This design comes from an exercise in tuning for small area and a short achievable clock period on the open sky130 flow, not from production work.
At most, simulation tests tie the RTL to the original design; equivalence was not proved.
The series may have gaps, and a smaller design here may also do less where the tests do not look.
No functional check of the RTL was part of runs 1 to 9 and 14.
No activity file was given, so power comes from the tool's default toggle rates.

[flow/run.sh]
#!/bin/bash
# synth_recipe.tcl (not shown) runs the flow's synth.tcl, then flattens the netlist and writes it again
# the make line also repeats each setting of config.mk as NAME=value (left out here)
make -C /OpenROAD-flow-scripts/flow DESIGN_CONFIG=/design/flow/config.mk WORK_HOME=/design/flow/orfs CLKGATE_MAP_FILE= SYNTH_SCRIPT=/design/flow/synth_recipe.tcl finish
[flow/config.mk]
export PLATFORM = sky130hd
export DESIGN_NAME = FP16_mcl
export DESIGN_NICKNAME = FP16_mcl
export VERILOG_FILES = /design/flow/design.v
export SDC_FILE = /design/flow/constraint.sdc
export NUM_CORES = 4
export LEC_CHECK = 0
export ABC_CLOCK_PERIOD_IN_PS = 3000
export CAP_MARGIN = 20
export CORE_MARGIN = 2
export CORE_UTILIZATION = 60
export CTS_BUF_LIST = sky130_fd_sc_hd__clkbuf_4 sky130_fd_sc_hd__clkbuf_8
export SETUP_SLACK_MARGIN = 2.5
export SLEW_MARGIN = 20
[flow/constraint.sdc]
create_clock -name core_clock -period 5.5 [get_ports {clk}]
set_input_delay 1.1000 -clock core_clock [delete_from_list [all_inputs] [get_ports {clk}]]
set_output_delay 1.1000 -clock core_clock [all_outputs]
set_load 0.01 [all_outputs]
[flow/design.v]
module FP16_mcl(
    input [15:0] data1,
    input [15:0] data2,
    input rst,
    input input_valid,
    input clk,
    output reg [15:0] datanew,
    output reg output_update
    );
    wire G1;
    wire G10;
    wire G11;
    wire G12;
    wire G13;
    wire G14;
    wire G15;
    wire G16;
    wire G17;
    wire G18;
    wire G19;
    wire G2;
    wire G20;
    wire G21;
    wire G22;
    wire G23;
    wire G24;
    wire G25;
    wire G26;
    wire G27;
    wire G28;
    wire G29;
    wire G3;
    wire G30;
    wire G31;
    wire G32;
    wire G33;
    wire G34;
    wire G35;
    wire G36;
    wire G37;
    wire G38;
    wire G39;
    wire G4;
    wire G40;
    wire G41;
    wire G42;
    wire G43;
    wire G44;
    wire G45;
    wire G46;
    wire G47;
    wire G5;
    wire G6;
    wire G7;
    wire G8;
    wire G9;
    wire P1;
    wire P10;
    wire P11;
    wire P12;
    wire P13;
    wire P14;
    wire P15;
    wire P16;
    wire P17;
    wire P18;
    wire P19;
    wire P2;
    wire P20;
    wire P21;
    wire P22;
    wire P23;
    wire P24;
    wire P25;
    wire P26;
    wire P27;
    wire P28;
    wire P29;
    wire P3;
    wire P30;
    wire P4;
    wire P5;
    wire P6;
    wire P7;
    wire P8;
    wire P9;
    wire bm5_0;
    wire bm5_1;
    wire bm5_10;
    wire bm5_11;
    wire bm5_2;
    wire bm5_3;
    wire bm5_4;
    wire bm5_5;
    wire bm5_6;
    wire bm5_7;
    wire bm5_8;
    wire bm5_9;
    wire bp0_0;
    wire bp0_1;
    wire bp0_10;
    wire bp0_11;
    wire bp0_2;
    wire bp0_3;
    wire bp0_4;
    wire bp0_5;
    wire bp0_6;
    wire bp0_7;
    wire bp0_8;
    wire bp0_9;
    wire bp1_0;
    wire bp1_1;
    wire bp1_10;
    wire bp1_11;
    wire bp1_2;
    wire bp1_3;
    wire bp1_4;
    wire bp1_5;
    wire bp1_6;
    wire bp1_7;
    wire bp1_8;
    wire bp1_9;
    wire bp2_0;
    wire bp2_1;
    wire bp2_10;
    wire bp2_11;
    wire bp2_2;
    wire bp2_3;
    wire bp2_4;
    wire bp2_5;
    wire bp2_6;
    wire bp2_7;
    wire bp2_8;
    wire bp2_9;
    wire bp3_0;
    wire bp3_1;
    wire bp3_10;
    wire bp3_11;
    wire bp3_2;
    wire bp3_3;
    wire bp3_4;
    wire bp3_5;
    wire bp3_6;
    wire bp3_7;
    wire bp3_8;
    wire bp3_9;
    wire bp4_0;
    wire bp4_1;
    wire bp4_10;
    wire bp4_11;
    wire bp4_2;
    wire bp4_3;
    wire bp4_4;
    wire bp4_5;
    wire bp4_6;
    wire bp4_7;
    wire bp4_8;
    wire bp4_9;
    wire fc_1_10_2;
    wire fc_1_10_3;
    wire fc_1_11_4;
    wire fc_1_11_5;
    wire fc_1_12_6;
    wire fc_1_12_7;
    wire fc_1_13_8;
    wire fc_1_13_9;
    wire fc_1_14_10;
    wire fc_1_14_11;
    wire fc_1_15_12;
    wire fc_1_16_13;
    wire fc_1_8_0;
    wire fc_1_9_1;
    wire fc_2_10_18;
    wire fc_2_11_19;
    wire fc_2_12_20;
    wire fc_2_13_21;
    wire fc_2_14_22;
    wire fc_2_15_23;
    wire fc_2_16_24;
    wire fc_2_17_25;
    wire fc_2_18_26;
    wire fc_2_6_14;
    wire fc_2_7_15;
    wire fc_2_8_16;
    wire fc_2_9_17;
    wire fc_3_10_33;
    wire fc_3_11_34;
    wire fc_3_12_35;
    wire fc_3_13_36;
    wire fc_3_14_37;
    wire fc_3_15_38;
    wire fc_3_16_39;
    wire fc_3_17_40;
    wire fc_3_18_41;
    wire fc_3_19_42;
    wire fc_3_20_43;
    wire fc_3_4_27;
    wire fc_3_5_28;
    wire fc_3_6_29;
    wire fc_3_7_30;
    wire fc_3_8_31;
    wire fc_3_9_32;
    wire fs_1_10_2;
    wire fs_1_10_3;
    wire fs_1_11_4;
    wire fs_1_11_5;
    wire fs_1_12_6;
    wire fs_1_12_7;
    wire fs_1_13_8;
    wire fs_1_13_9;
    wire fs_1_14_10;
    wire fs_1_14_11;
    wire fs_1_15_12;
    wire fs_1_16_13;
    wire fs_1_8_0;
    wire fs_1_9_1;
    wire fs_2_10_18;
    wire fs_2_11_19;
    wire fs_2_12_20;
    wire fs_2_13_21;
    wire fs_2_14_22;
    wire fs_2_15_23;
    wire fs_2_16_24;
    wire fs_2_17_25;
    wire fs_2_18_26;
    wire fs_2_6_14;
    wire fs_2_7_15;
    wire fs_2_8_16;
    wire fs_2_9_17;
    wire fs_3_10_33;
    wire fs_3_11_34;
    wire fs_3_12_35;
    wire fs_3_13_36;
    wire fs_3_14_37;
    wire fs_3_15_38;
    wire fs_3_16_39;
    wire fs_3_17_40;
    wire fs_3_18_41;
    wire fs_3_19_42;
    wire fs_3_20_43;
    wire fs_3_4_27;
    wire fs_3_5_28;
    wire fs_3_6_29;
    wire fs_3_7_30;
    wire fs_3_8_31;
    wire fs_3_9_32;
    wire g0;
    wire g10;
    wire g11;
    wire g12;
    wire g13;
    wire g14;
    wire g15;
    wire g16;
    wire g17;
    wire g18;
    wire g19;
    wire g2;
    wire g20;
    wire g21;
    wire g3;
    wire g4;
    wire g5;
    wire g6;
    wire g7;
    wire g8;
    wire g9;
    wire hc_1_6_0;
    wire hc_1_7_1;
    wire hc_1_8_2;
    wire hc_1_9_3;
    wire hc_2_4_4;
    wire hc_2_5_5;
    wire hc_3_2_6;
    wire hc_3_3_7;
    wire hrc12;
    wire hrc13;
    wire hrc14;
    wire hrc15;
    wire hrc16;
    wire hrc17;
    wire hrc18;
    wire hrc19;
    wire hrc20;
    wire hrc21;
    wire hrs11;
    wire hrs12;
    wire hrs13;
    wire hrs14;
    wire hrs15;
    wire hrs16;
    wire hrs17;
    wire hrs18;
    wire hrs19;
    wire hrs20;
    wire hrs21;
    wire hs_1_6_0;
    wire hs_1_7_1;
    wire hs_1_8_2;
    wire hs_1_9_3;
    wire hs_2_4_4;
    wire hs_2_5_5;
    wire hs_3_2_6;
    wire hs_3_3_7;
    wire l10;
    wire l9;
    wire n_bm5_11_c21;
    wire n_bm5_2_c12;
    wire n_bm5_2_c13;
    wire n_bm5_5_c15;
    wire n_bm5_7_c17;
    wire n_bm5_9_c19;
    wire neg0;
    wire neg1;
    wire neg2;
    wire neg3;
    wire neg4;
    wire nneg0;
    wire nneg1;
    wire nneg2;
    wire nneg3;
    wire nneg4;
    wire one0;
    wire one1;
    wire one2;
    wire one3;
    wire one4;
    wire p0;
    wire p10;
    wire p11;
    wire p12;
    wire p13;
    wire p14;
    wire p15;
    wire p16;
    wire p17;
    wire p18;
    wire p19;
    wire p2;
    wire p20;
    wire p21;
    wire p3;
    wire p4;
    wire p5;
    wire p6;
    wire p7;
    wire p8;
    wire p9;
    wire q0_10;
    wire q0_11;
    wire q0_12;
    wire q0_13;
    wire q0_14;
    wire q0_15;
    wire q0_16;
    wire q0_17;
    wire q0_18;
    wire q0_19;
    wire q0_20;
    wire q0_21;
    wire q0_c12;
    wire q1_11;
    wire q1_12;
    wire q1_13;
    wire q1_14;
    wire q1_15;
    wire q1_16;
    wire q1_17;
    wire q1_18;
    wire q1_19;
    wire q1_20;
    wire q1_c12;
    wire r0;
    wire sg0;
    wire two0;
    wire two1;
    wire two2;
    wire two3;
    wire two4;
    wire ug12;
    wire ug13;
    wire ug14;
    wire ug15;
    wire ug16;
    wire ug17;
    wire ug18;
    wire ug19;
    wire ug20;
    wire ug21;
    wire up12;
    wire up13;
    wire up14;
    wire up15;
    wire up16;
    wire up17;
    wire up18;
    wire up19;
    wire up20;
    wire up21;
    wire z9_0;
    reg bp0_0_r1;
    reg neg0_r1;
    reg hs_3_2_6_r1;
    reg neg1_r1;
    reg hs_3_3_7_r1;
    reg hc_3_2_6_r1;
    reg fs_3_4_27_r1;
    reg hc_3_3_7_r1;
    reg fs_3_5_28_r1;
    reg fc_3_4_27_r1;
    reg fs_3_6_29_r1;
    reg fc_3_5_28_r1;
    reg fs_3_7_30_r1;
    reg fc_3_6_29_r1;
    reg fs_3_8_31_r1;
    reg fc_3_7_30_r1;
    reg fs_3_9_32_r1;
    reg fc_3_8_31_r1;
    reg fs_3_10_33_r1;
    reg fc_3_9_32_r1;
    reg fs_3_11_34_r1;
    reg fc_3_10_33_r1;
    reg fs_3_12_35_r1;
    reg fc_3_11_34_r1;
    reg fs_3_13_36_r1;
    reg fc_3_12_35_r1;
    reg fs_3_14_37_r1;
    reg fc_3_13_36_r1;
    reg fs_3_15_38_r1;
    reg fc_3_14_37_r1;
    reg fs_3_16_39_r1;
    reg fc_3_15_38_r1;
    reg fs_3_17_40_r1;
    reg fc_3_16_39_r1;
    reg fs_3_18_41_r1;
    reg fc_3_17_40_r1;
    reg fs_3_19_42_r1;
    reg fc_3_18_41_r1;
    reg fs_3_20_43_r1;
    reg fc_3_19_42_r1;
    reg n_bm5_11_c21_r1;
    reg fc_3_20_43_r1;
    reg bp0_1_r1;
    reg hrs12_r1;
    reg hrc12_r1;
    reg hrs13_r1;
    reg hrc13_r1;
    reg hrs14_r1;
    reg hrc14_r1;
    reg hrs15_r1;
    reg hrc15_r1;
    reg hrs16_r1;
    reg hrc16_r1;
    reg hrs17_r1;
    reg hrc17_r1;
    reg hrs18_r1;
    reg hrc18_r1;
    reg hrs19_r1;
    reg hrc19_r1;
    reg hrs20_r1;
    reg hrc20_r1;
    reg hrs21_r1;
    reg hrc21_r1;
    reg hrs11_r1;
    reg z9_0_r1;
    reg es0_5_r1;
    reg es0_4_r1;
    reg es0_3_r1;
    reg es0_2_r1;
    reg es0_1_r1;
    reg es0_0_r1;
    reg sg0_r1;
    wire inf0 = (&data1[14:10]) | (&data2[14:10]);
    wire zero0 = ~(|data1[14:0]) | ~(|data2[14:0]);
    wire [5:0] esum0 = data1[14:10] + data2[14:10];
    wire [5:0] es0 = inf0 ? 6'd63 : zero0 ? 6'd0 : esum0;
    assign sg0 = data1[15] ^ data2[15];
    wire [10:0] t1, t2;
    assign t1[0] = 1'b1;
    assign t1[1] = ~(|data1[0:0]);
    assign t1[2] = ~(|data1[1:0]);
    assign t1[3] = ~(|data1[2:0]);
    assign t1[4] = ~(|data1[3:0]);
    assign t1[5] = ~(|data1[4:0]);
    assign t1[6] = ~(|data1[5:0]);
    assign t1[7] = ~(|data1[6:0]);
    assign t1[8] = ~(|data1[7:0]);
    assign t1[9] = ~(|data1[8:0]);
    assign t1[10] = ~(|data1[9:0]);
    assign t2[0] = 1'b1;
    assign t2[1] = ~(|data2[0:0]);
    assign t2[2] = ~(|data2[1:0]);
    assign t2[3] = ~(|data2[2:0]);
    assign t2[4] = ~(|data2[3:0]);
    assign t2[5] = ~(|data2[4:0]);
    assign t2[6] = ~(|data2[5:0]);
    assign t2[7] = ~(|data2[6:0]);
    assign t2[8] = ~(|data2[7:0]);
    assign t2[9] = ~(|data2[8:0]);
    assign t2[10] = ~(|data2[9:0]);
    assign z9_0 = (t1[0] & t2[9]) | (t1[1] & t2[8]) | (t1[2] & t2[7]) | (t1[3] & t2[6]) | (t1[4] & t2[5]) | (t1[5] & t2[4]) | (t1[6] & t2[3]) | (t1[7] & t2[2]) | (t1[8] & t2[1]) | (t1[9] & t2[0]);
    assign neg0 = data2[1] & ~(data2[0] & 1'b0);
    assign one0 = data2[0] ^ 1'b0;
    assign two0 = (data2[1] & ~data2[0] & ~1'b0) | (~data2[1] & data2[0] & 1'b0);
    assign bp0_0 = ((one0 & data1[0])) ^ neg0;
    assign bp0_1 = ((one0 & data1[1]) | (two0 & data1[0])) ^ neg0;
    assign bp0_2 = ((one0 & data1[2]) | (two0 & data1[1])) ^ neg0;
    assign bp0_3 = ((one0 & data1[3]) | (two0 & data1[2])) ^ neg0;
    assign bp0_4 = ((one0 & data1[4]) | (two0 & data1[3])) ^ neg0;
    assign bp0_5 = ((one0 & data1[5]) | (two0 & data1[4])) ^ neg0;
    assign bp0_6 = ((one0 & data1[6]) | (two0 & data1[5])) ^ neg0;
    assign bp0_7 = ((one0 & data1[7]) | (two0 & data1[6])) ^ neg0;
    assign bp0_8 = ((one0 & data1[8]) | (two0 & data1[7])) ^ neg0;
    assign bp0_9 = ((one0 & data1[9]) | (two0 & data1[8])) ^ neg0;
    assign bp0_10 = ((one0 & 1'b1) | (two0 & data1[9])) ^ neg0;
    assign bp0_11 = ((two0 & 1'b1)) ^ neg0;
    assign nneg0 = ~neg0;
    assign neg1 = data2[3] & ~(data2[2] & data2[1]);
    assign one1 = data2[2] ^ data2[1];
    assign two1 = (data2[3] & ~data2[2] & ~data2[1]) | (~data2[3] & data2[2] & data2[1]);
    assign bp1_0 = ((one1 & data1[0])) ^ neg1;
    assign bp1_1 = ((one1 & data1[1]) | (two1 & data1[0])) ^ neg1;
    assign bp1_2 = ((one1 & data1[2]) | (two1 & data1[1])) ^ neg1;
    assign bp1_3 = ((one1 & data1[3]) | (two1 & data1[2])) ^ neg1;
    assign bp1_4 = ((one1 & data1[4]) | (two1 & data1[3])) ^ neg1;
    assign bp1_5 = ((one1 & data1[5]) | (two1 & data1[4])) ^ neg1;
    assign bp1_6 = ((one1 & data1[6]) | (two1 & data1[5])) ^ neg1;
    assign bp1_7 = ((one1 & data1[7]) | (two1 & data1[6])) ^ neg1;
    assign bp1_8 = ((one1 & data1[8]) | (two1 & data1[7])) ^ neg1;
    assign bp1_9 = ((one1 & data1[9]) | (two1 & data1[8])) ^ neg1;
    assign bp1_10 = ((one1 & 1'b1) | (two1 & data1[9])) ^ neg1;
    assign bp1_11 = ((two1 & 1'b1)) ^ neg1;
    assign nneg1 = ~neg1;
    assign neg2 = data2[5] & ~(data2[4] & data2[3]);
    assign one2 = data2[4] ^ data2[3];
    assign two2 = (data2[5] & ~data2[4] & ~data2[3]) | (~data2[5] & data2[4] & data2[3]);
    assign bp2_0 = ((one2 & data1[0])) ^ neg2;
    assign bp2_1 = ((one2 & data1[1]) | (two2 & data1[0])) ^ neg2;
    assign bp2_2 = ((one2 & data1[2]) | (two2 & data1[1])) ^ neg2;
    assign bp2_3 = ((one2 & data1[3]) | (two2 & data1[2])) ^ neg2;
    assign bp2_4 = ((one2 & data1[4]) | (two2 & data1[3])) ^ neg2;
    assign bp2_5 = ((one2 & data1[5]) | (two2 & data1[4])) ^ neg2;
    assign bp2_6 = ((one2 & data1[6]) | (two2 & data1[5])) ^ neg2;
    assign bp2_7 = ((one2 & data1[7]) | (two2 & data1[6])) ^ neg2;
    assign bp2_8 = ((one2 & data1[8]) | (two2 & data1[7])) ^ neg2;
    assign bp2_9 = ((one2 & data1[9]) | (two2 & data1[8])) ^ neg2;
    assign bp2_10 = ((one2 & 1'b1) | (two2 & data1[9])) ^ neg2;
    assign bp2_11 = ((two2 & 1'b1)) ^ neg2;
    assign nneg2 = ~neg2;
    assign neg3 = data2[7] & ~(data2[6] & data2[5]);
    assign one3 = data2[6] ^ data2[5];
    assign two3 = (data2[7] & ~data2[6] & ~data2[5]) | (~data2[7] & data2[6] & data2[5]);
    assign bp3_0 = ((one3 & data1[0])) ^ neg3;
    assign bp3_1 = ((one3 & data1[1]) | (two3 & data1[0])) ^ neg3;
    assign bp3_2 = ((one3 & data1[2]) | (two3 & data1[1])) ^ neg3;
    assign bp3_3 = ((one3 & data1[3]) | (two3 & data1[2])) ^ neg3;
    assign bp3_4 = ((one3 & data1[4]) | (two3 & data1[3])) ^ neg3;
    assign bp3_5 = ((one3 & data1[5]) | (two3 & data1[4])) ^ neg3;
    assign bp3_6 = ((one3 & data1[6]) | (two3 & data1[5])) ^ neg3;
    assign bp3_7 = ((one3 & data1[7]) | (two3 & data1[6])) ^ neg3;
    assign bp3_8 = ((one3 & data1[8]) | (two3 & data1[7])) ^ neg3;
    assign bp3_9 = ((one3 & data1[9]) | (two3 & data1[8])) ^ neg3;
    assign bp3_10 = ((one3 & 1'b1) | (two3 & data1[9])) ^ neg3;
    assign bp3_11 = ((two3 & 1'b1)) ^ neg3;
    assign nneg3 = ~neg3;
    assign neg4 = data2[9] & ~(data2[8] & data2[7]);
    assign one4 = data2[8] ^ data2[7];
    assign two4 = (data2[9] & ~data2[8] & ~data2[7]) | (~data2[9] & data2[8] & data2[7]);
    assign bp4_0 = ((one4 & data1[0])) ^ neg4;
    assign bp4_1 = ((one4 & data1[1]) | (two4 & data1[0])) ^ neg4;
    assign bp4_2 = ((one4 & data1[2]) | (two4 & data1[1])) ^ neg4;
    assign bp4_3 = ((one4 & data1[3]) | (two4 & data1[2])) ^ neg4;
    assign bp4_4 = ((one4 & data1[4]) | (two4 & data1[3])) ^ neg4;
    assign bp4_5 = ((one4 & data1[5]) | (two4 & data1[4])) ^ neg4;
    assign bp4_6 = ((one4 & data1[6]) | (two4 & data1[5])) ^ neg4;
    assign bp4_7 = ((one4 & data1[7]) | (two4 & data1[6])) ^ neg4;
    assign bp4_8 = ((one4 & data1[8]) | (two4 & data1[7])) ^ neg4;
    assign bp4_9 = ((one4 & data1[9]) | (two4 & data1[8])) ^ neg4;
    assign bp4_10 = ((one4 & 1'b1) | (two4 & data1[9])) ^ neg4;
    assign bp4_11 = ((two4 & 1'b1)) ^ neg4;
    assign nneg4 = ~neg4;
    assign bm5_0 = data2[9] ? 1'b0 : data1[0];
    assign bm5_1 = data2[9] ? data1[0] : data1[1];
    assign bm5_2 = data2[9] ? data1[1] : data1[2];
    assign bm5_3 = data2[9] ? data1[2] : data1[3];
    assign bm5_4 = data2[9] ? data1[3] : data1[4];
    assign bm5_5 = data2[9] ? data1[4] : data1[5];
    assign bm5_6 = data2[9] ? data1[5] : data1[6];
    assign bm5_7 = data2[9] ? data1[6] : data1[7];
    assign bm5_8 = data2[9] ? data1[7] : data1[8];
    assign bm5_9 = data2[9] ? data1[8] : data1[9];
    assign bm5_10 = data2[9] ? data1[9] : 1'b1;
    assign bm5_11 = data2[9];
    assign n_bm5_2_c12 = ~bm5_2;
    assign n_bm5_2_c13 = ~bm5_2;
    assign n_bm5_5_c15 = ~bm5_5;
    assign n_bm5_7_c17 = ~bm5_7;
    assign n_bm5_9_c19 = ~bm5_9;
    assign n_bm5_11_c21 = ~bm5_11;
    assign hs_1_6_0 = bp0_6 ^ bp1_4;
    assign hc_1_6_0 = bp0_6 & bp1_4;
    assign hs_1_7_1 = bp0_7 ^ bp1_5;
    assign hc_1_7_1 = bp0_7 & bp1_5;
    assign fs_1_8_0 = bp0_8 ^ bp1_6 ^ bp2_4;
    assign fc_1_8_0 = (bp0_8 & bp1_6) | (bp0_8 & bp2_4) | (bp1_6 & bp2_4);
    assign hs_1_8_2 = bp3_2 ^ bp4_0;
    assign hc_1_8_2 = bp3_2 & bp4_0;
    assign fs_1_9_1 = bp0_9 ^ bp1_7 ^ bp2_5;
    assign fc_1_9_1 = (bp0_9 & bp1_7) | (bp0_9 & bp2_5) | (bp1_7 & bp2_5);
    assign hs_1_9_3 = bp3_3 ^ bp4_1;
    assign hc_1_9_3 = bp3_3 & bp4_1;
    assign fs_1_10_2 = bp0_10 ^ bp1_8 ^ bp2_6;
    assign fc_1_10_2 = (bp0_10 & bp1_8) | (bp0_10 & bp2_6) | (bp1_8 & bp2_6);
    assign fs_1_10_3 = bp3_4 ^ bp4_2 ^ bm5_0;
    assign fc_1_10_3 = (bp3_4 & bp4_2) | (bp3_4 & bm5_0) | (bp4_2 & bm5_0);
    assign fs_1_11_4 = bp0_11 ^ bp1_9 ^ bp2_7;
    assign fc_1_11_4 = (bp0_11 & bp1_9) | (bp0_11 & bp2_7) | (bp1_9 & bp2_7);
    assign fs_1_11_5 = bp3_5 ^ bp4_3 ^ bm5_1;
    assign fc_1_11_5 = (bp3_5 & bp4_3) | (bp3_5 & bm5_1) | (bp4_3 & bm5_1);
    assign fs_1_12_6 = nneg0 ^ bp1_10 ^ bp2_8;
    assign fc_1_12_6 = (nneg0 & bp1_10) | (nneg0 & bp2_8) | (bp1_10 & bp2_8);
    assign fs_1_12_7 = bp3_6 ^ bp4_4 ^ n_bm5_2_c12;
    assign fc_1_12_7 = (bp3_6 & bp4_4) | (bp3_6 & n_bm5_2_c12) | (bp4_4 & n_bm5_2_c12);
    assign fs_1_13_8 = bp1_11 ^ bp2_9 ^ bp3_7;
    assign fc_1_13_8 = (bp1_11 & bp2_9) | (bp1_11 & bp3_7) | (bp2_9 & bp3_7);
    assign fs_1_13_9 = bp4_5 ^ bm5_3 ^ n_bm5_2_c13;
    assign fc_1_13_9 = (bp4_5 & bm5_3) | (bp4_5 & n_bm5_2_c13) | (bm5_3 & n_bm5_2_c13);
    assign fs_1_14_10 = nneg1 ^ bp2_10 ^ bp3_8;
    assign fc_1_14_10 = (nneg1 & bp2_10) | (nneg1 & bp3_8) | (bp2_10 & bp3_8);
    assign fs_1_14_11 = bp4_6 ^ bm5_4 ^ bm5_2;
    assign fc_1_14_11 = (bp4_6 & bm5_4) | (bp4_6 & bm5_2) | (bm5_4 & bm5_2);
    assign fs_1_15_12 = bp2_11 ^ bp3_9 ^ bp4_7;
    assign fc_1_15_12 = (bp2_11 & bp3_9) | (bp2_11 & bp4_7) | (bp3_9 & bp4_7);
    assign fs_1_16_13 = nneg2 ^ bp3_10 ^ bp4_8;
    assign fc_1_16_13 = (nneg2 & bp3_10) | (nneg2 & bp4_8) | (bp3_10 & bp4_8);
    assign hs_2_4_4 = bp0_4 ^ bp1_2;
    assign hc_2_4_4 = bp0_4 & bp1_2;
    assign hs_2_5_5 = bp0_5 ^ bp1_3;
    assign hc_2_5_5 = bp0_5 & bp1_3;
    assign fs_2_6_14 = hs_1_6_0 ^ bp2_2 ^ bp3_0;
    assign fc_2_6_14 = (hs_1_6_0 & bp2_2) | (hs_1_6_0 & bp3_0) | (bp2_2 & bp3_0);
    assign fs_2_7_15 = hs_1_7_1 ^ bp2_3 ^ bp3_1;
    assign fc_2_7_15 = (hs_1_7_1 & bp2_3) | (hs_1_7_1 & bp3_1) | (bp2_3 & bp3_1);
    assign fs_2_8_16 = fs_1_8_0 ^ hs_1_8_2 ^ neg4;
    assign fc_2_8_16 = (fs_1_8_0 & hs_1_8_2) | (fs_1_8_0 & neg4) | (hs_1_8_2 & neg4);
    assign fs_2_9_17 = fs_1_9_1 ^ hs_1_9_3 ^ fc_1_8_0;
    assign fc_2_9_17 = (fs_1_9_1 & hs_1_9_3) | (fs_1_9_1 & fc_1_8_0) | (hs_1_9_3 & fc_1_8_0);
    assign fs_2_10_18 = fs_1_10_2 ^ fs_1_10_3 ^ fc_1_9_1;
    assign fc_2_10_18 = (fs_1_10_2 & fs_1_10_3) | (fs_1_10_2 & fc_1_9_1) | (fs_1_10_3 & fc_1_9_1);
    assign fs_2_11_19 = fs_1_11_4 ^ fs_1_11_5 ^ fc_1_10_2;
    assign fc_2_11_19 = (fs_1_11_4 & fs_1_11_5) | (fs_1_11_4 & fc_1_10_2) | (fs_1_11_5 & fc_1_10_2);
    assign fs_2_12_20 = fs_1_12_6 ^ fs_1_12_7 ^ fc_1_11_4;
    assign fc_2_12_20 = (fs_1_12_6 & fs_1_12_7) | (fs_1_12_6 & fc_1_11_4) | (fs_1_12_7 & fc_1_11_4);
    assign fs_2_13_21 = fs_1_13_8 ^ fs_1_13_9 ^ fc_1_12_6;
    assign fc_2_13_21 = (fs_1_13_8 & fs_1_13_9) | (fs_1_13_8 & fc_1_12_6) | (fs_1_13_9 & fc_1_12_6);
    assign fs_2_14_22 = fs_1_14_10 ^ fs_1_14_11 ^ fc_1_13_8;
    assign fc_2_14_22 = (fs_1_14_10 & fs_1_14_11) | (fs_1_14_10 & fc_1_13_8) | (fs_1_14_11 & fc_1_13_8);
    assign fs_2_15_23 = fs_1_15_12 ^ n_bm5_5_c15 ^ fc_1_14_10;
    assign fc_2_15_23 = (fs_1_15_12 & n_bm5_5_c15) | (fs_1_15_12 & fc_1_14_10) | (n_bm5_5_c15 & fc_1_14_10);
    assign fs_2_16_24 = fs_1_16_13 ^ bm5_6 ^ bm5_5;
    assign fc_2_16_24 = (fs_1_16_13 & bm5_6) | (fs_1_16_13 & bm5_5) | (bm5_6 & bm5_5);
    assign fs_2_17_25 = bp3_11 ^ bp4_9 ^ n_bm5_7_c17;
    assign fc_2_17_25 = (bp3_11 & bp4_9) | (bp3_11 & n_bm5_7_c17) | (bp4_9 & n_bm5_7_c17);
    assign fs_2_18_26 = nneg3 ^ bp4_10 ^ bm5_8;
    assign fc_2_18_26 = (nneg3 & bp4_10) | (nneg3 & bm5_8) | (bp4_10 & bm5_8);
    assign hs_3_2_6 = bp0_2 ^ bp1_0;
    assign hc_3_2_6 = bp0_2 & bp1_0;
    assign hs_3_3_7 = bp0_3 ^ bp1_1;
    assign hc_3_3_7 = bp0_3 & bp1_1;
    assign fs_3_4_27 = hs_2_4_4 ^ bp2_0 ^ neg2;
    assign fc_3_4_27 = (hs_2_4_4 & bp2_0) | (hs_2_4_4 & neg2) | (bp2_0 & neg2);
    assign fs_3_5_28 = hs_2_5_5 ^ bp2_1 ^ hc_2_4_4;
    assign fc_3_5_28 = (hs_2_5_5 & bp2_1) | (hs_2_5_5 & hc_2_4_4) | (bp2_1 & hc_2_4_4);
    assign fs_3_6_29 = fs_2_6_14 ^ neg3 ^ hc_2_5_5;
    assign fc_3_6_29 = (fs_2_6_14 & neg3) | (fs_2_6_14 & hc_2_5_5) | (neg3 & hc_2_5_5);
    assign fs_3_7_30 = fs_2_7_15 ^ hc_1_6_0 ^ fc_2_6_14;
    assign fc_3_7_30 = (fs_2_7_15 & hc_1_6_0) | (fs_2_7_15 & fc_2_6_14) | (hc_1_6_0 & fc_2_6_14);
    assign fs_3_8_31 = fs_2_8_16 ^ hc_1_7_1 ^ fc_2_7_15;
    assign fc_3_8_31 = (fs_2_8_16 & hc_1_7_1) | (fs_2_8_16 & fc_2_7_15) | (hc_1_7_1 & fc_2_7_15);
    assign fs_3_9_32 = fs_2_9_17 ^ hc_1_8_2 ^ fc_2_8_16;
    assign fc_3_9_32 = (fs_2_9_17 & hc_1_8_2) | (fs_2_9_17 & fc_2_8_16) | (hc_1_8_2 & fc_2_8_16);
    assign fs_3_10_33 = fs_2_10_18 ^ hc_1_9_3 ^ fc_2_9_17;
    assign fc_3_10_33 = (fs_2_10_18 & hc_1_9_3) | (fs_2_10_18 & fc_2_9_17) | (hc_1_9_3 & fc_2_9_17);
    assign fs_3_11_34 = fs_2_11_19 ^ fc_1_10_3 ^ fc_2_10_18;
    assign fc_3_11_34 = (fs_2_11_19 & fc_1_10_3) | (fs_2_11_19 & fc_2_10_18) | (fc_1_10_3 & fc_2_10_18);
    assign fs_3_12_35 = fs_2_12_20 ^ fc_1_11_5 ^ fc_2_11_19;
    assign fc_3_12_35 = (fs_2_12_20 & fc_1_11_5) | (fs_2_12_20 & fc_2_11_19) | (fc_1_11_5 & fc_2_11_19);
    assign fs_3_13_36 = fs_2_13_21 ^ fc_1_12_7 ^ fc_2_12_20;
    assign fc_3_13_36 = (fs_2_13_21 & fc_1_12_7) | (fs_2_13_21 & fc_2_12_20) | (fc_1_12_7 & fc_2_12_20);
    assign fs_3_14_37 = fs_2_14_22 ^ fc_1_13_9 ^ fc_2_13_21;
    assign fc_3_14_37 = (fs_2_14_22 & fc_1_13_9) | (fs_2_14_22 & fc_2_13_21) | (fc_1_13_9 & fc_2_13_21);
    assign fs_3_15_38 = fs_2_15_23 ^ fc_1_14_11 ^ fc_2_14_22;
    assign fc_3_15_38 = (fs_2_15_23 & fc_1_14_11) | (fs_2_15_23 & fc_2_14_22) | (fc_1_14_11 & fc_2_14_22);
    assign fs_3_16_39 = fs_2_16_24 ^ fc_1_15_12 ^ fc_2_15_23;
    assign fc_3_16_39 = (fs_2_16_24 & fc_1_15_12) | (fs_2_16_24 & fc_2_15_23) | (fc_1_15_12 & fc_2_15_23);
    assign fs_3_17_40 = fs_2_17_25 ^ fc_1_16_13 ^ fc_2_16_24;
    assign fc_3_17_40 = (fs_2_17_25 & fc_1_16_13) | (fs_2_17_25 & fc_2_16_24) | (fc_1_16_13 & fc_2_16_24);
    assign fs_3_18_41 = fs_2_18_26 ^ bm5_7 ^ fc_2_17_25;
    assign fc_3_18_41 = (fs_2_18_26 & bm5_7) | (fs_2_18_26 & fc_2_17_25) | (bm5_7 & fc_2_17_25);
    assign fs_3_19_42 = bp4_11 ^ n_bm5_9_c19 ^ fc_2_18_26;
    assign fc_3_19_42 = (bp4_11 & n_bm5_9_c19) | (bp4_11 & fc_2_18_26) | (n_bm5_9_c19 & fc_2_18_26);
    assign fs_3_20_43 = nneg4 ^ bm5_10 ^ bm5_9;
    assign fc_3_20_43 = (nneg4 & bm5_10) | (nneg4 & bm5_9) | (bm5_10 & bm5_9);
    assign g0 = bp0_0_r1 & neg0_r1;
    assign p0 = bp0_0_r1 ^ neg0_r1;
    assign g2 = hs_3_2_6_r1 & neg1_r1;
    assign p2 = hs_3_2_6_r1 ^ neg1_r1;
    assign g3 = hs_3_3_7_r1 & hc_3_2_6_r1;
    assign p3 = hs_3_3_7_r1 ^ hc_3_2_6_r1;
    assign g4 = fs_3_4_27_r1 & hc_3_3_7_r1;
    assign p4 = fs_3_4_27_r1 ^ hc_3_3_7_r1;
    assign g5 = fs_3_5_28_r1 & fc_3_4_27_r1;
    assign p5 = fs_3_5_28_r1 ^ fc_3_4_27_r1;
    assign g6 = fs_3_6_29_r1 & fc_3_5_28_r1;
    assign p6 = fs_3_6_29_r1 ^ fc_3_5_28_r1;
    assign g7 = fs_3_7_30_r1 & fc_3_6_29_r1;
    assign p7 = fs_3_7_30_r1 ^ fc_3_6_29_r1;
    assign g8 = fs_3_8_31_r1 & fc_3_7_30_r1;
    assign p8 = fs_3_8_31_r1 ^ fc_3_7_30_r1;
    assign g9 = fs_3_9_32_r1 & fc_3_8_31_r1;
    assign p9 = fs_3_9_32_r1 ^ fc_3_8_31_r1;
    assign g10 = fs_3_10_33_r1 & fc_3_9_32_r1;
    assign p10 = fs_3_10_33_r1 ^ fc_3_9_32_r1;
    assign g11 = fs_3_11_34_r1 & fc_3_10_33_r1;
    assign p11 = fs_3_11_34_r1 ^ fc_3_10_33_r1;
    assign g12 = fs_3_12_35_r1 & fc_3_11_34_r1;
    assign p12 = fs_3_12_35_r1 ^ fc_3_11_34_r1;
    assign g13 = fs_3_13_36_r1 & fc_3_12_35_r1;
    assign p13 = fs_3_13_36_r1 ^ fc_3_12_35_r1;
    assign g14 = fs_3_14_37_r1 & fc_3_13_36_r1;
    assign p14 = fs_3_14_37_r1 ^ fc_3_13_36_r1;
    assign g15 = fs_3_15_38_r1 & fc_3_14_37_r1;
    assign p15 = fs_3_15_38_r1 ^ fc_3_14_37_r1;
    assign g16 = fs_3_16_39_r1 & fc_3_15_38_r1;
    assign p16 = fs_3_16_39_r1 ^ fc_3_15_38_r1;
    assign g17 = fs_3_17_40_r1 & fc_3_16_39_r1;
    assign p17 = fs_3_17_40_r1 ^ fc_3_16_39_r1;
    assign g18 = fs_3_18_41_r1 & fc_3_17_40_r1;
    assign p18 = fs_3_18_41_r1 ^ fc_3_17_40_r1;
    assign g19 = fs_3_19_42_r1 & fc_3_18_41_r1;
    assign p19 = fs_3_19_42_r1 ^ fc_3_18_41_r1;
    assign g20 = fs_3_20_43_r1 & fc_3_19_42_r1;
    assign p20 = fs_3_20_43_r1 ^ fc_3_19_42_r1;
    assign g21 = n_bm5_11_c21_r1 & fc_3_20_43_r1;
    assign p21 = n_bm5_11_c21_r1 ^ fc_3_20_43_r1;
    assign G1 = bp0_1_r1 & g0;
    assign P1 = bp0_1_r1 & p0;
    assign G2 = g3 | (p3 & g2);
    assign P2 = p3 & p2;
    assign G3 = g5 | (p5 & g4);
    assign P3 = p5 & p4;
    assign G4 = g7 | (p7 & g6);
    assign P4 = p7 & p6;
    assign G5 = g9 | (p9 & g8);
    assign P5 = p9 & p8;
    assign G6 = g2 | (p2 & G1);
    assign P6 = p2 & P1;
    assign G7 = G2 | (P2 & G1);
    assign P7 = P2 & P1;
    assign G8 = g6 | (p6 & G3);
    assign P8 = p6 & P3;
    assign G9 = G4 | (P4 & G3);
    assign P9 = P4 & P3;
    assign G10 = g10 | (p10 & G5);
    assign P10 = p10 & P5;
    assign G11 = g4 | (p4 & G7);
    assign P11 = p4 & P7;
    assign G12 = G3 | (P3 & G7);
    assign P12 = P3 & P7;
    assign G13 = G8 | (P8 & G7);
    assign P13 = P8 & P7;
    assign G14 = G9 | (P9 & G7);
    assign P14 = P9 & P7;
    assign G15 = g8 | (p8 & G14);
    assign P15 = p8 & P14;
    assign G16 = G5 | (P5 & G14);
    assign P16 = P5 & P14;
    assign G17 = G10 | (P10 & G14);
    assign P17 = P10 & P14;
    assign l9 = p9 ^ G15;
    assign l10 = p10 ^ G16;
    assign hrs11 = fs_3_11_34 ^ fc_3_10_33;
    assign hrc12 = fs_3_11_34 & fc_3_10_33;
    assign hrs12 = fs_3_12_35 ^ fc_3_11_34;
    assign hrc13 = fs_3_12_35 & fc_3_11_34;
    assign hrs13 = fs_3_13_36 ^ fc_3_12_35;
    assign hrc14 = fs_3_13_36 & fc_3_12_35;
    assign hrs14 = fs_3_14_37 ^ fc_3_13_36;
    assign hrc15 = fs_3_14_37 & fc_3_13_36;
    assign hrs15 = fs_3_15_38 ^ fc_3_14_37;
    assign hrc16 = fs_3_15_38 & fc_3_14_37;
    assign hrs16 = fs_3_16_39 ^ fc_3_15_38;
    assign hrc17 = fs_3_16_39 & fc_3_15_38;
    assign hrs17 = fs_3_17_40 ^ fc_3_16_39;
    assign hrc18 = fs_3_17_40 & fc_3_16_39;
    assign hrs18 = fs_3_18_41 ^ fc_3_17_40;
    assign hrc19 = fs_3_18_41 & fc_3_17_40;
    assign hrs19 = fs_3_19_42 ^ fc_3_18_41;
    assign hrc20 = fs_3_19_42 & fc_3_18_41;
    assign hrs20 = fs_3_20_43 ^ fc_3_19_42;
    assign hrc21 = fs_3_20_43 & fc_3_19_42;
    assign hrs21 = n_bm5_11_c21 ^ fc_3_20_43;
    assign ug12 = hrs12_r1 & hrc12_r1;
    assign up12 = hrs12_r1 ^ hrc12_r1;
    assign ug13 = hrs13_r1 & hrc13_r1;
    assign up13 = hrs13_r1 ^ hrc13_r1;
    assign ug14 = hrs14_r1 & hrc14_r1;
    assign up14 = hrs14_r1 ^ hrc14_r1;
    assign ug15 = hrs15_r1 & hrc15_r1;
    assign up15 = hrs15_r1 ^ hrc15_r1;
    assign ug16 = hrs16_r1 & hrc16_r1;
    assign up16 = hrs16_r1 ^ hrc16_r1;
    assign ug17 = hrs17_r1 & hrc17_r1;
    assign up17 = hrs17_r1 ^ hrc17_r1;
    assign ug18 = hrs18_r1 & hrc18_r1;
    assign up18 = hrs18_r1 ^ hrc18_r1;
    assign ug19 = hrs19_r1 & hrc19_r1;
    assign up19 = hrs19_r1 ^ hrc19_r1;
    assign ug20 = hrs20_r1 & hrc20_r1;
    assign up20 = hrs20_r1 ^ hrc20_r1;
    assign ug21 = hrs21_r1 & hrc21_r1;
    assign up21 = hrs21_r1 ^ hrc21_r1;
    assign G18 = ug13 | (up13 & ug12);
    assign P18 = up13 & up12;
    assign G19 = ug15 | (up15 & ug14);
    assign P19 = up15 & up14;
    assign G20 = ug17 | (up17 & ug16);
    assign P20 = up17 & up16;
    assign G21 = ug19 | (up19 & ug18);
    assign P21 = up19 & up18;
    assign G22 = ug14 | (up14 & G18);
    assign P22 = up14 & P18;
    assign G23 = G19 | (P19 & G18);
    assign P23 = P19 & P18;
    assign G24 = ug18 | (up18 & G20);
    assign P24 = up18 & P20;
    assign G25 = G21 | (P21 & G20);
    assign P25 = P21 & P20;
    assign G26 = ug16 | (up16 & G23);
    assign P26 = up16 & P23;
    assign G27 = G20 | (P20 & G23);
    assign P27 = P20 & P23;
    assign G28 = G24 | (P24 & G23);
    assign P28 = P24 & P23;
    assign G29 = G25 | (P25 & G23);
    assign P29 = P25 & P23;
    assign G30 = ug20 | (up20 & G29);
    assign P30 = up20 & P29;
    assign r0 = l10 & l9;
    assign q0_10 = l10 ^ l9;
    assign q0_c12 = (G17 & r0) | ((G17 ^ r0) & hrs11_r1);
    assign q0_11 = hrs11_r1 ^ G17 ^ r0;
    assign q0_12 = up12 ^ q0_c12;
    assign G31 = ug12 | (up12 & q0_c12);
    assign q0_13 = up13 ^ G31;
    assign G32 = G18 | (P18 & q0_c12);
    assign q0_14 = up14 ^ G32;
    assign G33 = G22 | (P22 & q0_c12);
    assign q0_15 = up15 ^ G33;
    assign G34 = G23 | (P23 & q0_c12);
    assign q0_16 = up16 ^ G34;
    assign G35 = G26 | (P26 & q0_c12);
    assign q0_17 = up17 ^ G35;
    assign G36 = G27 | (P27 & q0_c12);
    assign q0_18 = up18 ^ G36;
    assign G37 = G28 | (P28 & q0_c12);
    assign q0_19 = up19 ^ G37;
    assign G38 = G29 | (P29 & q0_c12);
    assign q0_20 = up20 ^ G38;
    assign G39 = G30 | (P30 & q0_c12);
    assign q0_21 = up21 ^ G39;
    assign q1_c12 = (G17 & l10) | ((G17 ^ l10) & hrs11_r1);
    assign q1_11 = hrs11_r1 ^ G17 ^ l10;
    assign q1_12 = up12 ^ q1_c12;
    assign G40 = ug12 | (up12 & q1_c12);
    assign q1_13 = up13 ^ G40;
    assign G41 = G18 | (P18 & q1_c12);
    assign q1_14 = up14 ^ G41;
    assign G42 = G22 | (P22 & q1_c12);
    assign q1_15 = up15 ^ G42;
    assign G43 = G23 | (P23 & q1_c12);
    assign q1_16 = up16 ^ G43;
    assign G44 = G26 | (P26 & q1_c12);
    assign q1_17 = up17 ^ G44;
    assign G45 = G27 | (P27 & q1_c12);
    assign q1_18 = up18 ^ G45;
    assign G46 = G28 | (P28 & q1_c12);
    assign q1_19 = up19 ^ G46;
    assign G47 = G29 | (P29 & q1_c12);
    assign q1_20 = up20 ^ G47;
    wire z9 = z9_0_r1;
    wire k = q0_21;
    wire tie0 = l9 & z9;
    wire tie1 = l10 & ~l9 & z9;
    wire [9:0] frac = k ? {q1_20, q1_19, q1_18, q1_17, q1_16, q1_15, q1_14, q1_13, q1_12, q1_11 & ~tie1} : {q0_19, q0_18, q0_17, q0_16, q0_15, q0_14, q0_13, q0_12, q0_11, q0_10 & ~tie0};
    wire [5:0] esr = {es0_5_r1, es0_4_r1, es0_3_r1, es0_2_r1, es0_1_r1, es0_0_r1};
    wire sat = k ? (esr >= 6'd45) : (esr >= 6'd46);
    wire flz = k ? (esr <= 6'd14) : (esr <= 6'd15);
    wire [4:0] eo = esr[4:0] + (k ? 5'd18 : 5'd17);
    wire sg = sg0_r1;
    wire [15:0] res = sat ? {sg, 15'h7fff} : flz ? 16'h0000 : {sg, eo, frac};
    reg [0:0] vld;
    always @(posedge clk or posedge rst)
        if (rst) begin
            vld <= 1'd0;
            output_update <= 1'b0;
        end else begin
            vld <= input_valid;
            output_update <= vld[0];
        end
    always @(posedge clk) begin
        bp0_0_r1 <= bp0_0;
        neg0_r1 <= neg0;
        hs_3_2_6_r1 <= hs_3_2_6;
        neg1_r1 <= neg1;
        hs_3_3_7_r1 <= hs_3_3_7;
        hc_3_2_6_r1 <= hc_3_2_6;
        fs_3_4_27_r1 <= fs_3_4_27;
        hc_3_3_7_r1 <= hc_3_3_7;
        fs_3_5_28_r1 <= fs_3_5_28;
        fc_3_4_27_r1 <= fc_3_4_27;
        fs_3_6_29_r1 <= fs_3_6_29;
        fc_3_5_28_r1 <= fc_3_5_28;
        fs_3_7_30_r1 <= fs_3_7_30;
        fc_3_6_29_r1 <= fc_3_6_29;
        fs_3_8_31_r1 <= fs_3_8_31;
        fc_3_7_30_r1 <= fc_3_7_30;
        fs_3_9_32_r1 <= fs_3_9_32;
        fc_3_8_31_r1 <= fc_3_8_31;
        fs_3_10_33_r1 <= fs_3_10_33;
        fc_3_9_32_r1 <= fc_3_9_32;
        fs_3_11_34_r1 <= fs_3_11_34;
        fc_3_10_33_r1 <= fc_3_10_33;
        fs_3_12_35_r1 <= fs_3_12_35;
        fc_3_11_34_r1 <= fc_3_11_34;
        fs_3_13_36_r1 <= fs_3_13_36;
        fc_3_12_35_r1 <= fc_3_12_35;
        fs_3_14_37_r1 <= fs_3_14_37;
        fc_3_13_36_r1 <= fc_3_13_36;
        fs_3_15_38_r1 <= fs_3_15_38;
        fc_3_14_37_r1 <= fc_3_14_37;
        fs_3_16_39_r1 <= fs_3_16_39;
        fc_3_15_38_r1 <= fc_3_15_38;
        fs_3_17_40_r1 <= fs_3_17_40;
        fc_3_16_39_r1 <= fc_3_16_39;
        fs_3_18_41_r1 <= fs_3_18_41;
        fc_3_17_40_r1 <= fc_3_17_40;
        fs_3_19_42_r1 <= fs_3_19_42;
        fc_3_18_41_r1 <= fc_3_18_41;
        fs_3_20_43_r1 <= fs_3_20_43;
        fc_3_19_42_r1 <= fc_3_19_42;
        n_bm5_11_c21_r1 <= n_bm5_11_c21;
        fc_3_20_43_r1 <= fc_3_20_43;
        bp0_1_r1 <= bp0_1;
        hrs12_r1 <= hrs12;
        hrc12_r1 <= hrc12;
        hrs13_r1 <= hrs13;
        hrc13_r1 <= hrc13;
        hrs14_r1 <= hrs14;
        hrc14_r1 <= hrc14;
        hrs15_r1 <= hrs15;
        hrc15_r1 <= hrc15;
        hrs16_r1 <= hrs16;
        hrc16_r1 <= hrc16;
        hrs17_r1 <= hrs17;
        hrc17_r1 <= hrc17;
        hrs18_r1 <= hrs18;
        hrc18_r1 <= hrc18;
        hrs19_r1 <= hrs19;
        hrc19_r1 <= hrc19;
        hrs20_r1 <= hrs20;
        hrc20_r1 <= hrc20;
        hrs21_r1 <= hrs21;
        hrc21_r1 <= hrc21;
        hrs11_r1 <= hrs11;
        z9_0_r1 <= z9_0;
        es0_5_r1 <= es0[5];
        es0_4_r1 <= es0[4];
        es0_3_r1 <= es0[3];
        es0_2_r1 <= es0[2];
        es0_1_r1 <= es0[1];
        es0_0_r1 <= es0[0];
        sg0_r1 <= sg0;
        datanew <= res;
    end
endmodule
Figure 1. Clock tree after CTS (run 1).
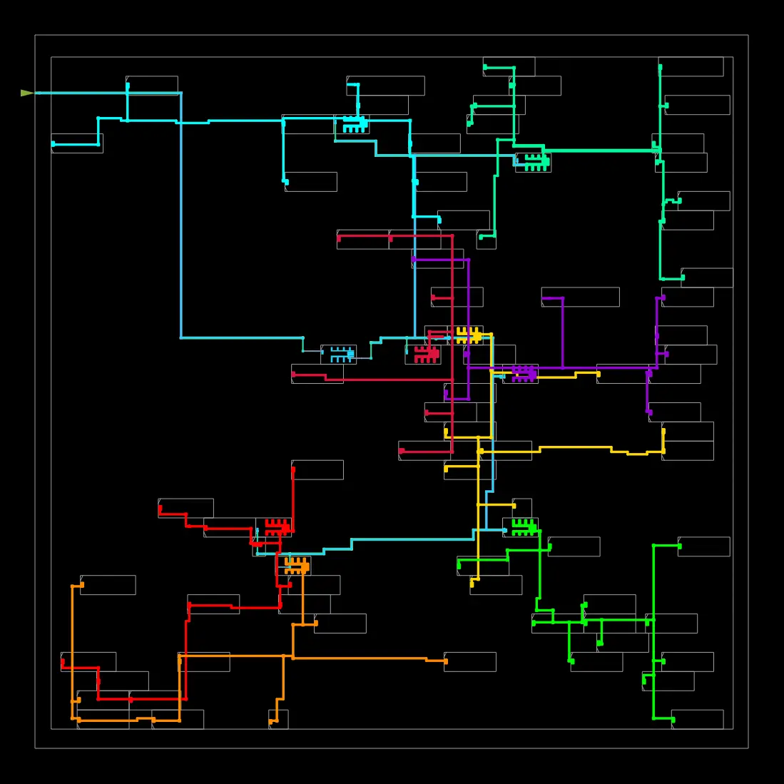
htree depth: 3
CTS root buf: clkbuf_8
num sequential: 68
number of clock sinks: 68
CTS Buf Count: 9

Figure 2. Cell sizes after repair (run 1).
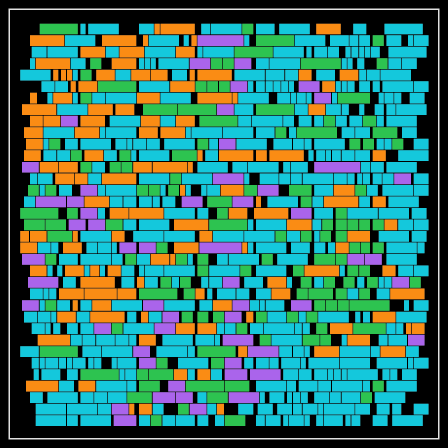
[purple] _6 and larger | cells: 55 | share: 7.3% | most used: buf_6
[green] _3 and _4 cells | cells: 130 | share: 17% | most used: buf_4
[cyan] _0 and _1 cells | cells: 436 | share: 58% | most used: dfxtp_1
[orange] _2 cells | cells: 128 | share: 17% | most used: a22oi_2

Figure 3. Signal wires on met3 (run 1).
Scale bar: 20 um.
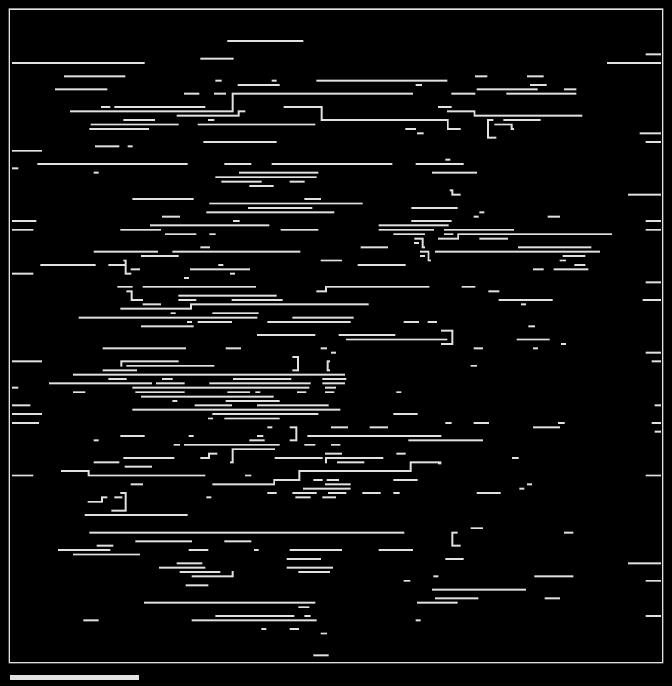
wire length on this layer: 1850 um
nets with wire on the layer: 182

==> metrics.csv, run 1 <==
metric,value,unit
met2 WL,10580,um
min-delay src,vld$_DFF_PP0_,
Yosys top cell by area,dfxtp_1,
DRT iter0 DRCs,454,
number of signal-net buffers in the layout,175,
status,timing/DRC/antenna clean,
YS warnings,1,
"non-filler cells, final",860,
cts hold-fix bufs,0,
multi-input gate share of the layout cell area,56.38,%
Non-clk invs,57,
Post-CTS Resized,184,
Final setup viols,0,
Mapped Nets,730,
gpl congestion,0.8615,
number of flip-flops in the largest register,16,
fin crit period,4.556,ns
setup bufs post-CTS,93,
Yosys top cell area share,23.38,%
multi-input gate count,433,
most frequent cells in the layout,"86 x buf_4, 63 x dfxtp_1, 39 x xor2_1",
Post-synth EDFFs,0,
Routed WL,21420,um
die area,10210,um2
layer with the highest usage,met2,
Die H,101.0,um
Vias/cell,6.509,
Vias,5598,
Mean Syn Cell Area,9.465,um2
CTS tree,yes,
top-count cell post-synth,dfxtp_1,
"Cell Chain, Critical Path",ha_1 -> a21oi_2 -> o21ai_1 -> and2_4 -> o31a_1 -> buf_4 -> o21ai_4 -> nand2b_1 -> fa_2 -> a21o_4 -> a221oi_4 -> buf_4 -> nor4_4 -> nor3_4 -> buf_6 -> inv_4 -> fa_2 -> nor2b_2 -> xor2_1 -> o21ai_1,
clkbuf count,10,
ClkCell Share,2.654,%
r2r setup slk,0.94,ns
hold crit path type,flop to flop,
clock buffer depth,2,
DRT Pass-1 Iters,5,
clock-pin slew on the worst setup and hold paths,0.08,ns
CP Capture Type,flop,
Die W,101.0,um
hold depth,0,
DRC Markers,0,
largest net degree at the start of global routing,19,
most instantiated cells after synthesis,"66 x dfxtp_1, 56 x inv_1, 49 x fa_1, 49 x ha_1, 47 x xor2_1",
routing usage on met3,7.074,%
Fmax,219.5,MHz
Crit Path Class,flop to flop,
Filler cells,369,
register area,1375,um2
RSZ-0062 raised after global routing,true,
I/O pin cnt,52,
Yosys cell types,57,
WP data required,5.72,ns
Post-Synth Simple-Gate Area,9.942,%
post-route clock period utilization,82.83,%
Port Buffers,51,
Placed Instances,731,
DPL Wire Length,9250,um
Synth Area in XOR/XNOR,12.22,%
CP Capture Point,datanew[14]$_SDFF_PP1_,
initial core utilization,61.44,%
Multi-input gate area,4678,um2
adder-cell area share of the yosys netlist,28.21,%
peak supply drop,0.3154,mV
CP max FO,10,
vias in the first global route,5493,
multiplexer area fraction after synthesis,2.524,%
"Arr. time, crit path",4.78,ns
CP Launch Point,fs_3_5_28_r1$_DFF_P_,
normalized max-slew margin,55.90,%
Post-Syn Instances,597,
"commonest non-fill, non-tap cell in the layout",buf_4,
worst skew pair latency,0.36,ns
Ant. Diodes,0,
All-Layer GR Usage,36.44,%
initial antenna violation count,0,
worst-margin pin slew,0.6615,ns
Top class by area,multi-input combinational cells,
area delta synth->final,46.86,%
grt met2 use,63.83,%
Seq cells post-synth,68,
RR Startpoint,fs_3_5_28_r1$_DFF_P_,
max-slew violations,0,
Post-DRT Antenna Nets,0,
Top reg by flops,datanew,
Async SR Flop Fraction,2.941,%
max cap viols,0,
Top Layer Used,met4,
Synth Area in Compound Gates,16.19,%
Leak,3.570,nW
terminus of the critical flop-to-flop path,datanew[14]$_SDFF_PP1_,
TNS Setup,0,ns
met3 WL,1849,um
Core Area,9196,um2
first-pass GRT wire length,28460,um
WHS,0.3665,ns
R2R depth,20,
row cnt,35,
layout cells sized above 1,41.79,%
dominant cells by area after synthesis,"dfxtp_1 23%, fa_1 17%, ha_1 11%",
"Hold Violations, Final",0,
PwrDens,610.9,nW/um2
clock skew,0.004923,ns
startpoint types,flop,
M1 WL,7174,um
worst hold endpoint,output_update$_DFF_PP0_,
sequential fraction of the synthesis area,24.27,%
[run 1: logic make-up after synthesis]
| logic type | after synthesis |
|---|---|
| buffers and inverters | 96 |
| multiplexers | 14 |
| AO/OA/AOI/OAI | 136 |
| flip-flops | 68 |
| XOR/XNOR | 78 |
| adder cells (fa/ha/maj) | 98 |
| AND/OR/NAND/NOR | 107 |
[run 1: metrics by stage]
step	power [mW]	utilization, %	setup slack, ns	instance area (um2)
after floorplan	2.447	-	1.426	6018
after global placement	2.912	70.18	0.8186	6454
after detailed placement	2.977	70.18	0.7895	6454
after CTS	4.212	85.89	1.221	7899
after global routing	5.320	90.23	0.7630	8298
final	5.069	90.23	0.9444	8298
[run 1: critical path, delay by kind of cell (launching register included)]
kind,cells,cell delay [ns]
AO/OA/AOI/OAI,7,1.40
adder cells (fa/ha/maj),3,1.17
AND/OR/NAND/NOR,5,0.77
buffers and inverters,4,0.59
flip-flops,1,0.31
XOR/XNOR,1,0.15
[run 1: power by group]
group / internal [mW] / switching [mW] / total (mW)
clock: 0.261 / 0.223 / 0.483
combinational: 1.85 / 1.94 / 3.79
sequential: 0.706 / 0.0904 / 0.797
total: 2.82 / 2.25 / 5.07
## Run 2: what changed since run 1
--- a/flow/design.v
+++ b/flow/design.v
@@ -46,8 +46,4 @@
     wire G42;
     wire G43;
-    wire G44;
-    wire G45;
-    wire G46;
-    wire G47;
     wire G5;
     wire G6;
@@ -74,9 +70,5 @@
     wire P25;
     wire P26;
-    wire P27;
-    wire P28;
-    wire P29;
     wire P3;
-    wire P30;
     wire P4;
     wire P5;
@@ -157,4 +149,11 @@
     wire bp4_8;
     wire bp4_9;
+    wire c10_k1;
+    wire c11_k0;
+    wire c11_k1;
+    wire c12_0_k0;
+    wire c12_0_k1;
+    wire c12_1_k0;
+    wire c12_1_k1;
     wire fc_1_10_2;
     wire fc_1_10_3;
@@ -303,6 +302,8 @@
     wire hs_3_2_6;
     wire hs_3_3_7;
-    wire l10;
-    wire l9;
+    wire l10_k0;
+    wire l10_k1;
+    wire l9_k0;
+    wire l9_k1;
     wire n_bm5_11_c21;
     wire n_bm5_2_c12;
@@ -347,4 +348,6 @@
     wire p8;
     wire p9;
+    wire pl10;
+    wire pl9;
     wire q0_10;
     wire q0_11;
@@ -360,4 +363,10 @@
     wire q0_21;
     wire q0_c12;
+    wire q10_k0;
+    wire q10_k1;
+    wire q11_0_k0;
+    wire q11_0_k1;
+    wire q11_1_k0;
+    wire q11_1_k1;
     wire q1_11;
     wire q1_12;
@@ -371,5 +380,6 @@
     wire q1_20;
     wire q1_c12;
-    wire r0;
+    wire r0_k0;
+    wire r0_k1;
     wire sg0;
     wire two0;
@@ -752,32 +762,22 @@
     assign G4 = g7 | (p7 & g6);
     assign P4 = p7 & p6;
-    assign G5 = g9 | (p9 & g8);
-    assign P5 = p9 & p8;
-    assign G6 = g2 | (p2 & G1);
-    assign P6 = p2 & P1;
-    assign G7 = G2 | (P2 & G1);
-    assign P7 = P2 & P1;
-    assign G8 = g6 | (p6 & G3);
-    assign P8 = p6 & P3;
-    assign G9 = G4 | (P4 & G3);
-    assign P9 = P4 & P3;
-    assign G10 = g10 | (p10 & G5);
-    assign P10 = p10 & P5;
-    assign G11 = g4 | (p4 & G7);
-    assign P11 = p4 & P7;
-    assign G12 = G3 | (P3 & G7);
-    assign P12 = P3 & P7;
-    assign G13 = G8 | (P8 & G7);
-    assign P13 = P8 & P7;
-    assign G14 = G9 | (P9 & G7);
-    assign P14 = P9 & P7;
-    assign G15 = g8 | (p8 & G14);
-    assign P15 = p8 & P14;
-    assign G16 = G5 | (P5 & G14);
-    assign P16 = P5 & P14;
-    assign G17 = G10 | (P10 & G14);
-    assign P17 = P10 & P14;
-    assign l9 = p9 ^ G15;
-    assign l10 = p10 ^ G16;
+    assign G5 = g2 | (p2 & G1);
+    assign P5 = p2 & P1;
+    assign G6 = G2 | (P2 & G1);
+    assign P6 = P2 & P1;
+    assign G7 = g6 | (p6 & G3);
+    assign P7 = p6 & P3;
+    assign G8 = G4 | (P4 & G3);
+    assign P8 = P4 & P3;
+    assign G9 = g4 | (p4 & G6);
+    assign P9 = p4 & P6;
+    assign G10 = G3 | (P3 & G6);
+    assign P10 = P3 & P6;
+    assign G11 = G7 | (P7 & G6);
+    assign P11 = P7 & P6;
+    assign G12 = G8 | (P8 & G6);
+    assign P12 = P8 & P6;
+    assign G13 = g8 | (p8 & G12);
+    assign P13 = p8 & P12;
     assign hrs11 = fs_3_11_34 ^ fc_3_10_33;
     assign hrc12 = fs_3_11_34 & fc_3_10_33;
@@ -821,83 +821,109 @@
     assign ug21 = hrs21_r1 & hrc21_r1;
     assign up21 = hrs21_r1 ^ hrc21_r1;
-    assign G18 = ug13 | (up13 & ug12);
-    assign P18 = up13 & up12;
-    assign G19 = ug15 | (up15 & ug14);
-    assign P19 = up15 & up14;
-    assign G20 = ug17 | (up17 & ug16);
-    assign P20 = up17 & up16;
-    assign G21 = ug19 | (up19 & ug18);
-    assign P21 = up19 & up18;
-    assign G22 = ug14 | (up14 & G18);
-    assign P22 = up14 & P18;
-    assign G23 = G19 | (P19 & G18);
-    assign P23 = P19 & P18;
-    assign G24 = ug18 | (up18 & G20);
-    assign P24 = up18 & P20;
-    assign G25 = G21 | (P21 & G20);
-    assign P25 = P21 & P20;
-    assign G26 = ug16 | (up16 & G23);
-    assign P26 = up16 & P23;
-    assign G27 = G20 | (P20 & G23);
-    assign P27 = P20 & P23;
-    assign G28 = G24 | (P24 & G23);
-    assign P28 = P24 & P23;
-    assign G29 = G25 | (P25 & G23);
-    assign P29 = P25 & P23;
-    assign G30 = ug20 | (up20 & G29);
-    assign P30 = up20 & P29;
-    assign r0 = l10 & l9;
-    assign q0_10 = l10 ^ l9;
-    assign q0_c12 = (G17 & r0) | ((G17 ^ r0) & hrs11_r1);
-    assign q0_11 = hrs11_r1 ^ G17 ^ r0;
+    assign G14 = ug13 | (up13 & ug12);
+    assign P14 = up13 & up12;
+    assign G15 = ug15 | (up15 & ug14);
+    assign P15 = up15 & up14;
+    assign G16 = ug17 | (up17 & ug16);
+    assign P16 = up17 & up16;
+    assign G17 = ug19 | (up19 & ug18);
+    assign P17 = up19 & up18;
+    assign G18 = ug14 | (up14 & G14);
+    assign P18 = up14 & P14;
+    assign G19 = G15 | (P15 & G14);
+    assign P19 = P15 & P14;
+    assign G20 = ug18 | (up18 & G16);
+    assign P20 = up18 & P16;
+    assign G21 = G17 | (P17 & G16);
+    assign P21 = P17 & P16;
+    assign G22 = ug16 | (up16 & G19);
+    assign P22 = up16 & P19;
+    assign G23 = G16 | (P16 & G19);
+    assign P23 = P16 & P19;
+    assign G24 = G20 | (P20 & G19);
+    assign P24 = P20 & P19;
+    assign G25 = G21 | (P21 & G19);
+    assign P25 = P21 & P19;
+    assign G26 = ug20 | (up20 & G25);
+    assign P26 = up20 & P25;
+    assign l9_k0 = p9;
+    assign l10_k0 = p10 ^ g9;
+    assign c11_k0 = g10 | (p10 & g9);
+    assign r0_k0 = l10_k0 & l9_k0;
+    assign c12_0_k0 = (hrs11_r1 & c11_k0) | (hrs11_r1 & r0_k0) | (c11_k0 & r0_k0);
+    assign q11_0_k0 = hrs11_r1 ^ c11_k0 ^ r0_k0;
+    assign c12_1_k0 = (hrs11_r1 & c11_k0) | (hrs11_r1 & l10_k0) | (c11_k0 & l10_k0);
+    assign q11_1_k0 = hrs11_r1 ^ c11_k0 ^ l10_k0;
+    assign q10_k0 = l10_k0 ^ l9_k0;
+    assign l9_k1 = ~p9;
+    assign c10_k1 = fs_3_9_32_r1 | fc_3_8_31_r1;
+    assign l10_k1 = p10 ^ c10_k1;
+    assign c11_k1 = g10 | (p10 & c10_k1);
+    assign r0_k1 = l10_k1 & l9_k1;
+    assign c12_0_k1 = (hrs11_r1 & c11_k1) | (hrs11_r1 & r0_k1) | (c11_k1 & r0_k1);
+    assign q11_0_k1 = hrs11_r1 ^ c11_k1 ^ r0_k1;
+    assign c12_1_k1 = (hrs11_r1 & c11_k1) | (hrs11_r1 & l10_k1) | (c11_k1 & l10_k1);
+    assign q11_1_k1 = hrs11_r1 ^ c11_k1 ^ l10_k1;
+    assign q10_k1 = l10_k1 ^ l9_k1;
+    assign pl9 = G13 ? l9_k1 : l9_k0;
+    assign pl10 = G13 ? l10_k1 : l10_k0;
+    assign q0_10 = G13 ? q10_k1 : q10_k0;
+    assign q0_c12 = G13 ? c12_0_k1 : c12_0_k0;
+    assign q0_11 = G13 ? q11_0_k1 : q11_0_k0;
     assign q0_12 = up12 ^ q0_c12;
-    assign G31 = ug12 | (up12 & q0_c12);
-    assign q0_13 = up13 ^ G31;
-    assign G32 = G18 | (P18 & q0_c12);
-    assign q0_14 = up14 ^ G32;
-    assign G33 = G22 | (P22 & q0_c12);
-    assign q0_15 = up15 ^ G33;
-    assign G34 = G23 | (P23 & q0_c12);
-    assign q0_16 = up16 ^ G34;
+    assign G27 = ug12 | (up12 & q0_c12);
+    assign q0_13 = up13 ^ G27;
+    assign G28 = G14 | (P14 & q0_c12);
+    assign q0_14 = up14 ^ G28;
+    assign G29 = G18 | (P18 & q0_c12);
+    assign q0_15 = up15 ^ G29;
+    assign G30 = G19 | (P19 & q0_c12);
+    assign q0_16 = up16 ^ G30;
+    assign G31 = G22 | (P22 & q0_c12);
+    assign q0_17 = up17 ^ G31;
+    assign G32 = G23 | (P23 & q0_c12);
+    assign q0_18 = up18 ^ G32;
+    assign G33 = G24 | (P24 & q0_c12);
+    assign q0_19 = up19 ^ G33;
+    assign G34 = G25 | (P25 & q0_c12);
+    assign q0_20 = up20 ^ G34;
     assign G35 = G26 | (P26 & q0_c12);
-    assign q0_17 = up17 ^ G35;
-    assign G36 = G27 | (P27 & q0_c12);
-    assign q0_18 = up18 ^ G36;
-    assign G37 = G28 | (P28 & q0_c12);
-    assign q0_19 = up19 ^ G37;
-    assign G38 = G29 | (P29 & q0_c12);
-    assign q0_20 = up20 ^ G38;
-    assign G39 = G30 | (P30 & q0_c12);
-    assign q0_21 = up21 ^ G39;
-    assign q1_c12 = (G17 & l10) | ((G17 ^ l10) & hrs11_r1);
-    assign q1_11 = hrs11_r1 ^ G17 ^ l10;
+    assign q0_21 = up21 ^ G35;
+    assign q1_c12 = G13 ? c12_1_k1 : c12_1_k0;
+    assign q1_11 = G13 ? q11_1_k1 : q11_1_k0;
     assign q1_12 = up12 ^ q1_c12;
-    assign G40 = ug12 | (up12 & q1_c12);
-    assign q1_13 = up13 ^ G40;
-    assign G41 = G18 | (P18 & q1_c12);
-    assign q1_14 = up14 ^ G41;
-    assign G42 = G22 | (P22 & q1_c12);
-    assign q1_15 = up15 ^ G42;
-    assign G43 = G23 | (P23 & q1_c12);
-    assign q1_16 = up16 ^ G43;
-    assign G44 = G26 | (P26 & q1_c12);
-    assign q1_17 = up17 ^ G44;
-    assign G45 = G27 | (P27 & q1_c12);
-    assign q1_18 = up18 ^ G45;
-    assign G46 = G28 | (P28 & q1_c12);
-    assign q1_19 = up19 ^ G46;
-    assign G47 = G29 | (P29 & q1_c12);
-    assign q1_20 = up20 ^ G47;
+    assign G36 = ug12 | (up12 & q1_c12);
+    assign q1_13 = up13 ^ G36;
+    assign G37 = G14 | (P14 & q1_c12);
+    assign q1_14 = up14 ^ G37;
+    assign G38 = G18 | (P18 & q1_c12);
+    assign q1_15 = up15 ^ G38;
+    assign G39 = G19 | (P19 & q1_c12);
+    assign q1_16 = up16 ^ G39;
+    assign G40 = G22 | (P22 & q1_c12);
+    assign q1_17 = up17 ^ G40;
+    assign G41 = G23 | (P23 & q1_c12);
+    assign q1_18 = up18 ^ G41;
+    assign G42 = G24 | (P24 & q1_c12);
+    assign q1_19 = up19 ^ G42;
+    assign G43 = G25 | (P25 & q1_c12);
+    assign q1_20 = up20 ^ G43;
     wire z9 = z9_0_r1;
     wire k = q0_21;
-    wire tie0 = l9 & z9;
-    wire tie1 = l10 & ~l9 & z9;
-    wire [9:0] frac = k ? {q1_20, q1_19, q1_18, q1_17, q1_16, q1_15, q1_14, q1_13, q1_12, q1_11 & ~tie1} : {q0_19, q0_18, q0_17, q0_16, q0_15, q0_14, q0_13, q0_12, q0_11, q0_10 & ~tie0};
+    wire tie0 = pl9 & z9;
+    wire tie1 = pl10 & ~pl9 & z9;
+    wire [9:0] frac1 = {q1_20, q1_19, q1_18, q1_17, q1_16, q1_15, q1_14, q1_13, q1_12, q1_11 & ~tie1};
+    wire [9:0] frac0 = {q0_19, q0_18, q0_17, q0_16, q0_15, q0_14, q0_13, q0_12, q0_11, q0_10 & ~tie0};
     wire [5:0] esr = {es0_5_r1, es0_4_r1, es0_3_r1, es0_2_r1, es0_1_r1, es0_0_r1};
-    wire sat = k ? (esr >= 6'd45) : (esr >= 6'd46);
-    wire flz = k ? (esr <= 6'd14) : (esr <= 6'd15);
-    wire [4:0] eo = esr[4:0] + (k ? 5'd18 : 5'd17);
+    wire sat1 = esr >= 6'd45;
+    wire sat0 = esr >= 6'd46;
+    wire flz1 = esr <= 6'd14;
+    wire flz0 = esr <= 6'd15;
+    wire [4:0] eo1 = esr[4:0] + 5'd18;
+    wire [4:0] eo0 = esr[4:0] + 5'd17;
     wire sg = sg0_r1;
-    wire [15:0] res = sat ? {sg, 15'h7fff} : flz ? 16'h0000 : {sg, eo, frac};
+    wire [15:0] res1 = sat1 ? {sg, 15'h7fff} : flz1 ? 16'h0000 : {sg, eo1, frac1};
+    wire [15:0] res0 = sat0 ? {sg, 15'h7fff} : flz0 ? 16'h0000 : {sg, eo0, frac0};
+    wire [15:0] res = k ? res1 : res0;
     reg [0:0] vld;
     always @(posedge clk or posedge rst)
Figure 4. Placed cells, one color a class (run 2).
Scale bar: 20 um. Fill, decap, tap and diode cells in gray.
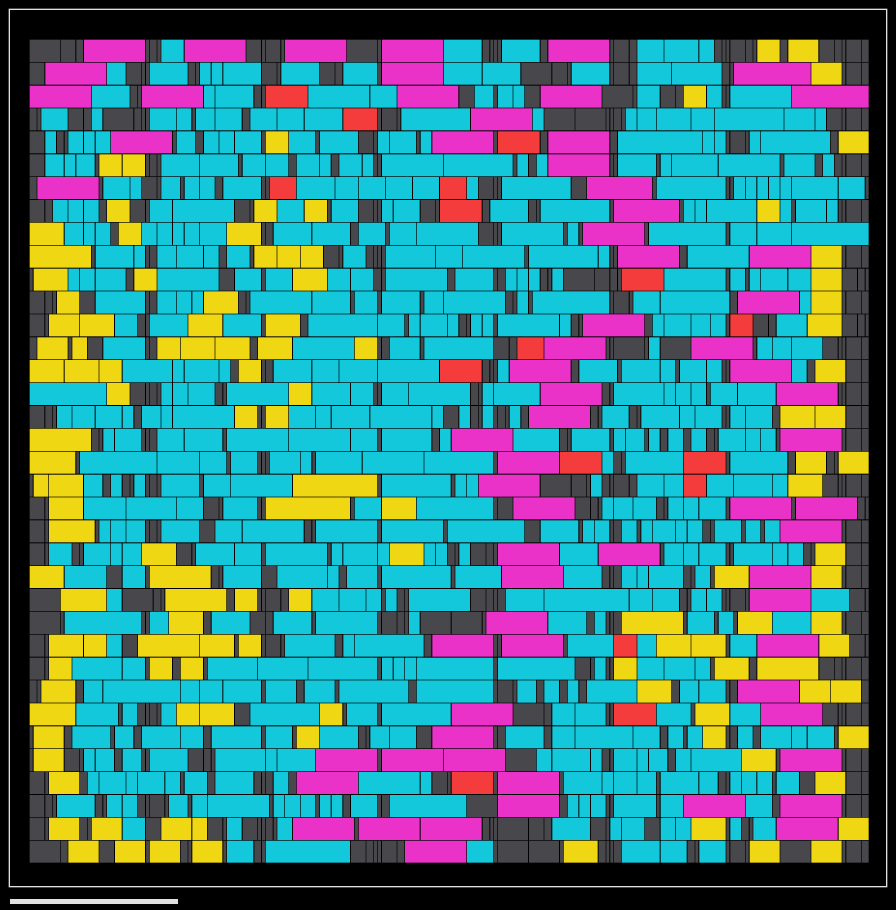
[red] clock drivers and dummy loads | cells: 16 | share of their area: 2.3%
[cyan] combinational and other logic | cells: 538 | share of their area: 64%
[magenta] sequential cells | cells: 68 | share of their area: 17%
[yellow] remaining buffers and delay cells | cells: 121 | share of their area: 16%
row cnt: 36
final core utilization: 83.05%
Final Cell Area: 8118 um2

Figure 5. Clock tree after CTS (run 2).
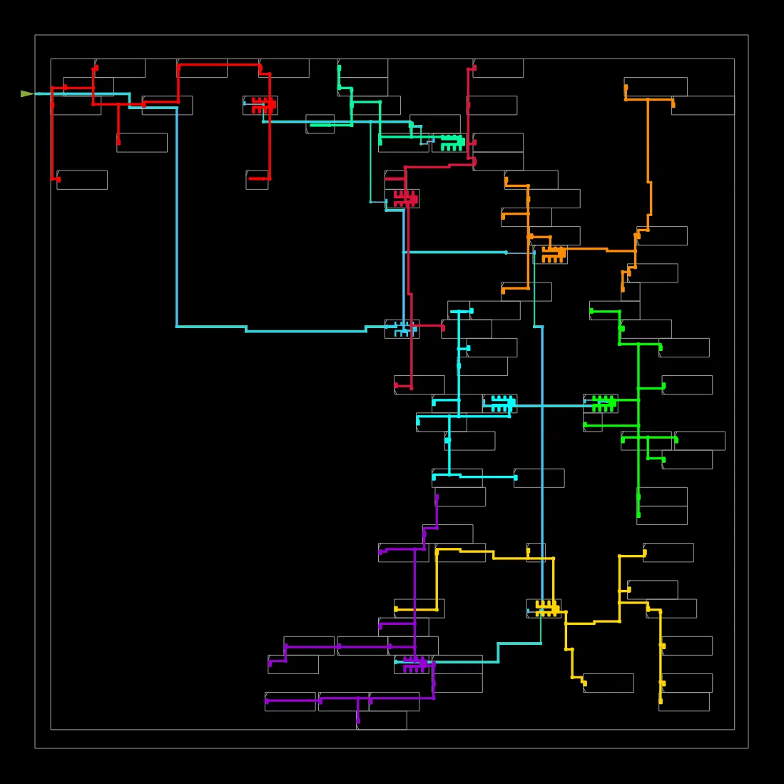

==> metrics.csv, run 2 <==
metric,value,unit,change
status,timing/DRC/antenna clean,,
normalized max-slew margin,32.51,%,-23 points
CTS Buf Count,9,,unchanged
number of clock sinks,68,,unchanged
critical path's top delay family,adder cells,,
hold crit path type,flop to flop,,
Multi-input gate area,4853,um2,+3.7%
Leak,3.413,nW,-4.4%
area delta synth->final,34.94,%,
clock skew,0.01305,ns,+0.008131 ns
grt met2 use,49.30,%,-15 points
peak supply drop,0.3338,mV,+5.8%
met2 WL,7623,um,-28%
Crit Path Class,input port to flop,,
Non-clk invs,68,,+19%
All-Layer GR Usage,28.58,%,-7.9 points
htree depth,3,,unchanged
internal cell power,2.417,mW,-14%
"Hold Violations, Final",0,,unchanged
first-pass GRT wire length,24810,um,-13%
Yosys top cell by area,dfxtp_1,,
initial antenna violation count,0,,unchanged
terminus of the critical flop-to-flop path,datanew[11]$_DFF_P_,,
layer with the highest usage,met2,,
multi-input gate share of the layout cell area,59.79,%,+3.4 points
Yosys top cell area share,21.96,%,-1.4 points
"Arr. time, crit path",3.89,ns,-0.89 ns
RR Startpoint,fc_3_8_31_r1$_DFF_P_,,
YS warnings,1,,unchanged
sequential fraction of the synthesis area,22.80,%,-1.5 points
DRT iter0 DRCs,276,,-39%
Die H,104.1,um,+3.1%
Mapped Nets,788,,+7.9%
worst skew pair latency,0.36,ns,about the same
Synth Area in XOR/XNOR,10.63,%,-1.6 points
Post-DRT Antenna Nets,0,,unchanged
Post-Synth Simple-Gate Area,10.54,%,+0.60 points
I/O pin cnt,52,,unchanged
dominant cells by area after synthesis,"dfxtp_1 22%, fa_1 17%, ha_1 11%",,
ClkCell Share,2.266,%,-0.39 points
Seq cells post-synth,68,,unchanged
routing usage on met3,5.576,%,-1.5 points
"non-filler cells, final",876,,+1.9%
startpoint types,input port,,
worst-margin pin slew,0.9997,ns,+0.3381 ns
number of flip-flops in the largest register,16,,unchanged
Synth Area in Compound Gates,16.97,%,+0.78 points
Post-DP Area,6750,um2,+4.6%
WP data required,5.75,ns,+0.03 ns
r2r setup slk,2.15,ns,+1.21 ns
Sw Share,44.70,%,+0.33 points
Fmax,275.0,MHz,+25%
WP buf/inv,4,,unchanged
layout cells sized above 1,33.51,%,-8.3 points
part of the power in registers,18.0,%,+2.3 points
gpl congestion,0.9109,,+5.7%
most frequent cells in the layout,"64 x dfxtp_1, 46 x inv_1, 35 x xor2_1, 35 x buf_4, 34 x ha_1",,
PwrDens,538.4,nW/um2,-12%
register area,1374,um2,about the same
"commonest non-fill, non-tap cell in the layout",dfxtp_1,,
Core Area,9774,um2,+6.3%
Top class by area,multi-input combinational cells,,
max cap viols,0,,unchanged
switching pwr,1.954,mW,-13%
CP Launch Point,data2[9],,
CP max FO,5,,-5
most instantiated cells after synthesis,"67 x inv_1, 66 x dfxtp_1, 52 x fa_1, 52 x ha_1, 39 x xor2_1",,
Final setup viols,0,,unchanged
top-count cell post-synth,inv_1,,
DRT Pass-1 Iters,4,,-1
cts hold-fix bufs,0,,unchanged
Clk pwr share,8.8,%,-0.7 points
M1 WL,6466,um,-9.9%
RSZ-0062 raised after global routing,true,,
number of signal-net buffers in the layout,121,,-31%
clkbuf count,9,,-1
Filler cells,587,,+59%
"Cell Chain, Critical Path",buf_8 -> buf_6 -> nand3b_1 -> o21ai_4 -> buf_12 -> a22oi_2 -> xor2_2 -> fa_1 -> fa_2 -> fa_2 -> inv_2 -> ha_4,,
CP Capture Point,hrs14_r1$_DFF_P_,,
==> run 2: changes by cell type after synthesis, sizes merged, moves of 5 or more <==
cell	delta
a211oi	+6
a31oi	-5
and2	-5
inv	+11
mux2	+5
nand2	-7
nand2b	+9
nand3	+12
nor2	+10
o21ai	+12
xor2	-8
==> run 2: repair_timing <==
| action | in CTS | in global routing |
|---|---|---|
| setup buffers | 47 | 10 |
| setup endpoints to repair | 55 | 51 |
| gates cloned | 4 | 0 |
| pin swaps | 75 | 37 |
| gates resized for setup | 197 | 40 |
==> run 2: metrics by stage <==
stage               worst slack [ns]  hold slack (ns)
floorplan                      1.721           0.3312
global placement              0.5483           0.3394
detailed placement            0.4967           0.3365
CTS                            1.926           0.3557
global route                   1.788           0.3617
finish                         1.864           0.3527
==> run 2: power groups by stage <==
stage | sequential (mW) | clock, mW | combinational (mW)
2_1_floorplan | 0.805 | 0 | 1.82
3_3_place_gp | 0.786 | 0 | 2.27
3_5_place_dp | 0.790 | 0 | 2.37
4_1_cts | 0.785 | 0.391 | 2.95
5_1_grt | 0.805 | 0.419 | 3.54
6_report | 0.787 | 0.384 | 3.20
Figure 6. Top view of the die (run 2).
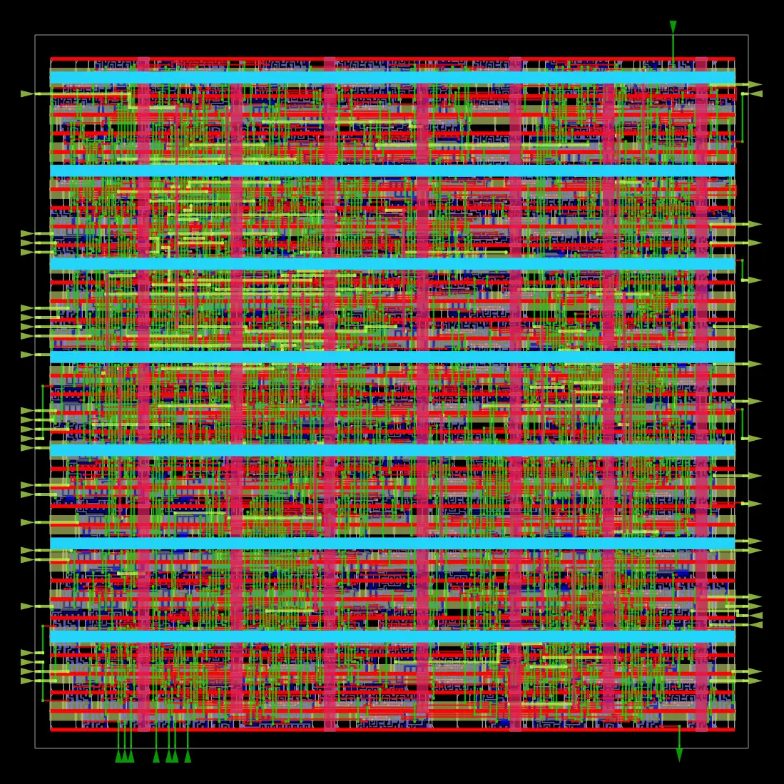

## Run 3: what changed since run 2
--- a/flow/design.v
+++ b/flow/design.v
@@ -452,25 +452,4 @@
     reg fc_3_20_43_r1;
     reg bp0_1_r1;
-    reg hrs12_r1;
-    reg hrc12_r1;
-    reg hrs13_r1;
-    reg hrc13_r1;
-    reg hrs14_r1;
-    reg hrc14_r1;
-    reg hrs15_r1;
-    reg hrc15_r1;
-    reg hrs16_r1;
-    reg hrc16_r1;
-    reg hrs17_r1;
-    reg hrc17_r1;
-    reg hrs18_r1;
-    reg hrc18_r1;
-    reg hrs19_r1;
-    reg hrc19_r1;
-    reg hrs20_r1;
-    reg hrc20_r1;
-    reg hrs21_r1;
-    reg hrc21_r1;
-    reg hrs11_r1;
     reg z9_0_r1;
     reg es0_5_r1;
@@ -780,45 +759,45 @@
     assign G13 = g8 | (p8 & G12);
     assign P13 = p8 & P12;
-    assign hrs11 = fs_3_11_34 ^ fc_3_10_33;
-    assign hrc12 = fs_3_11_34 & fc_3_10_33;
-    assign hrs12 = fs_3_12_35 ^ fc_3_11_34;
-    assign hrc13 = fs_3_12_35 & fc_3_11_34;
-    assign hrs13 = fs_3_13_36 ^ fc_3_12_35;
-    assign hrc14 = fs_3_13_36 & fc_3_12_35;
-    assign hrs14 = fs_3_14_37 ^ fc_3_13_36;
-    assign hrc15 = fs_3_14_37 & fc_3_13_36;
-    assign hrs15 = fs_3_15_38 ^ fc_3_14_37;
-    assign hrc16 = fs_3_15_38 & fc_3_14_37;
-    assign hrs16 = fs_3_16_39 ^ fc_3_15_38;
-    assign hrc17 = fs_3_16_39 & fc_3_15_38;
-    assign hrs17 = fs_3_17_40 ^ fc_3_16_39;
-    assign hrc18 = fs_3_17_40 & fc_3_16_39;
-    assign hrs18 = fs_3_18_41 ^ fc_3_17_40;
-    assign hrc19 = fs_3_18_41 & fc_3_17_40;
-    assign hrs19 = fs_3_19_42 ^ fc_3_18_41;
-    assign hrc20 = fs_3_19_42 & fc_3_18_41;
-    assign hrs20 = fs_3_20_43 ^ fc_3_19_42;
-    assign hrc21 = fs_3_20_43 & fc_3_19_42;
-    assign hrs21 = n_bm5_11_c21 ^ fc_3_20_43;
-    assign ug12 = hrs12_r1 & hrc12_r1;
-    assign up12 = hrs12_r1 ^ hrc12_r1;
-    assign ug13 = hrs13_r1 & hrc13_r1;
-    assign up13 = hrs13_r1 ^ hrc13_r1;
-    assign ug14 = hrs14_r1 & hrc14_r1;
-    assign up14 = hrs14_r1 ^ hrc14_r1;
-    assign ug15 = hrs15_r1 & hrc15_r1;
-    assign up15 = hrs15_r1 ^ hrc15_r1;
-    assign ug16 = hrs16_r1 & hrc16_r1;
-    assign up16 = hrs16_r1 ^ hrc16_r1;
-    assign ug17 = hrs17_r1 & hrc17_r1;
-    assign up17 = hrs17_r1 ^ hrc17_r1;
-    assign ug18 = hrs18_r1 & hrc18_r1;
-    assign up18 = hrs18_r1 ^ hrc18_r1;
-    assign ug19 = hrs19_r1 & hrc19_r1;
-    assign up19 = hrs19_r1 ^ hrc19_r1;
-    assign ug20 = hrs20_r1 & hrc20_r1;
-    assign up20 = hrs20_r1 ^ hrc20_r1;
-    assign ug21 = hrs21_r1 & hrc21_r1;
-    assign up21 = hrs21_r1 ^ hrc21_r1;
+    assign hrs11 = fs_3_11_34_r1 ^ fc_3_10_33_r1;
+    assign hrc12 = fs_3_11_34_r1 & fc_3_10_33_r1;
+    assign hrs12 = fs_3_12_35_r1 ^ fc_3_11_34_r1;
+    assign hrc13 = fs_3_12_35_r1 & fc_3_11_34_r1;
+    assign hrs13 = fs_3_13_36_r1 ^ fc_3_12_35_r1;
+    assign hrc14 = fs_3_13_36_r1 & fc_3_12_35_r1;
+    assign hrs14 = fs_3_14_37_r1 ^ fc_3_13_36_r1;
+    assign hrc15 = fs_3_14_37_r1 & fc_3_13_36_r1;
+    assign hrs15 = fs_3_15_38_r1 ^ fc_3_14_37_r1;
+    assign hrc16 = fs_3_15_38_r1 & fc_3_14_37_r1;
+    assign hrs16 = fs_3_16_39_r1 ^ fc_3_15_38_r1;
+    assign hrc17 = fs_3_16_39_r1 & fc_3_15_38_r1;
+    assign hrs17 = fs_3_17_40_r1 ^ fc_3_16_39_r1;
+    assign hrc18 = fs_3_17_40_r1 & fc_3_16_39_r1;
+    assign hrs18 = fs_3_18_41_r1 ^ fc_3_17_40_r1;
+    assign hrc19 = fs_3_18_41_r1 & fc_3_17_40_r1;
+    assign hrs19 = fs_3_19_42_r1 ^ fc_3_18_41_r1;
+    assign hrc20 = fs_3_19_42_r1 & fc_3_18_41_r1;
+    assign hrs20 = fs_3_20_43_r1 ^ fc_3_19_42_r1;
+    assign hrc21 = fs_3_20_43_r1 & fc_3_19_42_r1;
+    assign hrs21 = n_bm5_11_c21_r1 ^ fc_3_20_43_r1;
+    assign ug12 = hrs12 & hrc12;
+    assign up12 = hrs12 ^ hrc12;
+    assign ug13 = hrs13 & hrc13;
+    assign up13 = hrs13 ^ hrc13;
+    assign ug14 = hrs14 & hrc14;
+    assign up14 = hrs14 ^ hrc14;
+    assign ug15 = hrs15 & hrc15;
+    assign up15 = hrs15 ^ hrc15;
+    assign ug16 = hrs16 & hrc16;
+    assign up16 = hrs16 ^ hrc16;
+    assign ug17 = hrs17 & hrc17;
+    assign up17 = hrs17 ^ hrc17;
+    assign ug18 = hrs18 & hrc18;
+    assign up18 = hrs18 ^ hrc18;
+    assign ug19 = hrs19 & hrc19;
+    assign up19 = hrs19 ^ hrc19;
+    assign ug20 = hrs20 & hrc20;
+    assign up20 = hrs20 ^ hrc20;
+    assign ug21 = hrs21 & hrc21;
+    assign up21 = hrs21 ^ hrc21;
     assign G14 = ug13 | (up13 & ug12);
     assign P14 = up13 & up12;
@@ -851,8 +830,8 @@
     assign c11_k0 = g10 | (p10 & g9);
     assign r0_k0 = l10_k0 & l9_k0;
-    assign c12_0_k0 = (hrs11_r1 & c11_k0) | (hrs11_r1 & r0_k0) | (c11_k0 & r0_k0);
-    assign q11_0_k0 = hrs11_r1 ^ c11_k0 ^ r0_k0;
-    assign c12_1_k0 = (hrs11_r1 & c11_k0) | (hrs11_r1 & l10_k0) | (c11_k0 & l10_k0);
-    assign q11_1_k0 = hrs11_r1 ^ c11_k0 ^ l10_k0;
+    assign c12_0_k0 = (hrs11 & c11_k0) | (hrs11 & r0_k0) | (c11_k0 & r0_k0);
+    assign q11_0_k0 = hrs11 ^ c11_k0 ^ r0_k0;
+    assign c12_1_k0 = (hrs11 & c11_k0) | (hrs11 & l10_k0) | (c11_k0 & l10_k0);
+    assign q11_1_k0 = hrs11 ^ c11_k0 ^ l10_k0;
     assign q10_k0 = l10_k0 ^ l9_k0;
     assign l9_k1 = ~p9;
@@ -861,8 +840,8 @@
     assign c11_k1 = g10 | (p10 & c10_k1);
     assign r0_k1 = l10_k1 & l9_k1;
-    assign c12_0_k1 = (hrs11_r1 & c11_k1) | (hrs11_r1 & r0_k1) | (c11_k1 & r0_k1);
-    assign q11_0_k1 = hrs11_r1 ^ c11_k1 ^ r0_k1;
-    assign c12_1_k1 = (hrs11_r1 & c11_k1) | (hrs11_r1 & l10_k1) | (c11_k1 & l10_k1);
-    assign q11_1_k1 = hrs11_r1 ^ c11_k1 ^ l10_k1;
+    assign c12_0_k1 = (hrs11 & c11_k1) | (hrs11 & r0_k1) | (c11_k1 & r0_k1);
+    assign q11_0_k1 = hrs11 ^ c11_k1 ^ r0_k1;
+    assign c12_1_k1 = (hrs11 & c11_k1) | (hrs11 & l10_k1) | (c11_k1 & l10_k1);
+    assign q11_1_k1 = hrs11 ^ c11_k1 ^ l10_k1;
     assign q10_k1 = l10_k1 ^ l9_k1;
     assign pl9 = G13 ? l9_k1 : l9_k0;
@@ -979,25 +958,4 @@
         fc_3_20_43_r1 <= fc_3_20_43;
         bp0_1_r1 <= bp0_1;
-        hrs12_r1 <= hrs12;
-        hrc12_r1 <= hrc12;
-        hrs13_r1 <= hrs13;
-        hrc13_r1 <= hrc13;
-        hrs14_r1 <= hrs14;
-        hrc14_r1 <= hrc14;
-        hrs15_r1 <= hrs15;
-        hrc15_r1 <= hrc15;
-        hrs16_r1 <= hrs16;
-        hrc16_r1 <= hrc16;
-        hrs17_r1 <= hrs17;
-        hrc17_r1 <= hrc17;
-        hrs18_r1 <= hrs18;
-        hrc18_r1 <= hrc18;
-        hrs19_r1 <= hrs19;
-        hrc19_r1 <= hrc19;
-        hrs20_r1 <= hrs20;
-        hrc20_r1 <= hrc20;
-        hrs21_r1 <= hrs21;
-        hrc21_r1 <= hrc21;
-        hrs11_r1 <= hrs11;
         z9_0_r1 <= z9_0;
         es0_5_r1 <= es0[5];
Figure 7. Top view of the die (run 3).
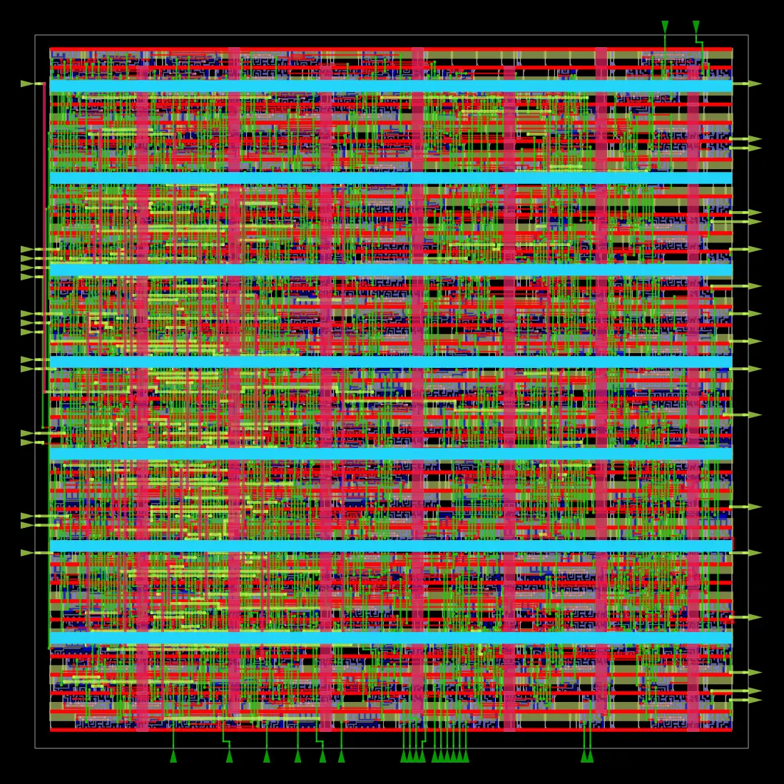
Die W: 105.5 um
non-filler cells, final: 880

Figure 8. Cell sizes after repair (run 3).
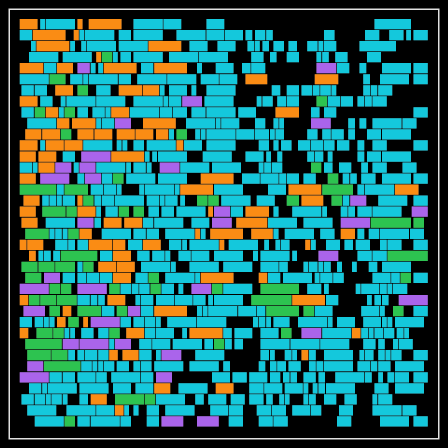
Final Cell Area: 7885 um2
final setup margin: 2.047 ns
number of signal-net buffers in the layout: 101
area delta synth->final: 27.65%

==> metrics.csv, run 3 <==
metric,value,unit,change
Final setup viols,0,,unchanged
Post-DRT Antenna Nets,0,,unchanged
terminus of the critical flop-to-flop path,datanew[11]$_DFF_P_,,
critical path's top delay family,adder cells,,
Comb power,3.50,mW,+9.4%
first-pass GRT wire length,26770,um,+7.9%
hold crit path type,flop to flop,,
Fmax,289.6,MHz,+5.3%
RR Startpoint,fs_3_9_32_r1$_DFF_P_,,
Post-CTS Resized,177,,-10%
Clk pwr share,8.1,%,-0.7 points
"commonest non-fill, non-tap cell in the layout",dfxtp_1,,
WP buf/inv,5,,+1
Seq. pwr,0.794,mW,+0.9%
internal cell power,2.506,mW,+3.7%
Core Area,10140,um2,+3.7%
setup bufs post-CTS,35,,-26%
WP data required,5.81,ns,+0.06 ns
layer with the highest usage,met2,,
most frequent cells in the layout,"66 x dfxtp_1, 59 x inv_1, 46 x ha_1",,
nets,878,,
normalized max-slew margin,44.87,%,+12 points
DRT iter0 DRCs,299,,+8.3%
Post-DP Area,6847,um2,+1.4%
routing usage on met3,4.082,%,-1.5 points
CTS Buf Count,9,,unchanged
Leak,3.400,nW,-0.37%
PwrDens,592.4,nW/um2,+10%
CP max FO,5,,unchanged
CP Capture Point,fs_3_12_35_r1$_DFF_P_,,
grt met2 use,53.87,%,+4.6 points
number of clock sinks,69,,+1.5%
"Cell Chain, Critical Path",buf_12 -> buf_4 -> nand2_2 -> o21ai_4 -> buf_6 -> buf_12 -> a22oi_1 -> xnor2_1 -> fa_1 -> fa_1 -> inv_1 -> fa_2,,
met2 WL,8542,um,+12%
Yosys top cell by area,dfxtp_1,,
startpoint types,input port,,
I/O pin cnt,52,,unchanged
hold depth,0,,
Vias/cell,5.963,,
part of the power in registers,17.0,%,-1.0 points
clock skew,0.01381,ns,+0.0007596 ns
layout cells sized above 1,25.94,%,-7.6 points
crit-path max cell delay,0.52,ns,
sequential fraction of the synthesis area,22.52,%,-0.27 points
CP Capture Type,flop,,
RSZ-0062 raised after global routing,true,,
die area,11120,um2,
Sw Share,46.35,%,+1.6 points
Yosys top cell area share,21.71,%,-0.25 points
htree depth,3,,unchanged
"Hold Violations, Final",0,,unchanged
Pwr top,combinational logic,,
largest net degree at the start of global routing,25,,
gpl congestion,0.9112,,about the same
WHS,0.3601,ns,+0.007359 ns
Mapped Nets,803,,+1.9%
CP Launch Point,data2[7],,
"Arr. time, crit path",3.76,ns,-0.13 ns
switching pwr,2.165,mW,+11%
most instantiated cells after synthesis,"68 x inv_1, 67 x dfxtp_1, 52 x fa_1, 52 x ha_1, 46 x xnor2_1",,
worst-margin pin slew,0.8230,ns,-0.1767 ns
top-count cell post-synth,inv_1,,
initial antenna violation count,0,,unchanged
dominant cells by area after synthesis,"dfxtp_1 22%, fa_1 17%, ha_1 11%",,
max cap viols,0,,unchanged
Post-Place Worst Slack,0.7757,ns,+0.2790 ns
status,timing/DRC/antenna clean,,
row cnt,37,,+2.8%
clk pwr,0.377,mW,-2%
Crit Path Class,input port to flop,,
final core utilization,77.77,%,-5.3 points
cts hold-fix bufs,0,,unchanged
vias in the first global route,5359,,
YS warnings,1,,unchanged
Seq cells post-synth,69,,+1.5%
DRT Pass-1 Iters,7,,+3
All-Layer GR Usage,30.53,%,+1.9 points
met1 usage,36.44,%,
number of flip-flops in the largest register,16,,unchanged
peak supply drop,0.4157,mV,+25%
r2r setup slk,2.37,ns,+0.22 ns
worst skew pair latency,0.36,ns,about the same
DRC Markers,0,,
M1 WL,6453,um,-0.20%
-- run 3: cell count changes in the layout (fill, tap and decap cells not counted), moves of 9 or more --
cell     before  now
nand3_1      16    5
ha_4         13    4
ha_1         34   46
o31ai_1       1   11
mux2i_1      12   22
inv_2        21    9
buf_6        31   12
inv_1        46   59
xnor2_1      30   42
-- run 3: worst register-to-register path, delay by kind of cell, from the launching register on --
kind	cells	cell delay [ns]
compound gates	4	0.92
fa+ha+maj	4	1.06
buf+inv	2	0.20
flops	1	0.33
simple gates	3	0.53
-- run 3: kinds of logic (layout without fill, tap and decap cells) --
| logic type | count (synthesis) | after routing | synth area share, % |
|---|---|---|---|
| compound gates | 161 | 162 | 18.07 |
| flops | 69 | 69 | 22.52 |
| fa+ha+maj | 104 | 104 | 27.39 |
| buf+inv | 110 | 188 | 6.907 |
| mux | 26 | 26 | 4.294 |
| simple gates | 110 | 110 | 8.487 |
| xor+xnor | 84 | 85 | 12.34 |
-- run 3: cell type report --
type | count | area (um2)
fillers | 657 | 2253
well taps | 136 | 170.2
clock buffers | 10 | 131.4
clock inverters | 6 | 40.04
repair buffers | 101 | 1037
flip-flops and latches | 69 | 1393
multi-input cells | 487 | 4830
inverters | 71 | 284.0
## Run 4: what changed since run 3
--- a/flow/config.mk
+++ b/flow/config.mk
@@ -6,9 +6,9 @@
 export NUM_CORES = 4
 export LEC_CHECK = 0
-export ABC_CLOCK_PERIOD_IN_PS = 3000
+export ABC_CLOCK_PERIOD_IN_PS = 4000
 export CAP_MARGIN = 20
 export CORE_MARGIN = 2
 export CORE_UTILIZATION = 60
 export CTS_BUF_LIST = sky130_fd_sc_hd__clkbuf_4 sky130_fd_sc_hd__clkbuf_8
-export SETUP_SLACK_MARGIN = 2.5
+export SETUP_SLACK_MARGIN = 1.5
 export SLEW_MARGIN = 20
Figure 9. Top view of the die (run 4).
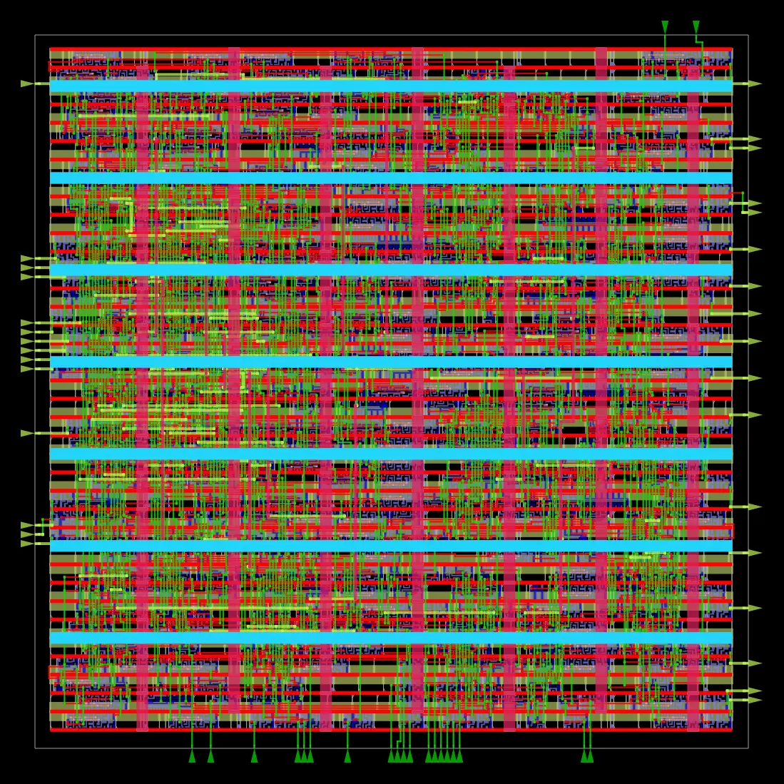
die area: 11120 um2
final core utilization: 70.18%
Die H: 105.5 um
Final Cell Area: 7116 um2

==> metrics.csv, run 4 <==
metric,value,unit,change
multi-input gate share of the layout cell area,61.60,%,+0.35 points
Top class by area,multi-input combinational cells,,
peak supply drop,0.3352,mV,-19%
initial antenna violation count,0,,unchanged
clock skew,0.009653,ns,-0.004161 ns
sequential share of cell area,19.55,%,+1.9 points
startpoint types,input port,,
WP buf/inv,2,,-3
Non-clk invs,71,,unchanged
max cap viols,0,,unchanged
Post-DRT Antenna Nets,0,,unchanged
Crit Path Class,input port to flop,,
I/O pin cnt,52,,unchanged
Yosys top cell by area,dfxtp_1,,
largest net degree at the start of global routing,25,,unchanged
grt met2 use,46.36,%,-7.5 points
final setup margin,1.633,ns,-0.4141 ns
"non-filler cells, final",844,,-4.1%
clkbuf count,10,,unchanged
Post-DP Area,6773,um2,-1.1%
Post-Place Worst Slack,1.048,ns,+0.2722 ns
# Taps,136,,unchanged
sequential fraction of the synthesis area,22.52,%,unchanged
PwrDens,610.0,nW/um2,+3.0%
CP Capture Type,flop,,
dominant cells by area after synthesis,"dfxtp_1 22%, fa_1 17%, ha_1 11%",,
Multi-input gate area,4383,um2,-9.2%
M1 WL,5995,um,-7.1%
Mapped Nets,803,,unchanged
YS warnings,1,,unchanged
setup bufs post-CTS,2,,-94%
Leak,3.199,nW,-5.9%
layer with the highest usage,met2,,
cts hold-fix bufs,0,,unchanged
"Arr. time, crit path",4.10,ns,+0.34 ns
Seq cells post-synth,69,,unchanged
htree depth,3,,unchanged
DRC Markers,0,,unchanged
Layout non-clock buf frac,9.267,%,-3.9 points
CTS Buf Count,9,,unchanged
area delta synth->final,15.19,%,
gpl congestion,0.9253,,+1.5%
All-Layer GR Usage,26.62,%,-3.9 points
most instantiated cells after synthesis,"68 x inv_1, 67 x dfxtp_1, 52 x fa_1, 52 x ha_1, 46 x xnor2_1",,
critical path's top delay family,adder cells,,
worst-margin pin slew,0.9313,ns,+0.1083 ns
vias in the first global route,4825,,-10%
hold crit path type,flop to flop,,
first-pass GRT wire length,23470,um,-12%
"Cell Chain, Critical Path",clkdlybuf4s50_1 -> ha_1 -> a22oi_1 -> xnor2_1 -> fa_1 -> fa_1 -> inv_1 -> fa_1,,
normalized max-slew margin,37.24,%,-7.6 points
number of signal-net buffers in the layout,67,,-34%
Yosys top cell area share,21.71,%,unchanged
Vias/cell,5.716,,-4.1%
ClkCell Share,3.411,%,+1.2 points
DRT iter0 DRCs,239,,-20%
top-count cell post-synth,inv_1,,
Final setup viols,0,,unchanged
routing usage on met3,3.401,%,-0.68 points
row cnt,37,,unchanged
RSZ-0062 raised after global routing,false,,
register area,1391,um2,about the same
WHS,0.3576,ns,-0.002512 ns
status,timing/DRC/antenna clean,,
worst skew pair latency,0.36,ns,about the same
layout cells sized above 1,8.616,%,-17 points
crit-path max cell delay,0.55,ns,+0.03 ns
multi-input gate count,485,,-0.41%
Routed WL,14070,um,
CP max FO,11,,+6
most frequent cells in the layout,"67 x inv_1, 67 x dfxtp_1, 52 x fa_1",,
"Hold Violations, Final",0,,unchanged
DRT Pass-1 Iters,5,,-2
met1 usage,33.32,%,-3.1 points
number of flip-flops in the largest register,16,,unchanged
Filler cells,783,,+19%
WP data required,5.73,ns,-0.08 ns
Core Area,10140,um2,unchanged
Post-CTS Resized,5,,-97%
Figure 10. Clock tree after CTS (run 4).
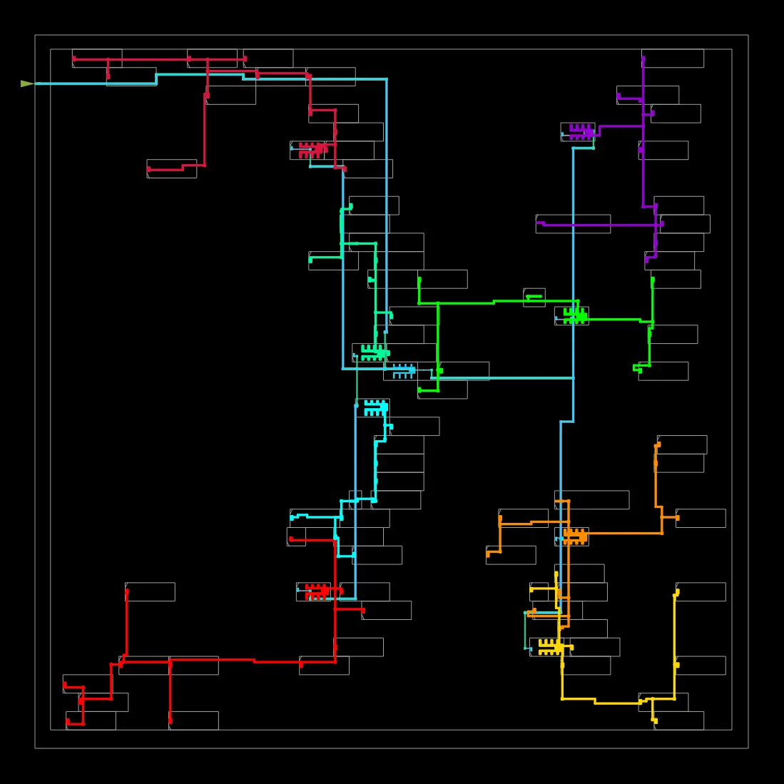
number of clock sinks: 69
num sequential: 69

[run 4: cell counts after synthesis]
Identical to the previous run, type by type.
[run 4: report_power, final]
group	switching (mW)	total, mW	internal, mW
clock network	0.193	0.499	0.306
registers	0.0744	0.795	0.720
logic	1.69	3.05	1.35
total	1.96	4.34	2.38
[run 4: logic make-up after synthesis]
family / Yosys count / share of synthesized area, %
xor gates and xnor gates: 84 / 12.34
muxes: 26 / 4.294
buffers and inverters: 110 / 6.907
adders and majority gates: 104 / 27.39
DFF: 69 / 22.52
and+or+nand+nor: 110 / 8.487
AOI/OAI and AO/OA: 161 / 18.07
[run 4: worst paths after layout]
path	startpoint	end	slack, ns	depth (start not counted)
max	data2[2]	fs_3_9_32_r1$_DFF_P_	1.63	8
min	vld$_DFF_PP0_	output_update$_DFF_PP0_	0.36	0
max reg2reg	fs_3_9_32_r1$_DFF_P_	datanew[11]$_DFF_P_	2.26	12
min reg2reg	vld$_DFF_PP0_	output_update$_DFF_PP0_	0.36	0
max in group asynchronous	rst	vld$_DFF_PP0_	4.50	2
min in group asynchronous	rst	output_update$_DFF_PP0_	0.89	2
## Run 5: what changed since run 4
--- a/flow/config.mk
+++ b/flow/config.mk
@@ -6,9 +6,9 @@
 export NUM_CORES = 4
 export LEC_CHECK = 0
-export ABC_CLOCK_PERIOD_IN_PS = 4000
+export ABC_CLOCK_PERIOD_IN_PS = 3500
 export CAP_MARGIN = 20
 export CORE_MARGIN = 2
 export CORE_UTILIZATION = 60
 export CTS_BUF_LIST = sky130_fd_sc_hd__clkbuf_4 sky130_fd_sc_hd__clkbuf_8
-export SETUP_SLACK_MARGIN = 1.5
+export SETUP_SLACK_MARGIN = 2.0
 export SLEW_MARGIN = 20
Figure 11. Clock tree after CTS (run 5).
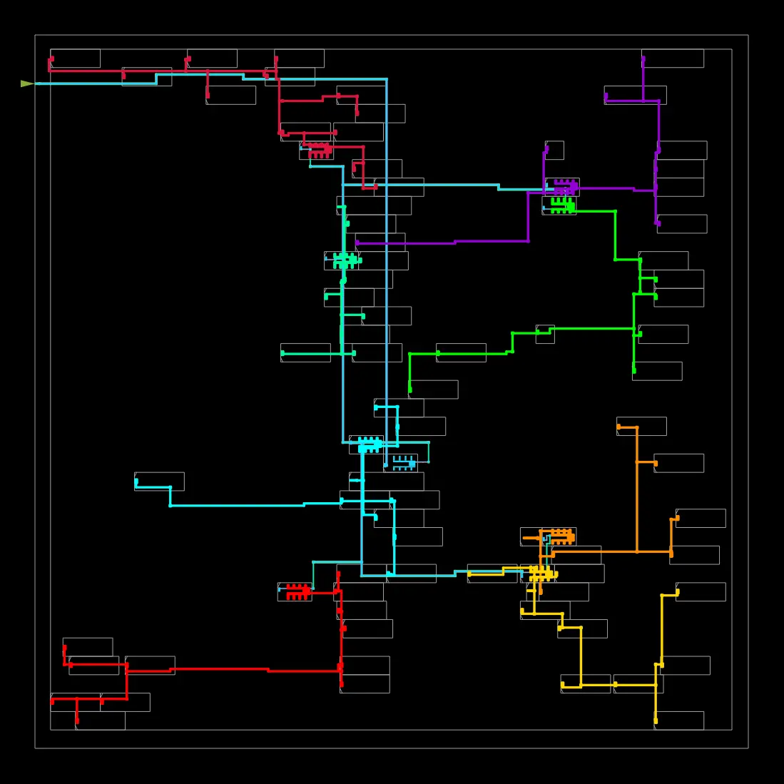

Figure 12. Top view of the die (run 5).
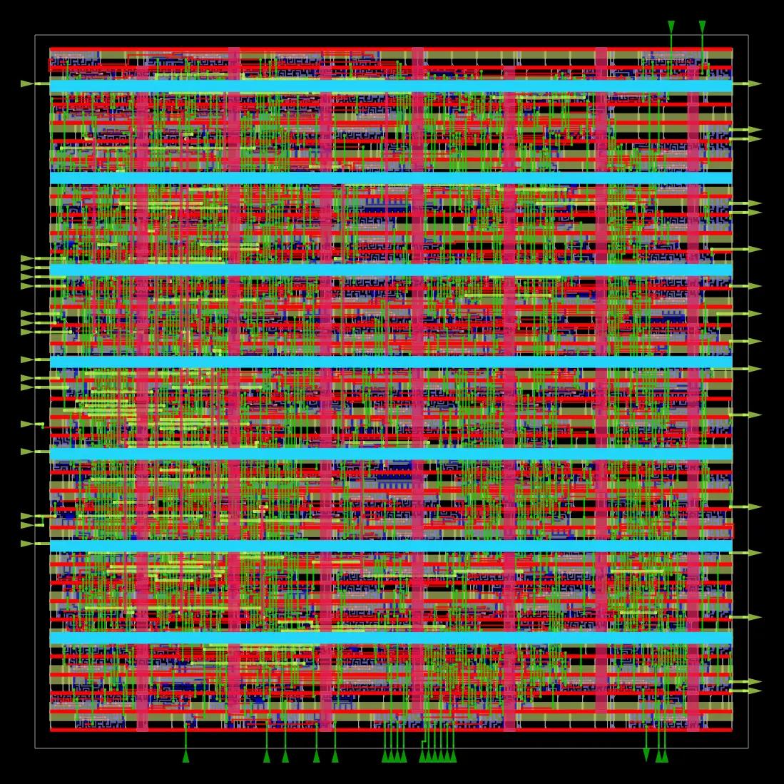
Routed WL: 14620 um
I/O pin cnt: 52
final core utilization: 72.57%
Final Cell Area: 7357 um2

==> metrics.csv, run 5 <==
metric,value,unit,change
clkbuf count,9,,-1
dominant cells by area after synthesis,"dfxtp_1 22%, fa_1 17%, ha_1 11%",,
"Hold Violations, Final",0,,unchanged
Post-CTS Resized,74,,+69
register area,1391,um2,unchanged
DRT iter0 DRCs,231,,-3.3%
CP Launch Point,data2[9],,
layer with the highest usage,met2,,
most instantiated cells after synthesis,"68 x inv_1, 67 x dfxtp_1, 52 x fa_1, 52 x ha_1, 46 x xnor2_1",,
PwrDens,588.8,nW/um2,-3.5%
Core Area,10140,um2,unchanged
final setup margin,1.967,ns,+0.3339 ns
clock-pin slew on the worst setup and hold paths,0.08,ns,
multi-input gate share of the layout cell area,61.79,%,+0.19 points
cts hold-fix bufs,0,,unchanged
Crit Path Class,input port to flop,,
number of clock sinks,69,,unchanged
Vias/cell,5.735,,+0.34%
multi-input gate count,485,,unchanged
hold crit path type,flop to flop,,
hold depth,0,,unchanged
R2R depth,12,,unchanged
Seq cells post-synth,69,,unchanged
CTS Buf Count,9,,unchanged
Layout non-clock buf frac,10.31,%,+1.0 points
All-Layer GR Usage,27.97,%,+1.3 points
Multi-input gate area,4546,um2,+3.7%
top-count cell post-synth,inv_1,,
Clk pwr share,10.4,%,-1.1 points
min-delay src,vld$_DFF_PP0_,,
setup bufs post-CTS,12,,+10
max cap viols,0,,unchanged
"non-filler cells, final",861,,+2.0%
DRT Pass-1 Iters,5,,unchanged
internal cell power,2.350,mW,-1.2%
first-pass GRT wire length,24790,um,+5.6%
Non-clk invs,71,,unchanged
area delta synth->final,19.10,%,
layout cells sized above 1,16.28,%,+7.7 points
"Arr. time, crit path",3.74,ns,-0.36 ns
RR Startpoint,fs_3_9_32_r1$_DFF_P_,,
# Taps,136,,unchanged
terminus of the critical flop-to-flop path,datanew[15]$_DFF_P_,,
status,timing/DRC/antenna clean,,
Yosys top cell area share,21.71,%,unchanged
Yosys top cell by area,dfxtp_1,,
YS warnings,1,,unchanged
M1 WL,6152,um,+2.6%
CP max FO,7,,-4
sequential fraction of the synthesis area,22.52,%,unchanged
routing usage on met3,4.700,%,+1.3 points
Post-Place Worst Slack,0.8929,ns,-0.1550 ns
part of the power in registers,18.4,%,about the same
Comb pwr share,71.3,%,+1.1 points
met1 usage,35.57,%,+2.3 points
die area,11120,um2,unchanged
Post-DP Area,6814,um2,+0.61%
clock skew,0.01148,ns,+0.001827 ns
sequential share of cell area,18.91,%,-0.64 points
vias in the first global route,5076,,+5.2%
num sequential,69,,unchanged
WP data required,5.71,ns,-0.02 ns
row cnt,37,,unchanged
initial antenna violation count,0,,unchanged
most frequent cells in the layout,"67 x dfxtp_1, 62 x inv_1, 52 x fa_1",,
RSZ-0062 raised after global routing,true,,
startpoint types,input port,,
number of flip-flops in the largest register,16,,unchanged
switching pwr,1.983,mW,+1.0%
Leak,3.282,nW,+2.6%
Async SR Flop Fraction,2.899,%,
peak supply drop,0.3078,mV,-8.1%
Final setup viols,0,,unchanged
CP Capture Type,flop,,
grt met2 use,46.68,%,+0.32 points
largest net degree at the start of global routing,25,,unchanged
Mapped Nets,803,,unchanged
DRC Markers,0,,unchanged
WHS,0.3567,ns,-0.0008460 ns
met3 WL,924,um,
Filler cells,745,,-4.9%
htree depth,3,,unchanged
Post-DRT Antenna Nets,0,,unchanged
==> run 5: cells by family after synthesis <==
| group | Yosys count | share of synthesized area, % |
|---|---|---|
| DFF | 69 | 22.52 |
| adders and majority gates | 104 | 27.39 |
| buffers and inverters | 110 | 6.907 |
| xor gates and xnor gates | 84 | 12.34 |
| and+or+nand+nor | 110 | 8.487 |
| AOI/OAI and AO/OA | 161 | 18.07 |
| muxes | 26 | 4.294 |
==> run 5: critical path, stage by stage <==
cell and delay, ns:
buf_6 0.07, buf_8 0.11, inv_8 0.04, or3_4 0.33
o21ai_4 0.14, buf_6 0.14, a22oi_2 0.07, xnor2_2 0.20
fa_1 0.50, inv_1 0.05, fa_1 0.49, inv_2 0.04
fa_1 0.46
==> run 5: power by group through the flow <==
| stage | registers (mW) | clock network [mW] | logic [mW] |
|---|---|---|---|
| floorplan | 0.820 | 0 | 2.30 |
| global placement | 0.802 | 0 | 2.97 |
| detailed placement | 0.808 | 0 | 3.04 |
| CTS | 0.797 | 0.460 | 3.08 |
| global route | 0.817 | 0.476 | 3.50 |
| finish | 0.795 | 0.450 | 3.09 |
Figure 13. Signal wires on met1 (run 5).
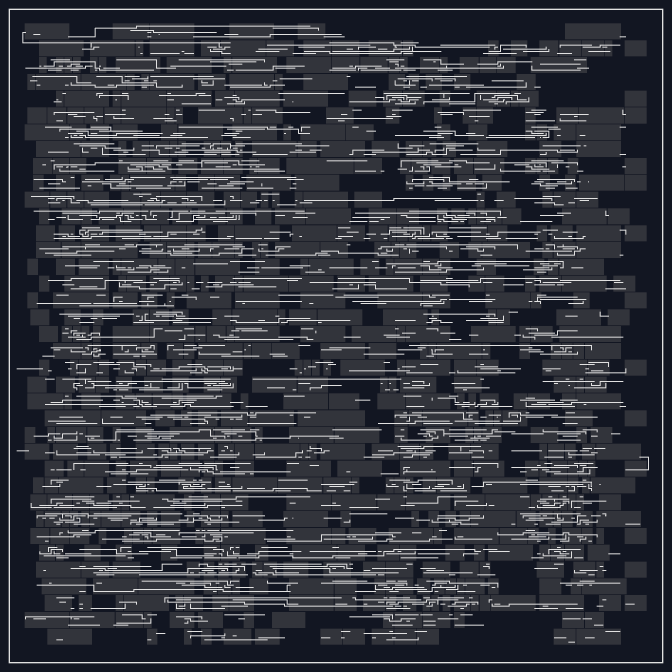

## Run 6: what changed since run 5
--- a/flow/design.v
+++ b/flow/design.v
@@ -409,46 +409,63 @@
     wire up21;
     wire z9_0;
+    reg bp0_2_r1;
+    reg bp1_0_r1;
+    reg bp0_3_r1;
+    reg bp1_1_r1;
+    reg hs_2_4_4_r1;
+    reg bp2_0_r1;
+    reg neg2_r1;
+    reg hs_2_5_5_r1;
+    reg bp2_1_r1;
+    reg hc_2_4_4_r1;
+    reg fs_2_6_14_r1;
+    reg neg3_r1;
+    reg hc_2_5_5_r1;
+    reg fs_2_7_15_r1;
+    reg hc_1_6_0_r1;
+    reg fc_2_6_14_r1;
+    reg fs_2_8_16_r1;
+    reg hc_1_7_1_r1;
+    reg fc_2_7_15_r1;
+    reg fs_2_9_17_r1;
+    reg hc_1_8_2_r1;
+    reg fc_2_8_16_r1;
+    reg fs_2_10_18_r1;
+    reg hc_1_9_3_r1;
+    reg fc_2_9_17_r1;
+    reg fs_2_11_19_r1;
+    reg fc_1_10_3_r1;
+    reg fc_2_10_18_r1;
+    reg fs_2_12_20_r1;
+    reg fc_1_11_5_r1;
+    reg fc_2_11_19_r1;
+    reg fs_2_13_21_r1;
+    reg fc_1_12_7_r1;
+    reg fc_2_12_20_r1;
+    reg fs_2_14_22_r1;
+    reg fc_1_13_9_r1;
+    reg fc_2_13_21_r1;
+    reg fs_2_15_23_r1;
+    reg fc_1_14_11_r1;
+    reg fc_2_14_22_r1;
+    reg fs_2_16_24_r1;
+    reg fc_1_15_12_r1;
+    reg fc_2_15_23_r1;
+    reg fs_2_17_25_r1;
+    reg fc_1_16_13_r1;
+    reg fc_2_16_24_r1;
+    reg fs_2_18_26_r1;
+    reg bm5_7_r1;
+    reg fc_2_17_25_r1;
+    reg bp4_11_r1;
+    reg n_bm5_9_c19_r1;
+    reg fc_2_18_26_r1;
+    reg nneg4_r1;
+    reg bm5_10_r1;
+    reg bm5_9_r1;
     reg bp0_0_r1;
     reg neg0_r1;
-    reg hs_3_2_6_r1;
     reg neg1_r1;
-    reg hs_3_3_7_r1;
-    reg hc_3_2_6_r1;
-    reg fs_3_4_27_r1;
-    reg hc_3_3_7_r1;
-    reg fs_3_5_28_r1;
-    reg fc_3_4_27_r1;
-    reg fs_3_6_29_r1;
-    reg fc_3_5_28_r1;
-    reg fs_3_7_30_r1;
-    reg fc_3_6_29_r1;
-    reg fs_3_8_31_r1;
-    reg fc_3_7_30_r1;
-    reg fs_3_9_32_r1;
-    reg fc_3_8_31_r1;
-    reg fs_3_10_33_r1;
-    reg fc_3_9_32_r1;
-    reg fs_3_11_34_r1;
-    reg fc_3_10_33_r1;
-    reg fs_3_12_35_r1;
-    reg fc_3_11_34_r1;
-    reg fs_3_13_36_r1;
-    reg fc_3_12_35_r1;
-    reg fs_3_14_37_r1;
-    reg fc_3_13_36_r1;
-    reg fs_3_15_38_r1;
-    reg fc_3_14_37_r1;
-    reg fs_3_16_39_r1;
-    reg fc_3_15_38_r1;
-    reg fs_3_17_40_r1;
-    reg fc_3_16_39_r1;
-    reg fs_3_18_41_r1;
-    reg fc_3_17_40_r1;
-    reg fs_3_19_42_r1;
-    reg fc_3_18_41_r1;
-    reg fs_3_20_43_r1;
-    reg fc_3_19_42_r1;
     reg n_bm5_11_c21_r1;
-    reg fc_3_20_43_r1;
     reg bp0_1_r1;
     reg z9_0_r1;
@@ -653,84 +670,84 @@
     assign fs_2_18_26 = nneg3 ^ bp4_10 ^ bm5_8;
     assign fc_2_18_26 = (nneg3 & bp4_10) | (nneg3 & bm5_8) | (bp4_10 & bm5_8);
-    assign hs_3_2_6 = bp0_2 ^ bp1_0;
-    assign hc_3_2_6 = bp0_2 & bp1_0;
-    assign hs_3_3_7 = bp0_3 ^ bp1_1;
-    assign hc_3_3_7 = bp0_3 & bp1_1;
-    assign fs_3_4_27 = hs_2_4_4 ^ bp2_0 ^ neg2;
-    assign fc_3_4_27 = (hs_2_4_4 & bp2_0) | (hs_2_4_4 & neg2) | (bp2_0 & neg2);
-    assign fs_3_5_28 = hs_2_5_5 ^ bp2_1 ^ hc_2_4_4;
-    assign fc_3_5_28 = (hs_2_5_5 & bp2_1) | (hs_2_5_5 & hc_2_4_4) | (bp2_1 & hc_2_4_4);
-    assign fs_3_6_29 = fs_2_6_14 ^ neg3 ^ hc_2_5_5;
-    assign fc_3_6_29 = (fs_2_6_14 & neg3) | (fs_2_6_14 & hc_2_5_5) | (neg3 & hc_2_5_5);
-    assign fs_3_7_30 = fs_2_7_15 ^ hc_1_6_0 ^ fc_2_6_14;
-    assign fc_3_7_30 = (fs_2_7_15 & hc_1_6_0) | (fs_2_7_15 & fc_2_6_14) | (hc_1_6_0 & fc_2_6_14);
-    assign fs_3_8_31 = fs_2_8_16 ^ hc_1_7_1 ^ fc_2_7_15;
-    assign fc_3_8_31 = (fs_2_8_16 & hc_1_7_1) | (fs_2_8_16 & fc_2_7_15) | (hc_1_7_1 & fc_2_7_15);
-    assign fs_3_9_32 = fs_2_9_17 ^ hc_1_8_2 ^ fc_2_8_16;
-    assign fc_3_9_32 = (fs_2_9_17 & hc_1_8_2) | (fs_2_9_17 & fc_2_8_16) | (hc_1_8_2 & fc_2_8_16);
-    assign fs_3_10_33 = fs_2_10_18 ^ hc_1_9_3 ^ fc_2_9_17;
-    assign fc_3_10_33 = (fs_2_10_18 & hc_1_9_3) | (fs_2_10_18 & fc_2_9_17) | (hc_1_9_3 & fc_2_9_17);
-    assign fs_3_11_34 = fs_2_11_19 ^ fc_1_10_3 ^ fc_2_10_18;
-    assign fc_3_11_34 = (fs_2_11_19 & fc_1_10_3) | (fs_2_11_19 & fc_2_10_18) | (fc_1_10_3 & fc_2_10_18);
-    assign fs_3_12_35 = fs_2_12_20 ^ fc_1_11_5 ^ fc_2_11_19;
-    assign fc_3_12_35 = (fs_2_12_20 & fc_1_11_5) | (fs_2_12_20 & fc_2_11_19) | (fc_1_11_5 & fc_2_11_19);
-    assign fs_3_13_36 = fs_2_13_21 ^ fc_1_12_7 ^ fc_2_12_20;
-    assign fc_3_13_36 = (fs_2_13_21 & fc_1_12_7) | (fs_2_13_21 & fc_2_12_20) | (fc_1_12_7 & fc_2_12_20);
-    assign fs_3_14_37 = fs_2_14_22 ^ fc_1_13_9 ^ fc_2_13_21;
-    assign fc_3_14_37 = (fs_2_14_22 & fc_1_13_9) | (fs_2_14_22 & fc_2_13_21) | (fc_1_13_9 & fc_2_13_21);
-    assign fs_3_15_38 = fs_2_15_23 ^ fc_1_14_11 ^ fc_2_14_22;
-    assign fc_3_15_38 = (fs_2_15_23 & fc_1_14_11) | (fs_2_15_23 & fc_2_14_22) | (fc_1_14_11 & fc_2_14_22);
-    assign fs_3_16_39 = fs_2_16_24 ^ fc_1_15_12 ^ fc_2_15_23;
-    assign fc_3_16_39 = (fs_2_16_24 & fc_1_15_12) | (fs_2_16_24 & fc_2_15_23) | (fc_1_15_12 & fc_2_15_23);
-    assign fs_3_17_40 = fs_2_17_25 ^ fc_1_16_13 ^ fc_2_16_24;
-    assign fc_3_17_40 = (fs_2_17_25 & fc_1_16_13) | (fs_2_17_25 & fc_2_16_24) | (fc_1_16_13 & fc_2_16_24);
-    assign fs_3_18_41 = fs_2_18_26 ^ bm5_7 ^ fc_2_17_25;
-    assign fc_3_18_41 = (fs_2_18_26 & bm5_7) | (fs_2_18_26 & fc_2_17_25) | (bm5_7 & fc_2_17_25);
-    assign fs_3_19_42 = bp4_11 ^ n_bm5_9_c19 ^ fc_2_18_26;
-    assign fc_3_19_42 = (bp4_11 & n_bm5_9_c19) | (bp4_11 & fc_2_18_26) | (n_bm5_9_c19 & fc_2_18_26);
-    assign fs_3_20_43 = nneg4 ^ bm5_10 ^ bm5_9;
-    assign fc_3_20_43 = (nneg4 & bm5_10) | (nneg4 & bm5_9) | (bm5_10 & bm5_9);
+    assign hs_3_2_6 = bp0_2_r1 ^ bp1_0_r1;
+    assign hc_3_2_6 = bp0_2_r1 & bp1_0_r1;
+    assign hs_3_3_7 = bp0_3_r1 ^ bp1_1_r1;
+    assign hc_3_3_7 = bp0_3_r1 & bp1_1_r1;
+    assign fs_3_4_27 = hs_2_4_4_r1 ^ bp2_0_r1 ^ neg2_r1;
+    assign fc_3_4_27 = (hs_2_4_4_r1 & bp2_0_r1) | (hs_2_4_4_r1 & neg2_r1) | (bp2_0_r1 & neg2_r1);
+    assign fs_3_5_28 = hs_2_5_5_r1 ^ bp2_1_r1 ^ hc_2_4_4_r1;
+    assign fc_3_5_28 = (hs_2_5_5_r1 & bp2_1_r1) | (hs_2_5_5_r1 & hc_2_4_4_r1) | (bp2_1_r1 & hc_2_4_4_r1);
+    assign fs_3_6_29 = fs_2_6_14_r1 ^ neg3_r1 ^ hc_2_5_5_r1;
+    assign fc_3_6_29 = (fs_2_6_14_r1 & neg3_r1) | (fs_2_6_14_r1 & hc_2_5_5_r1) | (neg3_r1 & hc_2_5_5_r1);
+    assign fs_3_7_30 = fs_2_7_15_r1 ^ hc_1_6_0_r1 ^ fc_2_6_14_r1;
+    assign fc_3_7_30 = (fs_2_7_15_r1 & hc_1_6_0_r1) | (fs_2_7_15_r1 & fc_2_6_14_r1) | (hc_1_6_0_r1 & fc_2_6_14_r1);
+    assign fs_3_8_31 = fs_2_8_16_r1 ^ hc_1_7_1_r1 ^ fc_2_7_15_r1;
+    assign fc_3_8_31 = (fs_2_8_16_r1 & hc_1_7_1_r1) | (fs_2_8_16_r1 & fc_2_7_15_r1) | (hc_1_7_1_r1 & fc_2_7_15_r1);
+    assign fs_3_9_32 = fs_2_9_17_r1 ^ hc_1_8_2_r1 ^ fc_2_8_16_r1;
+    assign fc_3_9_32 = (fs_2_9_17_r1 & hc_1_8_2_r1) | (fs_2_9_17_r1 & fc_2_8_16_r1) | (hc_1_8_2_r1 & fc_2_8_16_r1);
+    assign fs_3_10_33 = fs_2_10_18_r1 ^ hc_1_9_3_r1 ^ fc_2_9_17_r1;
+    assign fc_3_10_33 = (fs_2_10_18_r1 & hc_1_9_3_r1) | (fs_2_10_18_r1 & fc_2_9_17_r1) | (hc_1_9_3_r1 & fc_2_9_17_r1);
+    assign fs_3_11_34 = fs_2_11_19_r1 ^ fc_1_10_3_r1 ^ fc_2_10_18_r1;
+    assign fc_3_11_34 = (fs_2_11_19_r1 & fc_1_10_3_r1) | (fs_2_11_19_r1 & fc_2_10_18_r1) | (fc_1_10_3_r1 & fc_2_10_18_r1);
+    assign fs_3_12_35 = fs_2_12_20_r1 ^ fc_1_11_5_r1 ^ fc_2_11_19_r1;
+    assign fc_3_12_35 = (fs_2_12_20_r1 & fc_1_11_5_r1) | (fs_2_12_20_r1 & fc_2_11_19_r1) | (fc_1_11_5_r1 & fc_2_11_19_r1);
+    assign fs_3_13_36 = fs_2_13_21_r1 ^ fc_1_12_7_r1 ^ fc_2_12_20_r1;
+    assign fc_3_13_36 = (fs_2_13_21_r1 & fc_1_12_7_r1) | (fs_2_13_21_r1 & fc_2_12_20_r1) | (fc_1_12_7_r1 & fc_2_12_20_r1);
+    assign fs_3_14_37 = fs_2_14_22_r1 ^ fc_1_13_9_r1 ^ fc_2_13_21_r1;
+    assign fc_3_14_37 = (fs_2_14_22_r1 & fc_1_13_9_r1) | (fs_2_14_22_r1 & fc_2_13_21_r1) | (fc_1_13_9_r1 & fc_2_13_21_r1);
+    assign fs_3_15_38 = fs_2_15_23_r1 ^ fc_1_14_11_r1 ^ fc_2_14_22_r1;
+    assign fc_3_15_38 = (fs_2_15_23_r1 & fc_1_14_11_r1) | (fs_2_15_23_r1 & fc_2_14_22_r1) | (fc_1_14_11_r1 & fc_2_14_22_r1);
+    assign fs_3_16_39 = fs_2_16_24_r1 ^ fc_1_15_12_r1 ^ fc_2_15_23_r1;
+    assign fc_3_16_39 = (fs_2_16_24_r1 & fc_1_15_12_r1) | (fs_2_16_24_r1 & fc_2_15_23_r1) | (fc_1_15_12_r1 & fc_2_15_23_r1);
+    assign fs_3_17_40 = fs_2_17_25_r1 ^ fc_1_16_13_r1 ^ fc_2_16_24_r1;
+    assign fc_3_17_40 = (fs_2_17_25_r1 & fc_1_16_13_r1) | (fs_2_17_25_r1 & fc_2_16_24_r1) | (fc_1_16_13_r1 & fc_2_16_24_r1);
+    assign fs_3_18_41 = fs_2_18_26_r1 ^ bm5_7_r1 ^ fc_2_17_25_r1;
+    assign fc_3_18_41 = (fs_2_18_26_r1 & bm5_7_r1) | (fs_2_18_26_r1 & fc_2_17_25_r1) | (bm5_7_r1 & fc_2_17_25_r1);
+    assign fs_3_19_42 = bp4_11_r1 ^ n_bm5_9_c19_r1 ^ fc_2_18_26_r1;
+    assign fc_3_19_42 = (bp4_11_r1 & n_bm5_9_c19_r1) | (bp4_11_r1 & fc_2_18_26_r1) | (n_bm5_9_c19_r1 & fc_2_18_26_r1);
+    assign fs_3_20_43 = nneg4_r1 ^ bm5_10_r1 ^ bm5_9_r1;
+    assign fc_3_20_43 = (nneg4_r1 & bm5_10_r1) | (nneg4_r1 & bm5_9_r1) | (bm5_10_r1 & bm5_9_r1);
     assign g0 = bp0_0_r1 & neg0_r1;
     assign p0 = bp0_0_r1 ^ neg0_r1;
-    assign g2 = hs_3_2_6_r1 & neg1_r1;
-    assign p2 = hs_3_2_6_r1 ^ neg1_r1;
-    assign g3 = hs_3_3_7_r1 & hc_3_2_6_r1;
-    assign p3 = hs_3_3_7_r1 ^ hc_3_2_6_r1;
-    assign g4 = fs_3_4_27_r1 & hc_3_3_7_r1;
-    assign p4 = fs_3_4_27_r1 ^ hc_3_3_7_r1;
-    assign g5 = fs_3_5_28_r1 & fc_3_4_27_r1;
-    assign p5 = fs_3_5_28_r1 ^ fc_3_4_27_r1;
-    assign g6 = fs_3_6_29_r1 & fc_3_5_28_r1;
-    assign p6 = fs_3_6_29_r1 ^ fc_3_5_28_r1;
-    assign g7 = fs_3_7_30_r1 & fc_3_6_29_r1;
-    assign p7 = fs_3_7_30_r1 ^ fc_3_6_29_r1;
-    assign g8 = fs_3_8_31_r1 & fc_3_7_30_r1;
-    assign p8 = fs_3_8_31_r1 ^ fc_3_7_30_r1;
-    assign g9 = fs_3_9_32_r1 & fc_3_8_31_r1;
-    assign p9 = fs_3_9_32_r1 ^ fc_3_8_31_r1;
-    assign g10 = fs_3_10_33_r1 & fc_3_9_32_r1;
-    assign p10 = fs_3_10_33_r1 ^ fc_3_9_32_r1;
-    assign g11 = fs_3_11_34_r1 & fc_3_10_33_r1;
-    assign p11 = fs_3_11_34_r1 ^ fc_3_10_33_r1;
-    assign g12 = fs_3_12_35_r1 & fc_3_11_34_r1;
-    assign p12 = fs_3_12_35_r1 ^ fc_3_11_34_r1;
-    assign g13 = fs_3_13_36_r1 & fc_3_12_35_r1;
-    assign p13 = fs_3_13_36_r1 ^ fc_3_12_35_r1;
-    assign g14 = fs_3_14_37_r1 & fc_3_13_36_r1;
-    assign p14 = fs_3_14_37_r1 ^ fc_3_13_36_r1;
-    assign g15 = fs_3_15_38_r1 & fc_3_14_37_r1;
-    assign p15 = fs_3_15_38_r1 ^ fc_3_14_37_r1;
-    assign g16 = fs_3_16_39_r1 & fc_3_15_38_r1;
-    assign p16 = fs_3_16_39_r1 ^ fc_3_15_38_r1;
-    assign g17 = fs_3_17_40_r1 & fc_3_16_39_r1;
-    assign p17 = fs_3_17_40_r1 ^ fc_3_16_39_r1;
-    assign g18 = fs_3_18_41_r1 & fc_3_17_40_r1;
-    assign p18 = fs_3_18_41_r1 ^ fc_3_17_40_r1;
-    assign g19 = fs_3_19_42_r1 & fc_3_18_41_r1;
-    assign p19 = fs_3_19_42_r1 ^ fc_3_18_41_r1;
-    assign g20 = fs_3_20_43_r1 & fc_3_19_42_r1;
-    assign p20 = fs_3_20_43_r1 ^ fc_3_19_42_r1;
-    assign g21 = n_bm5_11_c21_r1 & fc_3_20_43_r1;
-    assign p21 = n_bm5_11_c21_r1 ^ fc_3_20_43_r1;
+    assign g2 = hs_3_2_6 & neg1_r1;
+    assign p2 = hs_3_2_6 ^ neg1_r1;
+    assign g3 = hs_3_3_7 & hc_3_2_6;
+    assign p3 = hs_3_3_7 ^ hc_3_2_6;
+    assign g4 = fs_3_4_27 & hc_3_3_7;
+    assign p4 = fs_3_4_27 ^ hc_3_3_7;
+    assign g5 = fs_3_5_28 & fc_3_4_27;
+    assign p5 = fs_3_5_28 ^ fc_3_4_27;
+    assign g6 = fs_3_6_29 & fc_3_5_28;
+    assign p6 = fs_3_6_29 ^ fc_3_5_28;
+    assign g7 = fs_3_7_30 & fc_3_6_29;
+    assign p7 = fs_3_7_30 ^ fc_3_6_29;
+    assign g8 = fs_3_8_31 & fc_3_7_30;
+    assign p8 = fs_3_8_31 ^ fc_3_7_30;
+    assign g9 = fs_3_9_32 & fc_3_8_31;
+    assign p9 = fs_3_9_32 ^ fc_3_8_31;
+    assign g10 = fs_3_10_33 & fc_3_9_32;
+    assign p10 = fs_3_10_33 ^ fc_3_9_32;
+    assign g11 = fs_3_11_34 & fc_3_10_33;
+    assign p11 = fs_3_11_34 ^ fc_3_10_33;
+    assign g12 = fs_3_12_35 & fc_3_11_34;
+    assign p12 = fs_3_12_35 ^ fc_3_11_34;
+    assign g13 = fs_3_13_36 & fc_3_12_35;
+    assign p13 = fs_3_13_36 ^ fc_3_12_35;
+    assign g14 = fs_3_14_37 & fc_3_13_36;
+    assign p14 = fs_3_14_37 ^ fc_3_13_36;
+    assign g15 = fs_3_15_38 & fc_3_14_37;
+    assign p15 = fs_3_15_38 ^ fc_3_14_37;
+    assign g16 = fs_3_16_39 & fc_3_15_38;
+    assign p16 = fs_3_16_39 ^ fc_3_15_38;
+    assign g17 = fs_3_17_40 & fc_3_16_39;
+    assign p17 = fs_3_17_40 ^ fc_3_16_39;
+    assign g18 = fs_3_18_41 & fc_3_17_40;
+    assign p18 = fs_3_18_41 ^ fc_3_17_40;
+    assign g19 = fs_3_19_42 & fc_3_18_41;
+    assign p19 = fs_3_19_42 ^ fc_3_18_41;
+    assign g20 = fs_3_20_43 & fc_3_19_42;
+    assign p20 = fs_3_20_43 ^ fc_3_19_42;
+    assign g21 = n_bm5_11_c21_r1 & fc_3_20_43;
+    assign p21 = n_bm5_11_c21_r1 ^ fc_3_20_43;
     assign G1 = bp0_1_r1 & g0;
     assign P1 = bp0_1_r1 & p0;
@@ -759,25 +776,25 @@
     assign G13 = g8 | (p8 & G12);
     assign P13 = p8 & P12;
-    assign hrs11 = fs_3_11_34_r1 ^ fc_3_10_33_r1;
-    assign hrc12 = fs_3_11_34_r1 & fc_3_10_33_r1;
-    assign hrs12 = fs_3_12_35_r1 ^ fc_3_11_34_r1;
-    assign hrc13 = fs_3_12_35_r1 & fc_3_11_34_r1;
-    assign hrs13 = fs_3_13_36_r1 ^ fc_3_12_35_r1;
-    assign hrc14 = fs_3_13_36_r1 & fc_3_12_35_r1;
-    assign hrs14 = fs_3_14_37_r1 ^ fc_3_13_36_r1;
-    assign hrc15 = fs_3_14_37_r1 & fc_3_13_36_r1;
-    assign hrs15 = fs_3_15_38_r1 ^ fc_3_14_37_r1;
-    assign hrc16 = fs_3_15_38_r1 & fc_3_14_37_r1;
-    assign hrs16 = fs_3_16_39_r1 ^ fc_3_15_38_r1;
-    assign hrc17 = fs_3_16_39_r1 & fc_3_15_38_r1;
-    assign hrs17 = fs_3_17_40_r1 ^ fc_3_16_39_r1;
-    assign hrc18 = fs_3_17_40_r1 & fc_3_16_39_r1;
-    assign hrs18 = fs_3_18_41_r1 ^ fc_3_17_40_r1;
-    assign hrc19 = fs_3_18_41_r1 & fc_3_17_40_r1;
-    assign hrs19 = fs_3_19_42_r1 ^ fc_3_18_41_r1;
-    assign hrc20 = fs_3_19_42_r1 & fc_3_18_41_r1;
-    assign hrs20 = fs_3_20_43_r1 ^ fc_3_19_42_r1;
-    assign hrc21 = fs_3_20_43_r1 & fc_3_19_42_r1;
-    assign hrs21 = n_bm5_11_c21_r1 ^ fc_3_20_43_r1;
+    assign hrs11 = fs_3_11_34 ^ fc_3_10_33;
+    assign hrc12 = fs_3_11_34 & fc_3_10_33;
+    assign hrs12 = fs_3_12_35 ^ fc_3_11_34;
+    assign hrc13 = fs_3_12_35 & fc_3_11_34;
+    assign hrs13 = fs_3_13_36 ^ fc_3_12_35;
+    assign hrc14 = fs_3_13_36 & fc_3_12_35;
+    assign hrs14 = fs_3_14_37 ^ fc_3_13_36;
+    assign hrc15 = fs_3_14_37 & fc_3_13_36;
+    assign hrs15 = fs_3_15_38 ^ fc_3_14_37;
+    assign hrc16 = fs_3_15_38 & fc_3_14_37;
+    assign hrs16 = fs_3_16_39 ^ fc_3_15_38;
+    assign hrc17 = fs_3_16_39 & fc_3_15_38;
+    assign hrs17 = fs_3_17_40 ^ fc_3_16_39;
+    assign hrc18 = fs_3_17_40 & fc_3_16_39;
+    assign hrs18 = fs_3_18_41 ^ fc_3_17_40;
+    assign hrc19 = fs_3_18_41 & fc_3_17_40;
+    assign hrs19 = fs_3_19_42 ^ fc_3_18_41;
+    assign hrc20 = fs_3_19_42 & fc_3_18_41;
+    assign hrs20 = fs_3_20_43 ^ fc_3_19_42;
+    assign hrc21 = fs_3_20_43 & fc_3_19_42;
+    assign hrs21 = n_bm5_11_c21_r1 ^ fc_3_20_43;
     assign ug12 = hrs12 & hrc12;
     assign up12 = hrs12 ^ hrc12;
@@ -836,5 +853,5 @@
     assign q10_k0 = l10_k0 ^ l9_k0;
     assign l9_k1 = ~p9;
-    assign c10_k1 = fs_3_9_32_r1 | fc_3_8_31_r1;
+    assign c10_k1 = fs_3_9_32 | fc_3_8_31;
     assign l10_k1 = p10 ^ c10_k1;
     assign c11_k1 = g10 | (p10 & c10_k1);
@@ -915,46 +932,63 @@
         end
     always @(posedge clk) begin
+        bp0_2_r1 <= bp0_2;
+        bp1_0_r1 <= bp1_0;
+        bp0_3_r1 <= bp0_3;
+        bp1_1_r1 <= bp1_1;
+        hs_2_4_4_r1 <= hs_2_4_4;
+        bp2_0_r1 <= bp2_0;
+        neg2_r1 <= neg2;
+        hs_2_5_5_r1 <= hs_2_5_5;
+        bp2_1_r1 <= bp2_1;
+        hc_2_4_4_r1 <= hc_2_4_4;
+        fs_2_6_14_r1 <= fs_2_6_14;
+        neg3_r1 <= neg3;
+        hc_2_5_5_r1 <= hc_2_5_5;
+        fs_2_7_15_r1 <= fs_2_7_15;
+        hc_1_6_0_r1 <= hc_1_6_0;
+        fc_2_6_14_r1 <= fc_2_6_14;
+        fs_2_8_16_r1 <= fs_2_8_16;
+        hc_1_7_1_r1 <= hc_1_7_1;
+        fc_2_7_15_r1 <= fc_2_7_15;
+        fs_2_9_17_r1 <= fs_2_9_17;
+        hc_1_8_2_r1 <= hc_1_8_2;
+        fc_2_8_16_r1 <= fc_2_8_16;
+        fs_2_10_18_r1 <= fs_2_10_18;
+        hc_1_9_3_r1 <= hc_1_9_3;
+        fc_2_9_17_r1 <= fc_2_9_17;
+        fs_2_11_19_r1 <= fs_2_11_19;
+        fc_1_10_3_r1 <= fc_1_10_3;
+        fc_2_10_18_r1 <= fc_2_10_18;
+        fs_2_12_20_r1 <= fs_2_12_20;
+        fc_1_11_5_r1 <= fc_1_11_5;
+        fc_2_11_19_r1 <= fc_2_11_19;
+        fs_2_13_21_r1 <= fs_2_13_21;
+        fc_1_12_7_r1 <= fc_1_12_7;
+        fc_2_12_20_r1 <= fc_2_12_20;
+        fs_2_14_22_r1 <= fs_2_14_22;
+        fc_1_13_9_r1 <= fc_1_13_9;
+        fc_2_13_21_r1 <= fc_2_13_21;
+        fs_2_15_23_r1 <= fs_2_15_23;
+        fc_1_14_11_r1 <= fc_1_14_11;
+        fc_2_14_22_r1 <= fc_2_14_22;
+        fs_2_16_24_r1 <= fs_2_16_24;
+        fc_1_15_12_r1 <= fc_1_15_12;
+        fc_2_15_23_r1 <= fc_2_15_23;
+        fs_2_17_25_r1 <= fs_2_17_25;
+        fc_1_16_13_r1 <= fc_1_16_13;
+        fc_2_16_24_r1 <= fc_2_16_24;
+        fs_2_18_26_r1 <= fs_2_18_26;
+        bm5_7_r1 <= bm5_7;
+        fc_2_17_25_r1 <= fc_2_17_25;
+        bp4_11_r1 <= bp4_11;
+        n_bm5_9_c19_r1 <= n_bm5_9_c19;
+        fc_2_18_26_r1 <= fc_2_18_26;
+        nneg4_r1 <= nneg4;
+        bm5_10_r1 <= bm5_10;
+        bm5_9_r1 <= bm5_9;
         bp0_0_r1 <= bp0_0;
         neg0_r1 <= neg0;
-        hs_3_2_6_r1 <= hs_3_2_6;
         neg1_r1 <= neg1;
-        hs_3_3_7_r1 <= hs_3_3_7;
-        hc_3_2_6_r1 <= hc_3_2_6;
-        fs_3_4_27_r1 <= fs_3_4_27;
-        hc_3_3_7_r1 <= hc_3_3_7;
-        fs_3_5_28_r1 <= fs_3_5_28;
-        fc_3_4_27_r1 <= fc_3_4_27;
-        fs_3_6_29_r1 <= fs_3_6_29;
-        fc_3_5_28_r1 <= fc_3_5_28;
-        fs_3_7_30_r1 <= fs_3_7_30;
-        fc_3_6_29_r1 <= fc_3_6_29;
-        fs_3_8_31_r1 <= fs_3_8_31;
-        fc_3_7_30_r1 <= fc_3_7_30;
-        fs_3_9_32_r1 <= fs_3_9_32;
-        fc_3_8_31_r1 <= fc_3_8_31;
-        fs_3_10_33_r1 <= fs_3_10_33;
-        fc_3_9_32_r1 <= fc_3_9_32;
-        fs_3_11_34_r1 <= fs_3_11_34;
-        fc_3_10_33_r1 <= fc_3_10_33;
-        fs_3_12_35_r1 <= fs_3_12_35;
-        fc_3_11_34_r1 <= fc_3_11_34;
-        fs_3_13_36_r1 <= fs_3_13_36;
-        fc_3_12_35_r1 <= fc_3_12_35;
-        fs_3_14_37_r1 <= fs_3_14_37;
-        fc_3_13_36_r1 <= fc_3_13_36;
-        fs_3_15_38_r1 <= fs_3_15_38;
-        fc_3_14_37_r1 <= fc_3_14_37;
-        fs_3_16_39_r1 <= fs_3_16_39;
-        fc_3_15_38_r1 <= fc_3_15_38;
-        fs_3_17_40_r1 <= fs_3_17_40;
-        fc_3_16_39_r1 <= fc_3_16_39;
-        fs_3_18_41_r1 <= fs_3_18_41;
-        fc_3_17_40_r1 <= fc_3_17_40;
-        fs_3_19_42_r1 <= fs_3_19_42;
-        fc_3_18_41_r1 <= fc_3_18_41;
-        fs_3_20_43_r1 <= fs_3_20_43;
-        fc_3_19_42_r1 <= fc_3_19_42;
         n_bm5_11_c21_r1 <= n_bm5_11_c21;
-        fc_3_20_43_r1 <= fc_3_20_43;
         bp0_1_r1 <= bp0_1;
         z9_0_r1 <= z9_0;
--- a/flow/config.mk
+++ b/flow/config.mk
@@ -6,9 +6,9 @@
 export NUM_CORES = 4
 export LEC_CHECK = 0
-export ABC_CLOCK_PERIOD_IN_PS = 3500
+export ABC_CLOCK_PERIOD_IN_PS = 3300
 export CAP_MARGIN = 20
 export CORE_MARGIN = 2
 export CORE_UTILIZATION = 60
 export CTS_BUF_LIST = sky130_fd_sc_hd__clkbuf_4 sky130_fd_sc_hd__clkbuf_8
-export SETUP_SLACK_MARGIN = 2.0
+export SETUP_SLACK_MARGIN = 1.9
 export SLEW_MARGIN = 20
Figure 14. Signal wires on met1 (run 6).
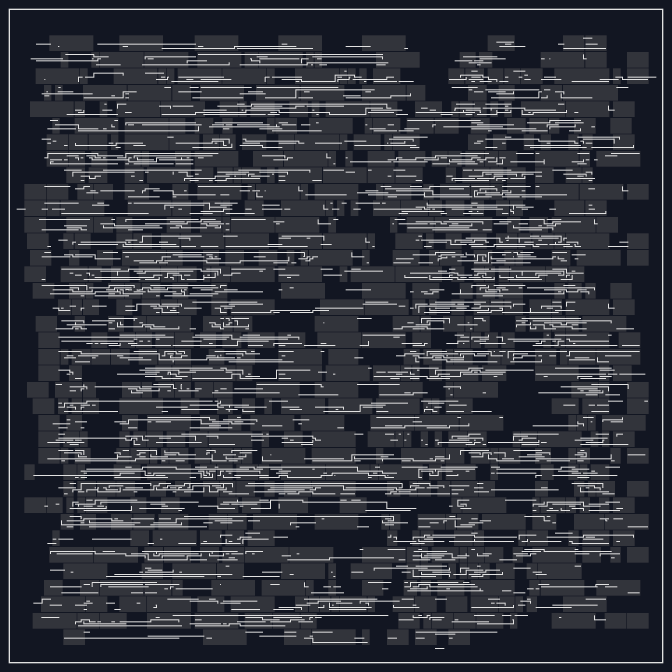
share of all routed wire: 41%
main direction: horizontal
Routed WL: 14680 um
met1 usage: 32.72%
Vias: 4871

Figure 15. Cell sizes after repair (run 6).
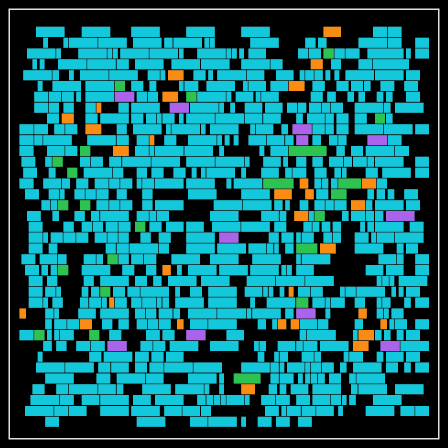
[purple] _6 and larger | cells: 11 | share: 1.6% | most used: clkbuf_8
[cyan] _0 and _1 cells | cells: 631 | share: 91% | most used: dfxtp_1
[orange] _2 cells | cells: 30 | share: 4.3% | most used: mux2_2
[green] _3 and _4 cells | cells: 23 | share: 3.3% | most used: buf_4
area delta synth->final: 13.28%
final setup margin: 1.980 ns

==> metrics.csv, run 6 <==
metric,value,unit,change
status,timing/DRC/antenna clean,,
hold depth,0,,unchanged
Final Cell Area,7279,um2,-1.1%
DRT Pass-1 Iters,6,,+1
WHS,0.3615,ns,+0.004769 ns
fin crit period,3.520,ns,
initial antenna violation count,0,,unchanged
Levels on crit path,9,,-4
PwrDens,721.4,nW/um2,+23%
max cap viols,0,,unchanged
terminus of the critical flop-to-flop path,datanew[3]$_DFF_P_,,
Post-CTS Resized,3,,-96%
"Hold Violations, Final",0,,unchanged
"non-filler cells, final",831,,-3.5%
R2R depth,12,,unchanged
Crit Path Class,input port to flop,,
layout cells sized above 1,9.209,%,-7.1 points
M1 WL,6089,um,-1.0%
All-Layer GR Usage,27.17,%,-0.80 points
WP buf/inv,4,,-2
critical path's top delay family,adder cells,,
worst hold endpoint,output_update$_DFF_PP0_,,
slowest cell on the critical path,fa_1,,
Leak,3.223,nW,-1.8%
Yosys top cell area share,26.17,%,+4.5 points
startpoint types,input port,,
Filler cells,858,,+15%
Async SR Flop Fraction,2.326,%,-0.57 points
WP data required,5.77,ns,+0.06 ns
CP Capture Type,flop,,
grt met2 use,45.73,%,-0.95 points
layer with the highest usage,met2,,
Seq cells post-synth,86,,+25%
Die W,107.5,um,
sequential fraction of the synthesis area,26.95,%,+4.4 points
clock buffer depth,2,,
"Cell Chain, Critical Path",clkdlybuf4s50_1 -> ha_1 -> nand2b_1 -> inv_2 -> xnor2_1 -> fa_1 -> inv_1 -> fa_1 -> inv_1,,
most frequent cells in the layout,"84 x dfxtp_1, 69 x inv_1, 54 x xnor2_1",,
number of clock sinks,86,,+25%
DRT iter0 DRCs,230,,-0.43%
I/O pin cnt,52,,unchanged
row cnt,37,,unchanged
peak supply drop,0.4414,mV,+43%
Top reg by flops,datanew,,
RSZ-0062 raised after global routing,true,,
CTS Buf Count,9,,unchanged
Mapped Nets,791,,-1.5%
DRC Markers,0,,unchanged
Final setup viols,0,,unchanged
CP max FO,10,,+3
post-route clock period utilization,64.00,%,
r2r setup slk,2.00,ns,
routing usage on met3,7.446,%,+2.7 points
Multi-input gate area,4327,um2,-4.8%
htree depth,3,,unchanged
Post-DRT Antenna Nets,0,,unchanged
Core Area,10370,um2,+2.3%
met3 WL,1027,um,+11%
normalized max-slew margin,39.00,%,
register area,1732,um2,+24%
hold crit path type,flop to flop,,
cts hold-fix bufs,0,,unchanged
min-delay src,vld$_DFF_PP0_,,
clock-pin slew on the worst setup and hold paths,0.08,ns,about the same
die area,11550,um2,+3.9%
Placed Instances,809,,
CP Launch Point,data2[5],,
Post-DP Area,7009,um2,+2.9%
RR Startpoint,fc_2_8_16_r1$_DFF_P_,,
dominant cells by area after synthesis,"dfxtp_1 26%, fa_1 17%, ha_1 10%",,
YS warnings,1,,unchanged
overall power,5.251,mW,
Post-Place Worst Slack,1.351,ns,+0.4582 ns
largest net degree at the start of global routing,21,,-16%
crit-path max cell delay,0.54,ns,+0.04 ns
clock skew,0.01441,ns,+0.002928 ns
Vias/cell,5.862,,+2.2%
"Arr. time, crit path",3.79,ns,+0.05 ns
most instantiated cells after synthesis,"84 x dfxtp_1, 71 x inv_1, 54 x xnor2_1",,
CTS root buf,clkbuf_8,,
final core utilization,70.20,%,-2.4 points
setup bufs post-CTS,2,,-10
Yosys top cell by area,dfxtp_1,,
WL/cell,17.67,um,
number of flip-flops in the largest register,16,,unchanged
Post-synth EDFFs,0,,
vias in the first global route,4997,,-1.6%
top-count cell post-synth,dfxtp_1,,
first-pass GRT wire length,24220,um,-2.3%
==> run 6: worst max-delay path by stage <==
stage | to | slack [ns]
after floorplan | datanew[3]$_DFF_P_ | 2.05
after global placement | fs_2_12_20_r1$_DFF_P_ | 1.51
after global routing | datanew[3]$_DFF_P_ | 1.84
after detailed placement | fs_2_11_19_r1$_DFF_P_ | 1.35
after CTS | datanew[3]$_DFF_P_ | 1.91
final | fs_2_16_24_r1$_DFF_P_ | 1.98
==> run 6: cell families after synthesis <==
logic type / synth area share (%)
AOI/OAI and AO/OA: 16.08
buffers and inverters: 6.542
adders and majority gates: 26.64
and+or+nand+nor: 9.034
DFF: 26.95
xor gates and xnor gates: 8.995
muxes: 5.763
==> run 6: power by group <==
group          internal [mW]  switching [mW]
Sequential             0.837          0.0755
Clock                  0.175           0.230
Combinational           1.79            2.14
==> run 6: cell type report <==
| type | instances | share of cell area (%) |
|---|---|---|
| clock inverters | 5 | 0.4813 |
| repair buffers | 63 | 8.182 |
| clock buffers | 11 | 1.908 |
| inverters | 74 | 3.867 |
| multi-input cells | 456 | 59.44 |
| well taps | 136 | 2.338 |
| flip-flops and latches | 86 | 23.79 |
--- run 7 (changed files replaced; the others as in run 6) ---
==> flow/design.v <==
module FP16_mcl(
    input [15:0] data1,
    input [15:0] data2,
    input rst,
    input input_valid,
    input clk,
    output reg [15:0] datanew,
    output reg output_update
    );
    wire bm5_0;
    wire bm5_1;
    wire bm5_10;
    wire bm5_11;
    wire bm5_2;
    wire bm5_3;
    wire bm5_4;
    wire bm5_5;
    wire bm5_6;
    wire bm5_7;
    wire bm5_8;
    wire bm5_9;
    wire bp0_0;
    wire bp0_1;
    wire bp0_10;
    wire bp0_11;
    wire bp0_2;
    wire bp0_3;
    wire bp0_4;
    wire bp0_5;
    wire bp0_6;
    wire bp0_7;
    wire bp0_8;
    wire bp0_9;
    wire bp1_0;
    wire bp1_1;
    wire bp1_10;
    wire bp1_11;
    wire bp1_2;
    wire bp1_3;
    wire bp1_4;
    wire bp1_5;
    wire bp1_6;
    wire bp1_7;
    wire bp1_8;
    wire bp1_9;
    wire bp2_0;
    wire bp2_1;
    wire bp2_10;
    wire bp2_11;
    wire bp2_2;
    wire bp2_3;
    wire bp2_4;
    wire bp2_5;
    wire bp2_6;
    wire bp2_7;
    wire bp2_8;
    wire bp2_9;
    wire bp3_0;
    wire bp3_1;
    wire bp3_10;
    wire bp3_11;
    wire bp3_2;
    wire bp3_3;
    wire bp3_4;
    wire bp3_5;
    wire bp3_6;
    wire bp3_7;
    wire bp3_8;
    wire bp3_9;
    wire bp4_0;
    wire bp4_1;
    wire bp4_10;
    wire bp4_11;
    wire bp4_2;
    wire bp4_3;
    wire bp4_4;
    wire bp4_5;
    wire bp4_6;
    wire bp4_7;
    wire bp4_8;
    wire bp4_9;
    wire cin9;
    wire fc_1_10_2;
    wire fc_1_10_3;
    wire fc_1_11_4;
    wire fc_1_11_5;
    wire fc_1_12_6;
    wire fc_1_12_7;
    wire fc_1_13_8;
    wire fc_1_13_9;
    wire fc_1_14_10;
    wire fc_1_14_11;
    wire fc_1_15_12;
    wire fc_1_16_13;
    wire fc_1_8_0;
    wire fc_1_9_1;
    wire fc_2_10_18;
    wire fc_2_11_19;
    wire fc_2_12_20;
    wire fc_2_13_21;
    wire fc_2_14_22;
    wire fc_2_15_23;
    wire fc_2_16_24;
    wire fc_2_17_25;
    wire fc_2_18_26;
    wire fc_2_6_14;
    wire fc_2_7_15;
    wire fc_2_8_16;
    wire fc_2_9_17;
    wire fc_3_10_33;
    wire fc_3_11_34;
    wire fc_3_12_35;
    wire fc_3_13_36;
    wire fc_3_14_37;
    wire fc_3_15_38;
    wire fc_3_16_39;
    wire fc_3_17_40;
    wire fc_3_18_41;
    wire fc_3_19_42;
    wire fc_3_20_43;
    wire fc_3_4_27;
    wire fc_3_5_28;
    wire fc_3_6_29;
    wire fc_3_7_30;
    wire fc_3_8_31;
    wire fc_3_9_32;
    wire fs_1_10_2;
    wire fs_1_10_3;
    wire fs_1_11_4;
    wire fs_1_11_5;
    wire fs_1_12_6;
    wire fs_1_12_7;
    wire fs_1_13_8;
    wire fs_1_13_9;
    wire fs_1_14_10;
    wire fs_1_14_11;
    wire fs_1_15_12;
    wire fs_1_16_13;
    wire fs_1_8_0;
    wire fs_1_9_1;
    wire fs_2_10_18;
    wire fs_2_11_19;
    wire fs_2_12_20;
    wire fs_2_13_21;
    wire fs_2_14_22;
    wire fs_2_15_23;
    wire fs_2_16_24;
    wire fs_2_17_25;
    wire fs_2_18_26;
    wire fs_2_6_14;
    wire fs_2_7_15;
    wire fs_2_8_16;
    wire fs_2_9_17;
    wire fs_3_10_33;
    wire fs_3_11_34;
    wire fs_3_12_35;
    wire fs_3_13_36;
    wire fs_3_14_37;
    wire fs_3_15_38;
    wire fs_3_16_39;
    wire fs_3_17_40;
    wire fs_3_18_41;
    wire fs_3_19_42;
    wire fs_3_20_43;
    wire fs_3_4_27;
    wire fs_3_5_28;
    wire fs_3_6_29;
    wire fs_3_7_30;
    wire fs_3_8_31;
    wire fs_3_9_32;
    wire hc_1_6_0;
    wire hc_1_7_1;
    wire hc_1_8_2;
    wire hc_1_9_3;
    wire hc_2_4_4;
    wire hc_2_5_5;
    wire hc_3_2_6;
    wire hc_3_3_7;
    wire hs_1_6_0;
    wire hs_1_7_1;
    wire hs_1_8_2;
    wire hs_1_9_3;
    wire hs_2_4_4;
    wire hs_2_5_5;
    wire hs_3_2_6;
    wire hs_3_3_7;
    wire n_bm5_11_c21;
    wire n_bm5_2_c12;
    wire n_bm5_2_c13;
    wire n_bm5_5_c15;
    wire n_bm5_7_c17;
    wire n_bm5_9_c19;
    wire neg0;
    wire neg1;
    wire neg2;
    wire neg3;
    wire neg4;
    wire nneg0;
    wire nneg1;
    wire nneg2;
    wire nneg3;
    wire nneg4;
    wire one0;
    wire one1;
    wire one2;
    wire one3;
    wire one4;
    wire sg0;
    wire two0;
    wire two1;
    wire two2;
    wire two3;
    wire two4;
    wire z9_0;
    reg one0_r1;
    reg data1_0_r1;
    reg neg0_r1;
    reg data1_1_r1;
    reg two0_r1;
    reg data1_2_r1;
    reg data1_3_r1;
    reg data1_4_r1;
    reg data1_5_r1;
    reg data1_6_r1;
    reg data1_7_r1;
    reg data1_8_r1;
    reg data1_9_r1;
    reg one1_r1;
    reg neg1_r1;
    reg two1_r1;
    reg one2_r1;
    reg neg2_r1;
    reg two2_r1;
    reg one3_r1;
    reg neg3_r1;
    reg two3_r1;
    reg one4_r1;
    reg neg4_r1;
    reg two4_r1;
    reg data2_9_r1;
    reg fs_3_8_31_r2;
    reg fs_3_7_30_r2;
    reg fs_3_6_29_r2;
    reg fs_3_5_28_r2;
    reg fs_3_4_27_r2;
    reg hs_3_3_7_r2;
    reg hs_3_2_6_r2;
    reg bp0_1_r2;
    reg bp0_0_r2;
    reg fc_3_7_30_r2;
    reg fc_3_6_29_r2;
    reg fc_3_5_28_r2;
    reg fc_3_4_27_r2;
    reg hc_3_3_7_r2;
    reg hc_3_2_6_r2;
    reg neg1_r2;
    reg neg0_r2;
    reg n_bm5_11_c21_r2;
    reg fs_3_20_43_r2;
    reg fs_3_19_42_r2;
    reg fs_3_18_41_r2;
    reg fs_3_17_40_r2;
    reg fs_3_16_39_r2;
    reg fs_3_15_38_r2;
    reg fs_3_14_37_r2;
    reg fs_3_13_36_r2;
    reg fs_3_12_35_r2;
    reg fs_3_11_34_r2;
    reg fs_3_10_33_r2;
    reg fs_3_9_32_r2;
    reg fc_3_20_43_r2;
    reg fc_3_19_42_r2;
    reg fc_3_18_41_r2;
    reg fc_3_17_40_r2;
    reg fc_3_16_39_r2;
    reg fc_3_15_38_r2;
    reg fc_3_14_37_r2;
    reg fc_3_13_36_r2;
    reg fc_3_12_35_r2;
    reg fc_3_11_34_r2;
    reg fc_3_10_33_r2;
    reg fc_3_9_32_r2;
    reg fc_3_8_31_r2;
    reg z9_0_r1;
    reg z9_0_r2;
    reg es0_5_r1;
    reg es0_5_r2;
    reg es0_4_r1;
    reg es0_4_r2;
    reg es0_3_r1;
    reg es0_3_r2;
    reg es0_2_r1;
    reg es0_2_r2;
    reg es0_1_r1;
    reg es0_1_r2;
    reg es0_0_r1;
    reg es0_0_r2;
    reg sg0_r1;
    reg sg0_r2;
    wire inf0 = (&data1[14:10]) | (&data2[14:10]);
    wire zero0 = ~(|data1[14:0]) | ~(|data2[14:0]);
    wire [5:0] esum0 = data1[14:10] + data2[14:10];
    wire [5:0] es0 = inf0 ? 6'd63 : zero0 ? 6'd0 : esum0;
    assign sg0 = data1[15] ^ data2[15];
    wire [10:0] t1, t2;
    assign t1[0] = 1'b1;
    assign t1[1] = ~(|data1[0:0]);
    assign t1[2] = ~(|data1[1:0]);
    assign t1[3] = ~(|data1[2:0]);
    assign t1[4] = ~(|data1[3:0]);
    assign t1[5] = ~(|data1[4:0]);
    assign t1[6] = ~(|data1[5:0]);
    assign t1[7] = ~(|data1[6:0]);
    assign t1[8] = ~(|data1[7:0]);
    assign t1[9] = ~(|data1[8:0]);
    assign t1[10] = ~(|data1[9:0]);
    assign t2[0] = 1'b1;
    assign t2[1] = ~(|data2[0:0]);
    assign t2[2] = ~(|data2[1:0]);
    assign t2[3] = ~(|data2[2:0]);
    assign t2[4] = ~(|data2[3:0]);
    assign t2[5] = ~(|data2[4:0]);
    assign t2[6] = ~(|data2[5:0]);
    assign t2[7] = ~(|data2[6:0]);
    assign t2[8] = ~(|data2[7:0]);
    assign t2[9] = ~(|data2[8:0]);
    assign t2[10] = ~(|data2[9:0]);
    assign z9_0 = (t1[0] & t2[9]) | (t1[1] & t2[8]) | (t1[2] & t2[7]) | (t1[3] & t2[6]) | (t1[4] & t2[5]) | (t1[5] & t2[4]) | (t1[6] & t2[3]) | (t1[7] & t2[2]) | (t1[8] & t2[1]) | (t1[9] & t2[0]);
    assign neg0 = data2[1] & ~(data2[0] & 1'b0);
    assign one0 = data2[0] ^ 1'b0;
    assign two0 = (data2[1] & ~data2[0] & ~1'b0) | (~data2[1] & data2[0] & 1'b0);
    assign bp0_0 = ((one0_r1 & data1_0_r1)) ^ neg0_r1;
    assign bp0_1 = ((one0_r1 & data1_1_r1) | (two0_r1 & data1_0_r1)) ^ neg0_r1;
    assign bp0_2 = ((one0_r1 & data1_2_r1) | (two0_r1 & data1_1_r1)) ^ neg0_r1;
    assign bp0_3 = ((one0_r1 & data1_3_r1) | (two0_r1 & data1_2_r1)) ^ neg0_r1;
    assign bp0_4 = ((one0_r1 & data1_4_r1) | (two0_r1 & data1_3_r1)) ^ neg0_r1;
    assign bp0_5 = ((one0_r1 & data1_5_r1) | (two0_r1 & data1_4_r1)) ^ neg0_r1;
    assign bp0_6 = ((one0_r1 & data1_6_r1) | (two0_r1 & data1_5_r1)) ^ neg0_r1;
    assign bp0_7 = ((one0_r1 & data1_7_r1) | (two0_r1 & data1_6_r1)) ^ neg0_r1;
    assign bp0_8 = ((one0_r1 & data1_8_r1) | (two0_r1 & data1_7_r1)) ^ neg0_r1;
    assign bp0_9 = ((one0_r1 & data1_9_r1) | (two0_r1 & data1_8_r1)) ^ neg0_r1;
    assign bp0_10 = ((one0_r1 & 1'b1) | (two0_r1 & data1_9_r1)) ^ neg0_r1;
    assign bp0_11 = ((two0_r1 & 1'b1)) ^ neg0_r1;
    assign nneg0 = ~neg0_r1;
    assign neg1 = data2[3] & ~(data2[2] & data2[1]);
    assign one1 = data2[2] ^ data2[1];
    assign two1 = (data2[3] & ~data2[2] & ~data2[1]) | (~data2[3] & data2[2] & data2[1]);
    assign bp1_0 = ((one1_r1 & data1_0_r1)) ^ neg1_r1;
    assign bp1_1 = ((one1_r1 & data1_1_r1) | (two1_r1 & data1_0_r1)) ^ neg1_r1;
    assign bp1_2 = ((one1_r1 & data1_2_r1) | (two1_r1 & data1_1_r1)) ^ neg1_r1;
    assign bp1_3 = ((one1_r1 & data1_3_r1) | (two1_r1 & data1_2_r1)) ^ neg1_r1;
    assign bp1_4 = ((one1_r1 & data1_4_r1) | (two1_r1 & data1_3_r1)) ^ neg1_r1;
    assign bp1_5 = ((one1_r1 & data1_5_r1) | (two1_r1 & data1_4_r1)) ^ neg1_r1;
    assign bp1_6 = ((one1_r1 & data1_6_r1) | (two1_r1 & data1_5_r1)) ^ neg1_r1;
    assign bp1_7 = ((one1_r1 & data1_7_r1) | (two1_r1 & data1_6_r1)) ^ neg1_r1;
    assign bp1_8 = ((one1_r1 & data1_8_r1) | (two1_r1 & data1_7_r1)) ^ neg1_r1;
    assign bp1_9 = ((one1_r1 & data1_9_r1) | (two1_r1 & data1_8_r1)) ^ neg1_r1;
    assign bp1_10 = ((one1_r1 & 1'b1) | (two1_r1 & data1_9_r1)) ^ neg1_r1;
    assign bp1_11 = ((two1_r1 & 1'b1)) ^ neg1_r1;
    assign nneg1 = ~neg1_r1;
    assign neg2 = data2[5] & ~(data2[4] & data2[3]);
    assign one2 = data2[4] ^ data2[3];
    assign two2 = (data2[5] & ~data2[4] & ~data2[3]) | (~data2[5] & data2[4] & data2[3]);
    assign bp2_0 = ((one2_r1 & data1_0_r1)) ^ neg2_r1;
    assign bp2_1 = ((one2_r1 & data1_1_r1) | (two2_r1 & data1_0_r1)) ^ neg2_r1;
    assign bp2_2 = ((one2_r1 & data1_2_r1) | (two2_r1 & data1_1_r1)) ^ neg2_r1;
    assign bp2_3 = ((one2_r1 & data1_3_r1) | (two2_r1 & data1_2_r1)) ^ neg2_r1;
    assign bp2_4 = ((one2_r1 & data1_4_r1) | (two2_r1 & data1_3_r1)) ^ neg2_r1;
    assign bp2_5 = ((one2_r1 & data1_5_r1) | (two2_r1 & data1_4_r1)) ^ neg2_r1;
    assign bp2_6 = ((one2_r1 & data1_6_r1) | (two2_r1 & data1_5_r1)) ^ neg2_r1;
    assign bp2_7 = ((one2_r1 & data1_7_r1) | (two2_r1 & data1_6_r1)) ^ neg2_r1;
    assign bp2_8 = ((one2_r1 & data1_8_r1) | (two2_r1 & data1_7_r1)) ^ neg2_r1;
    assign bp2_9 = ((one2_r1 & data1_9_r1) | (two2_r1 & data1_8_r1)) ^ neg2_r1;
    assign bp2_10 = ((one2_r1 & 1'b1) | (two2_r1 & data1_9_r1)) ^ neg2_r1;
    assign bp2_11 = ((two2_r1 & 1'b1)) ^ neg2_r1;
    assign nneg2 = ~neg2_r1;
    assign neg3 = data2[7] & ~(data2[6] & data2[5]);
    assign one3 = data2[6] ^ data2[5];
    assign two3 = (data2[7] & ~data2[6] & ~data2[5]) | (~data2[7] & data2[6] & data2[5]);
    assign bp3_0 = ((one3_r1 & data1_0_r1)) ^ neg3_r1;
    assign bp3_1 = ((one3_r1 & data1_1_r1) | (two3_r1 & data1_0_r1)) ^ neg3_r1;
    assign bp3_2 = ((one3_r1 & data1_2_r1) | (two3_r1 & data1_1_r1)) ^ neg3_r1;
    assign bp3_3 = ((one3_r1 & data1_3_r1) | (two3_r1 & data1_2_r1)) ^ neg3_r1;
    assign bp3_4 = ((one3_r1 & data1_4_r1) | (two3_r1 & data1_3_r1)) ^ neg3_r1;
    assign bp3_5 = ((one3_r1 & data1_5_r1) | (two3_r1 & data1_4_r1)) ^ neg3_r1;
    assign bp3_6 = ((one3_r1 & data1_6_r1) | (two3_r1 & data1_5_r1)) ^ neg3_r1;
    assign bp3_7 = ((one3_r1 & data1_7_r1) | (two3_r1 & data1_6_r1)) ^ neg3_r1;
    assign bp3_8 = ((one3_r1 & data1_8_r1) | (two3_r1 & data1_7_r1)) ^ neg3_r1;
    assign bp3_9 = ((one3_r1 & data1_9_r1) | (two3_r1 & data1_8_r1)) ^ neg3_r1;
    assign bp3_10 = ((one3_r1 & 1'b1) | (two3_r1 & data1_9_r1)) ^ neg3_r1;
    assign bp3_11 = ((two3_r1 & 1'b1)) ^ neg3_r1;
    assign nneg3 = ~neg3_r1;
    assign neg4 = data2[9] & ~(data2[8] & data2[7]);
    assign one4 = data2[8] ^ data2[7];
    assign two4 = (data2[9] & ~data2[8] & ~data2[7]) | (~data2[9] & data2[8] & data2[7]);
    assign bp4_0 = ((one4_r1 & data1_0_r1)) ^ neg4_r1;
    assign bp4_1 = ((one4_r1 & data1_1_r1) | (two4_r1 & data1_0_r1)) ^ neg4_r1;
    assign bp4_2 = ((one4_r1 & data1_2_r1) | (two4_r1 & data1_1_r1)) ^ neg4_r1;
    assign bp4_3 = ((one4_r1 & data1_3_r1) | (two4_r1 & data1_2_r1)) ^ neg4_r1;
    assign bp4_4 = ((one4_r1 & data1_4_r1) | (two4_r1 & data1_3_r1)) ^ neg4_r1;
    assign bp4_5 = ((one4_r1 & data1_5_r1) | (two4_r1 & data1_4_r1)) ^ neg4_r1;
    assign bp4_6 = ((one4_r1 & data1_6_r1) | (two4_r1 & data1_5_r1)) ^ neg4_r1;
    assign bp4_7 = ((one4_r1 & data1_7_r1) | (two4_r1 & data1_6_r1)) ^ neg4_r1;
    assign bp4_8 = ((one4_r1 & data1_8_r1) | (two4_r1 & data1_7_r1)) ^ neg4_r1;
    assign bp4_9 = ((one4_r1 & data1_9_r1) | (two4_r1 & data1_8_r1)) ^ neg4_r1;
    assign bp4_10 = ((one4_r1 & 1'b1) | (two4_r1 & data1_9_r1)) ^ neg4_r1;
    assign bp4_11 = ((two4_r1 & 1'b1)) ^ neg4_r1;
    assign nneg4 = ~neg4_r1;
    assign bm5_0 = data2_9_r1 ? 1'b0 : data1_0_r1;
    assign bm5_1 = data2_9_r1 ? data1_0_r1 : data1_1_r1;
    assign bm5_2 = data2_9_r1 ? data1_1_r1 : data1_2_r1;
    assign bm5_3 = data2_9_r1 ? data1_2_r1 : data1_3_r1;
    assign bm5_4 = data2_9_r1 ? data1_3_r1 : data1_4_r1;
    assign bm5_5 = data2_9_r1 ? data1_4_r1 : data1_5_r1;
    assign bm5_6 = data2_9_r1 ? data1_5_r1 : data1_6_r1;
    assign bm5_7 = data2_9_r1 ? data1_6_r1 : data1_7_r1;
    assign bm5_8 = data2_9_r1 ? data1_7_r1 : data1_8_r1;
    assign bm5_9 = data2_9_r1 ? data1_8_r1 : data1_9_r1;
    assign bm5_10 = data2_9_r1 ? data1_9_r1 : 1'b1;
    assign bm5_11 = data2_9_r1;
    assign n_bm5_2_c12 = ~bm5_2;
    assign n_bm5_2_c13 = ~bm5_2;
    assign n_bm5_5_c15 = ~bm5_5;
    assign n_bm5_7_c17 = ~bm5_7;
    assign n_bm5_9_c19 = ~bm5_9;
    assign n_bm5_11_c21 = ~bm5_11;
    assign hs_1_6_0 = bp0_6 ^ bp1_4;
    assign hc_1_6_0 = bp0_6 & bp1_4;
    assign hs_1_7_1 = bp0_7 ^ bp1_5;
    assign hc_1_7_1 = bp0_7 & bp1_5;
    assign fs_1_8_0 = bp0_8 ^ bp1_6 ^ bp2_4;
    assign fc_1_8_0 = (bp0_8 & bp1_6) | (bp0_8 & bp2_4) | (bp1_6 & bp2_4);
    assign hs_1_8_2 = bp3_2 ^ bp4_0;
    assign hc_1_8_2 = bp3_2 & bp4_0;
    assign fs_1_9_1 = bp0_9 ^ bp1_7 ^ bp2_5;
    assign fc_1_9_1 = (bp0_9 & bp1_7) | (bp0_9 & bp2_5) | (bp1_7 & bp2_5);
    assign hs_1_9_3 = bp3_3 ^ bp4_1;
    assign hc_1_9_3 = bp3_3 & bp4_1;
    assign fs_1_10_2 = bp0_10 ^ bp1_8 ^ bp2_6;
    assign fc_1_10_2 = (bp0_10 & bp1_8) | (bp0_10 & bp2_6) | (bp1_8 & bp2_6);
    assign fs_1_10_3 = bp3_4 ^ bp4_2 ^ bm5_0;
    assign fc_1_10_3 = (bp3_4 & bp4_2) | (bp3_4 & bm5_0) | (bp4_2 & bm5_0);
    assign fs_1_11_4 = bp0_11 ^ bp1_9 ^ bp2_7;
    assign fc_1_11_4 = (bp0_11 & bp1_9) | (bp0_11 & bp2_7) | (bp1_9 & bp2_7);
    assign fs_1_11_5 = bp3_5 ^ bp4_3 ^ bm5_1;
    assign fc_1_11_5 = (bp3_5 & bp4_3) | (bp3_5 & bm5_1) | (bp4_3 & bm5_1);
    assign fs_1_12_6 = nneg0 ^ bp1_10 ^ bp2_8;
    assign fc_1_12_6 = (nneg0 & bp1_10) | (nneg0 & bp2_8) | (bp1_10 & bp2_8);
    assign fs_1_12_7 = bp3_6 ^ bp4_4 ^ n_bm5_2_c12;
    assign fc_1_12_7 = (bp3_6 & bp4_4) | (bp3_6 & n_bm5_2_c12) | (bp4_4 & n_bm5_2_c12);
    assign fs_1_13_8 = bp1_11 ^ bp2_9 ^ bp3_7;
    assign fc_1_13_8 = (bp1_11 & bp2_9) | (bp1_11 & bp3_7) | (bp2_9 & bp3_7);
    assign fs_1_13_9 = bp4_5 ^ bm5_3 ^ n_bm5_2_c13;
    assign fc_1_13_9 = (bp4_5 & bm5_3) | (bp4_5 & n_bm5_2_c13) | (bm5_3 & n_bm5_2_c13);
    assign fs_1_14_10 = nneg1 ^ bp2_10 ^ bp3_8;
    assign fc_1_14_10 = (nneg1 & bp2_10) | (nneg1 & bp3_8) | (bp2_10 & bp3_8);
    assign fs_1_14_11 = bp4_6 ^ bm5_4 ^ bm5_2;
    assign fc_1_14_11 = (bp4_6 & bm5_4) | (bp4_6 & bm5_2) | (bm5_4 & bm5_2);
    assign fs_1_15_12 = bp2_11 ^ bp3_9 ^ bp4_7;
    assign fc_1_15_12 = (bp2_11 & bp3_9) | (bp2_11 & bp4_7) | (bp3_9 & bp4_7);
    assign fs_1_16_13 = nneg2 ^ bp3_10 ^ bp4_8;
    assign fc_1_16_13 = (nneg2 & bp3_10) | (nneg2 & bp4_8) | (bp3_10 & bp4_8);
    assign hs_2_4_4 = bp0_4 ^ bp1_2;
    assign hc_2_4_4 = bp0_4 & bp1_2;
    assign hs_2_5_5 = bp0_5 ^ bp1_3;
    assign hc_2_5_5 = bp0_5 & bp1_3;
    assign fs_2_6_14 = hs_1_6_0 ^ bp2_2 ^ bp3_0;
    assign fc_2_6_14 = (hs_1_6_0 & bp2_2) | (hs_1_6_0 & bp3_0) | (bp2_2 & bp3_0);
    assign fs_2_7_15 = hs_1_7_1 ^ bp2_3 ^ bp3_1;
    assign fc_2_7_15 = (hs_1_7_1 & bp2_3) | (hs_1_7_1 & bp3_1) | (bp2_3 & bp3_1);
    assign fs_2_8_16 = fs_1_8_0 ^ hs_1_8_2 ^ neg4_r1;
    assign fc_2_8_16 = (fs_1_8_0 & hs_1_8_2) | (fs_1_8_0 & neg4_r1) | (hs_1_8_2 & neg4_r1);
    assign fs_2_9_17 = fs_1_9_1 ^ hs_1_9_3 ^ fc_1_8_0;
    assign fc_2_9_17 = (fs_1_9_1 & hs_1_9_3) | (fs_1_9_1 & fc_1_8_0) | (hs_1_9_3 & fc_1_8_0);
    assign fs_2_10_18 = fs_1_10_2 ^ fs_1_10_3 ^ fc_1_9_1;
    assign fc_2_10_18 = (fs_1_10_2 & fs_1_10_3) | (fs_1_10_2 & fc_1_9_1) | (fs_1_10_3 & fc_1_9_1);
    assign fs_2_11_19 = fs_1_11_4 ^ fs_1_11_5 ^ fc_1_10_2;
    assign fc_2_11_19 = (fs_1_11_4 & fs_1_11_5) | (fs_1_11_4 & fc_1_10_2) | (fs_1_11_5 & fc_1_10_2);
    assign fs_2_12_20 = fs_1_12_6 ^ fs_1_12_7 ^ fc_1_11_4;
    assign fc_2_12_20 = (fs_1_12_6 & fs_1_12_7) | (fs_1_12_6 & fc_1_11_4) | (fs_1_12_7 & fc_1_11_4);
    assign fs_2_13_21 = fs_1_13_8 ^ fs_1_13_9 ^ fc_1_12_6;
    assign fc_2_13_21 = (fs_1_13_8 & fs_1_13_9) | (fs_1_13_8 & fc_1_12_6) | (fs_1_13_9 & fc_1_12_6);
    assign fs_2_14_22 = fs_1_14_10 ^ fs_1_14_11 ^ fc_1_13_8;
    assign fc_2_14_22 = (fs_1_14_10 & fs_1_14_11) | (fs_1_14_10 & fc_1_13_8) | (fs_1_14_11 & fc_1_13_8);
    assign fs_2_15_23 = fs_1_15_12 ^ n_bm5_5_c15 ^ fc_1_14_10;
    assign fc_2_15_23 = (fs_1_15_12 & n_bm5_5_c15) | (fs_1_15_12 & fc_1_14_10) | (n_bm5_5_c15 & fc_1_14_10);
    assign fs_2_16_24 = fs_1_16_13 ^ bm5_6 ^ bm5_5;
    assign fc_2_16_24 = (fs_1_16_13 & bm5_6) | (fs_1_16_13 & bm5_5) | (bm5_6 & bm5_5);
    assign fs_2_17_25 = bp3_11 ^ bp4_9 ^ n_bm5_7_c17;
    assign fc_2_17_25 = (bp3_11 & bp4_9) | (bp3_11 & n_bm5_7_c17) | (bp4_9 & n_bm5_7_c17);
    assign fs_2_18_26 = nneg3 ^ bp4_10 ^ bm5_8;
    assign fc_2_18_26 = (nneg3 & bp4_10) | (nneg3 & bm5_8) | (bp4_10 & bm5_8);
    assign hs_3_2_6 = bp0_2 ^ bp1_0;
    assign hc_3_2_6 = bp0_2 & bp1_0;
    assign hs_3_3_7 = bp0_3 ^ bp1_1;
    assign hc_3_3_7 = bp0_3 & bp1_1;
    assign fs_3_4_27 = hs_2_4_4 ^ bp2_0 ^ neg2_r1;
    assign fc_3_4_27 = (hs_2_4_4 & bp2_0) | (hs_2_4_4 & neg2_r1) | (bp2_0 & neg2_r1);
    assign fs_3_5_28 = hs_2_5_5 ^ bp2_1 ^ hc_2_4_4;
    assign fc_3_5_28 = (hs_2_5_5 & bp2_1) | (hs_2_5_5 & hc_2_4_4) | (bp2_1 & hc_2_4_4);
    assign fs_3_6_29 = fs_2_6_14 ^ neg3_r1 ^ hc_2_5_5;
    assign fc_3_6_29 = (fs_2_6_14 & neg3_r1) | (fs_2_6_14 & hc_2_5_5) | (neg3_r1 & hc_2_5_5);
    assign fs_3_7_30 = fs_2_7_15 ^ hc_1_6_0 ^ fc_2_6_14;
    assign fc_3_7_30 = (fs_2_7_15 & hc_1_6_0) | (fs_2_7_15 & fc_2_6_14) | (hc_1_6_0 & fc_2_6_14);
    assign fs_3_8_31 = fs_2_8_16 ^ hc_1_7_1 ^ fc_2_7_15;
    assign fc_3_8_31 = (fs_2_8_16 & hc_1_7_1) | (fs_2_8_16 & fc_2_7_15) | (hc_1_7_1 & fc_2_7_15);
    assign fs_3_9_32 = fs_2_9_17 ^ hc_1_8_2 ^ fc_2_8_16;
    assign fc_3_9_32 = (fs_2_9_17 & hc_1_8_2) | (fs_2_9_17 & fc_2_8_16) | (hc_1_8_2 & fc_2_8_16);
    assign fs_3_10_33 = fs_2_10_18 ^ hc_1_9_3 ^ fc_2_9_17;
    assign fc_3_10_33 = (fs_2_10_18 & hc_1_9_3) | (fs_2_10_18 & fc_2_9_17) | (hc_1_9_3 & fc_2_9_17);
    assign fs_3_11_34 = fs_2_11_19 ^ fc_1_10_3 ^ fc_2_10_18;
    assign fc_3_11_34 = (fs_2_11_19 & fc_1_10_3) | (fs_2_11_19 & fc_2_10_18) | (fc_1_10_3 & fc_2_10_18);
    assign fs_3_12_35 = fs_2_12_20 ^ fc_1_11_5 ^ fc_2_11_19;
    assign fc_3_12_35 = (fs_2_12_20 & fc_1_11_5) | (fs_2_12_20 & fc_2_11_19) | (fc_1_11_5 & fc_2_11_19);
    assign fs_3_13_36 = fs_2_13_21 ^ fc_1_12_7 ^ fc_2_12_20;
    assign fc_3_13_36 = (fs_2_13_21 & fc_1_12_7) | (fs_2_13_21 & fc_2_12_20) | (fc_1_12_7 & fc_2_12_20);
    assign fs_3_14_37 = fs_2_14_22 ^ fc_1_13_9 ^ fc_2_13_21;
    assign fc_3_14_37 = (fs_2_14_22 & fc_1_13_9) | (fs_2_14_22 & fc_2_13_21) | (fc_1_13_9 & fc_2_13_21);
    assign fs_3_15_38 = fs_2_15_23 ^ fc_1_14_11 ^ fc_2_14_22;
    assign fc_3_15_38 = (fs_2_15_23 & fc_1_14_11) | (fs_2_15_23 & fc_2_14_22) | (fc_1_14_11 & fc_2_14_22);
    assign fs_3_16_39 = fs_2_16_24 ^ fc_1_15_12 ^ fc_2_15_23;
    assign fc_3_16_39 = (fs_2_16_24 & fc_1_15_12) | (fs_2_16_24 & fc_2_15_23) | (fc_1_15_12 & fc_2_15_23);
    assign fs_3_17_40 = fs_2_17_25 ^ fc_1_16_13 ^ fc_2_16_24;
    assign fc_3_17_40 = (fs_2_17_25 & fc_1_16_13) | (fs_2_17_25 & fc_2_16_24) | (fc_1_16_13 & fc_2_16_24);
    assign fs_3_18_41 = fs_2_18_26 ^ bm5_7 ^ fc_2_17_25;
    assign fc_3_18_41 = (fs_2_18_26 & bm5_7) | (fs_2_18_26 & fc_2_17_25) | (bm5_7 & fc_2_17_25);
    assign fs_3_19_42 = bp4_11 ^ n_bm5_9_c19 ^ fc_2_18_26;
    assign fc_3_19_42 = (bp4_11 & n_bm5_9_c19) | (bp4_11 & fc_2_18_26) | (n_bm5_9_c19 & fc_2_18_26);
    assign fs_3_20_43 = nneg4 ^ bm5_10 ^ bm5_9;
    assign fc_3_20_43 = (nneg4 & bm5_10) | (nneg4 & bm5_9) | (bm5_10 & bm5_9);
    assign cin9 = ({1'b0, {fs_3_8_31_r2, fs_3_7_30_r2, fs_3_6_29_r2, fs_3_5_28_r2, fs_3_4_27_r2, hs_3_3_7_r2, hs_3_2_6_r2, bp0_1_r2, bp0_0_r2}} + {1'b0, {fc_3_7_30_r2, fc_3_6_29_r2, fc_3_5_28_r2, fc_3_4_27_r2, hc_3_3_7_r2, hc_3_2_6_r2, neg1_r2, 1'b0, neg0_r2}}) >> 9;
    wire [12:0] ph;
    assign ph = {n_bm5_11_c21_r2, fs_3_20_43_r2, fs_3_19_42_r2, fs_3_18_41_r2, fs_3_17_40_r2, fs_3_16_39_r2, fs_3_15_38_r2, fs_3_14_37_r2, fs_3_13_36_r2, fs_3_12_35_r2, fs_3_11_34_r2, fs_3_10_33_r2, fs_3_9_32_r2} + {fc_3_20_43_r2, fc_3_19_42_r2, fc_3_18_41_r2, fc_3_17_40_r2, fc_3_16_39_r2, fc_3_15_38_r2, fc_3_14_37_r2, fc_3_13_36_r2, fc_3_12_35_r2, fc_3_11_34_r2, fc_3_10_33_r2, fc_3_9_32_r2, fc_3_8_31_r2} + {12'd0, cin9};
    wire [10:0] pH = {ph[12], ph[11], ph[10], ph[9], ph[8], ph[7], ph[6], ph[5], ph[4], ph[3], ph[2]};
    wire [10:0] pL = {ph[11], ph[10], ph[9], ph[8], ph[7], ph[6], ph[5], ph[4], ph[3], ph[2], ph[1]};
    wire h = ph[12];
    wire z9 = z9_0_r2;
    wire upH = ph[1] & (ph[2] | ph[0] | ~z9);
    wire upL = ph[0] & (ph[1] | ~z9);
    wire [11:0] incL = {1'b0, pL} + 12'd1;
    wire [10:0] incH = pH + 11'd1;
    wire ovf = ~h & upL & incL[11];
    wire [9:0] frac = h ? (upH ? incH[9:0] : pH[9:0]) : (upL ? incL[9:0] : pL[9:0]);
    wire k = h | ovf;
    wire [5:0] esr = {es0_5_r2, es0_4_r2, es0_3_r2, es0_2_r2, es0_1_r2, es0_0_r2};
    wire sat = k ? (esr >= 6'd45) : (esr >= 6'd46);
    wire flz = k ? (esr <= 6'd14) : (esr <= 6'd15);
    wire [4:0] eo = esr[4:0] + (k ? 5'd18 : 5'd17);
    wire sg = sg0_r2;
    wire [15:0] res = sat ? {sg, 15'h7fff} : flz ? 16'h0000 : {sg, eo, frac};
    reg [1:0] vld;
    always @(posedge clk or posedge rst)
        if (rst) begin
            vld <= 2'd0;
            output_update <= 1'b0;
        end else begin
            vld <= {vld[0:0], input_valid};
            output_update <= vld[1];
        end
    always @(posedge clk) begin
        one0_r1 <= one0;
        data1_0_r1 <= data1[0];
        neg0_r1 <= neg0;
        data1_1_r1 <= data1[1];
        two0_r1 <= two0;
        data1_2_r1 <= data1[2];
        data1_3_r1 <= data1[3];
        data1_4_r1 <= data1[4];
        data1_5_r1 <= data1[5];
        data1_6_r1 <= data1[6];
        data1_7_r1 <= data1[7];
        data1_8_r1 <= data1[8];
        data1_9_r1 <= data1[9];
        one1_r1 <= one1;
        neg1_r1 <= neg1;
        two1_r1 <= two1;
        one2_r1 <= one2;
        neg2_r1 <= neg2;
        two2_r1 <= two2;
        one3_r1 <= one3;
        neg3_r1 <= neg3;
        two3_r1 <= two3;
        one4_r1 <= one4;
        neg4_r1 <= neg4;
        two4_r1 <= two4;
        data2_9_r1 <= data2[9];
        fs_3_8_31_r2 <= fs_3_8_31;
        fs_3_7_30_r2 <= fs_3_7_30;
        fs_3_6_29_r2 <= fs_3_6_29;
        fs_3_5_28_r2 <= fs_3_5_28;
        fs_3_4_27_r2 <= fs_3_4_27;
        hs_3_3_7_r2 <= hs_3_3_7;
        hs_3_2_6_r2 <= hs_3_2_6;
        bp0_1_r2 <= bp0_1;
        bp0_0_r2 <= bp0_0;
        fc_3_7_30_r2 <= fc_3_7_30;
        fc_3_6_29_r2 <= fc_3_6_29;
        fc_3_5_28_r2 <= fc_3_5_28;
        fc_3_4_27_r2 <= fc_3_4_27;
        hc_3_3_7_r2 <= hc_3_3_7;
        hc_3_2_6_r2 <= hc_3_2_6;
        neg1_r2 <= neg1_r1;
        neg0_r2 <= neg0_r1;
        n_bm5_11_c21_r2 <= n_bm5_11_c21;
        fs_3_20_43_r2 <= fs_3_20_43;
        fs_3_19_42_r2 <= fs_3_19_42;
        fs_3_18_41_r2 <= fs_3_18_41;
        fs_3_17_40_r2 <= fs_3_17_40;
        fs_3_16_39_r2 <= fs_3_16_39;
        fs_3_15_38_r2 <= fs_3_15_38;
        fs_3_14_37_r2 <= fs_3_14_37;
        fs_3_13_36_r2 <= fs_3_13_36;
        fs_3_12_35_r2 <= fs_3_12_35;
        fs_3_11_34_r2 <= fs_3_11_34;
        fs_3_10_33_r2 <= fs_3_10_33;
        fs_3_9_32_r2 <= fs_3_9_32;
        fc_3_20_43_r2 <= fc_3_20_43;
        fc_3_19_42_r2 <= fc_3_19_42;
        fc_3_18_41_r2 <= fc_3_18_41;
        fc_3_17_40_r2 <= fc_3_17_40;
        fc_3_16_39_r2 <= fc_3_16_39;
        fc_3_15_38_r2 <= fc_3_15_38;
        fc_3_14_37_r2 <= fc_3_14_37;
        fc_3_13_36_r2 <= fc_3_13_36;
        fc_3_12_35_r2 <= fc_3_12_35;
        fc_3_11_34_r2 <= fc_3_11_34;
        fc_3_10_33_r2 <= fc_3_10_33;
        fc_3_9_32_r2 <= fc_3_9_32;
        fc_3_8_31_r2 <= fc_3_8_31;
        z9_0_r1 <= z9_0;
        z9_0_r2 <= z9_0_r1;
        es0_5_r1 <= es0[5];
        es0_5_r2 <= es0_5_r1;
        es0_4_r1 <= es0[4];
        es0_4_r2 <= es0_4_r1;
        es0_3_r1 <= es0[3];
        es0_3_r2 <= es0_3_r1;
        es0_2_r1 <= es0[2];
        es0_2_r2 <= es0_2_r1;
        es0_1_r1 <= es0[1];
        es0_1_r2 <= es0_1_r1;
        es0_0_r1 <= es0[0];
        es0_0_r2 <= es0_0_r1;
        sg0_r1 <= sg0;
        sg0_r2 <= sg0_r1;
        datanew <= res;
    end
endmodule
==> flow/config.mk <==
export PLATFORM = sky130hd
export DESIGN_NAME = FP16_mcl
export DESIGN_NICKNAME = FP16_mcl
export VERILOG_FILES = /design/flow/design.v
export SDC_FILE = /design/flow/constraint.sdc
export NUM_CORES = 4
export LEC_CHECK = 0
export CAP_MARGIN = 20
export CORE_MARGIN = 2
export CORE_UTILIZATION = 40
export SLEW_MARGIN = 20
Figure 16. Top view of the die (run 7).
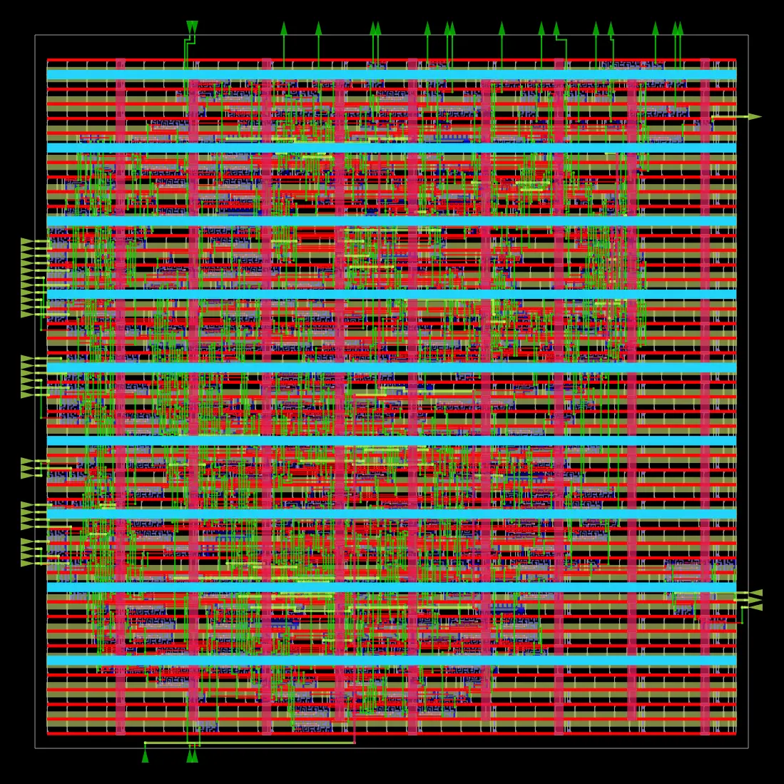
die area: 17550 um2
row cnt: 46
non-filler cells, final: 921

==> metrics.csv, run 7 <==
metric,value,unit,change
status,timing/DRC/antenna clean,,
Post-Synth Simple-Gate Area,11.03,%,+2.0 points
Pwr top,combinational logic,,
clk pwr,0.586,mW,+45%
WP buf/inv,1,,-3
Non-clk invs,56,,-24%
switching pwr,2.120,mW,-13%
clkbuf count,10,,-1
DRT Pass-1 Iters,5,,-1
Seq. pwr,1.11,mW,+22%
cts hold-fix bufs,0,,unchanged
critical path's top delay family,compound AO/OA/AOI/OAI gates,,
Crit Path Class,flop to flop,,
number of clock sinks,104,,+21%
hold crit path type,flop to flop,,
clock skew,0.007206,ns,-0.007203 ns
register area,2097,um2,+21%
overall power,4.764,mW,-9.3%
WP data required,5.78,ns,about the same
Async SR Flop Fraction,2.885,%,+0.56 points
number of signal-net buffers in the layout,60,,-4.8%
Comb pwr share,64.4,%,-11 points
area delta synth->final,14.97,%,
final setup margin,0.4794,ns,-1.501 ns
first-pass GRT wire length,23230,um,-4.1%
Final setup viols,0,,unchanged
peak supply drop,0.2454,mV,-44%
Placed Instances,899,,+11%
WHS,0.3273,ns,-0.03417 ns
dominant cells by area after synthesis,"dfxtp_1 31%, fa_1 14%, ha_1 7.4%",,
initial antenna violation count,0,,unchanged
startpoint types,flop,,
most instantiated cells after synthesis,"101 x dfxtp_1, 55 x inv_1, 51 x xnor2_1",,
part of the power in registers,23.3,%,+5.9 points
adder-cell area share of the yosys netlist,21.64,%,-5.0 points
number of flip-flops in the largest register,16,,unchanged
Core Area,16000,um2,+54%
"Arr. time, crit path",5.30,ns,+1.51 ns
sequential fraction of the synthesis area,31.76,%,+4.8 points
Routed WL,13730,um,-6.5%
normalized max-slew margin,41.92,%,+2.9 points
Top class by area,multi-input combinational cells,,
Yosys top cell area share,30.62,%,+4.5 points
clock-pin slew on the worst setup and hold paths,0.07,ns,about the same
I/O pin cnt,52,,unchanged
"Cell Chain, Critical Path",ha_1 -> a41o_1 -> a21oi_1 -> nor2b_1 -> o21ai_0 -> nand2b_1 -> a21oi_1 -> nor2b_1 -> o21ai_0 -> nand2b_1 -> fa_1 -> a211oi_4 -> nor2_1 -> xnor2_2 -> inv_1 -> ha_1 -> nand3_1 -> or3_4 -> nor3_4 -> a31oi_4 -> fa_1 -> o21ai_0 -> o31ai_1 -> a31oi_1,,
Die W,132.5,um,+23%
DRT iter0 DRCs,380,,+65%
largest family of logic cells by synthesized area,adder cells,,
Leak,3.074,nW,-4.6%
Synth Area in XOR/XNOR,11.28,%,+2.3 points
Post-Place Worst Slack,0.2533,ns,-1.098 ns
setup bufs post-CTS,0,,-2
Layout non-clock buf frac,7.615,%,-0.57 points
Mapped Nets,785,,-0.76%
crit-path max cell delay,0.46,ns,-0.08 ns
DRC Markers,0,,unchanged
CTS root buf,clkbuf_16,,
Yosys top cell by area,dfxtp_1,,
YS warnings,1,,unchanged
num sequential,104,,+21%
vias in the first global route,4840,,-3.1%
PwrDens,627.5,nW/um2,-13%
max cap viols,0,,unchanged
ClkCell Share,3.593,%,+1.2 points
slowest cell on the critical path,fa_1,,
Filler cells,1560,,+82%
Vias,4860,,-0.23%
post-route clock period utilization,91.28,%,+27 points
# Taps,216,,+59%
CP Capture Type,flop,,
All-Layer GR Usage,16.24,%,-11 points
Vias/cell,5.277,,-10%
WL/cell,14.90,um,-16%
clock buffer depth,2,,unchanged
most frequent cells in the layout,"101 x dfxtp_1, 55 x inv_1, 51 x clkdlybuf4s50_1",,
Figure 17. Placed cells, one color a class (run 7).
Scale bar: 50 um. Fill, decap, tap and diode cells in gray.
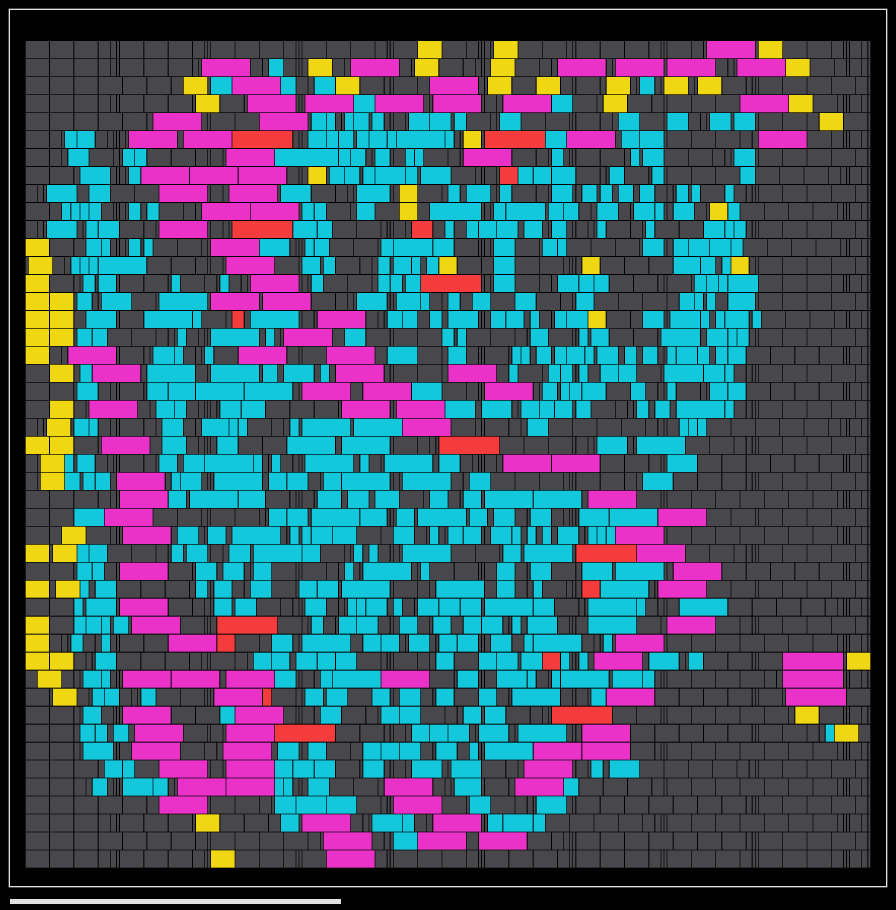
sequential share of cell area: 27.62%
final core utilization: 47.44%
Final Cell Area: 7591 um2

run 7: changes by cell type in the layout (fill, tap and decap cells not counted), sizes merged, moves of 9 or more:
cell	change
a21oi	+9
ha	-13
mux2i	-22
xor2	+22
nor2b	+12
inv	-17
dfxtp	+17
run 7: worst paths after layout:
check                                    start                 endpoint  slack [ns]  cells after the start
hold reg to reg                 sg0_r1$_DFF_P_           sg0_r2$_DFF_P_        0.33                      0
setup reg to reg           hs_3_2_6_r2$_DFF_P_   datanew[14]$_SDFF_PP1_        0.48                     24
max in group asynchronous                  rst         vld[0]$_DFF_PP0_        4.46                      2
min in group asynchronous                  rst  output_update$_DFF_PP0_        0.92                      2
setup / recovery           hs_3_2_6_r2$_DFF_P_   datanew[14]$_SDFF_PP1_        0.48                     24
hold / removal                  sg0_r1$_DFF_P_           sg0_r2$_DFF_P_        0.33                      0
run 7: per-layer routing:
layer | part of all wire (%) | GRT usage, % | wire length, um | up-vias
met5 | 0 | 0 | 0 | -
met4 | 1.6 | 5.854 | 224 | 0
met3 | 4.0 | 3.065 | 548 | 16
met2 | 47 | 26.45 | 6514 | 121
met1 | 47 | 21.60 | 6438 | 2341
li1 | - | - | - | 2382
## Run 8: what changed since run 7
--- a/flow/config.mk
+++ b/flow/config.mk
@@ -6,6 +6,9 @@
 export NUM_CORES = 4
 export LEC_CHECK = 0
+export ABC_CLOCK_PERIOD_IN_PS = 3000
 export CAP_MARGIN = 20
 export CORE_MARGIN = 2
-export CORE_UTILIZATION = 40
+export CORE_UTILIZATION = 60
+export CTS_BUF_LIST = sky130_fd_sc_hd__clkbuf_4 sky130_fd_sc_hd__clkbuf_8
+export SETUP_SLACK_MARGIN = 2.5
 export SLEW_MARGIN = 20
Figure 18. Clock tree after CTS (run 8).
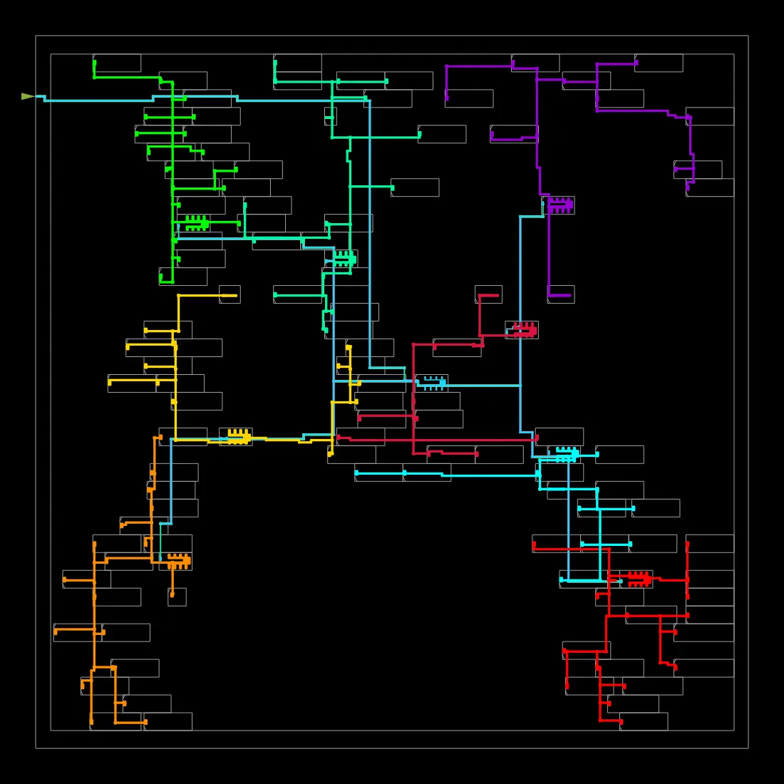
number of clock sinks: 104
num sequential: 104

Figure 19. Placed cells, one color a class (run 8).
Scale bar: 20 um. Fill, decap, tap and diode cells in gray.
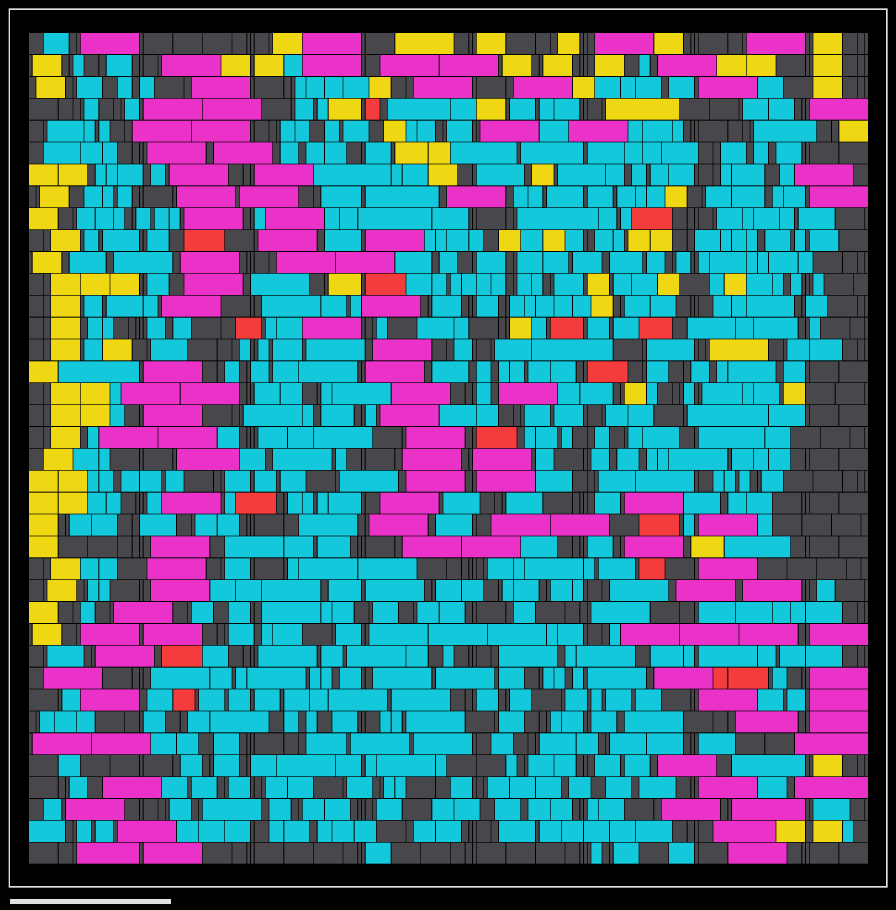
row cnt: 38
final core utilization: 72.90%

==> metrics.csv, run 8 <==
metric,value,unit,change
status,timing/DRC/antenna clean,,
Final setup viols,0,,unchanged
RR Startpoint,hs_3_2_6_r2$_DFF_P_,,
clock skew,0.01198,ns,+0.004779 ns
Die W,108.9,um,-18%
vias in the first global route,5226,,+8.0%
Crit Path Class,flop to flop,,
sequential share of cell area,26.72,%,-0.91 points
WP buf/inv,3,,+2
Leak,3.203,nW,+4.2%
sequential fraction of the synthesis area,31.76,%,unchanged
CP Capture Point,datanew[13]$_SDFF_PP1_,,
Filler cells,789,,-49%
R2R depth,26,,+8.3%
most frequent cells in the layout,"97 x dfxtp_1, 52 x inv_1, 51 x clkdlybuf4s50_1",,
Core Area,10790,um2,-33%
initial antenna violation count,0,,unchanged
CP Launch Point,hs_3_2_6_r2$_DFF_P_,,
number of signal-net buffers in the layout,76,,+27%
Yosys top cell by area,dfxtp_1,,
switching pwr,2.464,mW,+16%
clkbuf count,10,,unchanged
CTS root buf,clkbuf_8,,
Mapped Nets,785,,unchanged
area delta synth->final,19.16,%,
post-route clock period utilization,81.25,%,-10 points
terminus of the critical flop-to-flop path,datanew[13]$_SDFF_PP1_,,
met2 WL,7323,um,+12%
cts hold-fix bufs,0,,unchanged
Routed WL,14970,um,+9.1%
hold crit path type,flop to flop,,
Top class by area,multi-input combinational cells,,
normalized max-slew margin,43.14,%,+1.2 points
DRC Markers,0,,unchanged
Comb pwr share,70.6,%,+6.2 points
"Arr. time, crit path",4.73,ns,-0.57 ns
PwrDens,677.0,nW/um2,+7.9%
CP Capture Type,flop,,
WL/cell,17.38,um,+17%
YS warnings,1,,unchanged
die area,11860,um2,-32%
DRT Pass-1 Iters,5,,unchanged
Yosys top cell area share,30.62,%,unchanged
ClkCell Share,2.306,%,-1.3 points
min-delay src,es0_2_r1$_SDFF_PP1_,,
most instantiated cells after synthesis,"101 x dfxtp_1, 55 x inv_1, 51 x xnor2_1",,
# Taps,140,,-35%
clock-pin slew on the worst setup and hold paths,0.10,ns,+0.03 ns
Vias/cell,5.981,,+13%
slowest cell on the critical path,fa_2,,
## run 8: layer usage
metal / up-vias / track usage [%]
met5: - / 0
met4: 0 / 8.516
met3: 27 / 5.798
met2: 191 / 45.21
met1: 2524 / 33.99
li1: 2408 / -
## run 8: per-stage QoR
| stage | hold slack [ns] | instance area, um2 | total power [mW] | cells |
|---|---|---|---|---|
| final | 0.3332 | 7868 | 5.326 | 861 |
| after detailed placement | 0.3132 | 7188 | 4.176 | 821 |
| after global placement | 0.3113 | 7188 | 4.084 | 821 |
| after global routing | 0.3416 | 7868 | 5.735 | 861 |
| after floorplan | 0.3096 | 6650 | 3.432 | 664 |
| after CTS | 0.3363 | 7727 | 5.080 | 858 |
## run 8: kinds of logic after synthesis
| family | Yosys count | synth area share, % |
|---|---|---|
| AOI/OAI and AO/OA | 155 | 16.83 |
| and+or+nand+nor | 131 | 11.03 |
| DFF | 104 | 31.76 |
| buffers and inverters | 91 | 5.533 |
| adders and majority gates | 86 | 21.64 |
| xor gates and xnor gates | 85 | 11.28 |
| muxes | 12 | 1.933 |
## run 8: repair_timing
item	CTS	global route
setup endpoints to repair	22	28
buffers inserted	20	3
cloned	1	0
resized for setup	27	24
pin swaps	25	20
--- run 9: outline of the changes from run 8 ---
flow/design.v: 648 -> 933 lines; modules unchanged: 0
  FP16_mcl: edited, 648 -> 933 lines
Figure 20. Placed cells, one color a class (run 9).
Scale bar: 20 um. Fill, decap, tap and diode cells in gray.
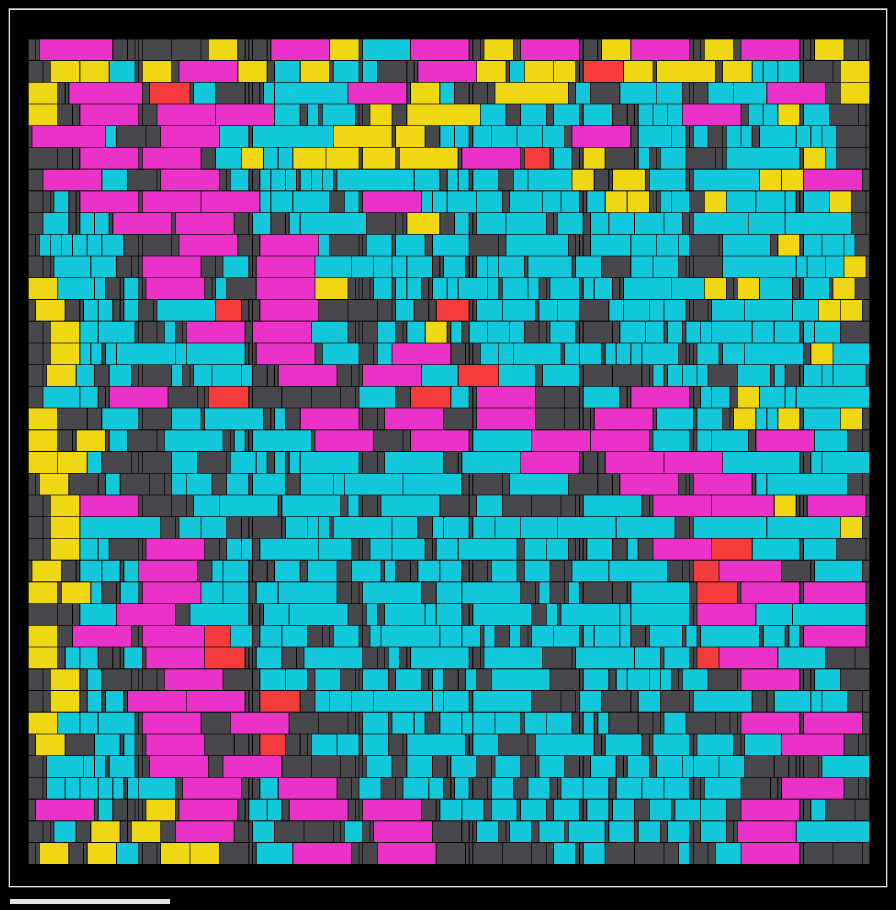
[yellow] remaining buffers and delay cells | cells: 90 | share of their area: 11%
[red] clock drivers and dummy loads | cells: 16 | share of their area: 2.3%
[magenta] sequential cells | cells: 104 | share of their area: 26%
[cyan] combinational and other logic | cells: 538 | share of their area: 60%

Figure 21. Clock tree after CTS (run 9).
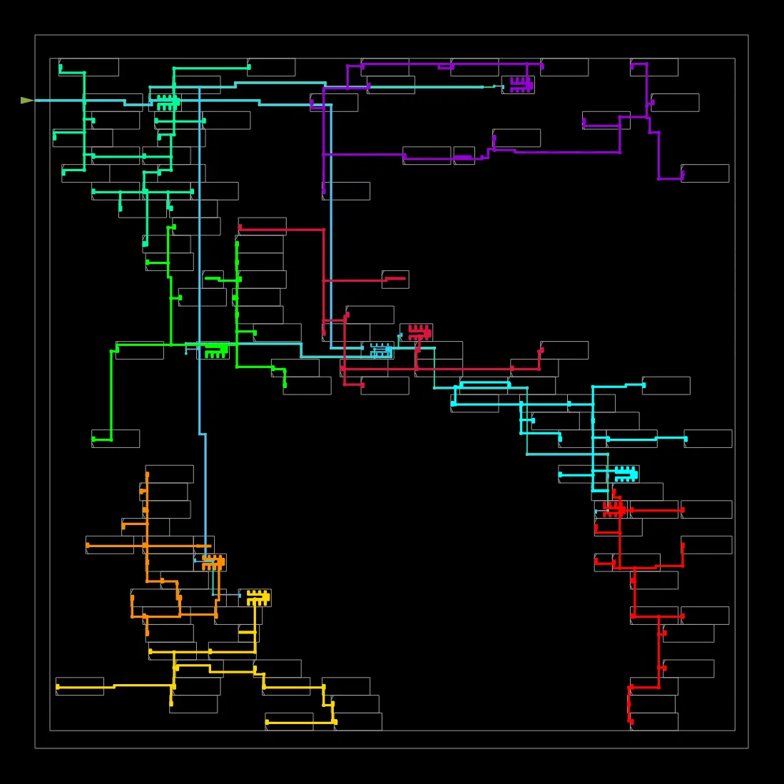

==> metrics.csv, run 9 <==
metric,value,unit,change
WL/cell,17.03,um,-2.0%
slowest cell on the critical path,fa_2,,
initial antenna violation count,0,,unchanged
CTS Buf Count,9,,
Core Area,10890,um2,+0.88%
met2 WL,7395,um,+0.98%
most frequent cells in the layout,"94 x dfxtp_1, 51 x clkdlybuf4s50_1, 49 x inv_1",,
overall power,5.877,mW,+10%
sequential share of cell area,25.62,%,-1.1 points
Yosys top cell area share,30.17,%,-0.45 points
Final setup viols,0,,unchanged
area delta synth->final,22.67,%,
Placed Instances,835,,+1.7%
Die W,109.7,um,+0.72%
multi-input gate count,483,,
Mapped Area,6701,um2,
# Taps,140,,unchanged
Leak,3.447,nW,+7.6%
num sequential,104,,unchanged
Final Cell Area,8220,um2,+4.5%
RR Startpoint,fc_3_6_29_r2$_DFF_P_,,
Mapped Nets,802,,+2.2%
Top class by area,multi-input combinational cells,,
DRC Markers,0,,unchanged
Fmax,260.5,MHz,
number of signal-net buffers in the layout,90,,+18%
ClkCell Share,2.268,%,-0.038 points
clkbuf count,9,,-1
CP Capture Point,datanew[14]$_SDFF_PP1_,,
Comb pwr share,73.1,%,+2.5 points
"Arr. time, crit path",4.14,ns,-0.59 ns
Post-Synth Simple-Gate Area,11.22,%,+0.19 points
hold crit path type,flop to flop,,
DRT Pass-1 Iters,5,,unchanged
CP Capture Type,flop,,
Crit Path Class,flop to flop,,
worst skew pair latency,0.40,ns,
Post-DP Area,7345,um2,+2.2%
most instantiated cells after synthesis,"101 x dfxtp_1, 53 x inv_1, 47 x xnor2_1",,
sequential fraction of the synthesis area,31.29,%,-0.47 points
clock-pin slew on the worst setup and hold paths,0.12,ns,+0.02 ns
startpoint types,flop,,
post-route clock period utilization,69.79,%,-11 points
R2R depth,18,,-31%
CP Launch Point,fc_3_6_29_r2$_DFF_P_,,
Yosys top cell by area,dfxtp_1,,
normalized max-slew margin,48.81,%,+5.7 points
YS warnings,1,,unchanged
WHS,0.3374,ns,+0.004194 ns
htree depth,3,,
final core utilization,75.50,%,+2.6 points
largest family of logic cells by synthesized area,adder cells,,
row cnt,38,,unchanged
fin crit period,3.838,ns,
RSZ-0062 raised after global routing,true,,
clock skew,0.02146,ns,+0.009472 ns
CTS root buf,clkbuf_8,,
"non-filler cells, final",888,,+3.1%
Synth Area in Compound Gates,15.38,%,-1.4 points
Filler cells,761,,-3.5%
Pwr top,combinational logic,,
Routed WL,15130,um,+1.1%
status,timing/DRC/antenna clean,,
WP buf/inv,4,,+1
adder-cell area share of the yosys netlist,22.33,%,+0.69 points
Vias/cell,5.825,,-2.6%
multiplexer area fraction after synthesis,3.286,%,+1.4 points
vias in the first global route,5147,,-1.5%
terminus of the critical flop-to-flop path,datanew[14]$_SDFF_PP1_,,
PwrDens,714.9,nW/um2,+5.6%
number of clock sinks,104,,unchanged
-- run 9: cell types whose count changed after synthesis, sizes merged, moves of 5 or more --
cell	delta
o21ai	+5
nand3	-8
mux2i	+7
a21o	+5
and3	+6
nor2b	-8
nand2	+15
o211ai	-6
ha	+7
-- run 9: per-layer routing --
layer | GRT usage [%] | vias up
met5 | 0 | -
met2 | 44.09 | 170
li1 | - | 2476
met4 | 9.222 | 0
met1 | 32.26 | 2499
met3 | 5.039 | 28
-- run 9: how the worst min path moves through the flow --
stage                              startpoint               end
final                     es0_5_r1$_SDFF_PP1_  es0_5_r2$_DFF_P_
after floorplan           es0_0_r1$_SDFF_PP1_  es0_0_r2$_DFF_P_
after CTS                 es0_5_r1$_SDFF_PP1_  es0_5_r2$_DFF_P_
after detailed placement  es0_5_r1$_SDFF_PP1_  es0_5_r2$_DFF_P_
after global routing      es0_0_r1$_SDFF_PP1_  es0_0_r2$_DFF_P_
after global placement         sg0_r1$_DFF_P_    sg0_r2$_DFF_P_
-- run 9: what timing repair did --
action / in CTS / in global routing
pin swaps: 25 / 20
setup endpoints to repair: 22 / 26
gates cloned: 0 / 2
setup buffers: 27 / 8
hold buffers: 0 / 0
gates resized for setup: 28 / 38
## Run 10: what changed since run 9
--- a/flow/design.v
+++ b/flow/design.v
@@ -46,6 +46,4 @@
     wire G42;
     wire G43;
-    wire G44;
-    wire G45;
     wire G5;
     wire G6;
@@ -72,12 +70,5 @@
     wire P25;
     wire P26;
-    wire P27;
-    wire P28;
-    wire P29;
     wire P3;
-    wire P30;
-    wire P31;
-    wire P32;
-    wire P33;
     wire P4;
     wire P5;
@@ -158,4 +149,11 @@
     wire bp4_8;
     wire bp4_9;
+    wire c10_k1;
+    wire c11_k0;
+    wire c11_k1;
+    wire c12_0_k0;
+    wire c12_0_k1;
+    wire c12_1_k0;
+    wire c12_1_k1;
     wire fc_1_10_2;
     wire fc_1_10_3;
@@ -275,4 +273,25 @@
     wire hc_3_2_6;
     wire hc_3_3_7;
+    wire hrc12;
+    wire hrc13;
+    wire hrc14;
+    wire hrc15;
+    wire hrc16;
+    wire hrc17;
+    wire hrc18;
+    wire hrc19;
+    wire hrc20;
+    wire hrc21;
+    wire hrs11;
+    wire hrs12;
+    wire hrs13;
+    wire hrs14;
+    wire hrs15;
+    wire hrs16;
+    wire hrs17;
+    wire hrs18;
+    wire hrs19;
+    wire hrs20;
+    wire hrs21;
     wire hs_1_6_0;
     wire hs_1_7_1;
@@ -283,4 +302,8 @@
     wire hs_3_2_6;
     wire hs_3_3_7;
+    wire l10_k0;
+    wire l10_k1;
+    wire l9_k0;
+    wire l9_k1;
     wire n_bm5_11_c21;
     wire n_bm5_2_c12;
@@ -325,17 +348,38 @@
     wire p8;
     wire p9;
-    wire ps10;
-    wire ps11;
-    wire ps12;
-    wire ps13;
-    wire ps14;
-    wire ps15;
-    wire ps16;
-    wire ps17;
-    wire ps18;
-    wire ps19;
-    wire ps20;
-    wire ps21;
-    wire ps9;
+    wire pl10;
+    wire pl9;
+    wire q0_10;
+    wire q0_11;
+    wire q0_12;
+    wire q0_13;
+    wire q0_14;
+    wire q0_15;
+    wire q0_16;
+    wire q0_17;
+    wire q0_18;
+    wire q0_19;
+    wire q0_20;
+    wire q0_21;
+    wire q0_c12;
+    wire q10_k0;
+    wire q10_k1;
+    wire q11_0_k0;
+    wire q11_0_k1;
+    wire q11_1_k0;
+    wire q11_1_k1;
+    wire q1_11;
+    wire q1_12;
+    wire q1_13;
+    wire q1_14;
+    wire q1_15;
+    wire q1_16;
+    wire q1_17;
+    wire q1_18;
+    wire q1_19;
+    wire q1_20;
+    wire q1_c12;
+    wire r0_k0;
+    wire r0_k1;
     wire sg0;
     wire two0;
@@ -344,4 +388,24 @@
     wire two3;
     wire two4;
+    wire ug12;
+    wire ug13;
+    wire ug14;
+    wire ug15;
+    wire ug16;
+    wire ug17;
+    wire ug18;
+    wire ug19;
+    wire ug20;
+    wire ug21;
+    wire up12;
+    wire up13;
+    wire up14;
+    wire up15;
+    wire up16;
+    wire up17;
+    wire up18;
+    wire up19;
+    wire up20;
+    wire up21;
     wire z9_0;
     reg one0_r1;
@@ -729,109 +793,150 @@
     assign G13 = g8 | (p8 & G12);
     assign P13 = p8 & P12;
-    assign G14 = g10 | (p10 & g9);
-    assign P14 = p10 & p9;
-    assign G15 = g12 | (p12 & g11);
-    assign P15 = p12 & p11;
-    assign G16 = g14 | (p14 & g13);
-    assign P16 = p14 & p13;
-    assign G17 = g16 | (p16 & g15);
-    assign P17 = p16 & p15;
-    assign G18 = g18 | (p18 & g17);
-    assign P18 = p18 & p17;
-    assign G19 = g20 | (p20 & g19);
-    assign P19 = p20 & p19;
-    assign G20 = g11 | (p11 & G14);
-    assign P20 = p11 & P14;
-    assign G21 = G15 | (P15 & G14);
-    assign P21 = P15 & P14;
-    assign G22 = g15 | (p15 & G16);
-    assign P22 = p15 & P16;
-    assign G23 = G17 | (P17 & G16);
-    assign P23 = P17 & P16;
-    assign G24 = g19 | (p19 & G18);
-    assign P24 = p19 & P18;
-    assign G25 = G19 | (P19 & G18);
-    assign P25 = P19 & P18;
-    assign G26 = g13 | (p13 & G21);
-    assign P26 = p13 & P21;
-    assign G27 = G16 | (P16 & G21);
-    assign P27 = P16 & P21;
-    assign G28 = G22 | (P22 & G21);
-    assign P28 = P22 & P21;
-    assign G29 = G23 | (P23 & G21);
-    assign P29 = P23 & P21;
-    assign G30 = g17 | (p17 & G29);
-    assign P30 = p17 & P29;
-    assign G31 = G18 | (P18 & G29);
-    assign P31 = P18 & P29;
-    assign G32 = G24 | (P24 & G29);
-    assign P32 = P24 & P29;
-    assign G33 = G25 | (P25 & G29);
-    assign P33 = P25 & P29;
-    assign G34 = g9 | (p9 & G13);
-    assign G35 = G14 | (P14 & G13);
-    assign G36 = G20 | (P20 & G13);
-    assign G37 = G21 | (P21 & G13);
-    assign G38 = G26 | (P26 & G13);
-    assign G39 = G27 | (P27 & G13);
-    assign G40 = G28 | (P28 & G13);
-    assign G41 = G29 | (P29 & G13);
-    assign G42 = G30 | (P30 & G13);
-    assign G43 = G31 | (P31 & G13);
-    assign G44 = G32 | (P32 & G13);
-    assign G45 = G33 | (P33 & G13);
-    assign ps9 = p9 ^ G13;
-    assign ps10 = p10 ^ G34;
-    assign ps11 = p11 ^ G35;
-    assign ps12 = p12 ^ G36;
-    assign ps13 = p13 ^ G37;
-    assign ps14 = p14 ^ G38;
-    assign ps15 = p15 ^ G39;
-    assign ps16 = p16 ^ G40;
-    assign ps17 = p17 ^ G41;
-    assign ps18 = p18 ^ G42;
-    assign ps19 = p19 ^ G43;
-    assign ps20 = p20 ^ G44;
-    assign ps21 = p21 ^ G45;
-    wire [10:0] pH = {ps21, ps20, ps19, ps18, ps17, ps16, ps15, ps14, ps13, ps12, ps11};
-    wire [10:0] pL = {ps20, ps19, ps18, ps17, ps16, ps15, ps14, ps13, ps12, ps11, ps10};
-    wire h = ps21;
+    assign hrs11 = fs_3_11_34_r2 ^ fc_3_10_33_r2;
+    assign hrc12 = fs_3_11_34_r2 & fc_3_10_33_r2;
+    assign hrs12 = fs_3_12_35_r2 ^ fc_3_11_34_r2;
+    assign hrc13 = fs_3_12_35_r2 & fc_3_11_34_r2;
+    assign hrs13 = fs_3_13_36_r2 ^ fc_3_12_35_r2;
+    assign hrc14 = fs_3_13_36_r2 & fc_3_12_35_r2;
+    assign hrs14 = fs_3_14_37_r2 ^ fc_3_13_36_r2;
+    assign hrc15 = fs_3_14_37_r2 & fc_3_13_36_r2;
+    assign hrs15 = fs_3_15_38_r2 ^ fc_3_14_37_r2;
+    assign hrc16 = fs_3_15_38_r2 & fc_3_14_37_r2;
+    assign hrs16 = fs_3_16_39_r2 ^ fc_3_15_38_r2;
+    assign hrc17 = fs_3_16_39_r2 & fc_3_15_38_r2;
+    assign hrs17 = fs_3_17_40_r2 ^ fc_3_16_39_r2;
+    assign hrc18 = fs_3_17_40_r2 & fc_3_16_39_r2;
+    assign hrs18 = fs_3_18_41_r2 ^ fc_3_17_40_r2;
+    assign hrc19 = fs_3_18_41_r2 & fc_3_17_40_r2;
+    assign hrs19 = fs_3_19_42_r2 ^ fc_3_18_41_r2;
+    assign hrc20 = fs_3_19_42_r2 & fc_3_18_41_r2;
+    assign hrs20 = fs_3_20_43_r2 ^ fc_3_19_42_r2;
+    assign hrc21 = fs_3_20_43_r2 & fc_3_19_42_r2;
+    assign hrs21 = n_bm5_11_c21_r2 ^ fc_3_20_43_r2;
+    assign ug12 = hrs12 & hrc12;
+    assign up12 = hrs12 ^ hrc12;
+    assign ug13 = hrs13 & hrc13;
+    assign up13 = hrs13 ^ hrc13;
+    assign ug14 = hrs14 & hrc14;
+    assign up14 = hrs14 ^ hrc14;
+    assign ug15 = hrs15 & hrc15;
+    assign up15 = hrs15 ^ hrc15;
+    assign ug16 = hrs16 & hrc16;
+    assign up16 = hrs16 ^ hrc16;
+    assign ug17 = hrs17 & hrc17;
+    assign up17 = hrs17 ^ hrc17;
+    assign ug18 = hrs18 & hrc18;
+    assign up18 = hrs18 ^ hrc18;
+    assign ug19 = hrs19 & hrc19;
+    assign up19 = hrs19 ^ hrc19;
+    assign ug20 = hrs20 & hrc20;
+    assign up20 = hrs20 ^ hrc20;
+    assign ug21 = hrs21 & hrc21;
+    assign up21 = hrs21 ^ hrc21;
+    assign G14 = ug13 | (up13 & ug12);
+    assign P14 = up13 & up12;
+    assign G15 = ug15 | (up15 & ug14);
+    assign P15 = up15 & up14;
+    assign G16 = ug17 | (up17 & ug16);
+    assign P16 = up17 & up16;
+    assign G17 = ug19 | (up19 & ug18);
+    assign P17 = up19 & up18;
+    assign G18 = ug14 | (up14 & G14);
+    assign P18 = up14 & P14;
+    assign G19 = G15 | (P15 & G14);
+    assign P19 = P15 & P14;
+    assign G20 = ug18 | (up18 & G16);
+    assign P20 = up18 & P16;
+    assign G21 = G17 | (P17 & G16);
+    assign P21 = P17 & P16;
+    assign G22 = ug16 | (up16 & G19);
+    assign P22 = up16 & P19;
+    assign G23 = G16 | (P16 & G19);
+    assign P23 = P16 & P19;
+    assign G24 = G20 | (P20 & G19);
+    assign P24 = P20 & P19;
+    assign G25 = G21 | (P21 & G19);
+    assign P25 = P21 & P19;
+    assign G26 = ug20 | (up20 & G25);
+    assign P26 = up20 & P25;
+    assign l9_k0 = p9;
+    assign l10_k0 = p10 ^ g9;
+    assign c11_k0 = g10 | (p10 & g9);
+    assign r0_k0 = l10_k0 & l9_k0;
+    assign c12_0_k0 = (hrs11 & c11_k0) | (hrs11 & r0_k0) | (c11_k0 & r0_k0);
+    assign q11_0_k0 = hrs11 ^ c11_k0 ^ r0_k0;
+    assign c12_1_k0 = (hrs11 & c11_k0) | (hrs11 & l10_k0) | (c11_k0 & l10_k0);
+    assign q11_1_k0 = hrs11 ^ c11_k0 ^ l10_k0;
+    assign q10_k0 = l10_k0 ^ l9_k0;
+    assign l9_k1 = ~p9;
+    assign c10_k1 = fs_3_9_32_r2 | fc_3_8_31_r2;
+    assign l10_k1 = p10 ^ c10_k1;
+    assign c11_k1 = g10 | (p10 & c10_k1);
+    assign r0_k1 = l10_k1 & l9_k1;
+    assign c12_0_k1 = (hrs11 & c11_k1) | (hrs11 & r0_k1) | (c11_k1 & r0_k1);
+    assign q11_0_k1 = hrs11 ^ c11_k1 ^ r0_k1;
+    assign c12_1_k1 = (hrs11 & c11_k1) | (hrs11 & l10_k1) | (c11_k1 & l10_k1);
+    assign q11_1_k1 = hrs11 ^ c11_k1 ^ l10_k1;
+    assign q10_k1 = l10_k1 ^ l9_k1;
+    assign pl9 = G13 ? l9_k1 : l9_k0;
+    assign pl10 = G13 ? l10_k1 : l10_k0;
+    assign q0_10 = G13 ? q10_k1 : q10_k0;
+    assign q0_c12 = G13 ? c12_0_k1 : c12_0_k0;
+    assign q0_11 = G13 ? q11_0_k1 : q11_0_k0;
+    assign q0_12 = up12 ^ q0_c12;
+    assign G27 = ug12 | (up12 & q0_c12);
+    assign q0_13 = up13 ^ G27;
+    assign G28 = G14 | (P14 & q0_c12);
+    assign q0_14 = up14 ^ G28;
+    assign G29 = G18 | (P18 & q0_c12);
+    assign q0_15 = up15 ^ G29;
+    assign G30 = G19 | (P19 & q0_c12);
+    assign q0_16 = up16 ^ G30;
+    assign G31 = G22 | (P22 & q0_c12);
+    assign q0_17 = up17 ^ G31;
+    assign G32 = G23 | (P23 & q0_c12);
+    assign q0_18 = up18 ^ G32;
+    assign G33 = G24 | (P24 & q0_c12);
+    assign q0_19 = up19 ^ G33;
+    assign G34 = G25 | (P25 & q0_c12);
+    assign q0_20 = up20 ^ G34;
+    assign G35 = G26 | (P26 & q0_c12);
+    assign q0_21 = up21 ^ G35;
+    assign q1_c12 = G13 ? c12_1_k1 : c12_1_k0;
+    assign q1_11 = G13 ? q11_1_k1 : q11_1_k0;
+    assign q1_12 = up12 ^ q1_c12;
+    assign G36 = ug12 | (up12 & q1_c12);
+    assign q1_13 = up13 ^ G36;
+    assign G37 = G14 | (P14 & q1_c12);
+    assign q1_14 = up14 ^ G37;
+    assign G38 = G18 | (P18 & q1_c12);
+    assign q1_15 = up15 ^ G38;
+    assign G39 = G19 | (P19 & q1_c12);
+    assign q1_16 = up16 ^ G39;
+    assign G40 = G22 | (P22 & q1_c12);
+    assign q1_17 = up17 ^ G40;
+    assign G41 = G23 | (P23 & q1_c12);
+    assign q1_18 = up18 ^ G41;
+    assign G42 = G24 | (P24 & q1_c12);
+    assign q1_19 = up19 ^ G42;
+    assign G43 = G25 | (P25 & q1_c12);
+    assign q1_20 = up20 ^ G43;
     wire z9 = z9_0_r2;
-    wire upH = ps10 & (ps11 | ps9 | ~z9);
-    wire upL = ps9 & (ps10 | ~z9);
-    wire [11:0] incL;
-    wire [10:0] incH;
-    assign incL[0] = ~pL[0];
-    assign incH[0] = ~pH[0];
-    assign incL[1] = pL[1] ^ (&pL[0:0]);
-    assign incH[1] = pH[1] ^ (&pH[0:0]);
-    assign incL[2] = pL[2] ^ (&pL[1:0]);
-    assign incH[2] = pH[2] ^ (&pH[1:0]);
-    assign incL[3] = pL[3] ^ (&pL[2:0]);
-    assign incH[3] = pH[3] ^ (&pH[2:0]);
-    assign incL[4] = pL[4] ^ (&pL[3:0]);
-    assign incH[4] = pH[4] ^ (&pH[3:0]);
-    assign incL[5] = pL[5] ^ (&pL[4:0]);
-    assign incH[5] = pH[5] ^ (&pH[4:0]);
-    assign incL[6] = pL[6] ^ (&pL[5:0]);
-    assign incH[6] = pH[6] ^ (&pH[5:0]);
-    assign incL[7] = pL[7] ^ (&pL[6:0]);
-    assign incH[7] = pH[7] ^ (&pH[6:0]);
-    assign incL[8] = pL[8] ^ (&pL[7:0]);
-    assign incH[8] = pH[8] ^ (&pH[7:0]);
-    assign incL[9] = pL[9] ^ (&pL[8:0]);
-    assign incH[9] = pH[9] ^ (&pH[8:0]);
-    assign incL[10] = pL[10] ^ (&pL[9:0]);
-    assign incH[10] = pH[10] ^ (&pH[9:0]);
-    assign incL[11] = &pL[10:0];
-    wire ovf = ~h & upL & incL[11];
-    wire [9:0] frac = h ? (upH ? incH[9:0] : pH[9:0]) : (upL ? incL[9:0] : pL[9:0]);
-    wire k = h | ovf;
+    wire k = q0_21;
+    wire tie0 = pl9 & z9;
+    wire tie1 = pl10 & ~pl9 & z9;
+    wire [9:0] frac1 = {q1_20, q1_19, q1_18, q1_17, q1_16, q1_15, q1_14, q1_13, q1_12, q1_11 & ~tie1};
+    wire [9:0] frac0 = {q0_19, q0_18, q0_17, q0_16, q0_15, q0_14, q0_13, q0_12, q0_11, q0_10 & ~tie0};
     wire [5:0] esr = {es0_5_r2, es0_4_r2, es0_3_r2, es0_2_r2, es0_1_r2, es0_0_r2};
-    wire sat = k ? (esr >= 6'd45) : (esr >= 6'd46);
-    wire flz = k ? (esr <= 6'd14) : (esr <= 6'd15);
-    wire [4:0] eo = esr[4:0] + (k ? 5'd18 : 5'd17);
+    wire sat1 = esr >= 6'd45;
+    wire sat0 = esr >= 6'd46;
+    wire flz1 = esr <= 6'd14;
+    wire flz0 = esr <= 6'd15;
+    wire [4:0] eo1 = esr[4:0] + 5'd18;
+    wire [4:0] eo0 = esr[4:0] + 5'd17;
     wire sg = sg0_r2;
-    wire [15:0] res = sat ? {sg, 15'h7fff} : flz ? 16'h0000 : {sg, eo, frac};
+    wire [15:0] res1 = sat1 ? {sg, 15'h7fff} : flz1 ? 16'h0000 : {sg, eo1, frac1};
+    wire [15:0] res0 = sat0 ? {sg, 15'h7fff} : flz0 ? 16'h0000 : {sg, eo0, frac0};
+    wire [15:0] res = k ? res1 : res0;
     reg [1:0] vld;
     always @(posedge clk or posedge rst)
--- a/flow/config.mk
+++ b/flow/config.mk
@@ -6,9 +6,9 @@
 export NUM_CORES = 4
 export LEC_CHECK = 0
-export ABC_CLOCK_PERIOD_IN_PS = 3000
+export ABC_CLOCK_PERIOD_IN_PS = 2900
 export CAP_MARGIN = 20
 export CORE_MARGIN = 2
 export CORE_UTILIZATION = 60
 export CTS_BUF_LIST = sky130_fd_sc_hd__clkbuf_4 sky130_fd_sc_hd__clkbuf_8
-export SETUP_SLACK_MARGIN = 2.5
+export SETUP_SLACK_MARGIN = 2.3
 export SLEW_MARGIN = 20
Figure 22. Placed cells, one color a class (run 10).
Scale bar: 20 um. Fill, decap, tap and diode cells in gray.
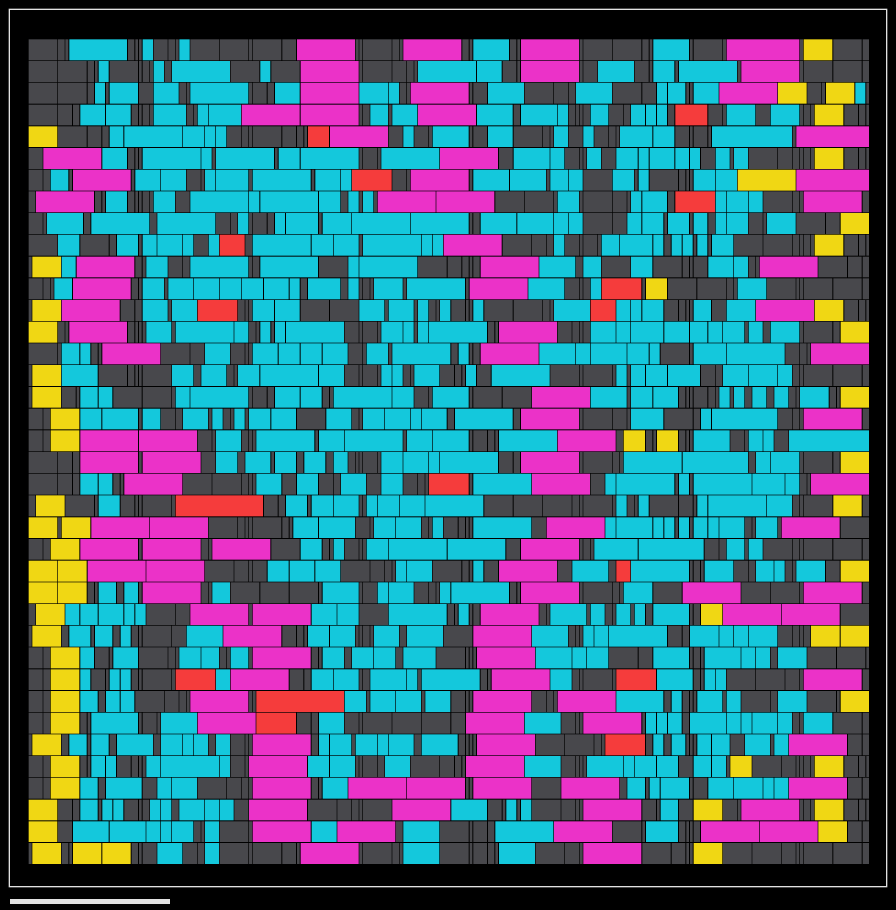
[red] clock drivers and dummy loads | cells: 16 | share of their area: 3.0%
[magenta] sequential cells | cells: 104 | share of their area: 28%
[cyan] combinational and other logic | cells: 524 | share of their area: 61%
[yellow] remaining buffers and delay cells | cells: 57 | share of their area: 7.7%

Figure 23. Top view of the die (run 10).
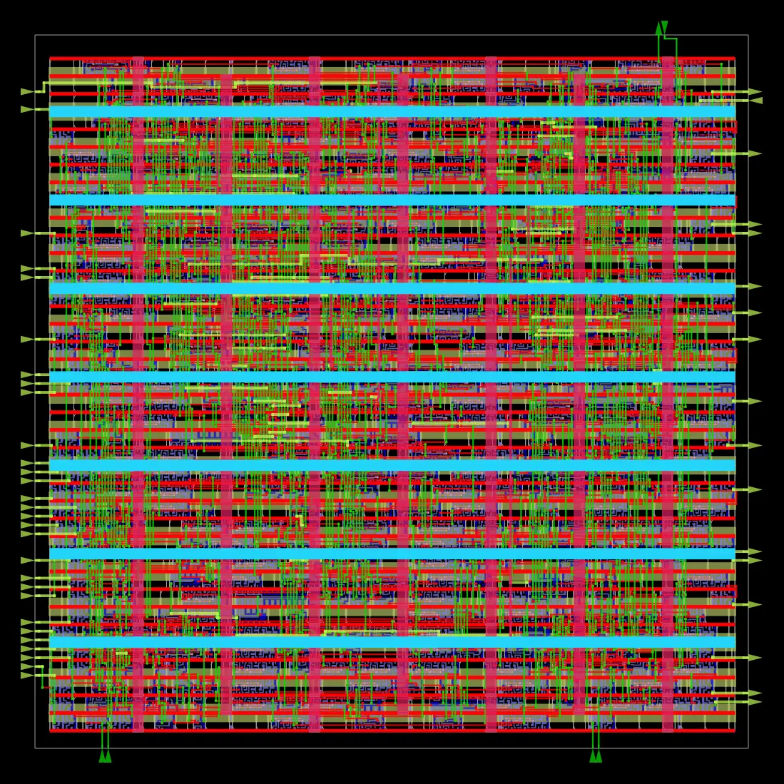
die area: 12040 um2
Die W: 109.7 um
Final Cell Area: 7599 um2
Die H: 109.7 um

==> metrics.csv, run 10 <==
metric,value,unit,change
met2 WL,6655,um,-10%
"commonest non-fill, non-tap cell in the layout",dfxtp_1,,
grt met2 use,41.75,%,-2.3 points
number of signal-net buffers in the layout,57,,-37%
Post-Synth Simple-Gate Area,6.868,%,-4.4 points
Top class by area,multi-input combinational cells,,
most instantiated cells after synthesis,"101 x dfxtp_1, 71 x inv_1, 54 x xnor2_1",,
Fmax,318.4,MHz,+22%
Vias/cell,5.609,,-3.7%
area delta synth->final,13.34,%,
normalized max-slew margin,31.61,%,-17 points
clock-pin slew on the worst setup and hold paths,0.10,ns,-0.02 ns
worst hold endpoint,sg0_r2$_DFF_P_,,
Core Area,10890,um2,unchanged
Crit Path Class,flop to flop,,
layout cells sized above 1,6.847,%,
multiplexer area fraction after synthesis,4.965,%,+1.7 points
most frequent cells in the layout,"101 x dfxtp_1, 71 x inv_1, 54 x xnor2_1",,
routing usage on met3,5.276,%,+0.24 points
CP Launch Point,fs_3_9_32_r2$_DFF_P_,,
clkbuf count,9,,unchanged
post-route clock period utilization,57.10,%,-13 points
Post-CTS Resized,1,,-96%
Routed WL,13370,um,-12%
cts hold-fix bufs,0,,unchanged
Yosys top cell by area,dfxtp_1,,
min-delay src,sg0_r1$_DFF_P_,,
Async SR Flop Fraction,2.885,%,
max-slew violations,0,,
layer with the highest usage,met2,,
Yosys top cell area share,30.16,%,about the same
WHS,0.3362,ns,-0.001215 ns
number of clock sinks,104,,unchanged
status,timing/DRC/antenna clean,,
dominant cells by area after synthesis,"dfxtp_1 30%, fa_1 16%, ha_1 9.7%",,
DRT Pass-1 Iters,5,,unchanged
multi-input gate count,451,,-6.6%
vias in the first global route,4644,,-9.8%
Final setup viols,0,,unchanged
Filler cells,834,,+9.6%
top-count cell post-synth,dfxtp_1,,
Comb pwr share,64.0,%,-9.1 points
RSZ-0062 raised after global routing,true,,
met1 usage,30.10,%,-2.2 points
"Arr. time, crit path",3.40,ns,-0.74 ns
initial antenna violation count,0,,unchanged
hold crit path type,flop to flop,,
sequential fraction of the synthesis area,31.28,%,about the same
PwrDens,603.5,nW/um2,-16%
CTS Buf Count,9,,unchanged
startpoint types,flop,,
sequential share of cell area,27.60,%,+2.0 points
YS warnings,1,,unchanged
htree depth,3,,unchanged
Mapped Nets,799,,-0.37%
Top reg by flops,datanew,,
ClkCell Share,2.964,%,+0.70 points
setup bufs post-CTS,2,,-93%
CP Capture Type,flop,,
terminus of the critical flop-to-flop path,datanew[1]$_DFF_P_,,
row cnt,38,,unchanged
clock skew,0.01131,ns,-0.01015 ns
num sequential,104,,unchanged
TNS Setup,0,ns,
worst skew pair latency,0.39,ns,about the same
# Taps,140,,unchanged
DRC Markers,0,,unchanged
Mapped Area,6704,um2,about the same
first-pass GRT wire length,22280,um,
largest family of logic cells by synthesized area,adder cells,,
CP Capture Point,datanew[1]$_DFF_P_,,
multi-input gate share of the layout cell area,56.02,%,
fin crit period,3.140,ns,-0.6980 ns
Synth Area in Compound Gates,14.97,%,-0.42 points
adder-cell area share of the yosys netlist,25.23,%,+2.9 points
WL/cell,15.90,um,-6.6%
==> run 10: cell types whose count changed in the layout (fill, tap and decap cells not counted), sizes merged, moves of 9 or more <==
cell,before,now
nand2,35,19
mux2i,13,23
xor2,38,24
buf,37,6
xnor2,47,56
inv,58,76
==> run 10: worst max-delay path, cell delays in order (launching register included) <==
cell and delay (ns):
dfxtp_1 0.34, ha_2 0.19, fa_1 0.59, inv_1 0.07
fa_2 0.34, nor3b_1 0.14, o21ai_1 0.11, o32ai_2 0.11
buf_4 0.18, nor2_4 0.09, inv_1 0.06, fa_2 0.51
inv_1 0.04, o21ai_1 0.14, mux2i_1 0.10
==> run 10: stage by stage <==
stage	total power, mW	util, %	setup slack, ns	instance area, um2	std cells
6_report	4.586	69.79	2.360	7599	841
5_1_grt	5.028	69.79	2.192	7599	841
4_1_cts	4.506	69.29	2.327	7545	839
3_5_place_dp	3.877	66.80	2.089	7273	820
3_3_place_gp	3.804	66.80	2.241	7273	820
2_1_floorplan	3.218	-	2.506	6704	660
## Run 11: what changed since run 10
--- a/flow/config.mk
+++ b/flow/config.mk
@@ -6,9 +6,9 @@
 export NUM_CORES = 4
 export LEC_CHECK = 0
-export ABC_CLOCK_PERIOD_IN_PS = 2900
+export ABC_CLOCK_PERIOD_IN_PS = 2700
 export CAP_MARGIN = 20
 export CORE_MARGIN = 2
 export CORE_UTILIZATION = 60
 export CTS_BUF_LIST = sky130_fd_sc_hd__clkbuf_4 sky130_fd_sc_hd__clkbuf_8
-export SETUP_SLACK_MARGIN = 2.3
+export SETUP_SLACK_MARGIN = 2.6
 export SLEW_MARGIN = 20
Figure 24. Clock tree after CTS (run 11).
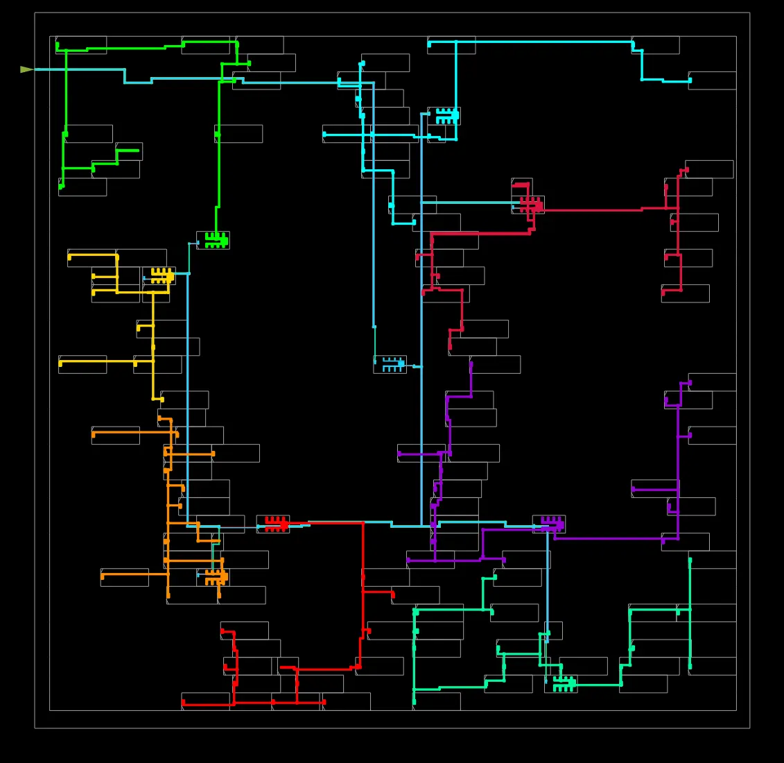

==> metrics.csv, run 11 <==
metric,value,unit,change
WHS,0.3393,ns,+0.003148 ns
Pwr top,combinational logic,,
number of flip-flops in the largest register,16,,
DRT iter0 DRCs,231,,
CTS Buf Count,9,,unchanged
initial antenna violation count,0,,unchanged
sequential fraction of the synthesis area,31.28,%,unchanged
Yosys top cell area share,30.16,%,unchanged
number of clock sinks,104,,unchanged
final core utilization,71.14,%,+1.4 points
Vias/cell,5.637,,+0.50%
top-count cell post-synth,dfxtp_1,,
DRT Pass-1 Iters,5,,unchanged
dominant cells by area after synthesis,"dfxtp_1 30%, fa_1 16%, ha_1 9.7%",,
Post-synth EDFFs,0,,
hold crit path type,flop to flop,,
max cap viols,0,,
global route total overflow,0,,
layer with the highest usage,met2,,
min-delay src,sg0_r1$_DFF_P_,,
Yosys cell types,51,,
overall power,4.840,mW,+5.5%
Yosys top cell by area,dfxtp_1,,
grt met2 use,42.24,%,+0.49 points
YS warnings,1,,unchanged
Levels on crit path,12,,-2
DRC Markers,0,,unchanged
htree depth,3,,unchanged
clock skew,0.01000,ns,-0.001304 ns
first-pass GRT wire length,22680,um,+1.8%
Seq. pwr,1.13,mW,
layout cells sized above 1,11.92,%,+5.1 points
Seq cells post-synth,104,,
largest net degree at the start of global routing,19,,
Comb pwr share,67.4,%,+3.4 points
"Arr. time, crit path",3.23,ns,-0.17 ns
worst-margin pin slew,1.143,ns,
internal cell power,2.784,mW,
Leak,3.324,nW,
Top reg by flops,datanew,,
startpoint types,flop,,
most instantiated cells after synthesis,"101 x dfxtp_1, 71 x inv_1, 54 x xnor2_1",,
clock-pin slew on the worst setup and hold paths,0.10,ns,about the same
Mapped Nets,799,,unchanged
routing usage on met3,3.616,%,-1.7 points
critical path's top delay family,adder cells,,
fin crit period,2.924,ns,-0.2159 ns
Final setup viols,0,,unchanged
Die H,109.7,um,unchanged
met1 usage,31.18,%,+1.1 points
gpl congestion,0.9141,,
Core Area,10890,um2,unchanged
max-slew violations,0,,unchanged
Post-Syn Instances,660,,
worst hold endpoint,sg0_r2$_DFF_P_,,
RR Startpoint,fs_3_9_32_r2$_DFF_P_,,
Sw Share,42.48,%,
WP data required,5.80,ns,
Fmax,342.0,MHz,+7.4%
Top Registers,"datanew (16), vld (2)",,
I/O pin cnt,52,,
Clk pwr share,9.3,%,
PwrDens,624.8,nW/um2,+3.5%
Port Buffers,51,,
CP Launch Point,fs_3_9_32_r2$_DFF_P_,,
most frequent cells in the layout,"93 x dfxtp_1, 67 x inv_1, 54 x xnor2_1",,
WL/cell,16.07,um,+1.1%
All-Layer GR Usage,24.46,%,
CP Capture Type,flop,,
Die W,109.7,um,unchanged
Final Cell Area,7746,um2,+1.9%
CP Capture Point,datanew[7]$_DFF_P_,,
row cnt,38,,unchanged
"commonest non-fill, non-tap cell in the layout",dfxtp_1,,
normalized max-slew margin,23.25,%,-8.4 points
Comb power,3.26,mW,
CP most frequent cell,ha_2,,
Ant. Diodes,0,,
hold depth,0,,
crit-path max cell delay,0.47,ns,-0.12 ns
Placed Instances,819,,-0.12%
worst skew pair latency,0.38,ns,about the same
slowest cell on the critical path,fa_1,,
"non-filler cells, final",853,,+1.4%
TNS Setup,0,ns,unchanged
final setup margin,2.576,ns,+0.2159 ns
Post-DP Area,7293,um2,+0.28%
Crit Path Class,flop to flop,,
terminus of the critical flop-to-flop path,datanew[7]$_DFF_P_,,
clk pwr,0.449,mW,
Post-Place Worst Slack,2.104,ns,+0.01497 ns
die area,12040,um2,unchanged
WP buf/inv,4,,unchanged
status,timing/DRC/antenna clean,,
area delta synth->final,15.55,%,
RSZ-0062 raised after global routing,true,,
DPL Wire Length,10490,um,
nets,847,,
CP max FO,8,,
Async SR Flop Fraction,2.885,%,unchanged
"Cell Chain, Critical Path",ha_2 -> fa_1 -> buf_4 -> ha_2 -> fa_2 -> mux2i_4 -> inv_4 -> a211oi_4 -> buf_6 -> xnor2_4 -> buf_12 -> mux2i_1,,
part of the power in registers,23.3,%,
ys flop type,dfxtp_1,,
Mapped Area,6704,um2,unchanged
vias in the first global route,4794,,+3.2%
r2r setup slk,2.58,ns,
post-route clock period utilization,53.17,%,-3.9 points
Figure 25. Signal wires on met3 (run 11).
Scale bar: 20 um.
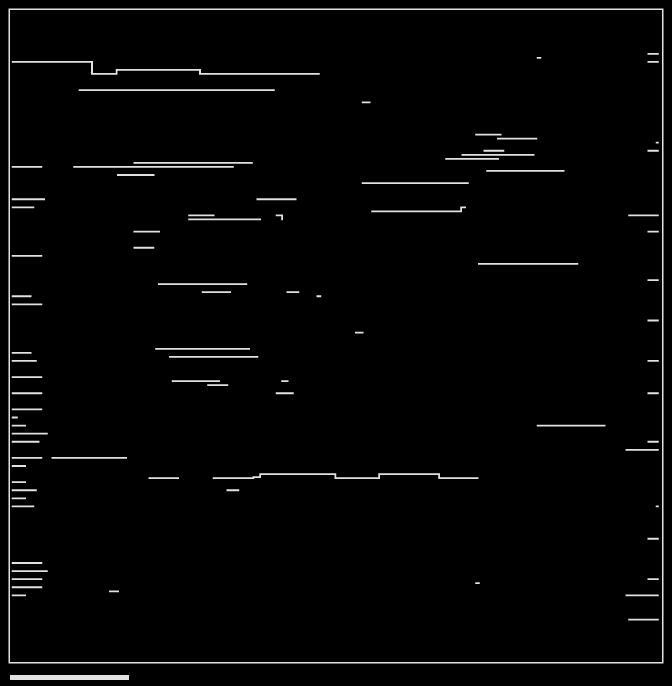
main direction: horizontal
longest straight run: 32.7 um
wire length on this layer: 557 um
share of all routed wire: 4.1%
Routed WL: 13710 um
Vias: 4808

## run 11: area by class of cell
| class | instances | area, um2 |
|---|---|---|
| clock buffer | 10 | 131.4 |
| clock inverter | 6 | 52.55 |
| fill | 861 | 3142 |
| inverter | 73 | 276.5 |
| multi-input combinational | 451 | 4327 |
| sequential | 104 | 2107 |
| tap | 140 | 175.2 |
| timing repair buffer | 69 | 676.9 |
## run 11: logic make-up (layout without fill, tap and decap cells)
kind of cell	after synthesis	count (layout)	share of synthesized area (%)
AOI/OAI and AO/OA	146	146	14.97
buffers and inverters	106	158	6.084
adders and majority gates	104	104	25.23
DFF	104	104	31.28
and+or+nand+nor	90	90	6.869
xor gates and xnor gates	79	80	10.60
muxes	31	31	4.965
## run 11: what timing repair did
| item | 4_1_cts | 5_1_grt |
|---|---|---|
| gates cloned | 1 | 0 |
| hold buffers | 0 | 0 |
| resized for setup | 11 | 22 |
| pin swaps | 8 | 12 |
| buffers inserted | 10 | 7 |
| endpoints found under the setup margin | 22 | 26 |
## run 11: layer usage
metal	wire [um]	vias to the layer above
met5	0	-
met4	218	0
met3	556	12
met2	6842	119
met1	6092	2344
li1	-	2333
## Run 12: what changed since run 11
==> flow/flow/run.sh (new file) <==
#!/bin/bash
# The standard layout, with the port buffers made from the smallest buffer cell.
bash standard.sh 'BUFFER_PORTS_ARGS=-buffer_cell sky130_fd_sc_hd__buf_1' finish > standard.log 2>&1
==> flow/standard.sh (new file) <==
#!/bin/bash
# synth_recipe.tcl (not shown) runs the flow's synth.tcl, then flattens the netlist and writes it again
# the make line also repeats each setting of config.mk as NAME=value (left out here)
make -C /OpenROAD-flow-scripts/flow DESIGN_CONFIG=/design/flow/config.mk WORK_HOME=/design/flow/orfs CLKGATE_MAP_FILE= SYNTH_SCRIPT=/design/flow/synth_recipe.tcl "${@:-finish}"
removed: flow/run.sh
Figure 26. Top view of the die (run 12).
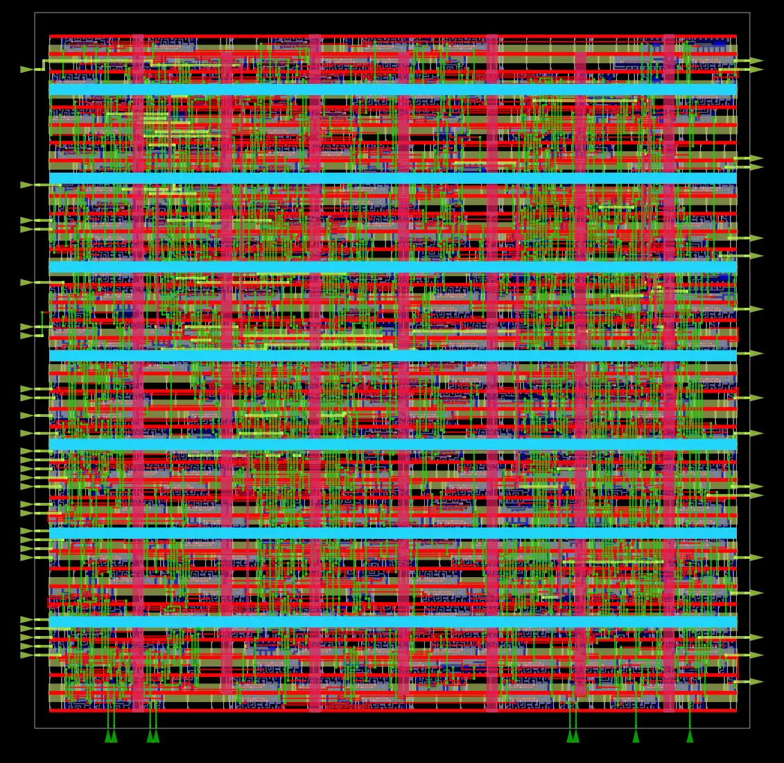
Final Cell Area: 7483 um2
final core utilization: 68.73%
non-filler cells, final: 855
Routed WL: 14130 um

==> metrics.csv, run 12 <==
metric,value,unit,change
largest net degree at the start of global routing,20,,+1
Non-clk invs,73,,unchanged
M1 WL,6541,um,+7.4%
CP max FO,2,,-6
status,timing/DRC/antenna clean,,
nets,849,,+0.24%
Layout non-clock buf frac,4.999,%,-3.7 points
clock skew,0.01216,ns,+0.002152 ns
vias in the first global route,4843,,+1.0%
die area,12040,um2,unchanged
Post-Syn Instances,660,,unchanged
Post-CTS Resized,10,,-1
top-count cell post-synth,dfxtp_1,,
ClkCell Share,2.842,%,+0.47 points
Post-Place Worst Slack,2.325,ns,+0.2207 ns
adder-cell area share of the yosys netlist,25.23,%,unchanged
Post-Synth Simple-Gate Area,6.868,%,unchanged
Leak,3.216,nW,-3.2%
Seq. pwr,1.14,mW,about the same
Multi-input gate area,4335,um2,+0.20%
Die W,109.7,um,unchanged
Yosys top cell by area,dfxtp_1,,
internal cell power,2.763,mW,-0.76%
CP Capture Type,flop,,
Vias,4824,,+0.33%
max-slew violations,0,,unchanged
number of clock sinks,104,,unchanged
row cnt,38,,unchanged
worst skew pair latency,0.39,ns,about the same
setup bufs post-CTS,10,,unchanged
Top class by area,multi-input combinational cells,,
Seq cells post-synth,104,,unchanged
met3 WL,466,um,-16%
Top Layer Used,met4,,
PwrDens,654.0,nW/um2,+4.7%
startpoint types,flop,,
DPL Wire Length,10610,um,+1.1%
Comb power,3.25,mW,about the same
DRT Pass-1 Iters,5,,unchanged
WHS,0.3415,ns,+0.002184 ns
most frequent cells in the layout,"91 x dfxtp_1, 68 x inv_1, 54 x xnor2_1",,
Ant. Diodes,0,,unchanged
Mapped Area,6704,um2,unchanged
Crit Path Class,flop to flop,,
Yosys cell types,51,,unchanged
Vias/cell,5.642,,about the same
global route total overflow,0,,unchanged
Synth Area in Compound Gates,14.97,%,unchanged
Final setup viols,0,,unchanged
most instantiated cells after synthesis,"101 x dfxtp_1, 71 x inv_1, 54 x xnor2_1",,
WP data required,5.77,ns,-0.03 ns
Mapped Nets,799,,unchanged
Die H,109.7,um,unchanged
"Arr. time, crit path",3.20,ns,-0.03 ns
first-pass GRT wire length,23290,um,+2.7%
Figure 27. Cell sizes after repair (run 12).
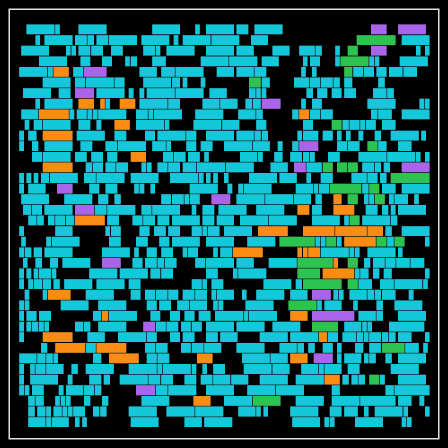
number of signal-net buffers in the layout: 71
final setup margin: 2.577 ns
area delta synth->final: 11.63%

run 12: cell count changes in the layout (fill, tap and decap cells not counted), sizes merged:
cell and change:
clkdlybuf4s50 -51, buf +53, bufinv +1, clkinv +1, clkbuf -1, clkinvlp -1
run 12: path summary, 6_finish.rpt:
check                                      from            endpoint  slack, ns  cells past startpoint
hold reg to reg                  sg0_r1$_DFF_P_      sg0_r2$_DFF_P_       0.34                      0
setup reg to reg           fs_3_9_32_r2$_DFF_P_  datanew[7]$_DFF_P_       2.58                     14
max in group asynchronous                   rst    vld[0]$_DFF_PP0_       4.82                      2
setup / recovery           fs_3_9_32_r2$_DFF_P_  datanew[7]$_DFF_P_       2.58                     14
hold / removal                   sg0_r1$_DFF_P_      sg0_r2$_DFF_P_       0.34                      0
min in group asynchronous                   rst    vld[1]$_DFF_PP0_       0.53                      2
run 12: cells by family (layout without fill, tap and decap cells):
kind of cell	Yosys count	in the layout
buffers and inverters	106	160
DFF	104	104
AOI/OAI and AO/OA	146	146
adders and majority gates	104	104
xor gates and xnor gates	79	80
muxes	31	31
and+or+nand+nor	90	90
Figure 28. Signal wires on met1 (run 12).
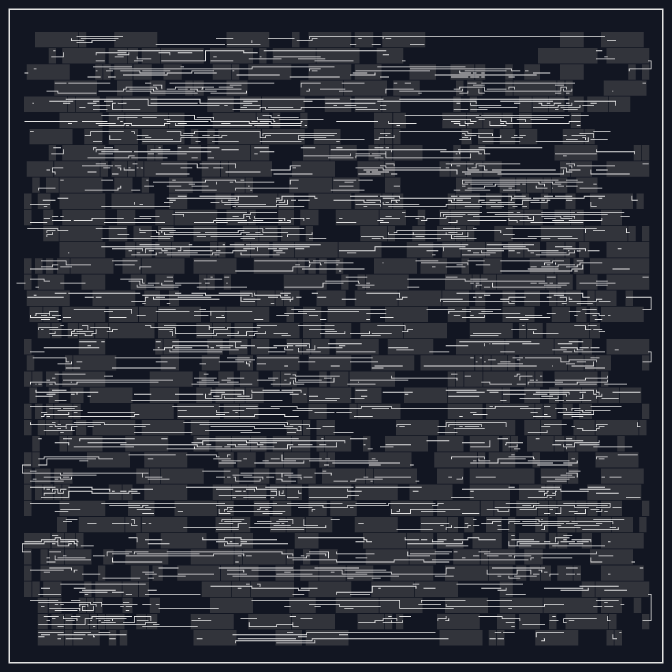

## Run 13: what changed since run 12
--- a/flow/config.mk
+++ b/flow/config.mk
@@ -6,9 +6,9 @@
 export NUM_CORES = 4
 export LEC_CHECK = 0
-export ABC_CLOCK_PERIOD_IN_PS = 2700
+export ABC_CLOCK_PERIOD_IN_PS = 2900
 export CAP_MARGIN = 20
 export CORE_MARGIN = 2
 export CORE_UTILIZATION = 60
 export CTS_BUF_LIST = sky130_fd_sc_hd__clkbuf_4 sky130_fd_sc_hd__clkbuf_8
-export SETUP_SLACK_MARGIN = 2.6
+export SETUP_SLACK_MARGIN = 2.3
 export SLEW_MARGIN = 20
Figure 29. Signal wires on met1 (run 13).
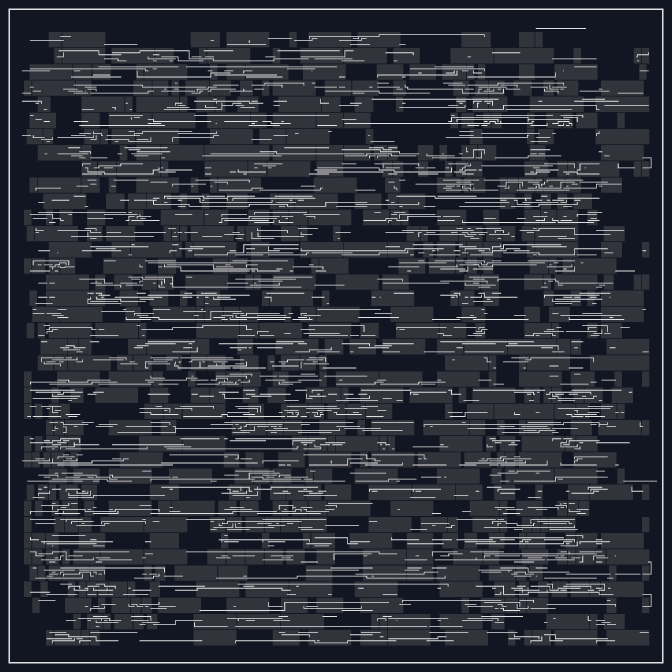
share of all routed wire: 45%
longest straight run: 35.3 um

Figure 30. Signal wires on met3 (run 13).
Scale bar: 20 um.
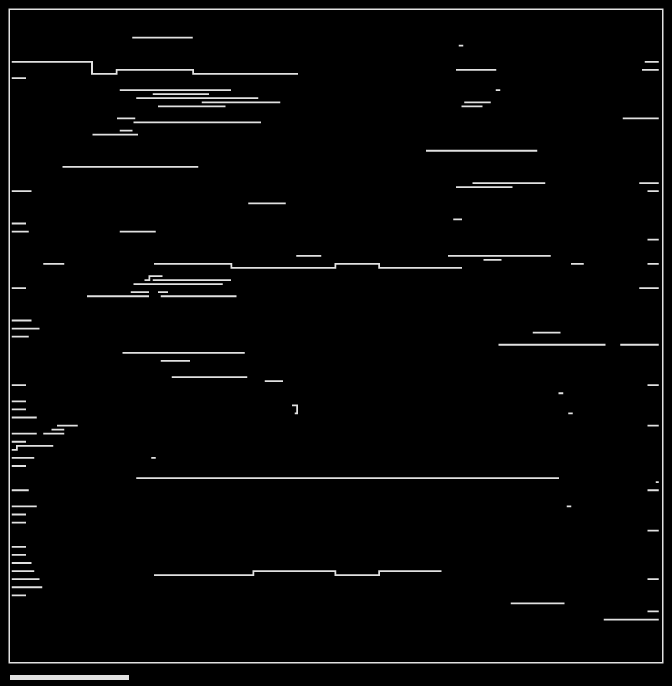
longest straight run: 70.8 um
wire length on this layer: 728 um
main direction: horizontal
share of all routed wire: 5.3%
routing usage on met3: 5.631%
Vias: 4681
Routed WL: 13660 um

==> metrics.csv, run 13 <==
metric,value,unit,change
M1 WL,6109,um,-6.6%
Crit Path Class,flop to flop,,
worst-margin pin slew,1.078,ns,
Leak,3.132,nW,-2.6%
DRT iter0 DRCs,284,,
most frequent cells in the layout,"100 x dfxtp_1, 71 x inv_1, 54 x xnor2_1",,
PwrDens,618.5,nW/um2,-5.4%
adder-cell area share of the yosys netlist,25.23,%,unchanged
Top class by area,multi-input combinational cells,,
layout cells sized above 1,6.695,%,
Yosys cell types,51,,unchanged
Layout non-clock buf frac,3.364,%,-1.6 points
status,timing/DRC/antenna clean,,
Post-CTS Resized,2,,-8
Final Cell Area,7252,um2,-3.1%
CP Capture Type,flop,,
Post-Place Worst Slack,2.212,ns,-0.1130 ns
number of clock sinks,104,,unchanged
Yosys top cell by area,dfxtp_1,,
largest net degree at the start of global routing,18,,-10%
DPL Wire Length,10340,um,-2.6%
Die W,109.7,um,unchanged
startpoint types,flop,,
CP max FO,8,,+6
"non-filler cells, final",842,,-1.5%
Synth Area in Compound Gates,14.97,%,unchanged
dominant cells by area after synthesis,"dfxtp_1 30%, fa_1 16%, ha_1 9.7%",,
Top Layer Used,met4,,
number of signal-net buffers in the layout,58,,-18%
# Taps,140,,
clock buffer depth,2,,
Post-Synth Simple-Gate Area,6.868,%,unchanged
Mapped Nets,799,,unchanged
clock skew,0.01664,ns,+0.004486 ns
sequential fraction of the synthesis area,31.28,%,
Mapped Area,6704,um2,unchanged
met3 WL,727,um,+56%
fin crit period,3.020,ns,
initial core utilization,61.57,%,
top-count cell post-synth,dfxtp_1,,
worst skew pair latency,0.40,ns,about the same
Comb power,2.86,mW,-12%
Placed Instances,819,,
Ant. Diodes,0,,unchanged
gpl congestion,0.8951,,
"Arr. time, crit path",3.35,ns,+0.15 ns
area delta synth->final,8.175,%,
Vias/cell,5.559,,-1.5%
"Hold Violations, Final",0,,
Final setup viols,0,,unchanged
final core utilization,66.61,%,-2.1 points
Seq cells post-synth,104,,unchanged
WHS,0.3369,ns,-0.004586 ns
Top reg by flops,datanew,,
ys flop type,dfxtp_1,,
TNS Setup,0,ns,
Multi-input gate area,4250,um2,-2.0%
Yosys top cell area share,30.16,%,
number of flip-flops in the largest register,16,,
first-pass GRT wire length,22610,um,-2.9%
setup bufs post-CTS,3,,-7
All-Layer GR Usage,24.67,%,
nets,836,,-1.5%
final setup margin,2.480,ns,-0.09673 ns
part of the power in registers,25.0,%,
Seq. pwr,1.12,mW,about the same
Top Registers,"datanew (16), vld (2)",,
Post-DP Area,6947,um2,
WP data required,5.83,ns,+0.06 ns
vias in the first global route,4598,,-5.1%
Non-clk invs,73,,unchanged
post-route clock period utilization,54.90,%,
CTS Buf Count,9,,
initial antenna violation count,0,,
sequential share of cell area,28.93,%,
most instantiated cells after synthesis,"101 x dfxtp_1, 71 x inv_1, 54 x xnor2_1",,
Die H,109.7,um,unchanged
DRT Pass-1 Iters,5,,unchanged
Sw Share,43.86,%,
Post-Syn Instances,660,,unchanged
ClkCell Share,2.864,%,+0.022 points
global route total overflow,0,,unchanged
internal cell power,2.518,mW,-8.9%
CTS tree,yes,,
max-slew violations,0,,unchanged
num sequential,104,,
row cnt,38,,unchanged
die area,12040,um2,unchanged
-- run 13: cell types whose count changed in the layout (fill, tap and decap cells not counted), sizes merged --
cell	previous run	this run
clkbuf	9	11
clkinv	3	1
buf	71	58
-- run 13: cell families after synthesis --
kind of cell               count (synthesis)
DFF                                      104
and+or+nand+nor                           90
adders and majority gates                104
muxes                                     31
xor gates and xnor gates                  79
buffers and inverters                    106
AOI/OAI and AO/OA                        146
-- run 13: final timing paths --
check                                          start             endpoint  slack [ns]  depth (start not counted)
worst max register to register  fs_3_9_32_r2$_DFF_P_  datanew[13]$_DFF_P_        2.48                         12
worst max-delay path            fs_3_9_32_r2$_DFF_P_  datanew[13]$_DFF_P_        2.48                         12
worst min-delay path                  sg0_r1$_DFF_P_       sg0_r2$_DFF_P_        0.34                          0
worst min register to register        sg0_r1$_DFF_P_       sg0_r2$_DFF_P_        0.34                          0
min in group asynchronous                        rst     vld[1]$_DFF_PP0_        0.52                          2
max in group asynchronous                        rst     vld[0]$_DFF_PP0_        4.85                          2
## Run 14: large edit since run 13, in outline
flow/design.v: 1038 -> 1050 lines; modules unchanged: 0
  FP16_mcl: edited, 1038 -> 1050 lines
--- a/flow/config.mk
+++ b/flow/config.mk
@@ -6,9 +6,9 @@
 export NUM_CORES = 4
 export LEC_CHECK = 0
-export ABC_CLOCK_PERIOD_IN_PS = 2900
+export ABC_AREA = 1
 export CAP_MARGIN = 20
 export CORE_MARGIN = 2
 export CORE_UTILIZATION = 60
 export CTS_BUF_LIST = sky130_fd_sc_hd__clkbuf_4 sky130_fd_sc_hd__clkbuf_8
-export SETUP_SLACK_MARGIN = 2.3
+export SETUP_SLACK_MARGIN = 2.7
 export SLEW_MARGIN = 20
Figure 31. Placed cells, one color a class (run 14).
Scale bar: 20 um. Fill, decap, tap and diode cells in gray.
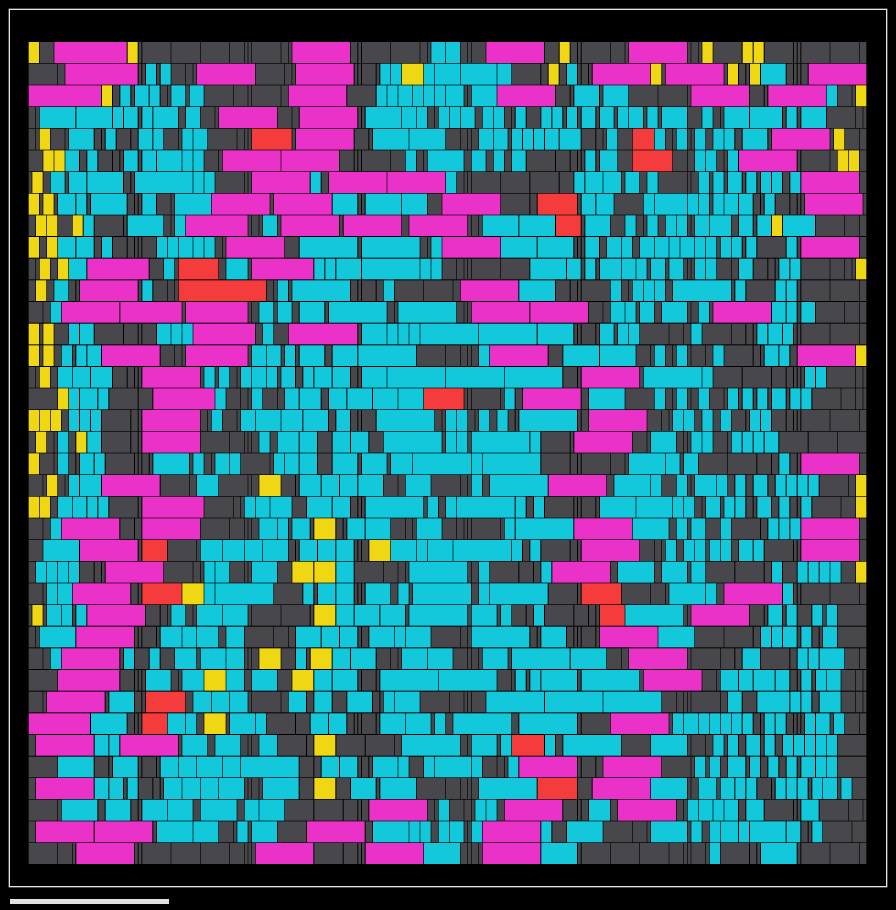
[magenta] sequential cells | cells: 104 | share of their area: 29%
[red] clock drivers and dummy loads | cells: 16 | share of their area: 2.9%
[yellow] remaining buffers and delay cells | cells: 66 | share of their area: 4.2%
[cyan] combinational and other logic | cells: 705 | share of their area: 64%

Figure 32. Top view of the die (run 14).
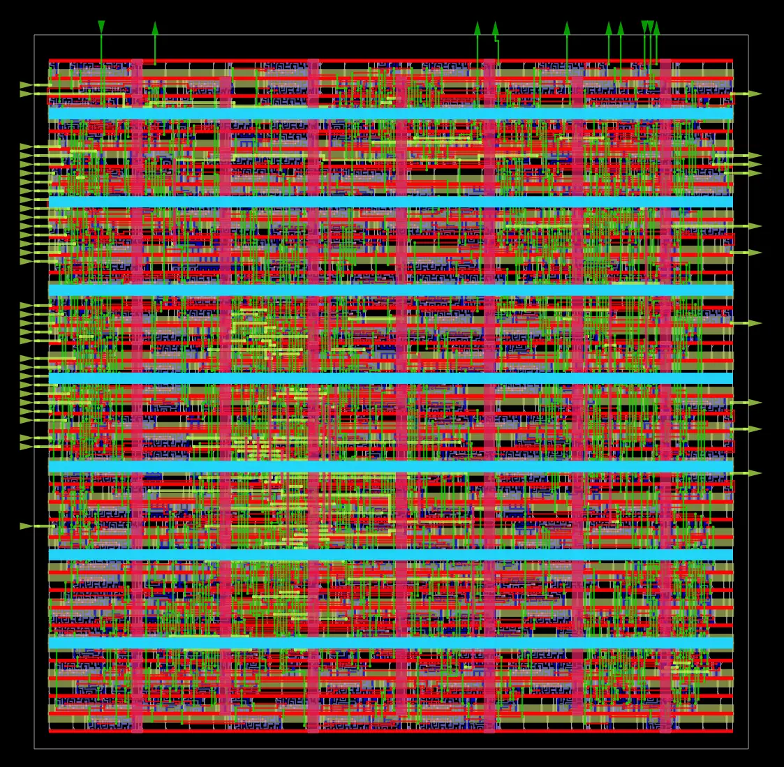
final core utilization: 68.52%
Die W: 110.1 um
Final Cell Area: 7461 um2

==> metrics.csv, run 14 <==
metric,value,unit,change
Final setup viols,0,,unchanged
Yosys top cell by area,dfxtp_1,,
Layout non-clock buf frac,4.075,%,+0.71 points
Leak,3.650,nW,+17%
peak supply drop,0.3493,mV,
Post-CTS Resized,6,,+4
M1 WL,6793,um,+11%
sequential share of cell area,28.34,%,-0.59 points
CTS tree,yes,,
max-slew violations,0,,unchanged
All-Layer GR Usage,25.52,%,+0.85 points
Post-Synth Simple-Gate Area,17.91,%,+11 points
Top reg by flops,datanew,,
fin crit period,2.737,ns,-0.2822 ns
ys flop type,dfxtp_1,,
worst-margin pin slew,0.7390,ns,-0.3387 ns
first-pass GRT wire length,23780,um,+5.2%
Synth Area in Compound Gates,10.92,%,-4.1 points
Yosys top cell area share,29.95,%,-0.21 points
Mapped Area,6750,um2,+0.69%
die area,12110,um2,+0.66%
largest net degree at the start of global routing,21,,+3
most instantiated cells after synthesis,"166 x nand2_1, 108 x inv_1, 101 x dfxtp_1",,
DPL Wire Length,11500,um,+11%
vias in the first global route,5135,,+12%
Multi-input gate area,4124,um2,-3.0%
WHS,0.3421,ns,+0.005185 ns
Yosys cell types,35,,-31%
CTS Buf Count,9,,unchanged
Top Registers,"datanew (16), vld (2)",,
post-route clock period utilization,49.77,%,-5.1 points
global route total overflow,0,,unchanged
PwrDens,548.3,nW/um2,-11%
DRT iter0 DRCs,404,,+42%
Seq cells post-synth,104,,unchanged
r2r setup slk,2.76,ns,+0.28 ns
nets,1019,,+22%
worst skew pair latency,0.39,ns,about the same
num sequential,104,,unchanged
row cnt,38,,unchanged
clock skew,0.01509,ns,-0.001551 ns
Vias,5510,,+18%
"Arr. time, crit path",3.07,ns,-0.28 ns
Post-Syn Instances,823,,+25%
Routed WL,14590,um,+6.8%
internal cell power,2.144,mW,-15%
Mapped Nets,956,,+20%
CP Capture Type,flop,,
Non-clk invs,128,,+75%
Filler cells,926,,
Crit Path Class,flop to flop,,
number of clock sinks,104,,unchanged
"Hold Violations, Final",0,,unchanged
YS warnings,1,,
status,timing/DRC/antenna clean,,
ClkCell Share,2.784,%,-0.080 points
# Taps,140,,unchanged
number of flip-flops in the largest register,16,,unchanged
Post-DP Area,7057,um2,+1.6%
Ant. Diodes,0,,unchanged
CP max FO,8,,unchanged
final setup margin,2.763,ns,+0.2822 ns
number of signal-net buffers in the layout,66,,+14%
met3 WL,869,um,+20%
most frequent cells in the layout,"165 x nand2_1, 107 x inv_1, 89 x dfxtp_1",,
Post-Place Worst Slack,2.495,ns,+0.2831 ns
gpl congestion,0.9366,,+4.6%
setup bufs post-CTS,0,,-3
Top class by area,multi-input combinational cells,,
clock buffer depth,2,,unchanged
top-count cell post-synth,nand2_1,,
startpoint types,flop,,
layout cells sized above 1,9.652,%,+3.0 points
Top Layer Used,met4,,
routing usage on met3,5.173,%,-0.46 points
DRT Pass-1 Iters,7,,+2
initial antenna violation count,0,,unchanged
TNS Setup,0,ns,unchanged
Sw Share,47.57,%,+3.7 points
"non-filler cells, final",1031,,+22%
adder-cell area share of the yosys netlist,23.28,%,-2.0 points
sequential fraction of the synthesis area,31.07,%,-0.21 points
part of the power in registers,26.6,%,+1.6 points
dominant cells by area after synthesis,"dfxtp_1 30%, fa_1 14%, ha_1 9.6%",,
WP data required,5.83,ns,about the same
initial core utilization,62.00,%,+0.43 points
## run 14: changes by cell type after synthesis, moves of 37 or more
cell and change:
nand3_1 +39, xnor2_1 -49, a22oi_1 -44, xor2_1 +39, o22ai_1 +45, inv_1 +37, nand2_1 +147
## run 14: worst paths after layout
check	startpoint	end	depth (start not counted)
max	one2_r1$_DFF_P_	fs_3_13_36_r2$_DFF_P_	8
min	es0_3_r1$_SDFF_PP1_	es0_3_r2$_DFF_P_	0
max reg2reg	one2_r1$_DFF_P_	fs_3_13_36_r2$_DFF_P_	8
min reg2reg	es0_3_r1$_SDFF_PP1_	es0_3_r2$_DFF_P_	0
min in group asynchronous	rst	vld[0]$_DFF_PP0_	2
max in group asynchronous	rst	vld[1]$_DFF_PP0_	2
## run 14: power by group through the flow
stage          logic, mW  registers, mW  clock network, mW
5_1_grt             2.90           1.12              0.543
6_report            2.51           1.09              0.495
4_1_cts             2.48           1.09              0.506
3_5_place_dp        2.46           1.10                  0
3_3_place_gp        2.40           1.10                  0
2_1_floorplan       1.89           1.11                  0
## run 14: critical path, delay by kind of cell, from the launching register on
family          cells  cell delay [ns]
buf+inv             3             0.33
compound gates      1             0.25
flops               1             0.41
xor+xnor            1             0.12
fa+ha+maj           3             1.58

## separate check: timing with driven ports
The flow's constraints put no driver on any port. The routed layouts listed below were extracted and timed again, unchanged, in two steps. Step 1 assumes that a clkbuf_16 drives the clock port and a buf_2 every other input. Step 2, shift: input delay + t, output delay - t, t = (earliest + latest rising clock arrival at the registers) / 2. This alone moves slack from input paths to output paths. Slacks: ideal ports / drivers / drivers and shift; pairs: ideal ports / drivers.
run	t, ns	setup slack, ns
run 1	0.387	0.944 / 0.944 / 0.944
run 2	0.391	1.864 / 1.863 / 1.473
run 3	0.393	2.047 / 2.021 / 1.628
run 4	0.388	1.633 / 1.645 / 1.257
run 5	0.382	1.967 / 1.964 / 1.583
run 6	0.402	1.980 / 1.994 / 1.592
run 7	0.384	0.479 / 0.479 / 0.479
run 8	0.410	1.031 / 1.031 / 1.031
run 9	0.417	1.662 / 1.662 / 1.662
run 10	0.416	2.360 / 2.360 / 2.360
run 11	0.410	2.576 / 2.576 / 2.374
run 12	0.421	2.577 / 2.577 / 2.577
run 13	0.427	2.480 / 2.480 / 2.358
run 14	0.413	2.763 / 2.763 / 2.763
After both steps every run listed still meets setup and hold.
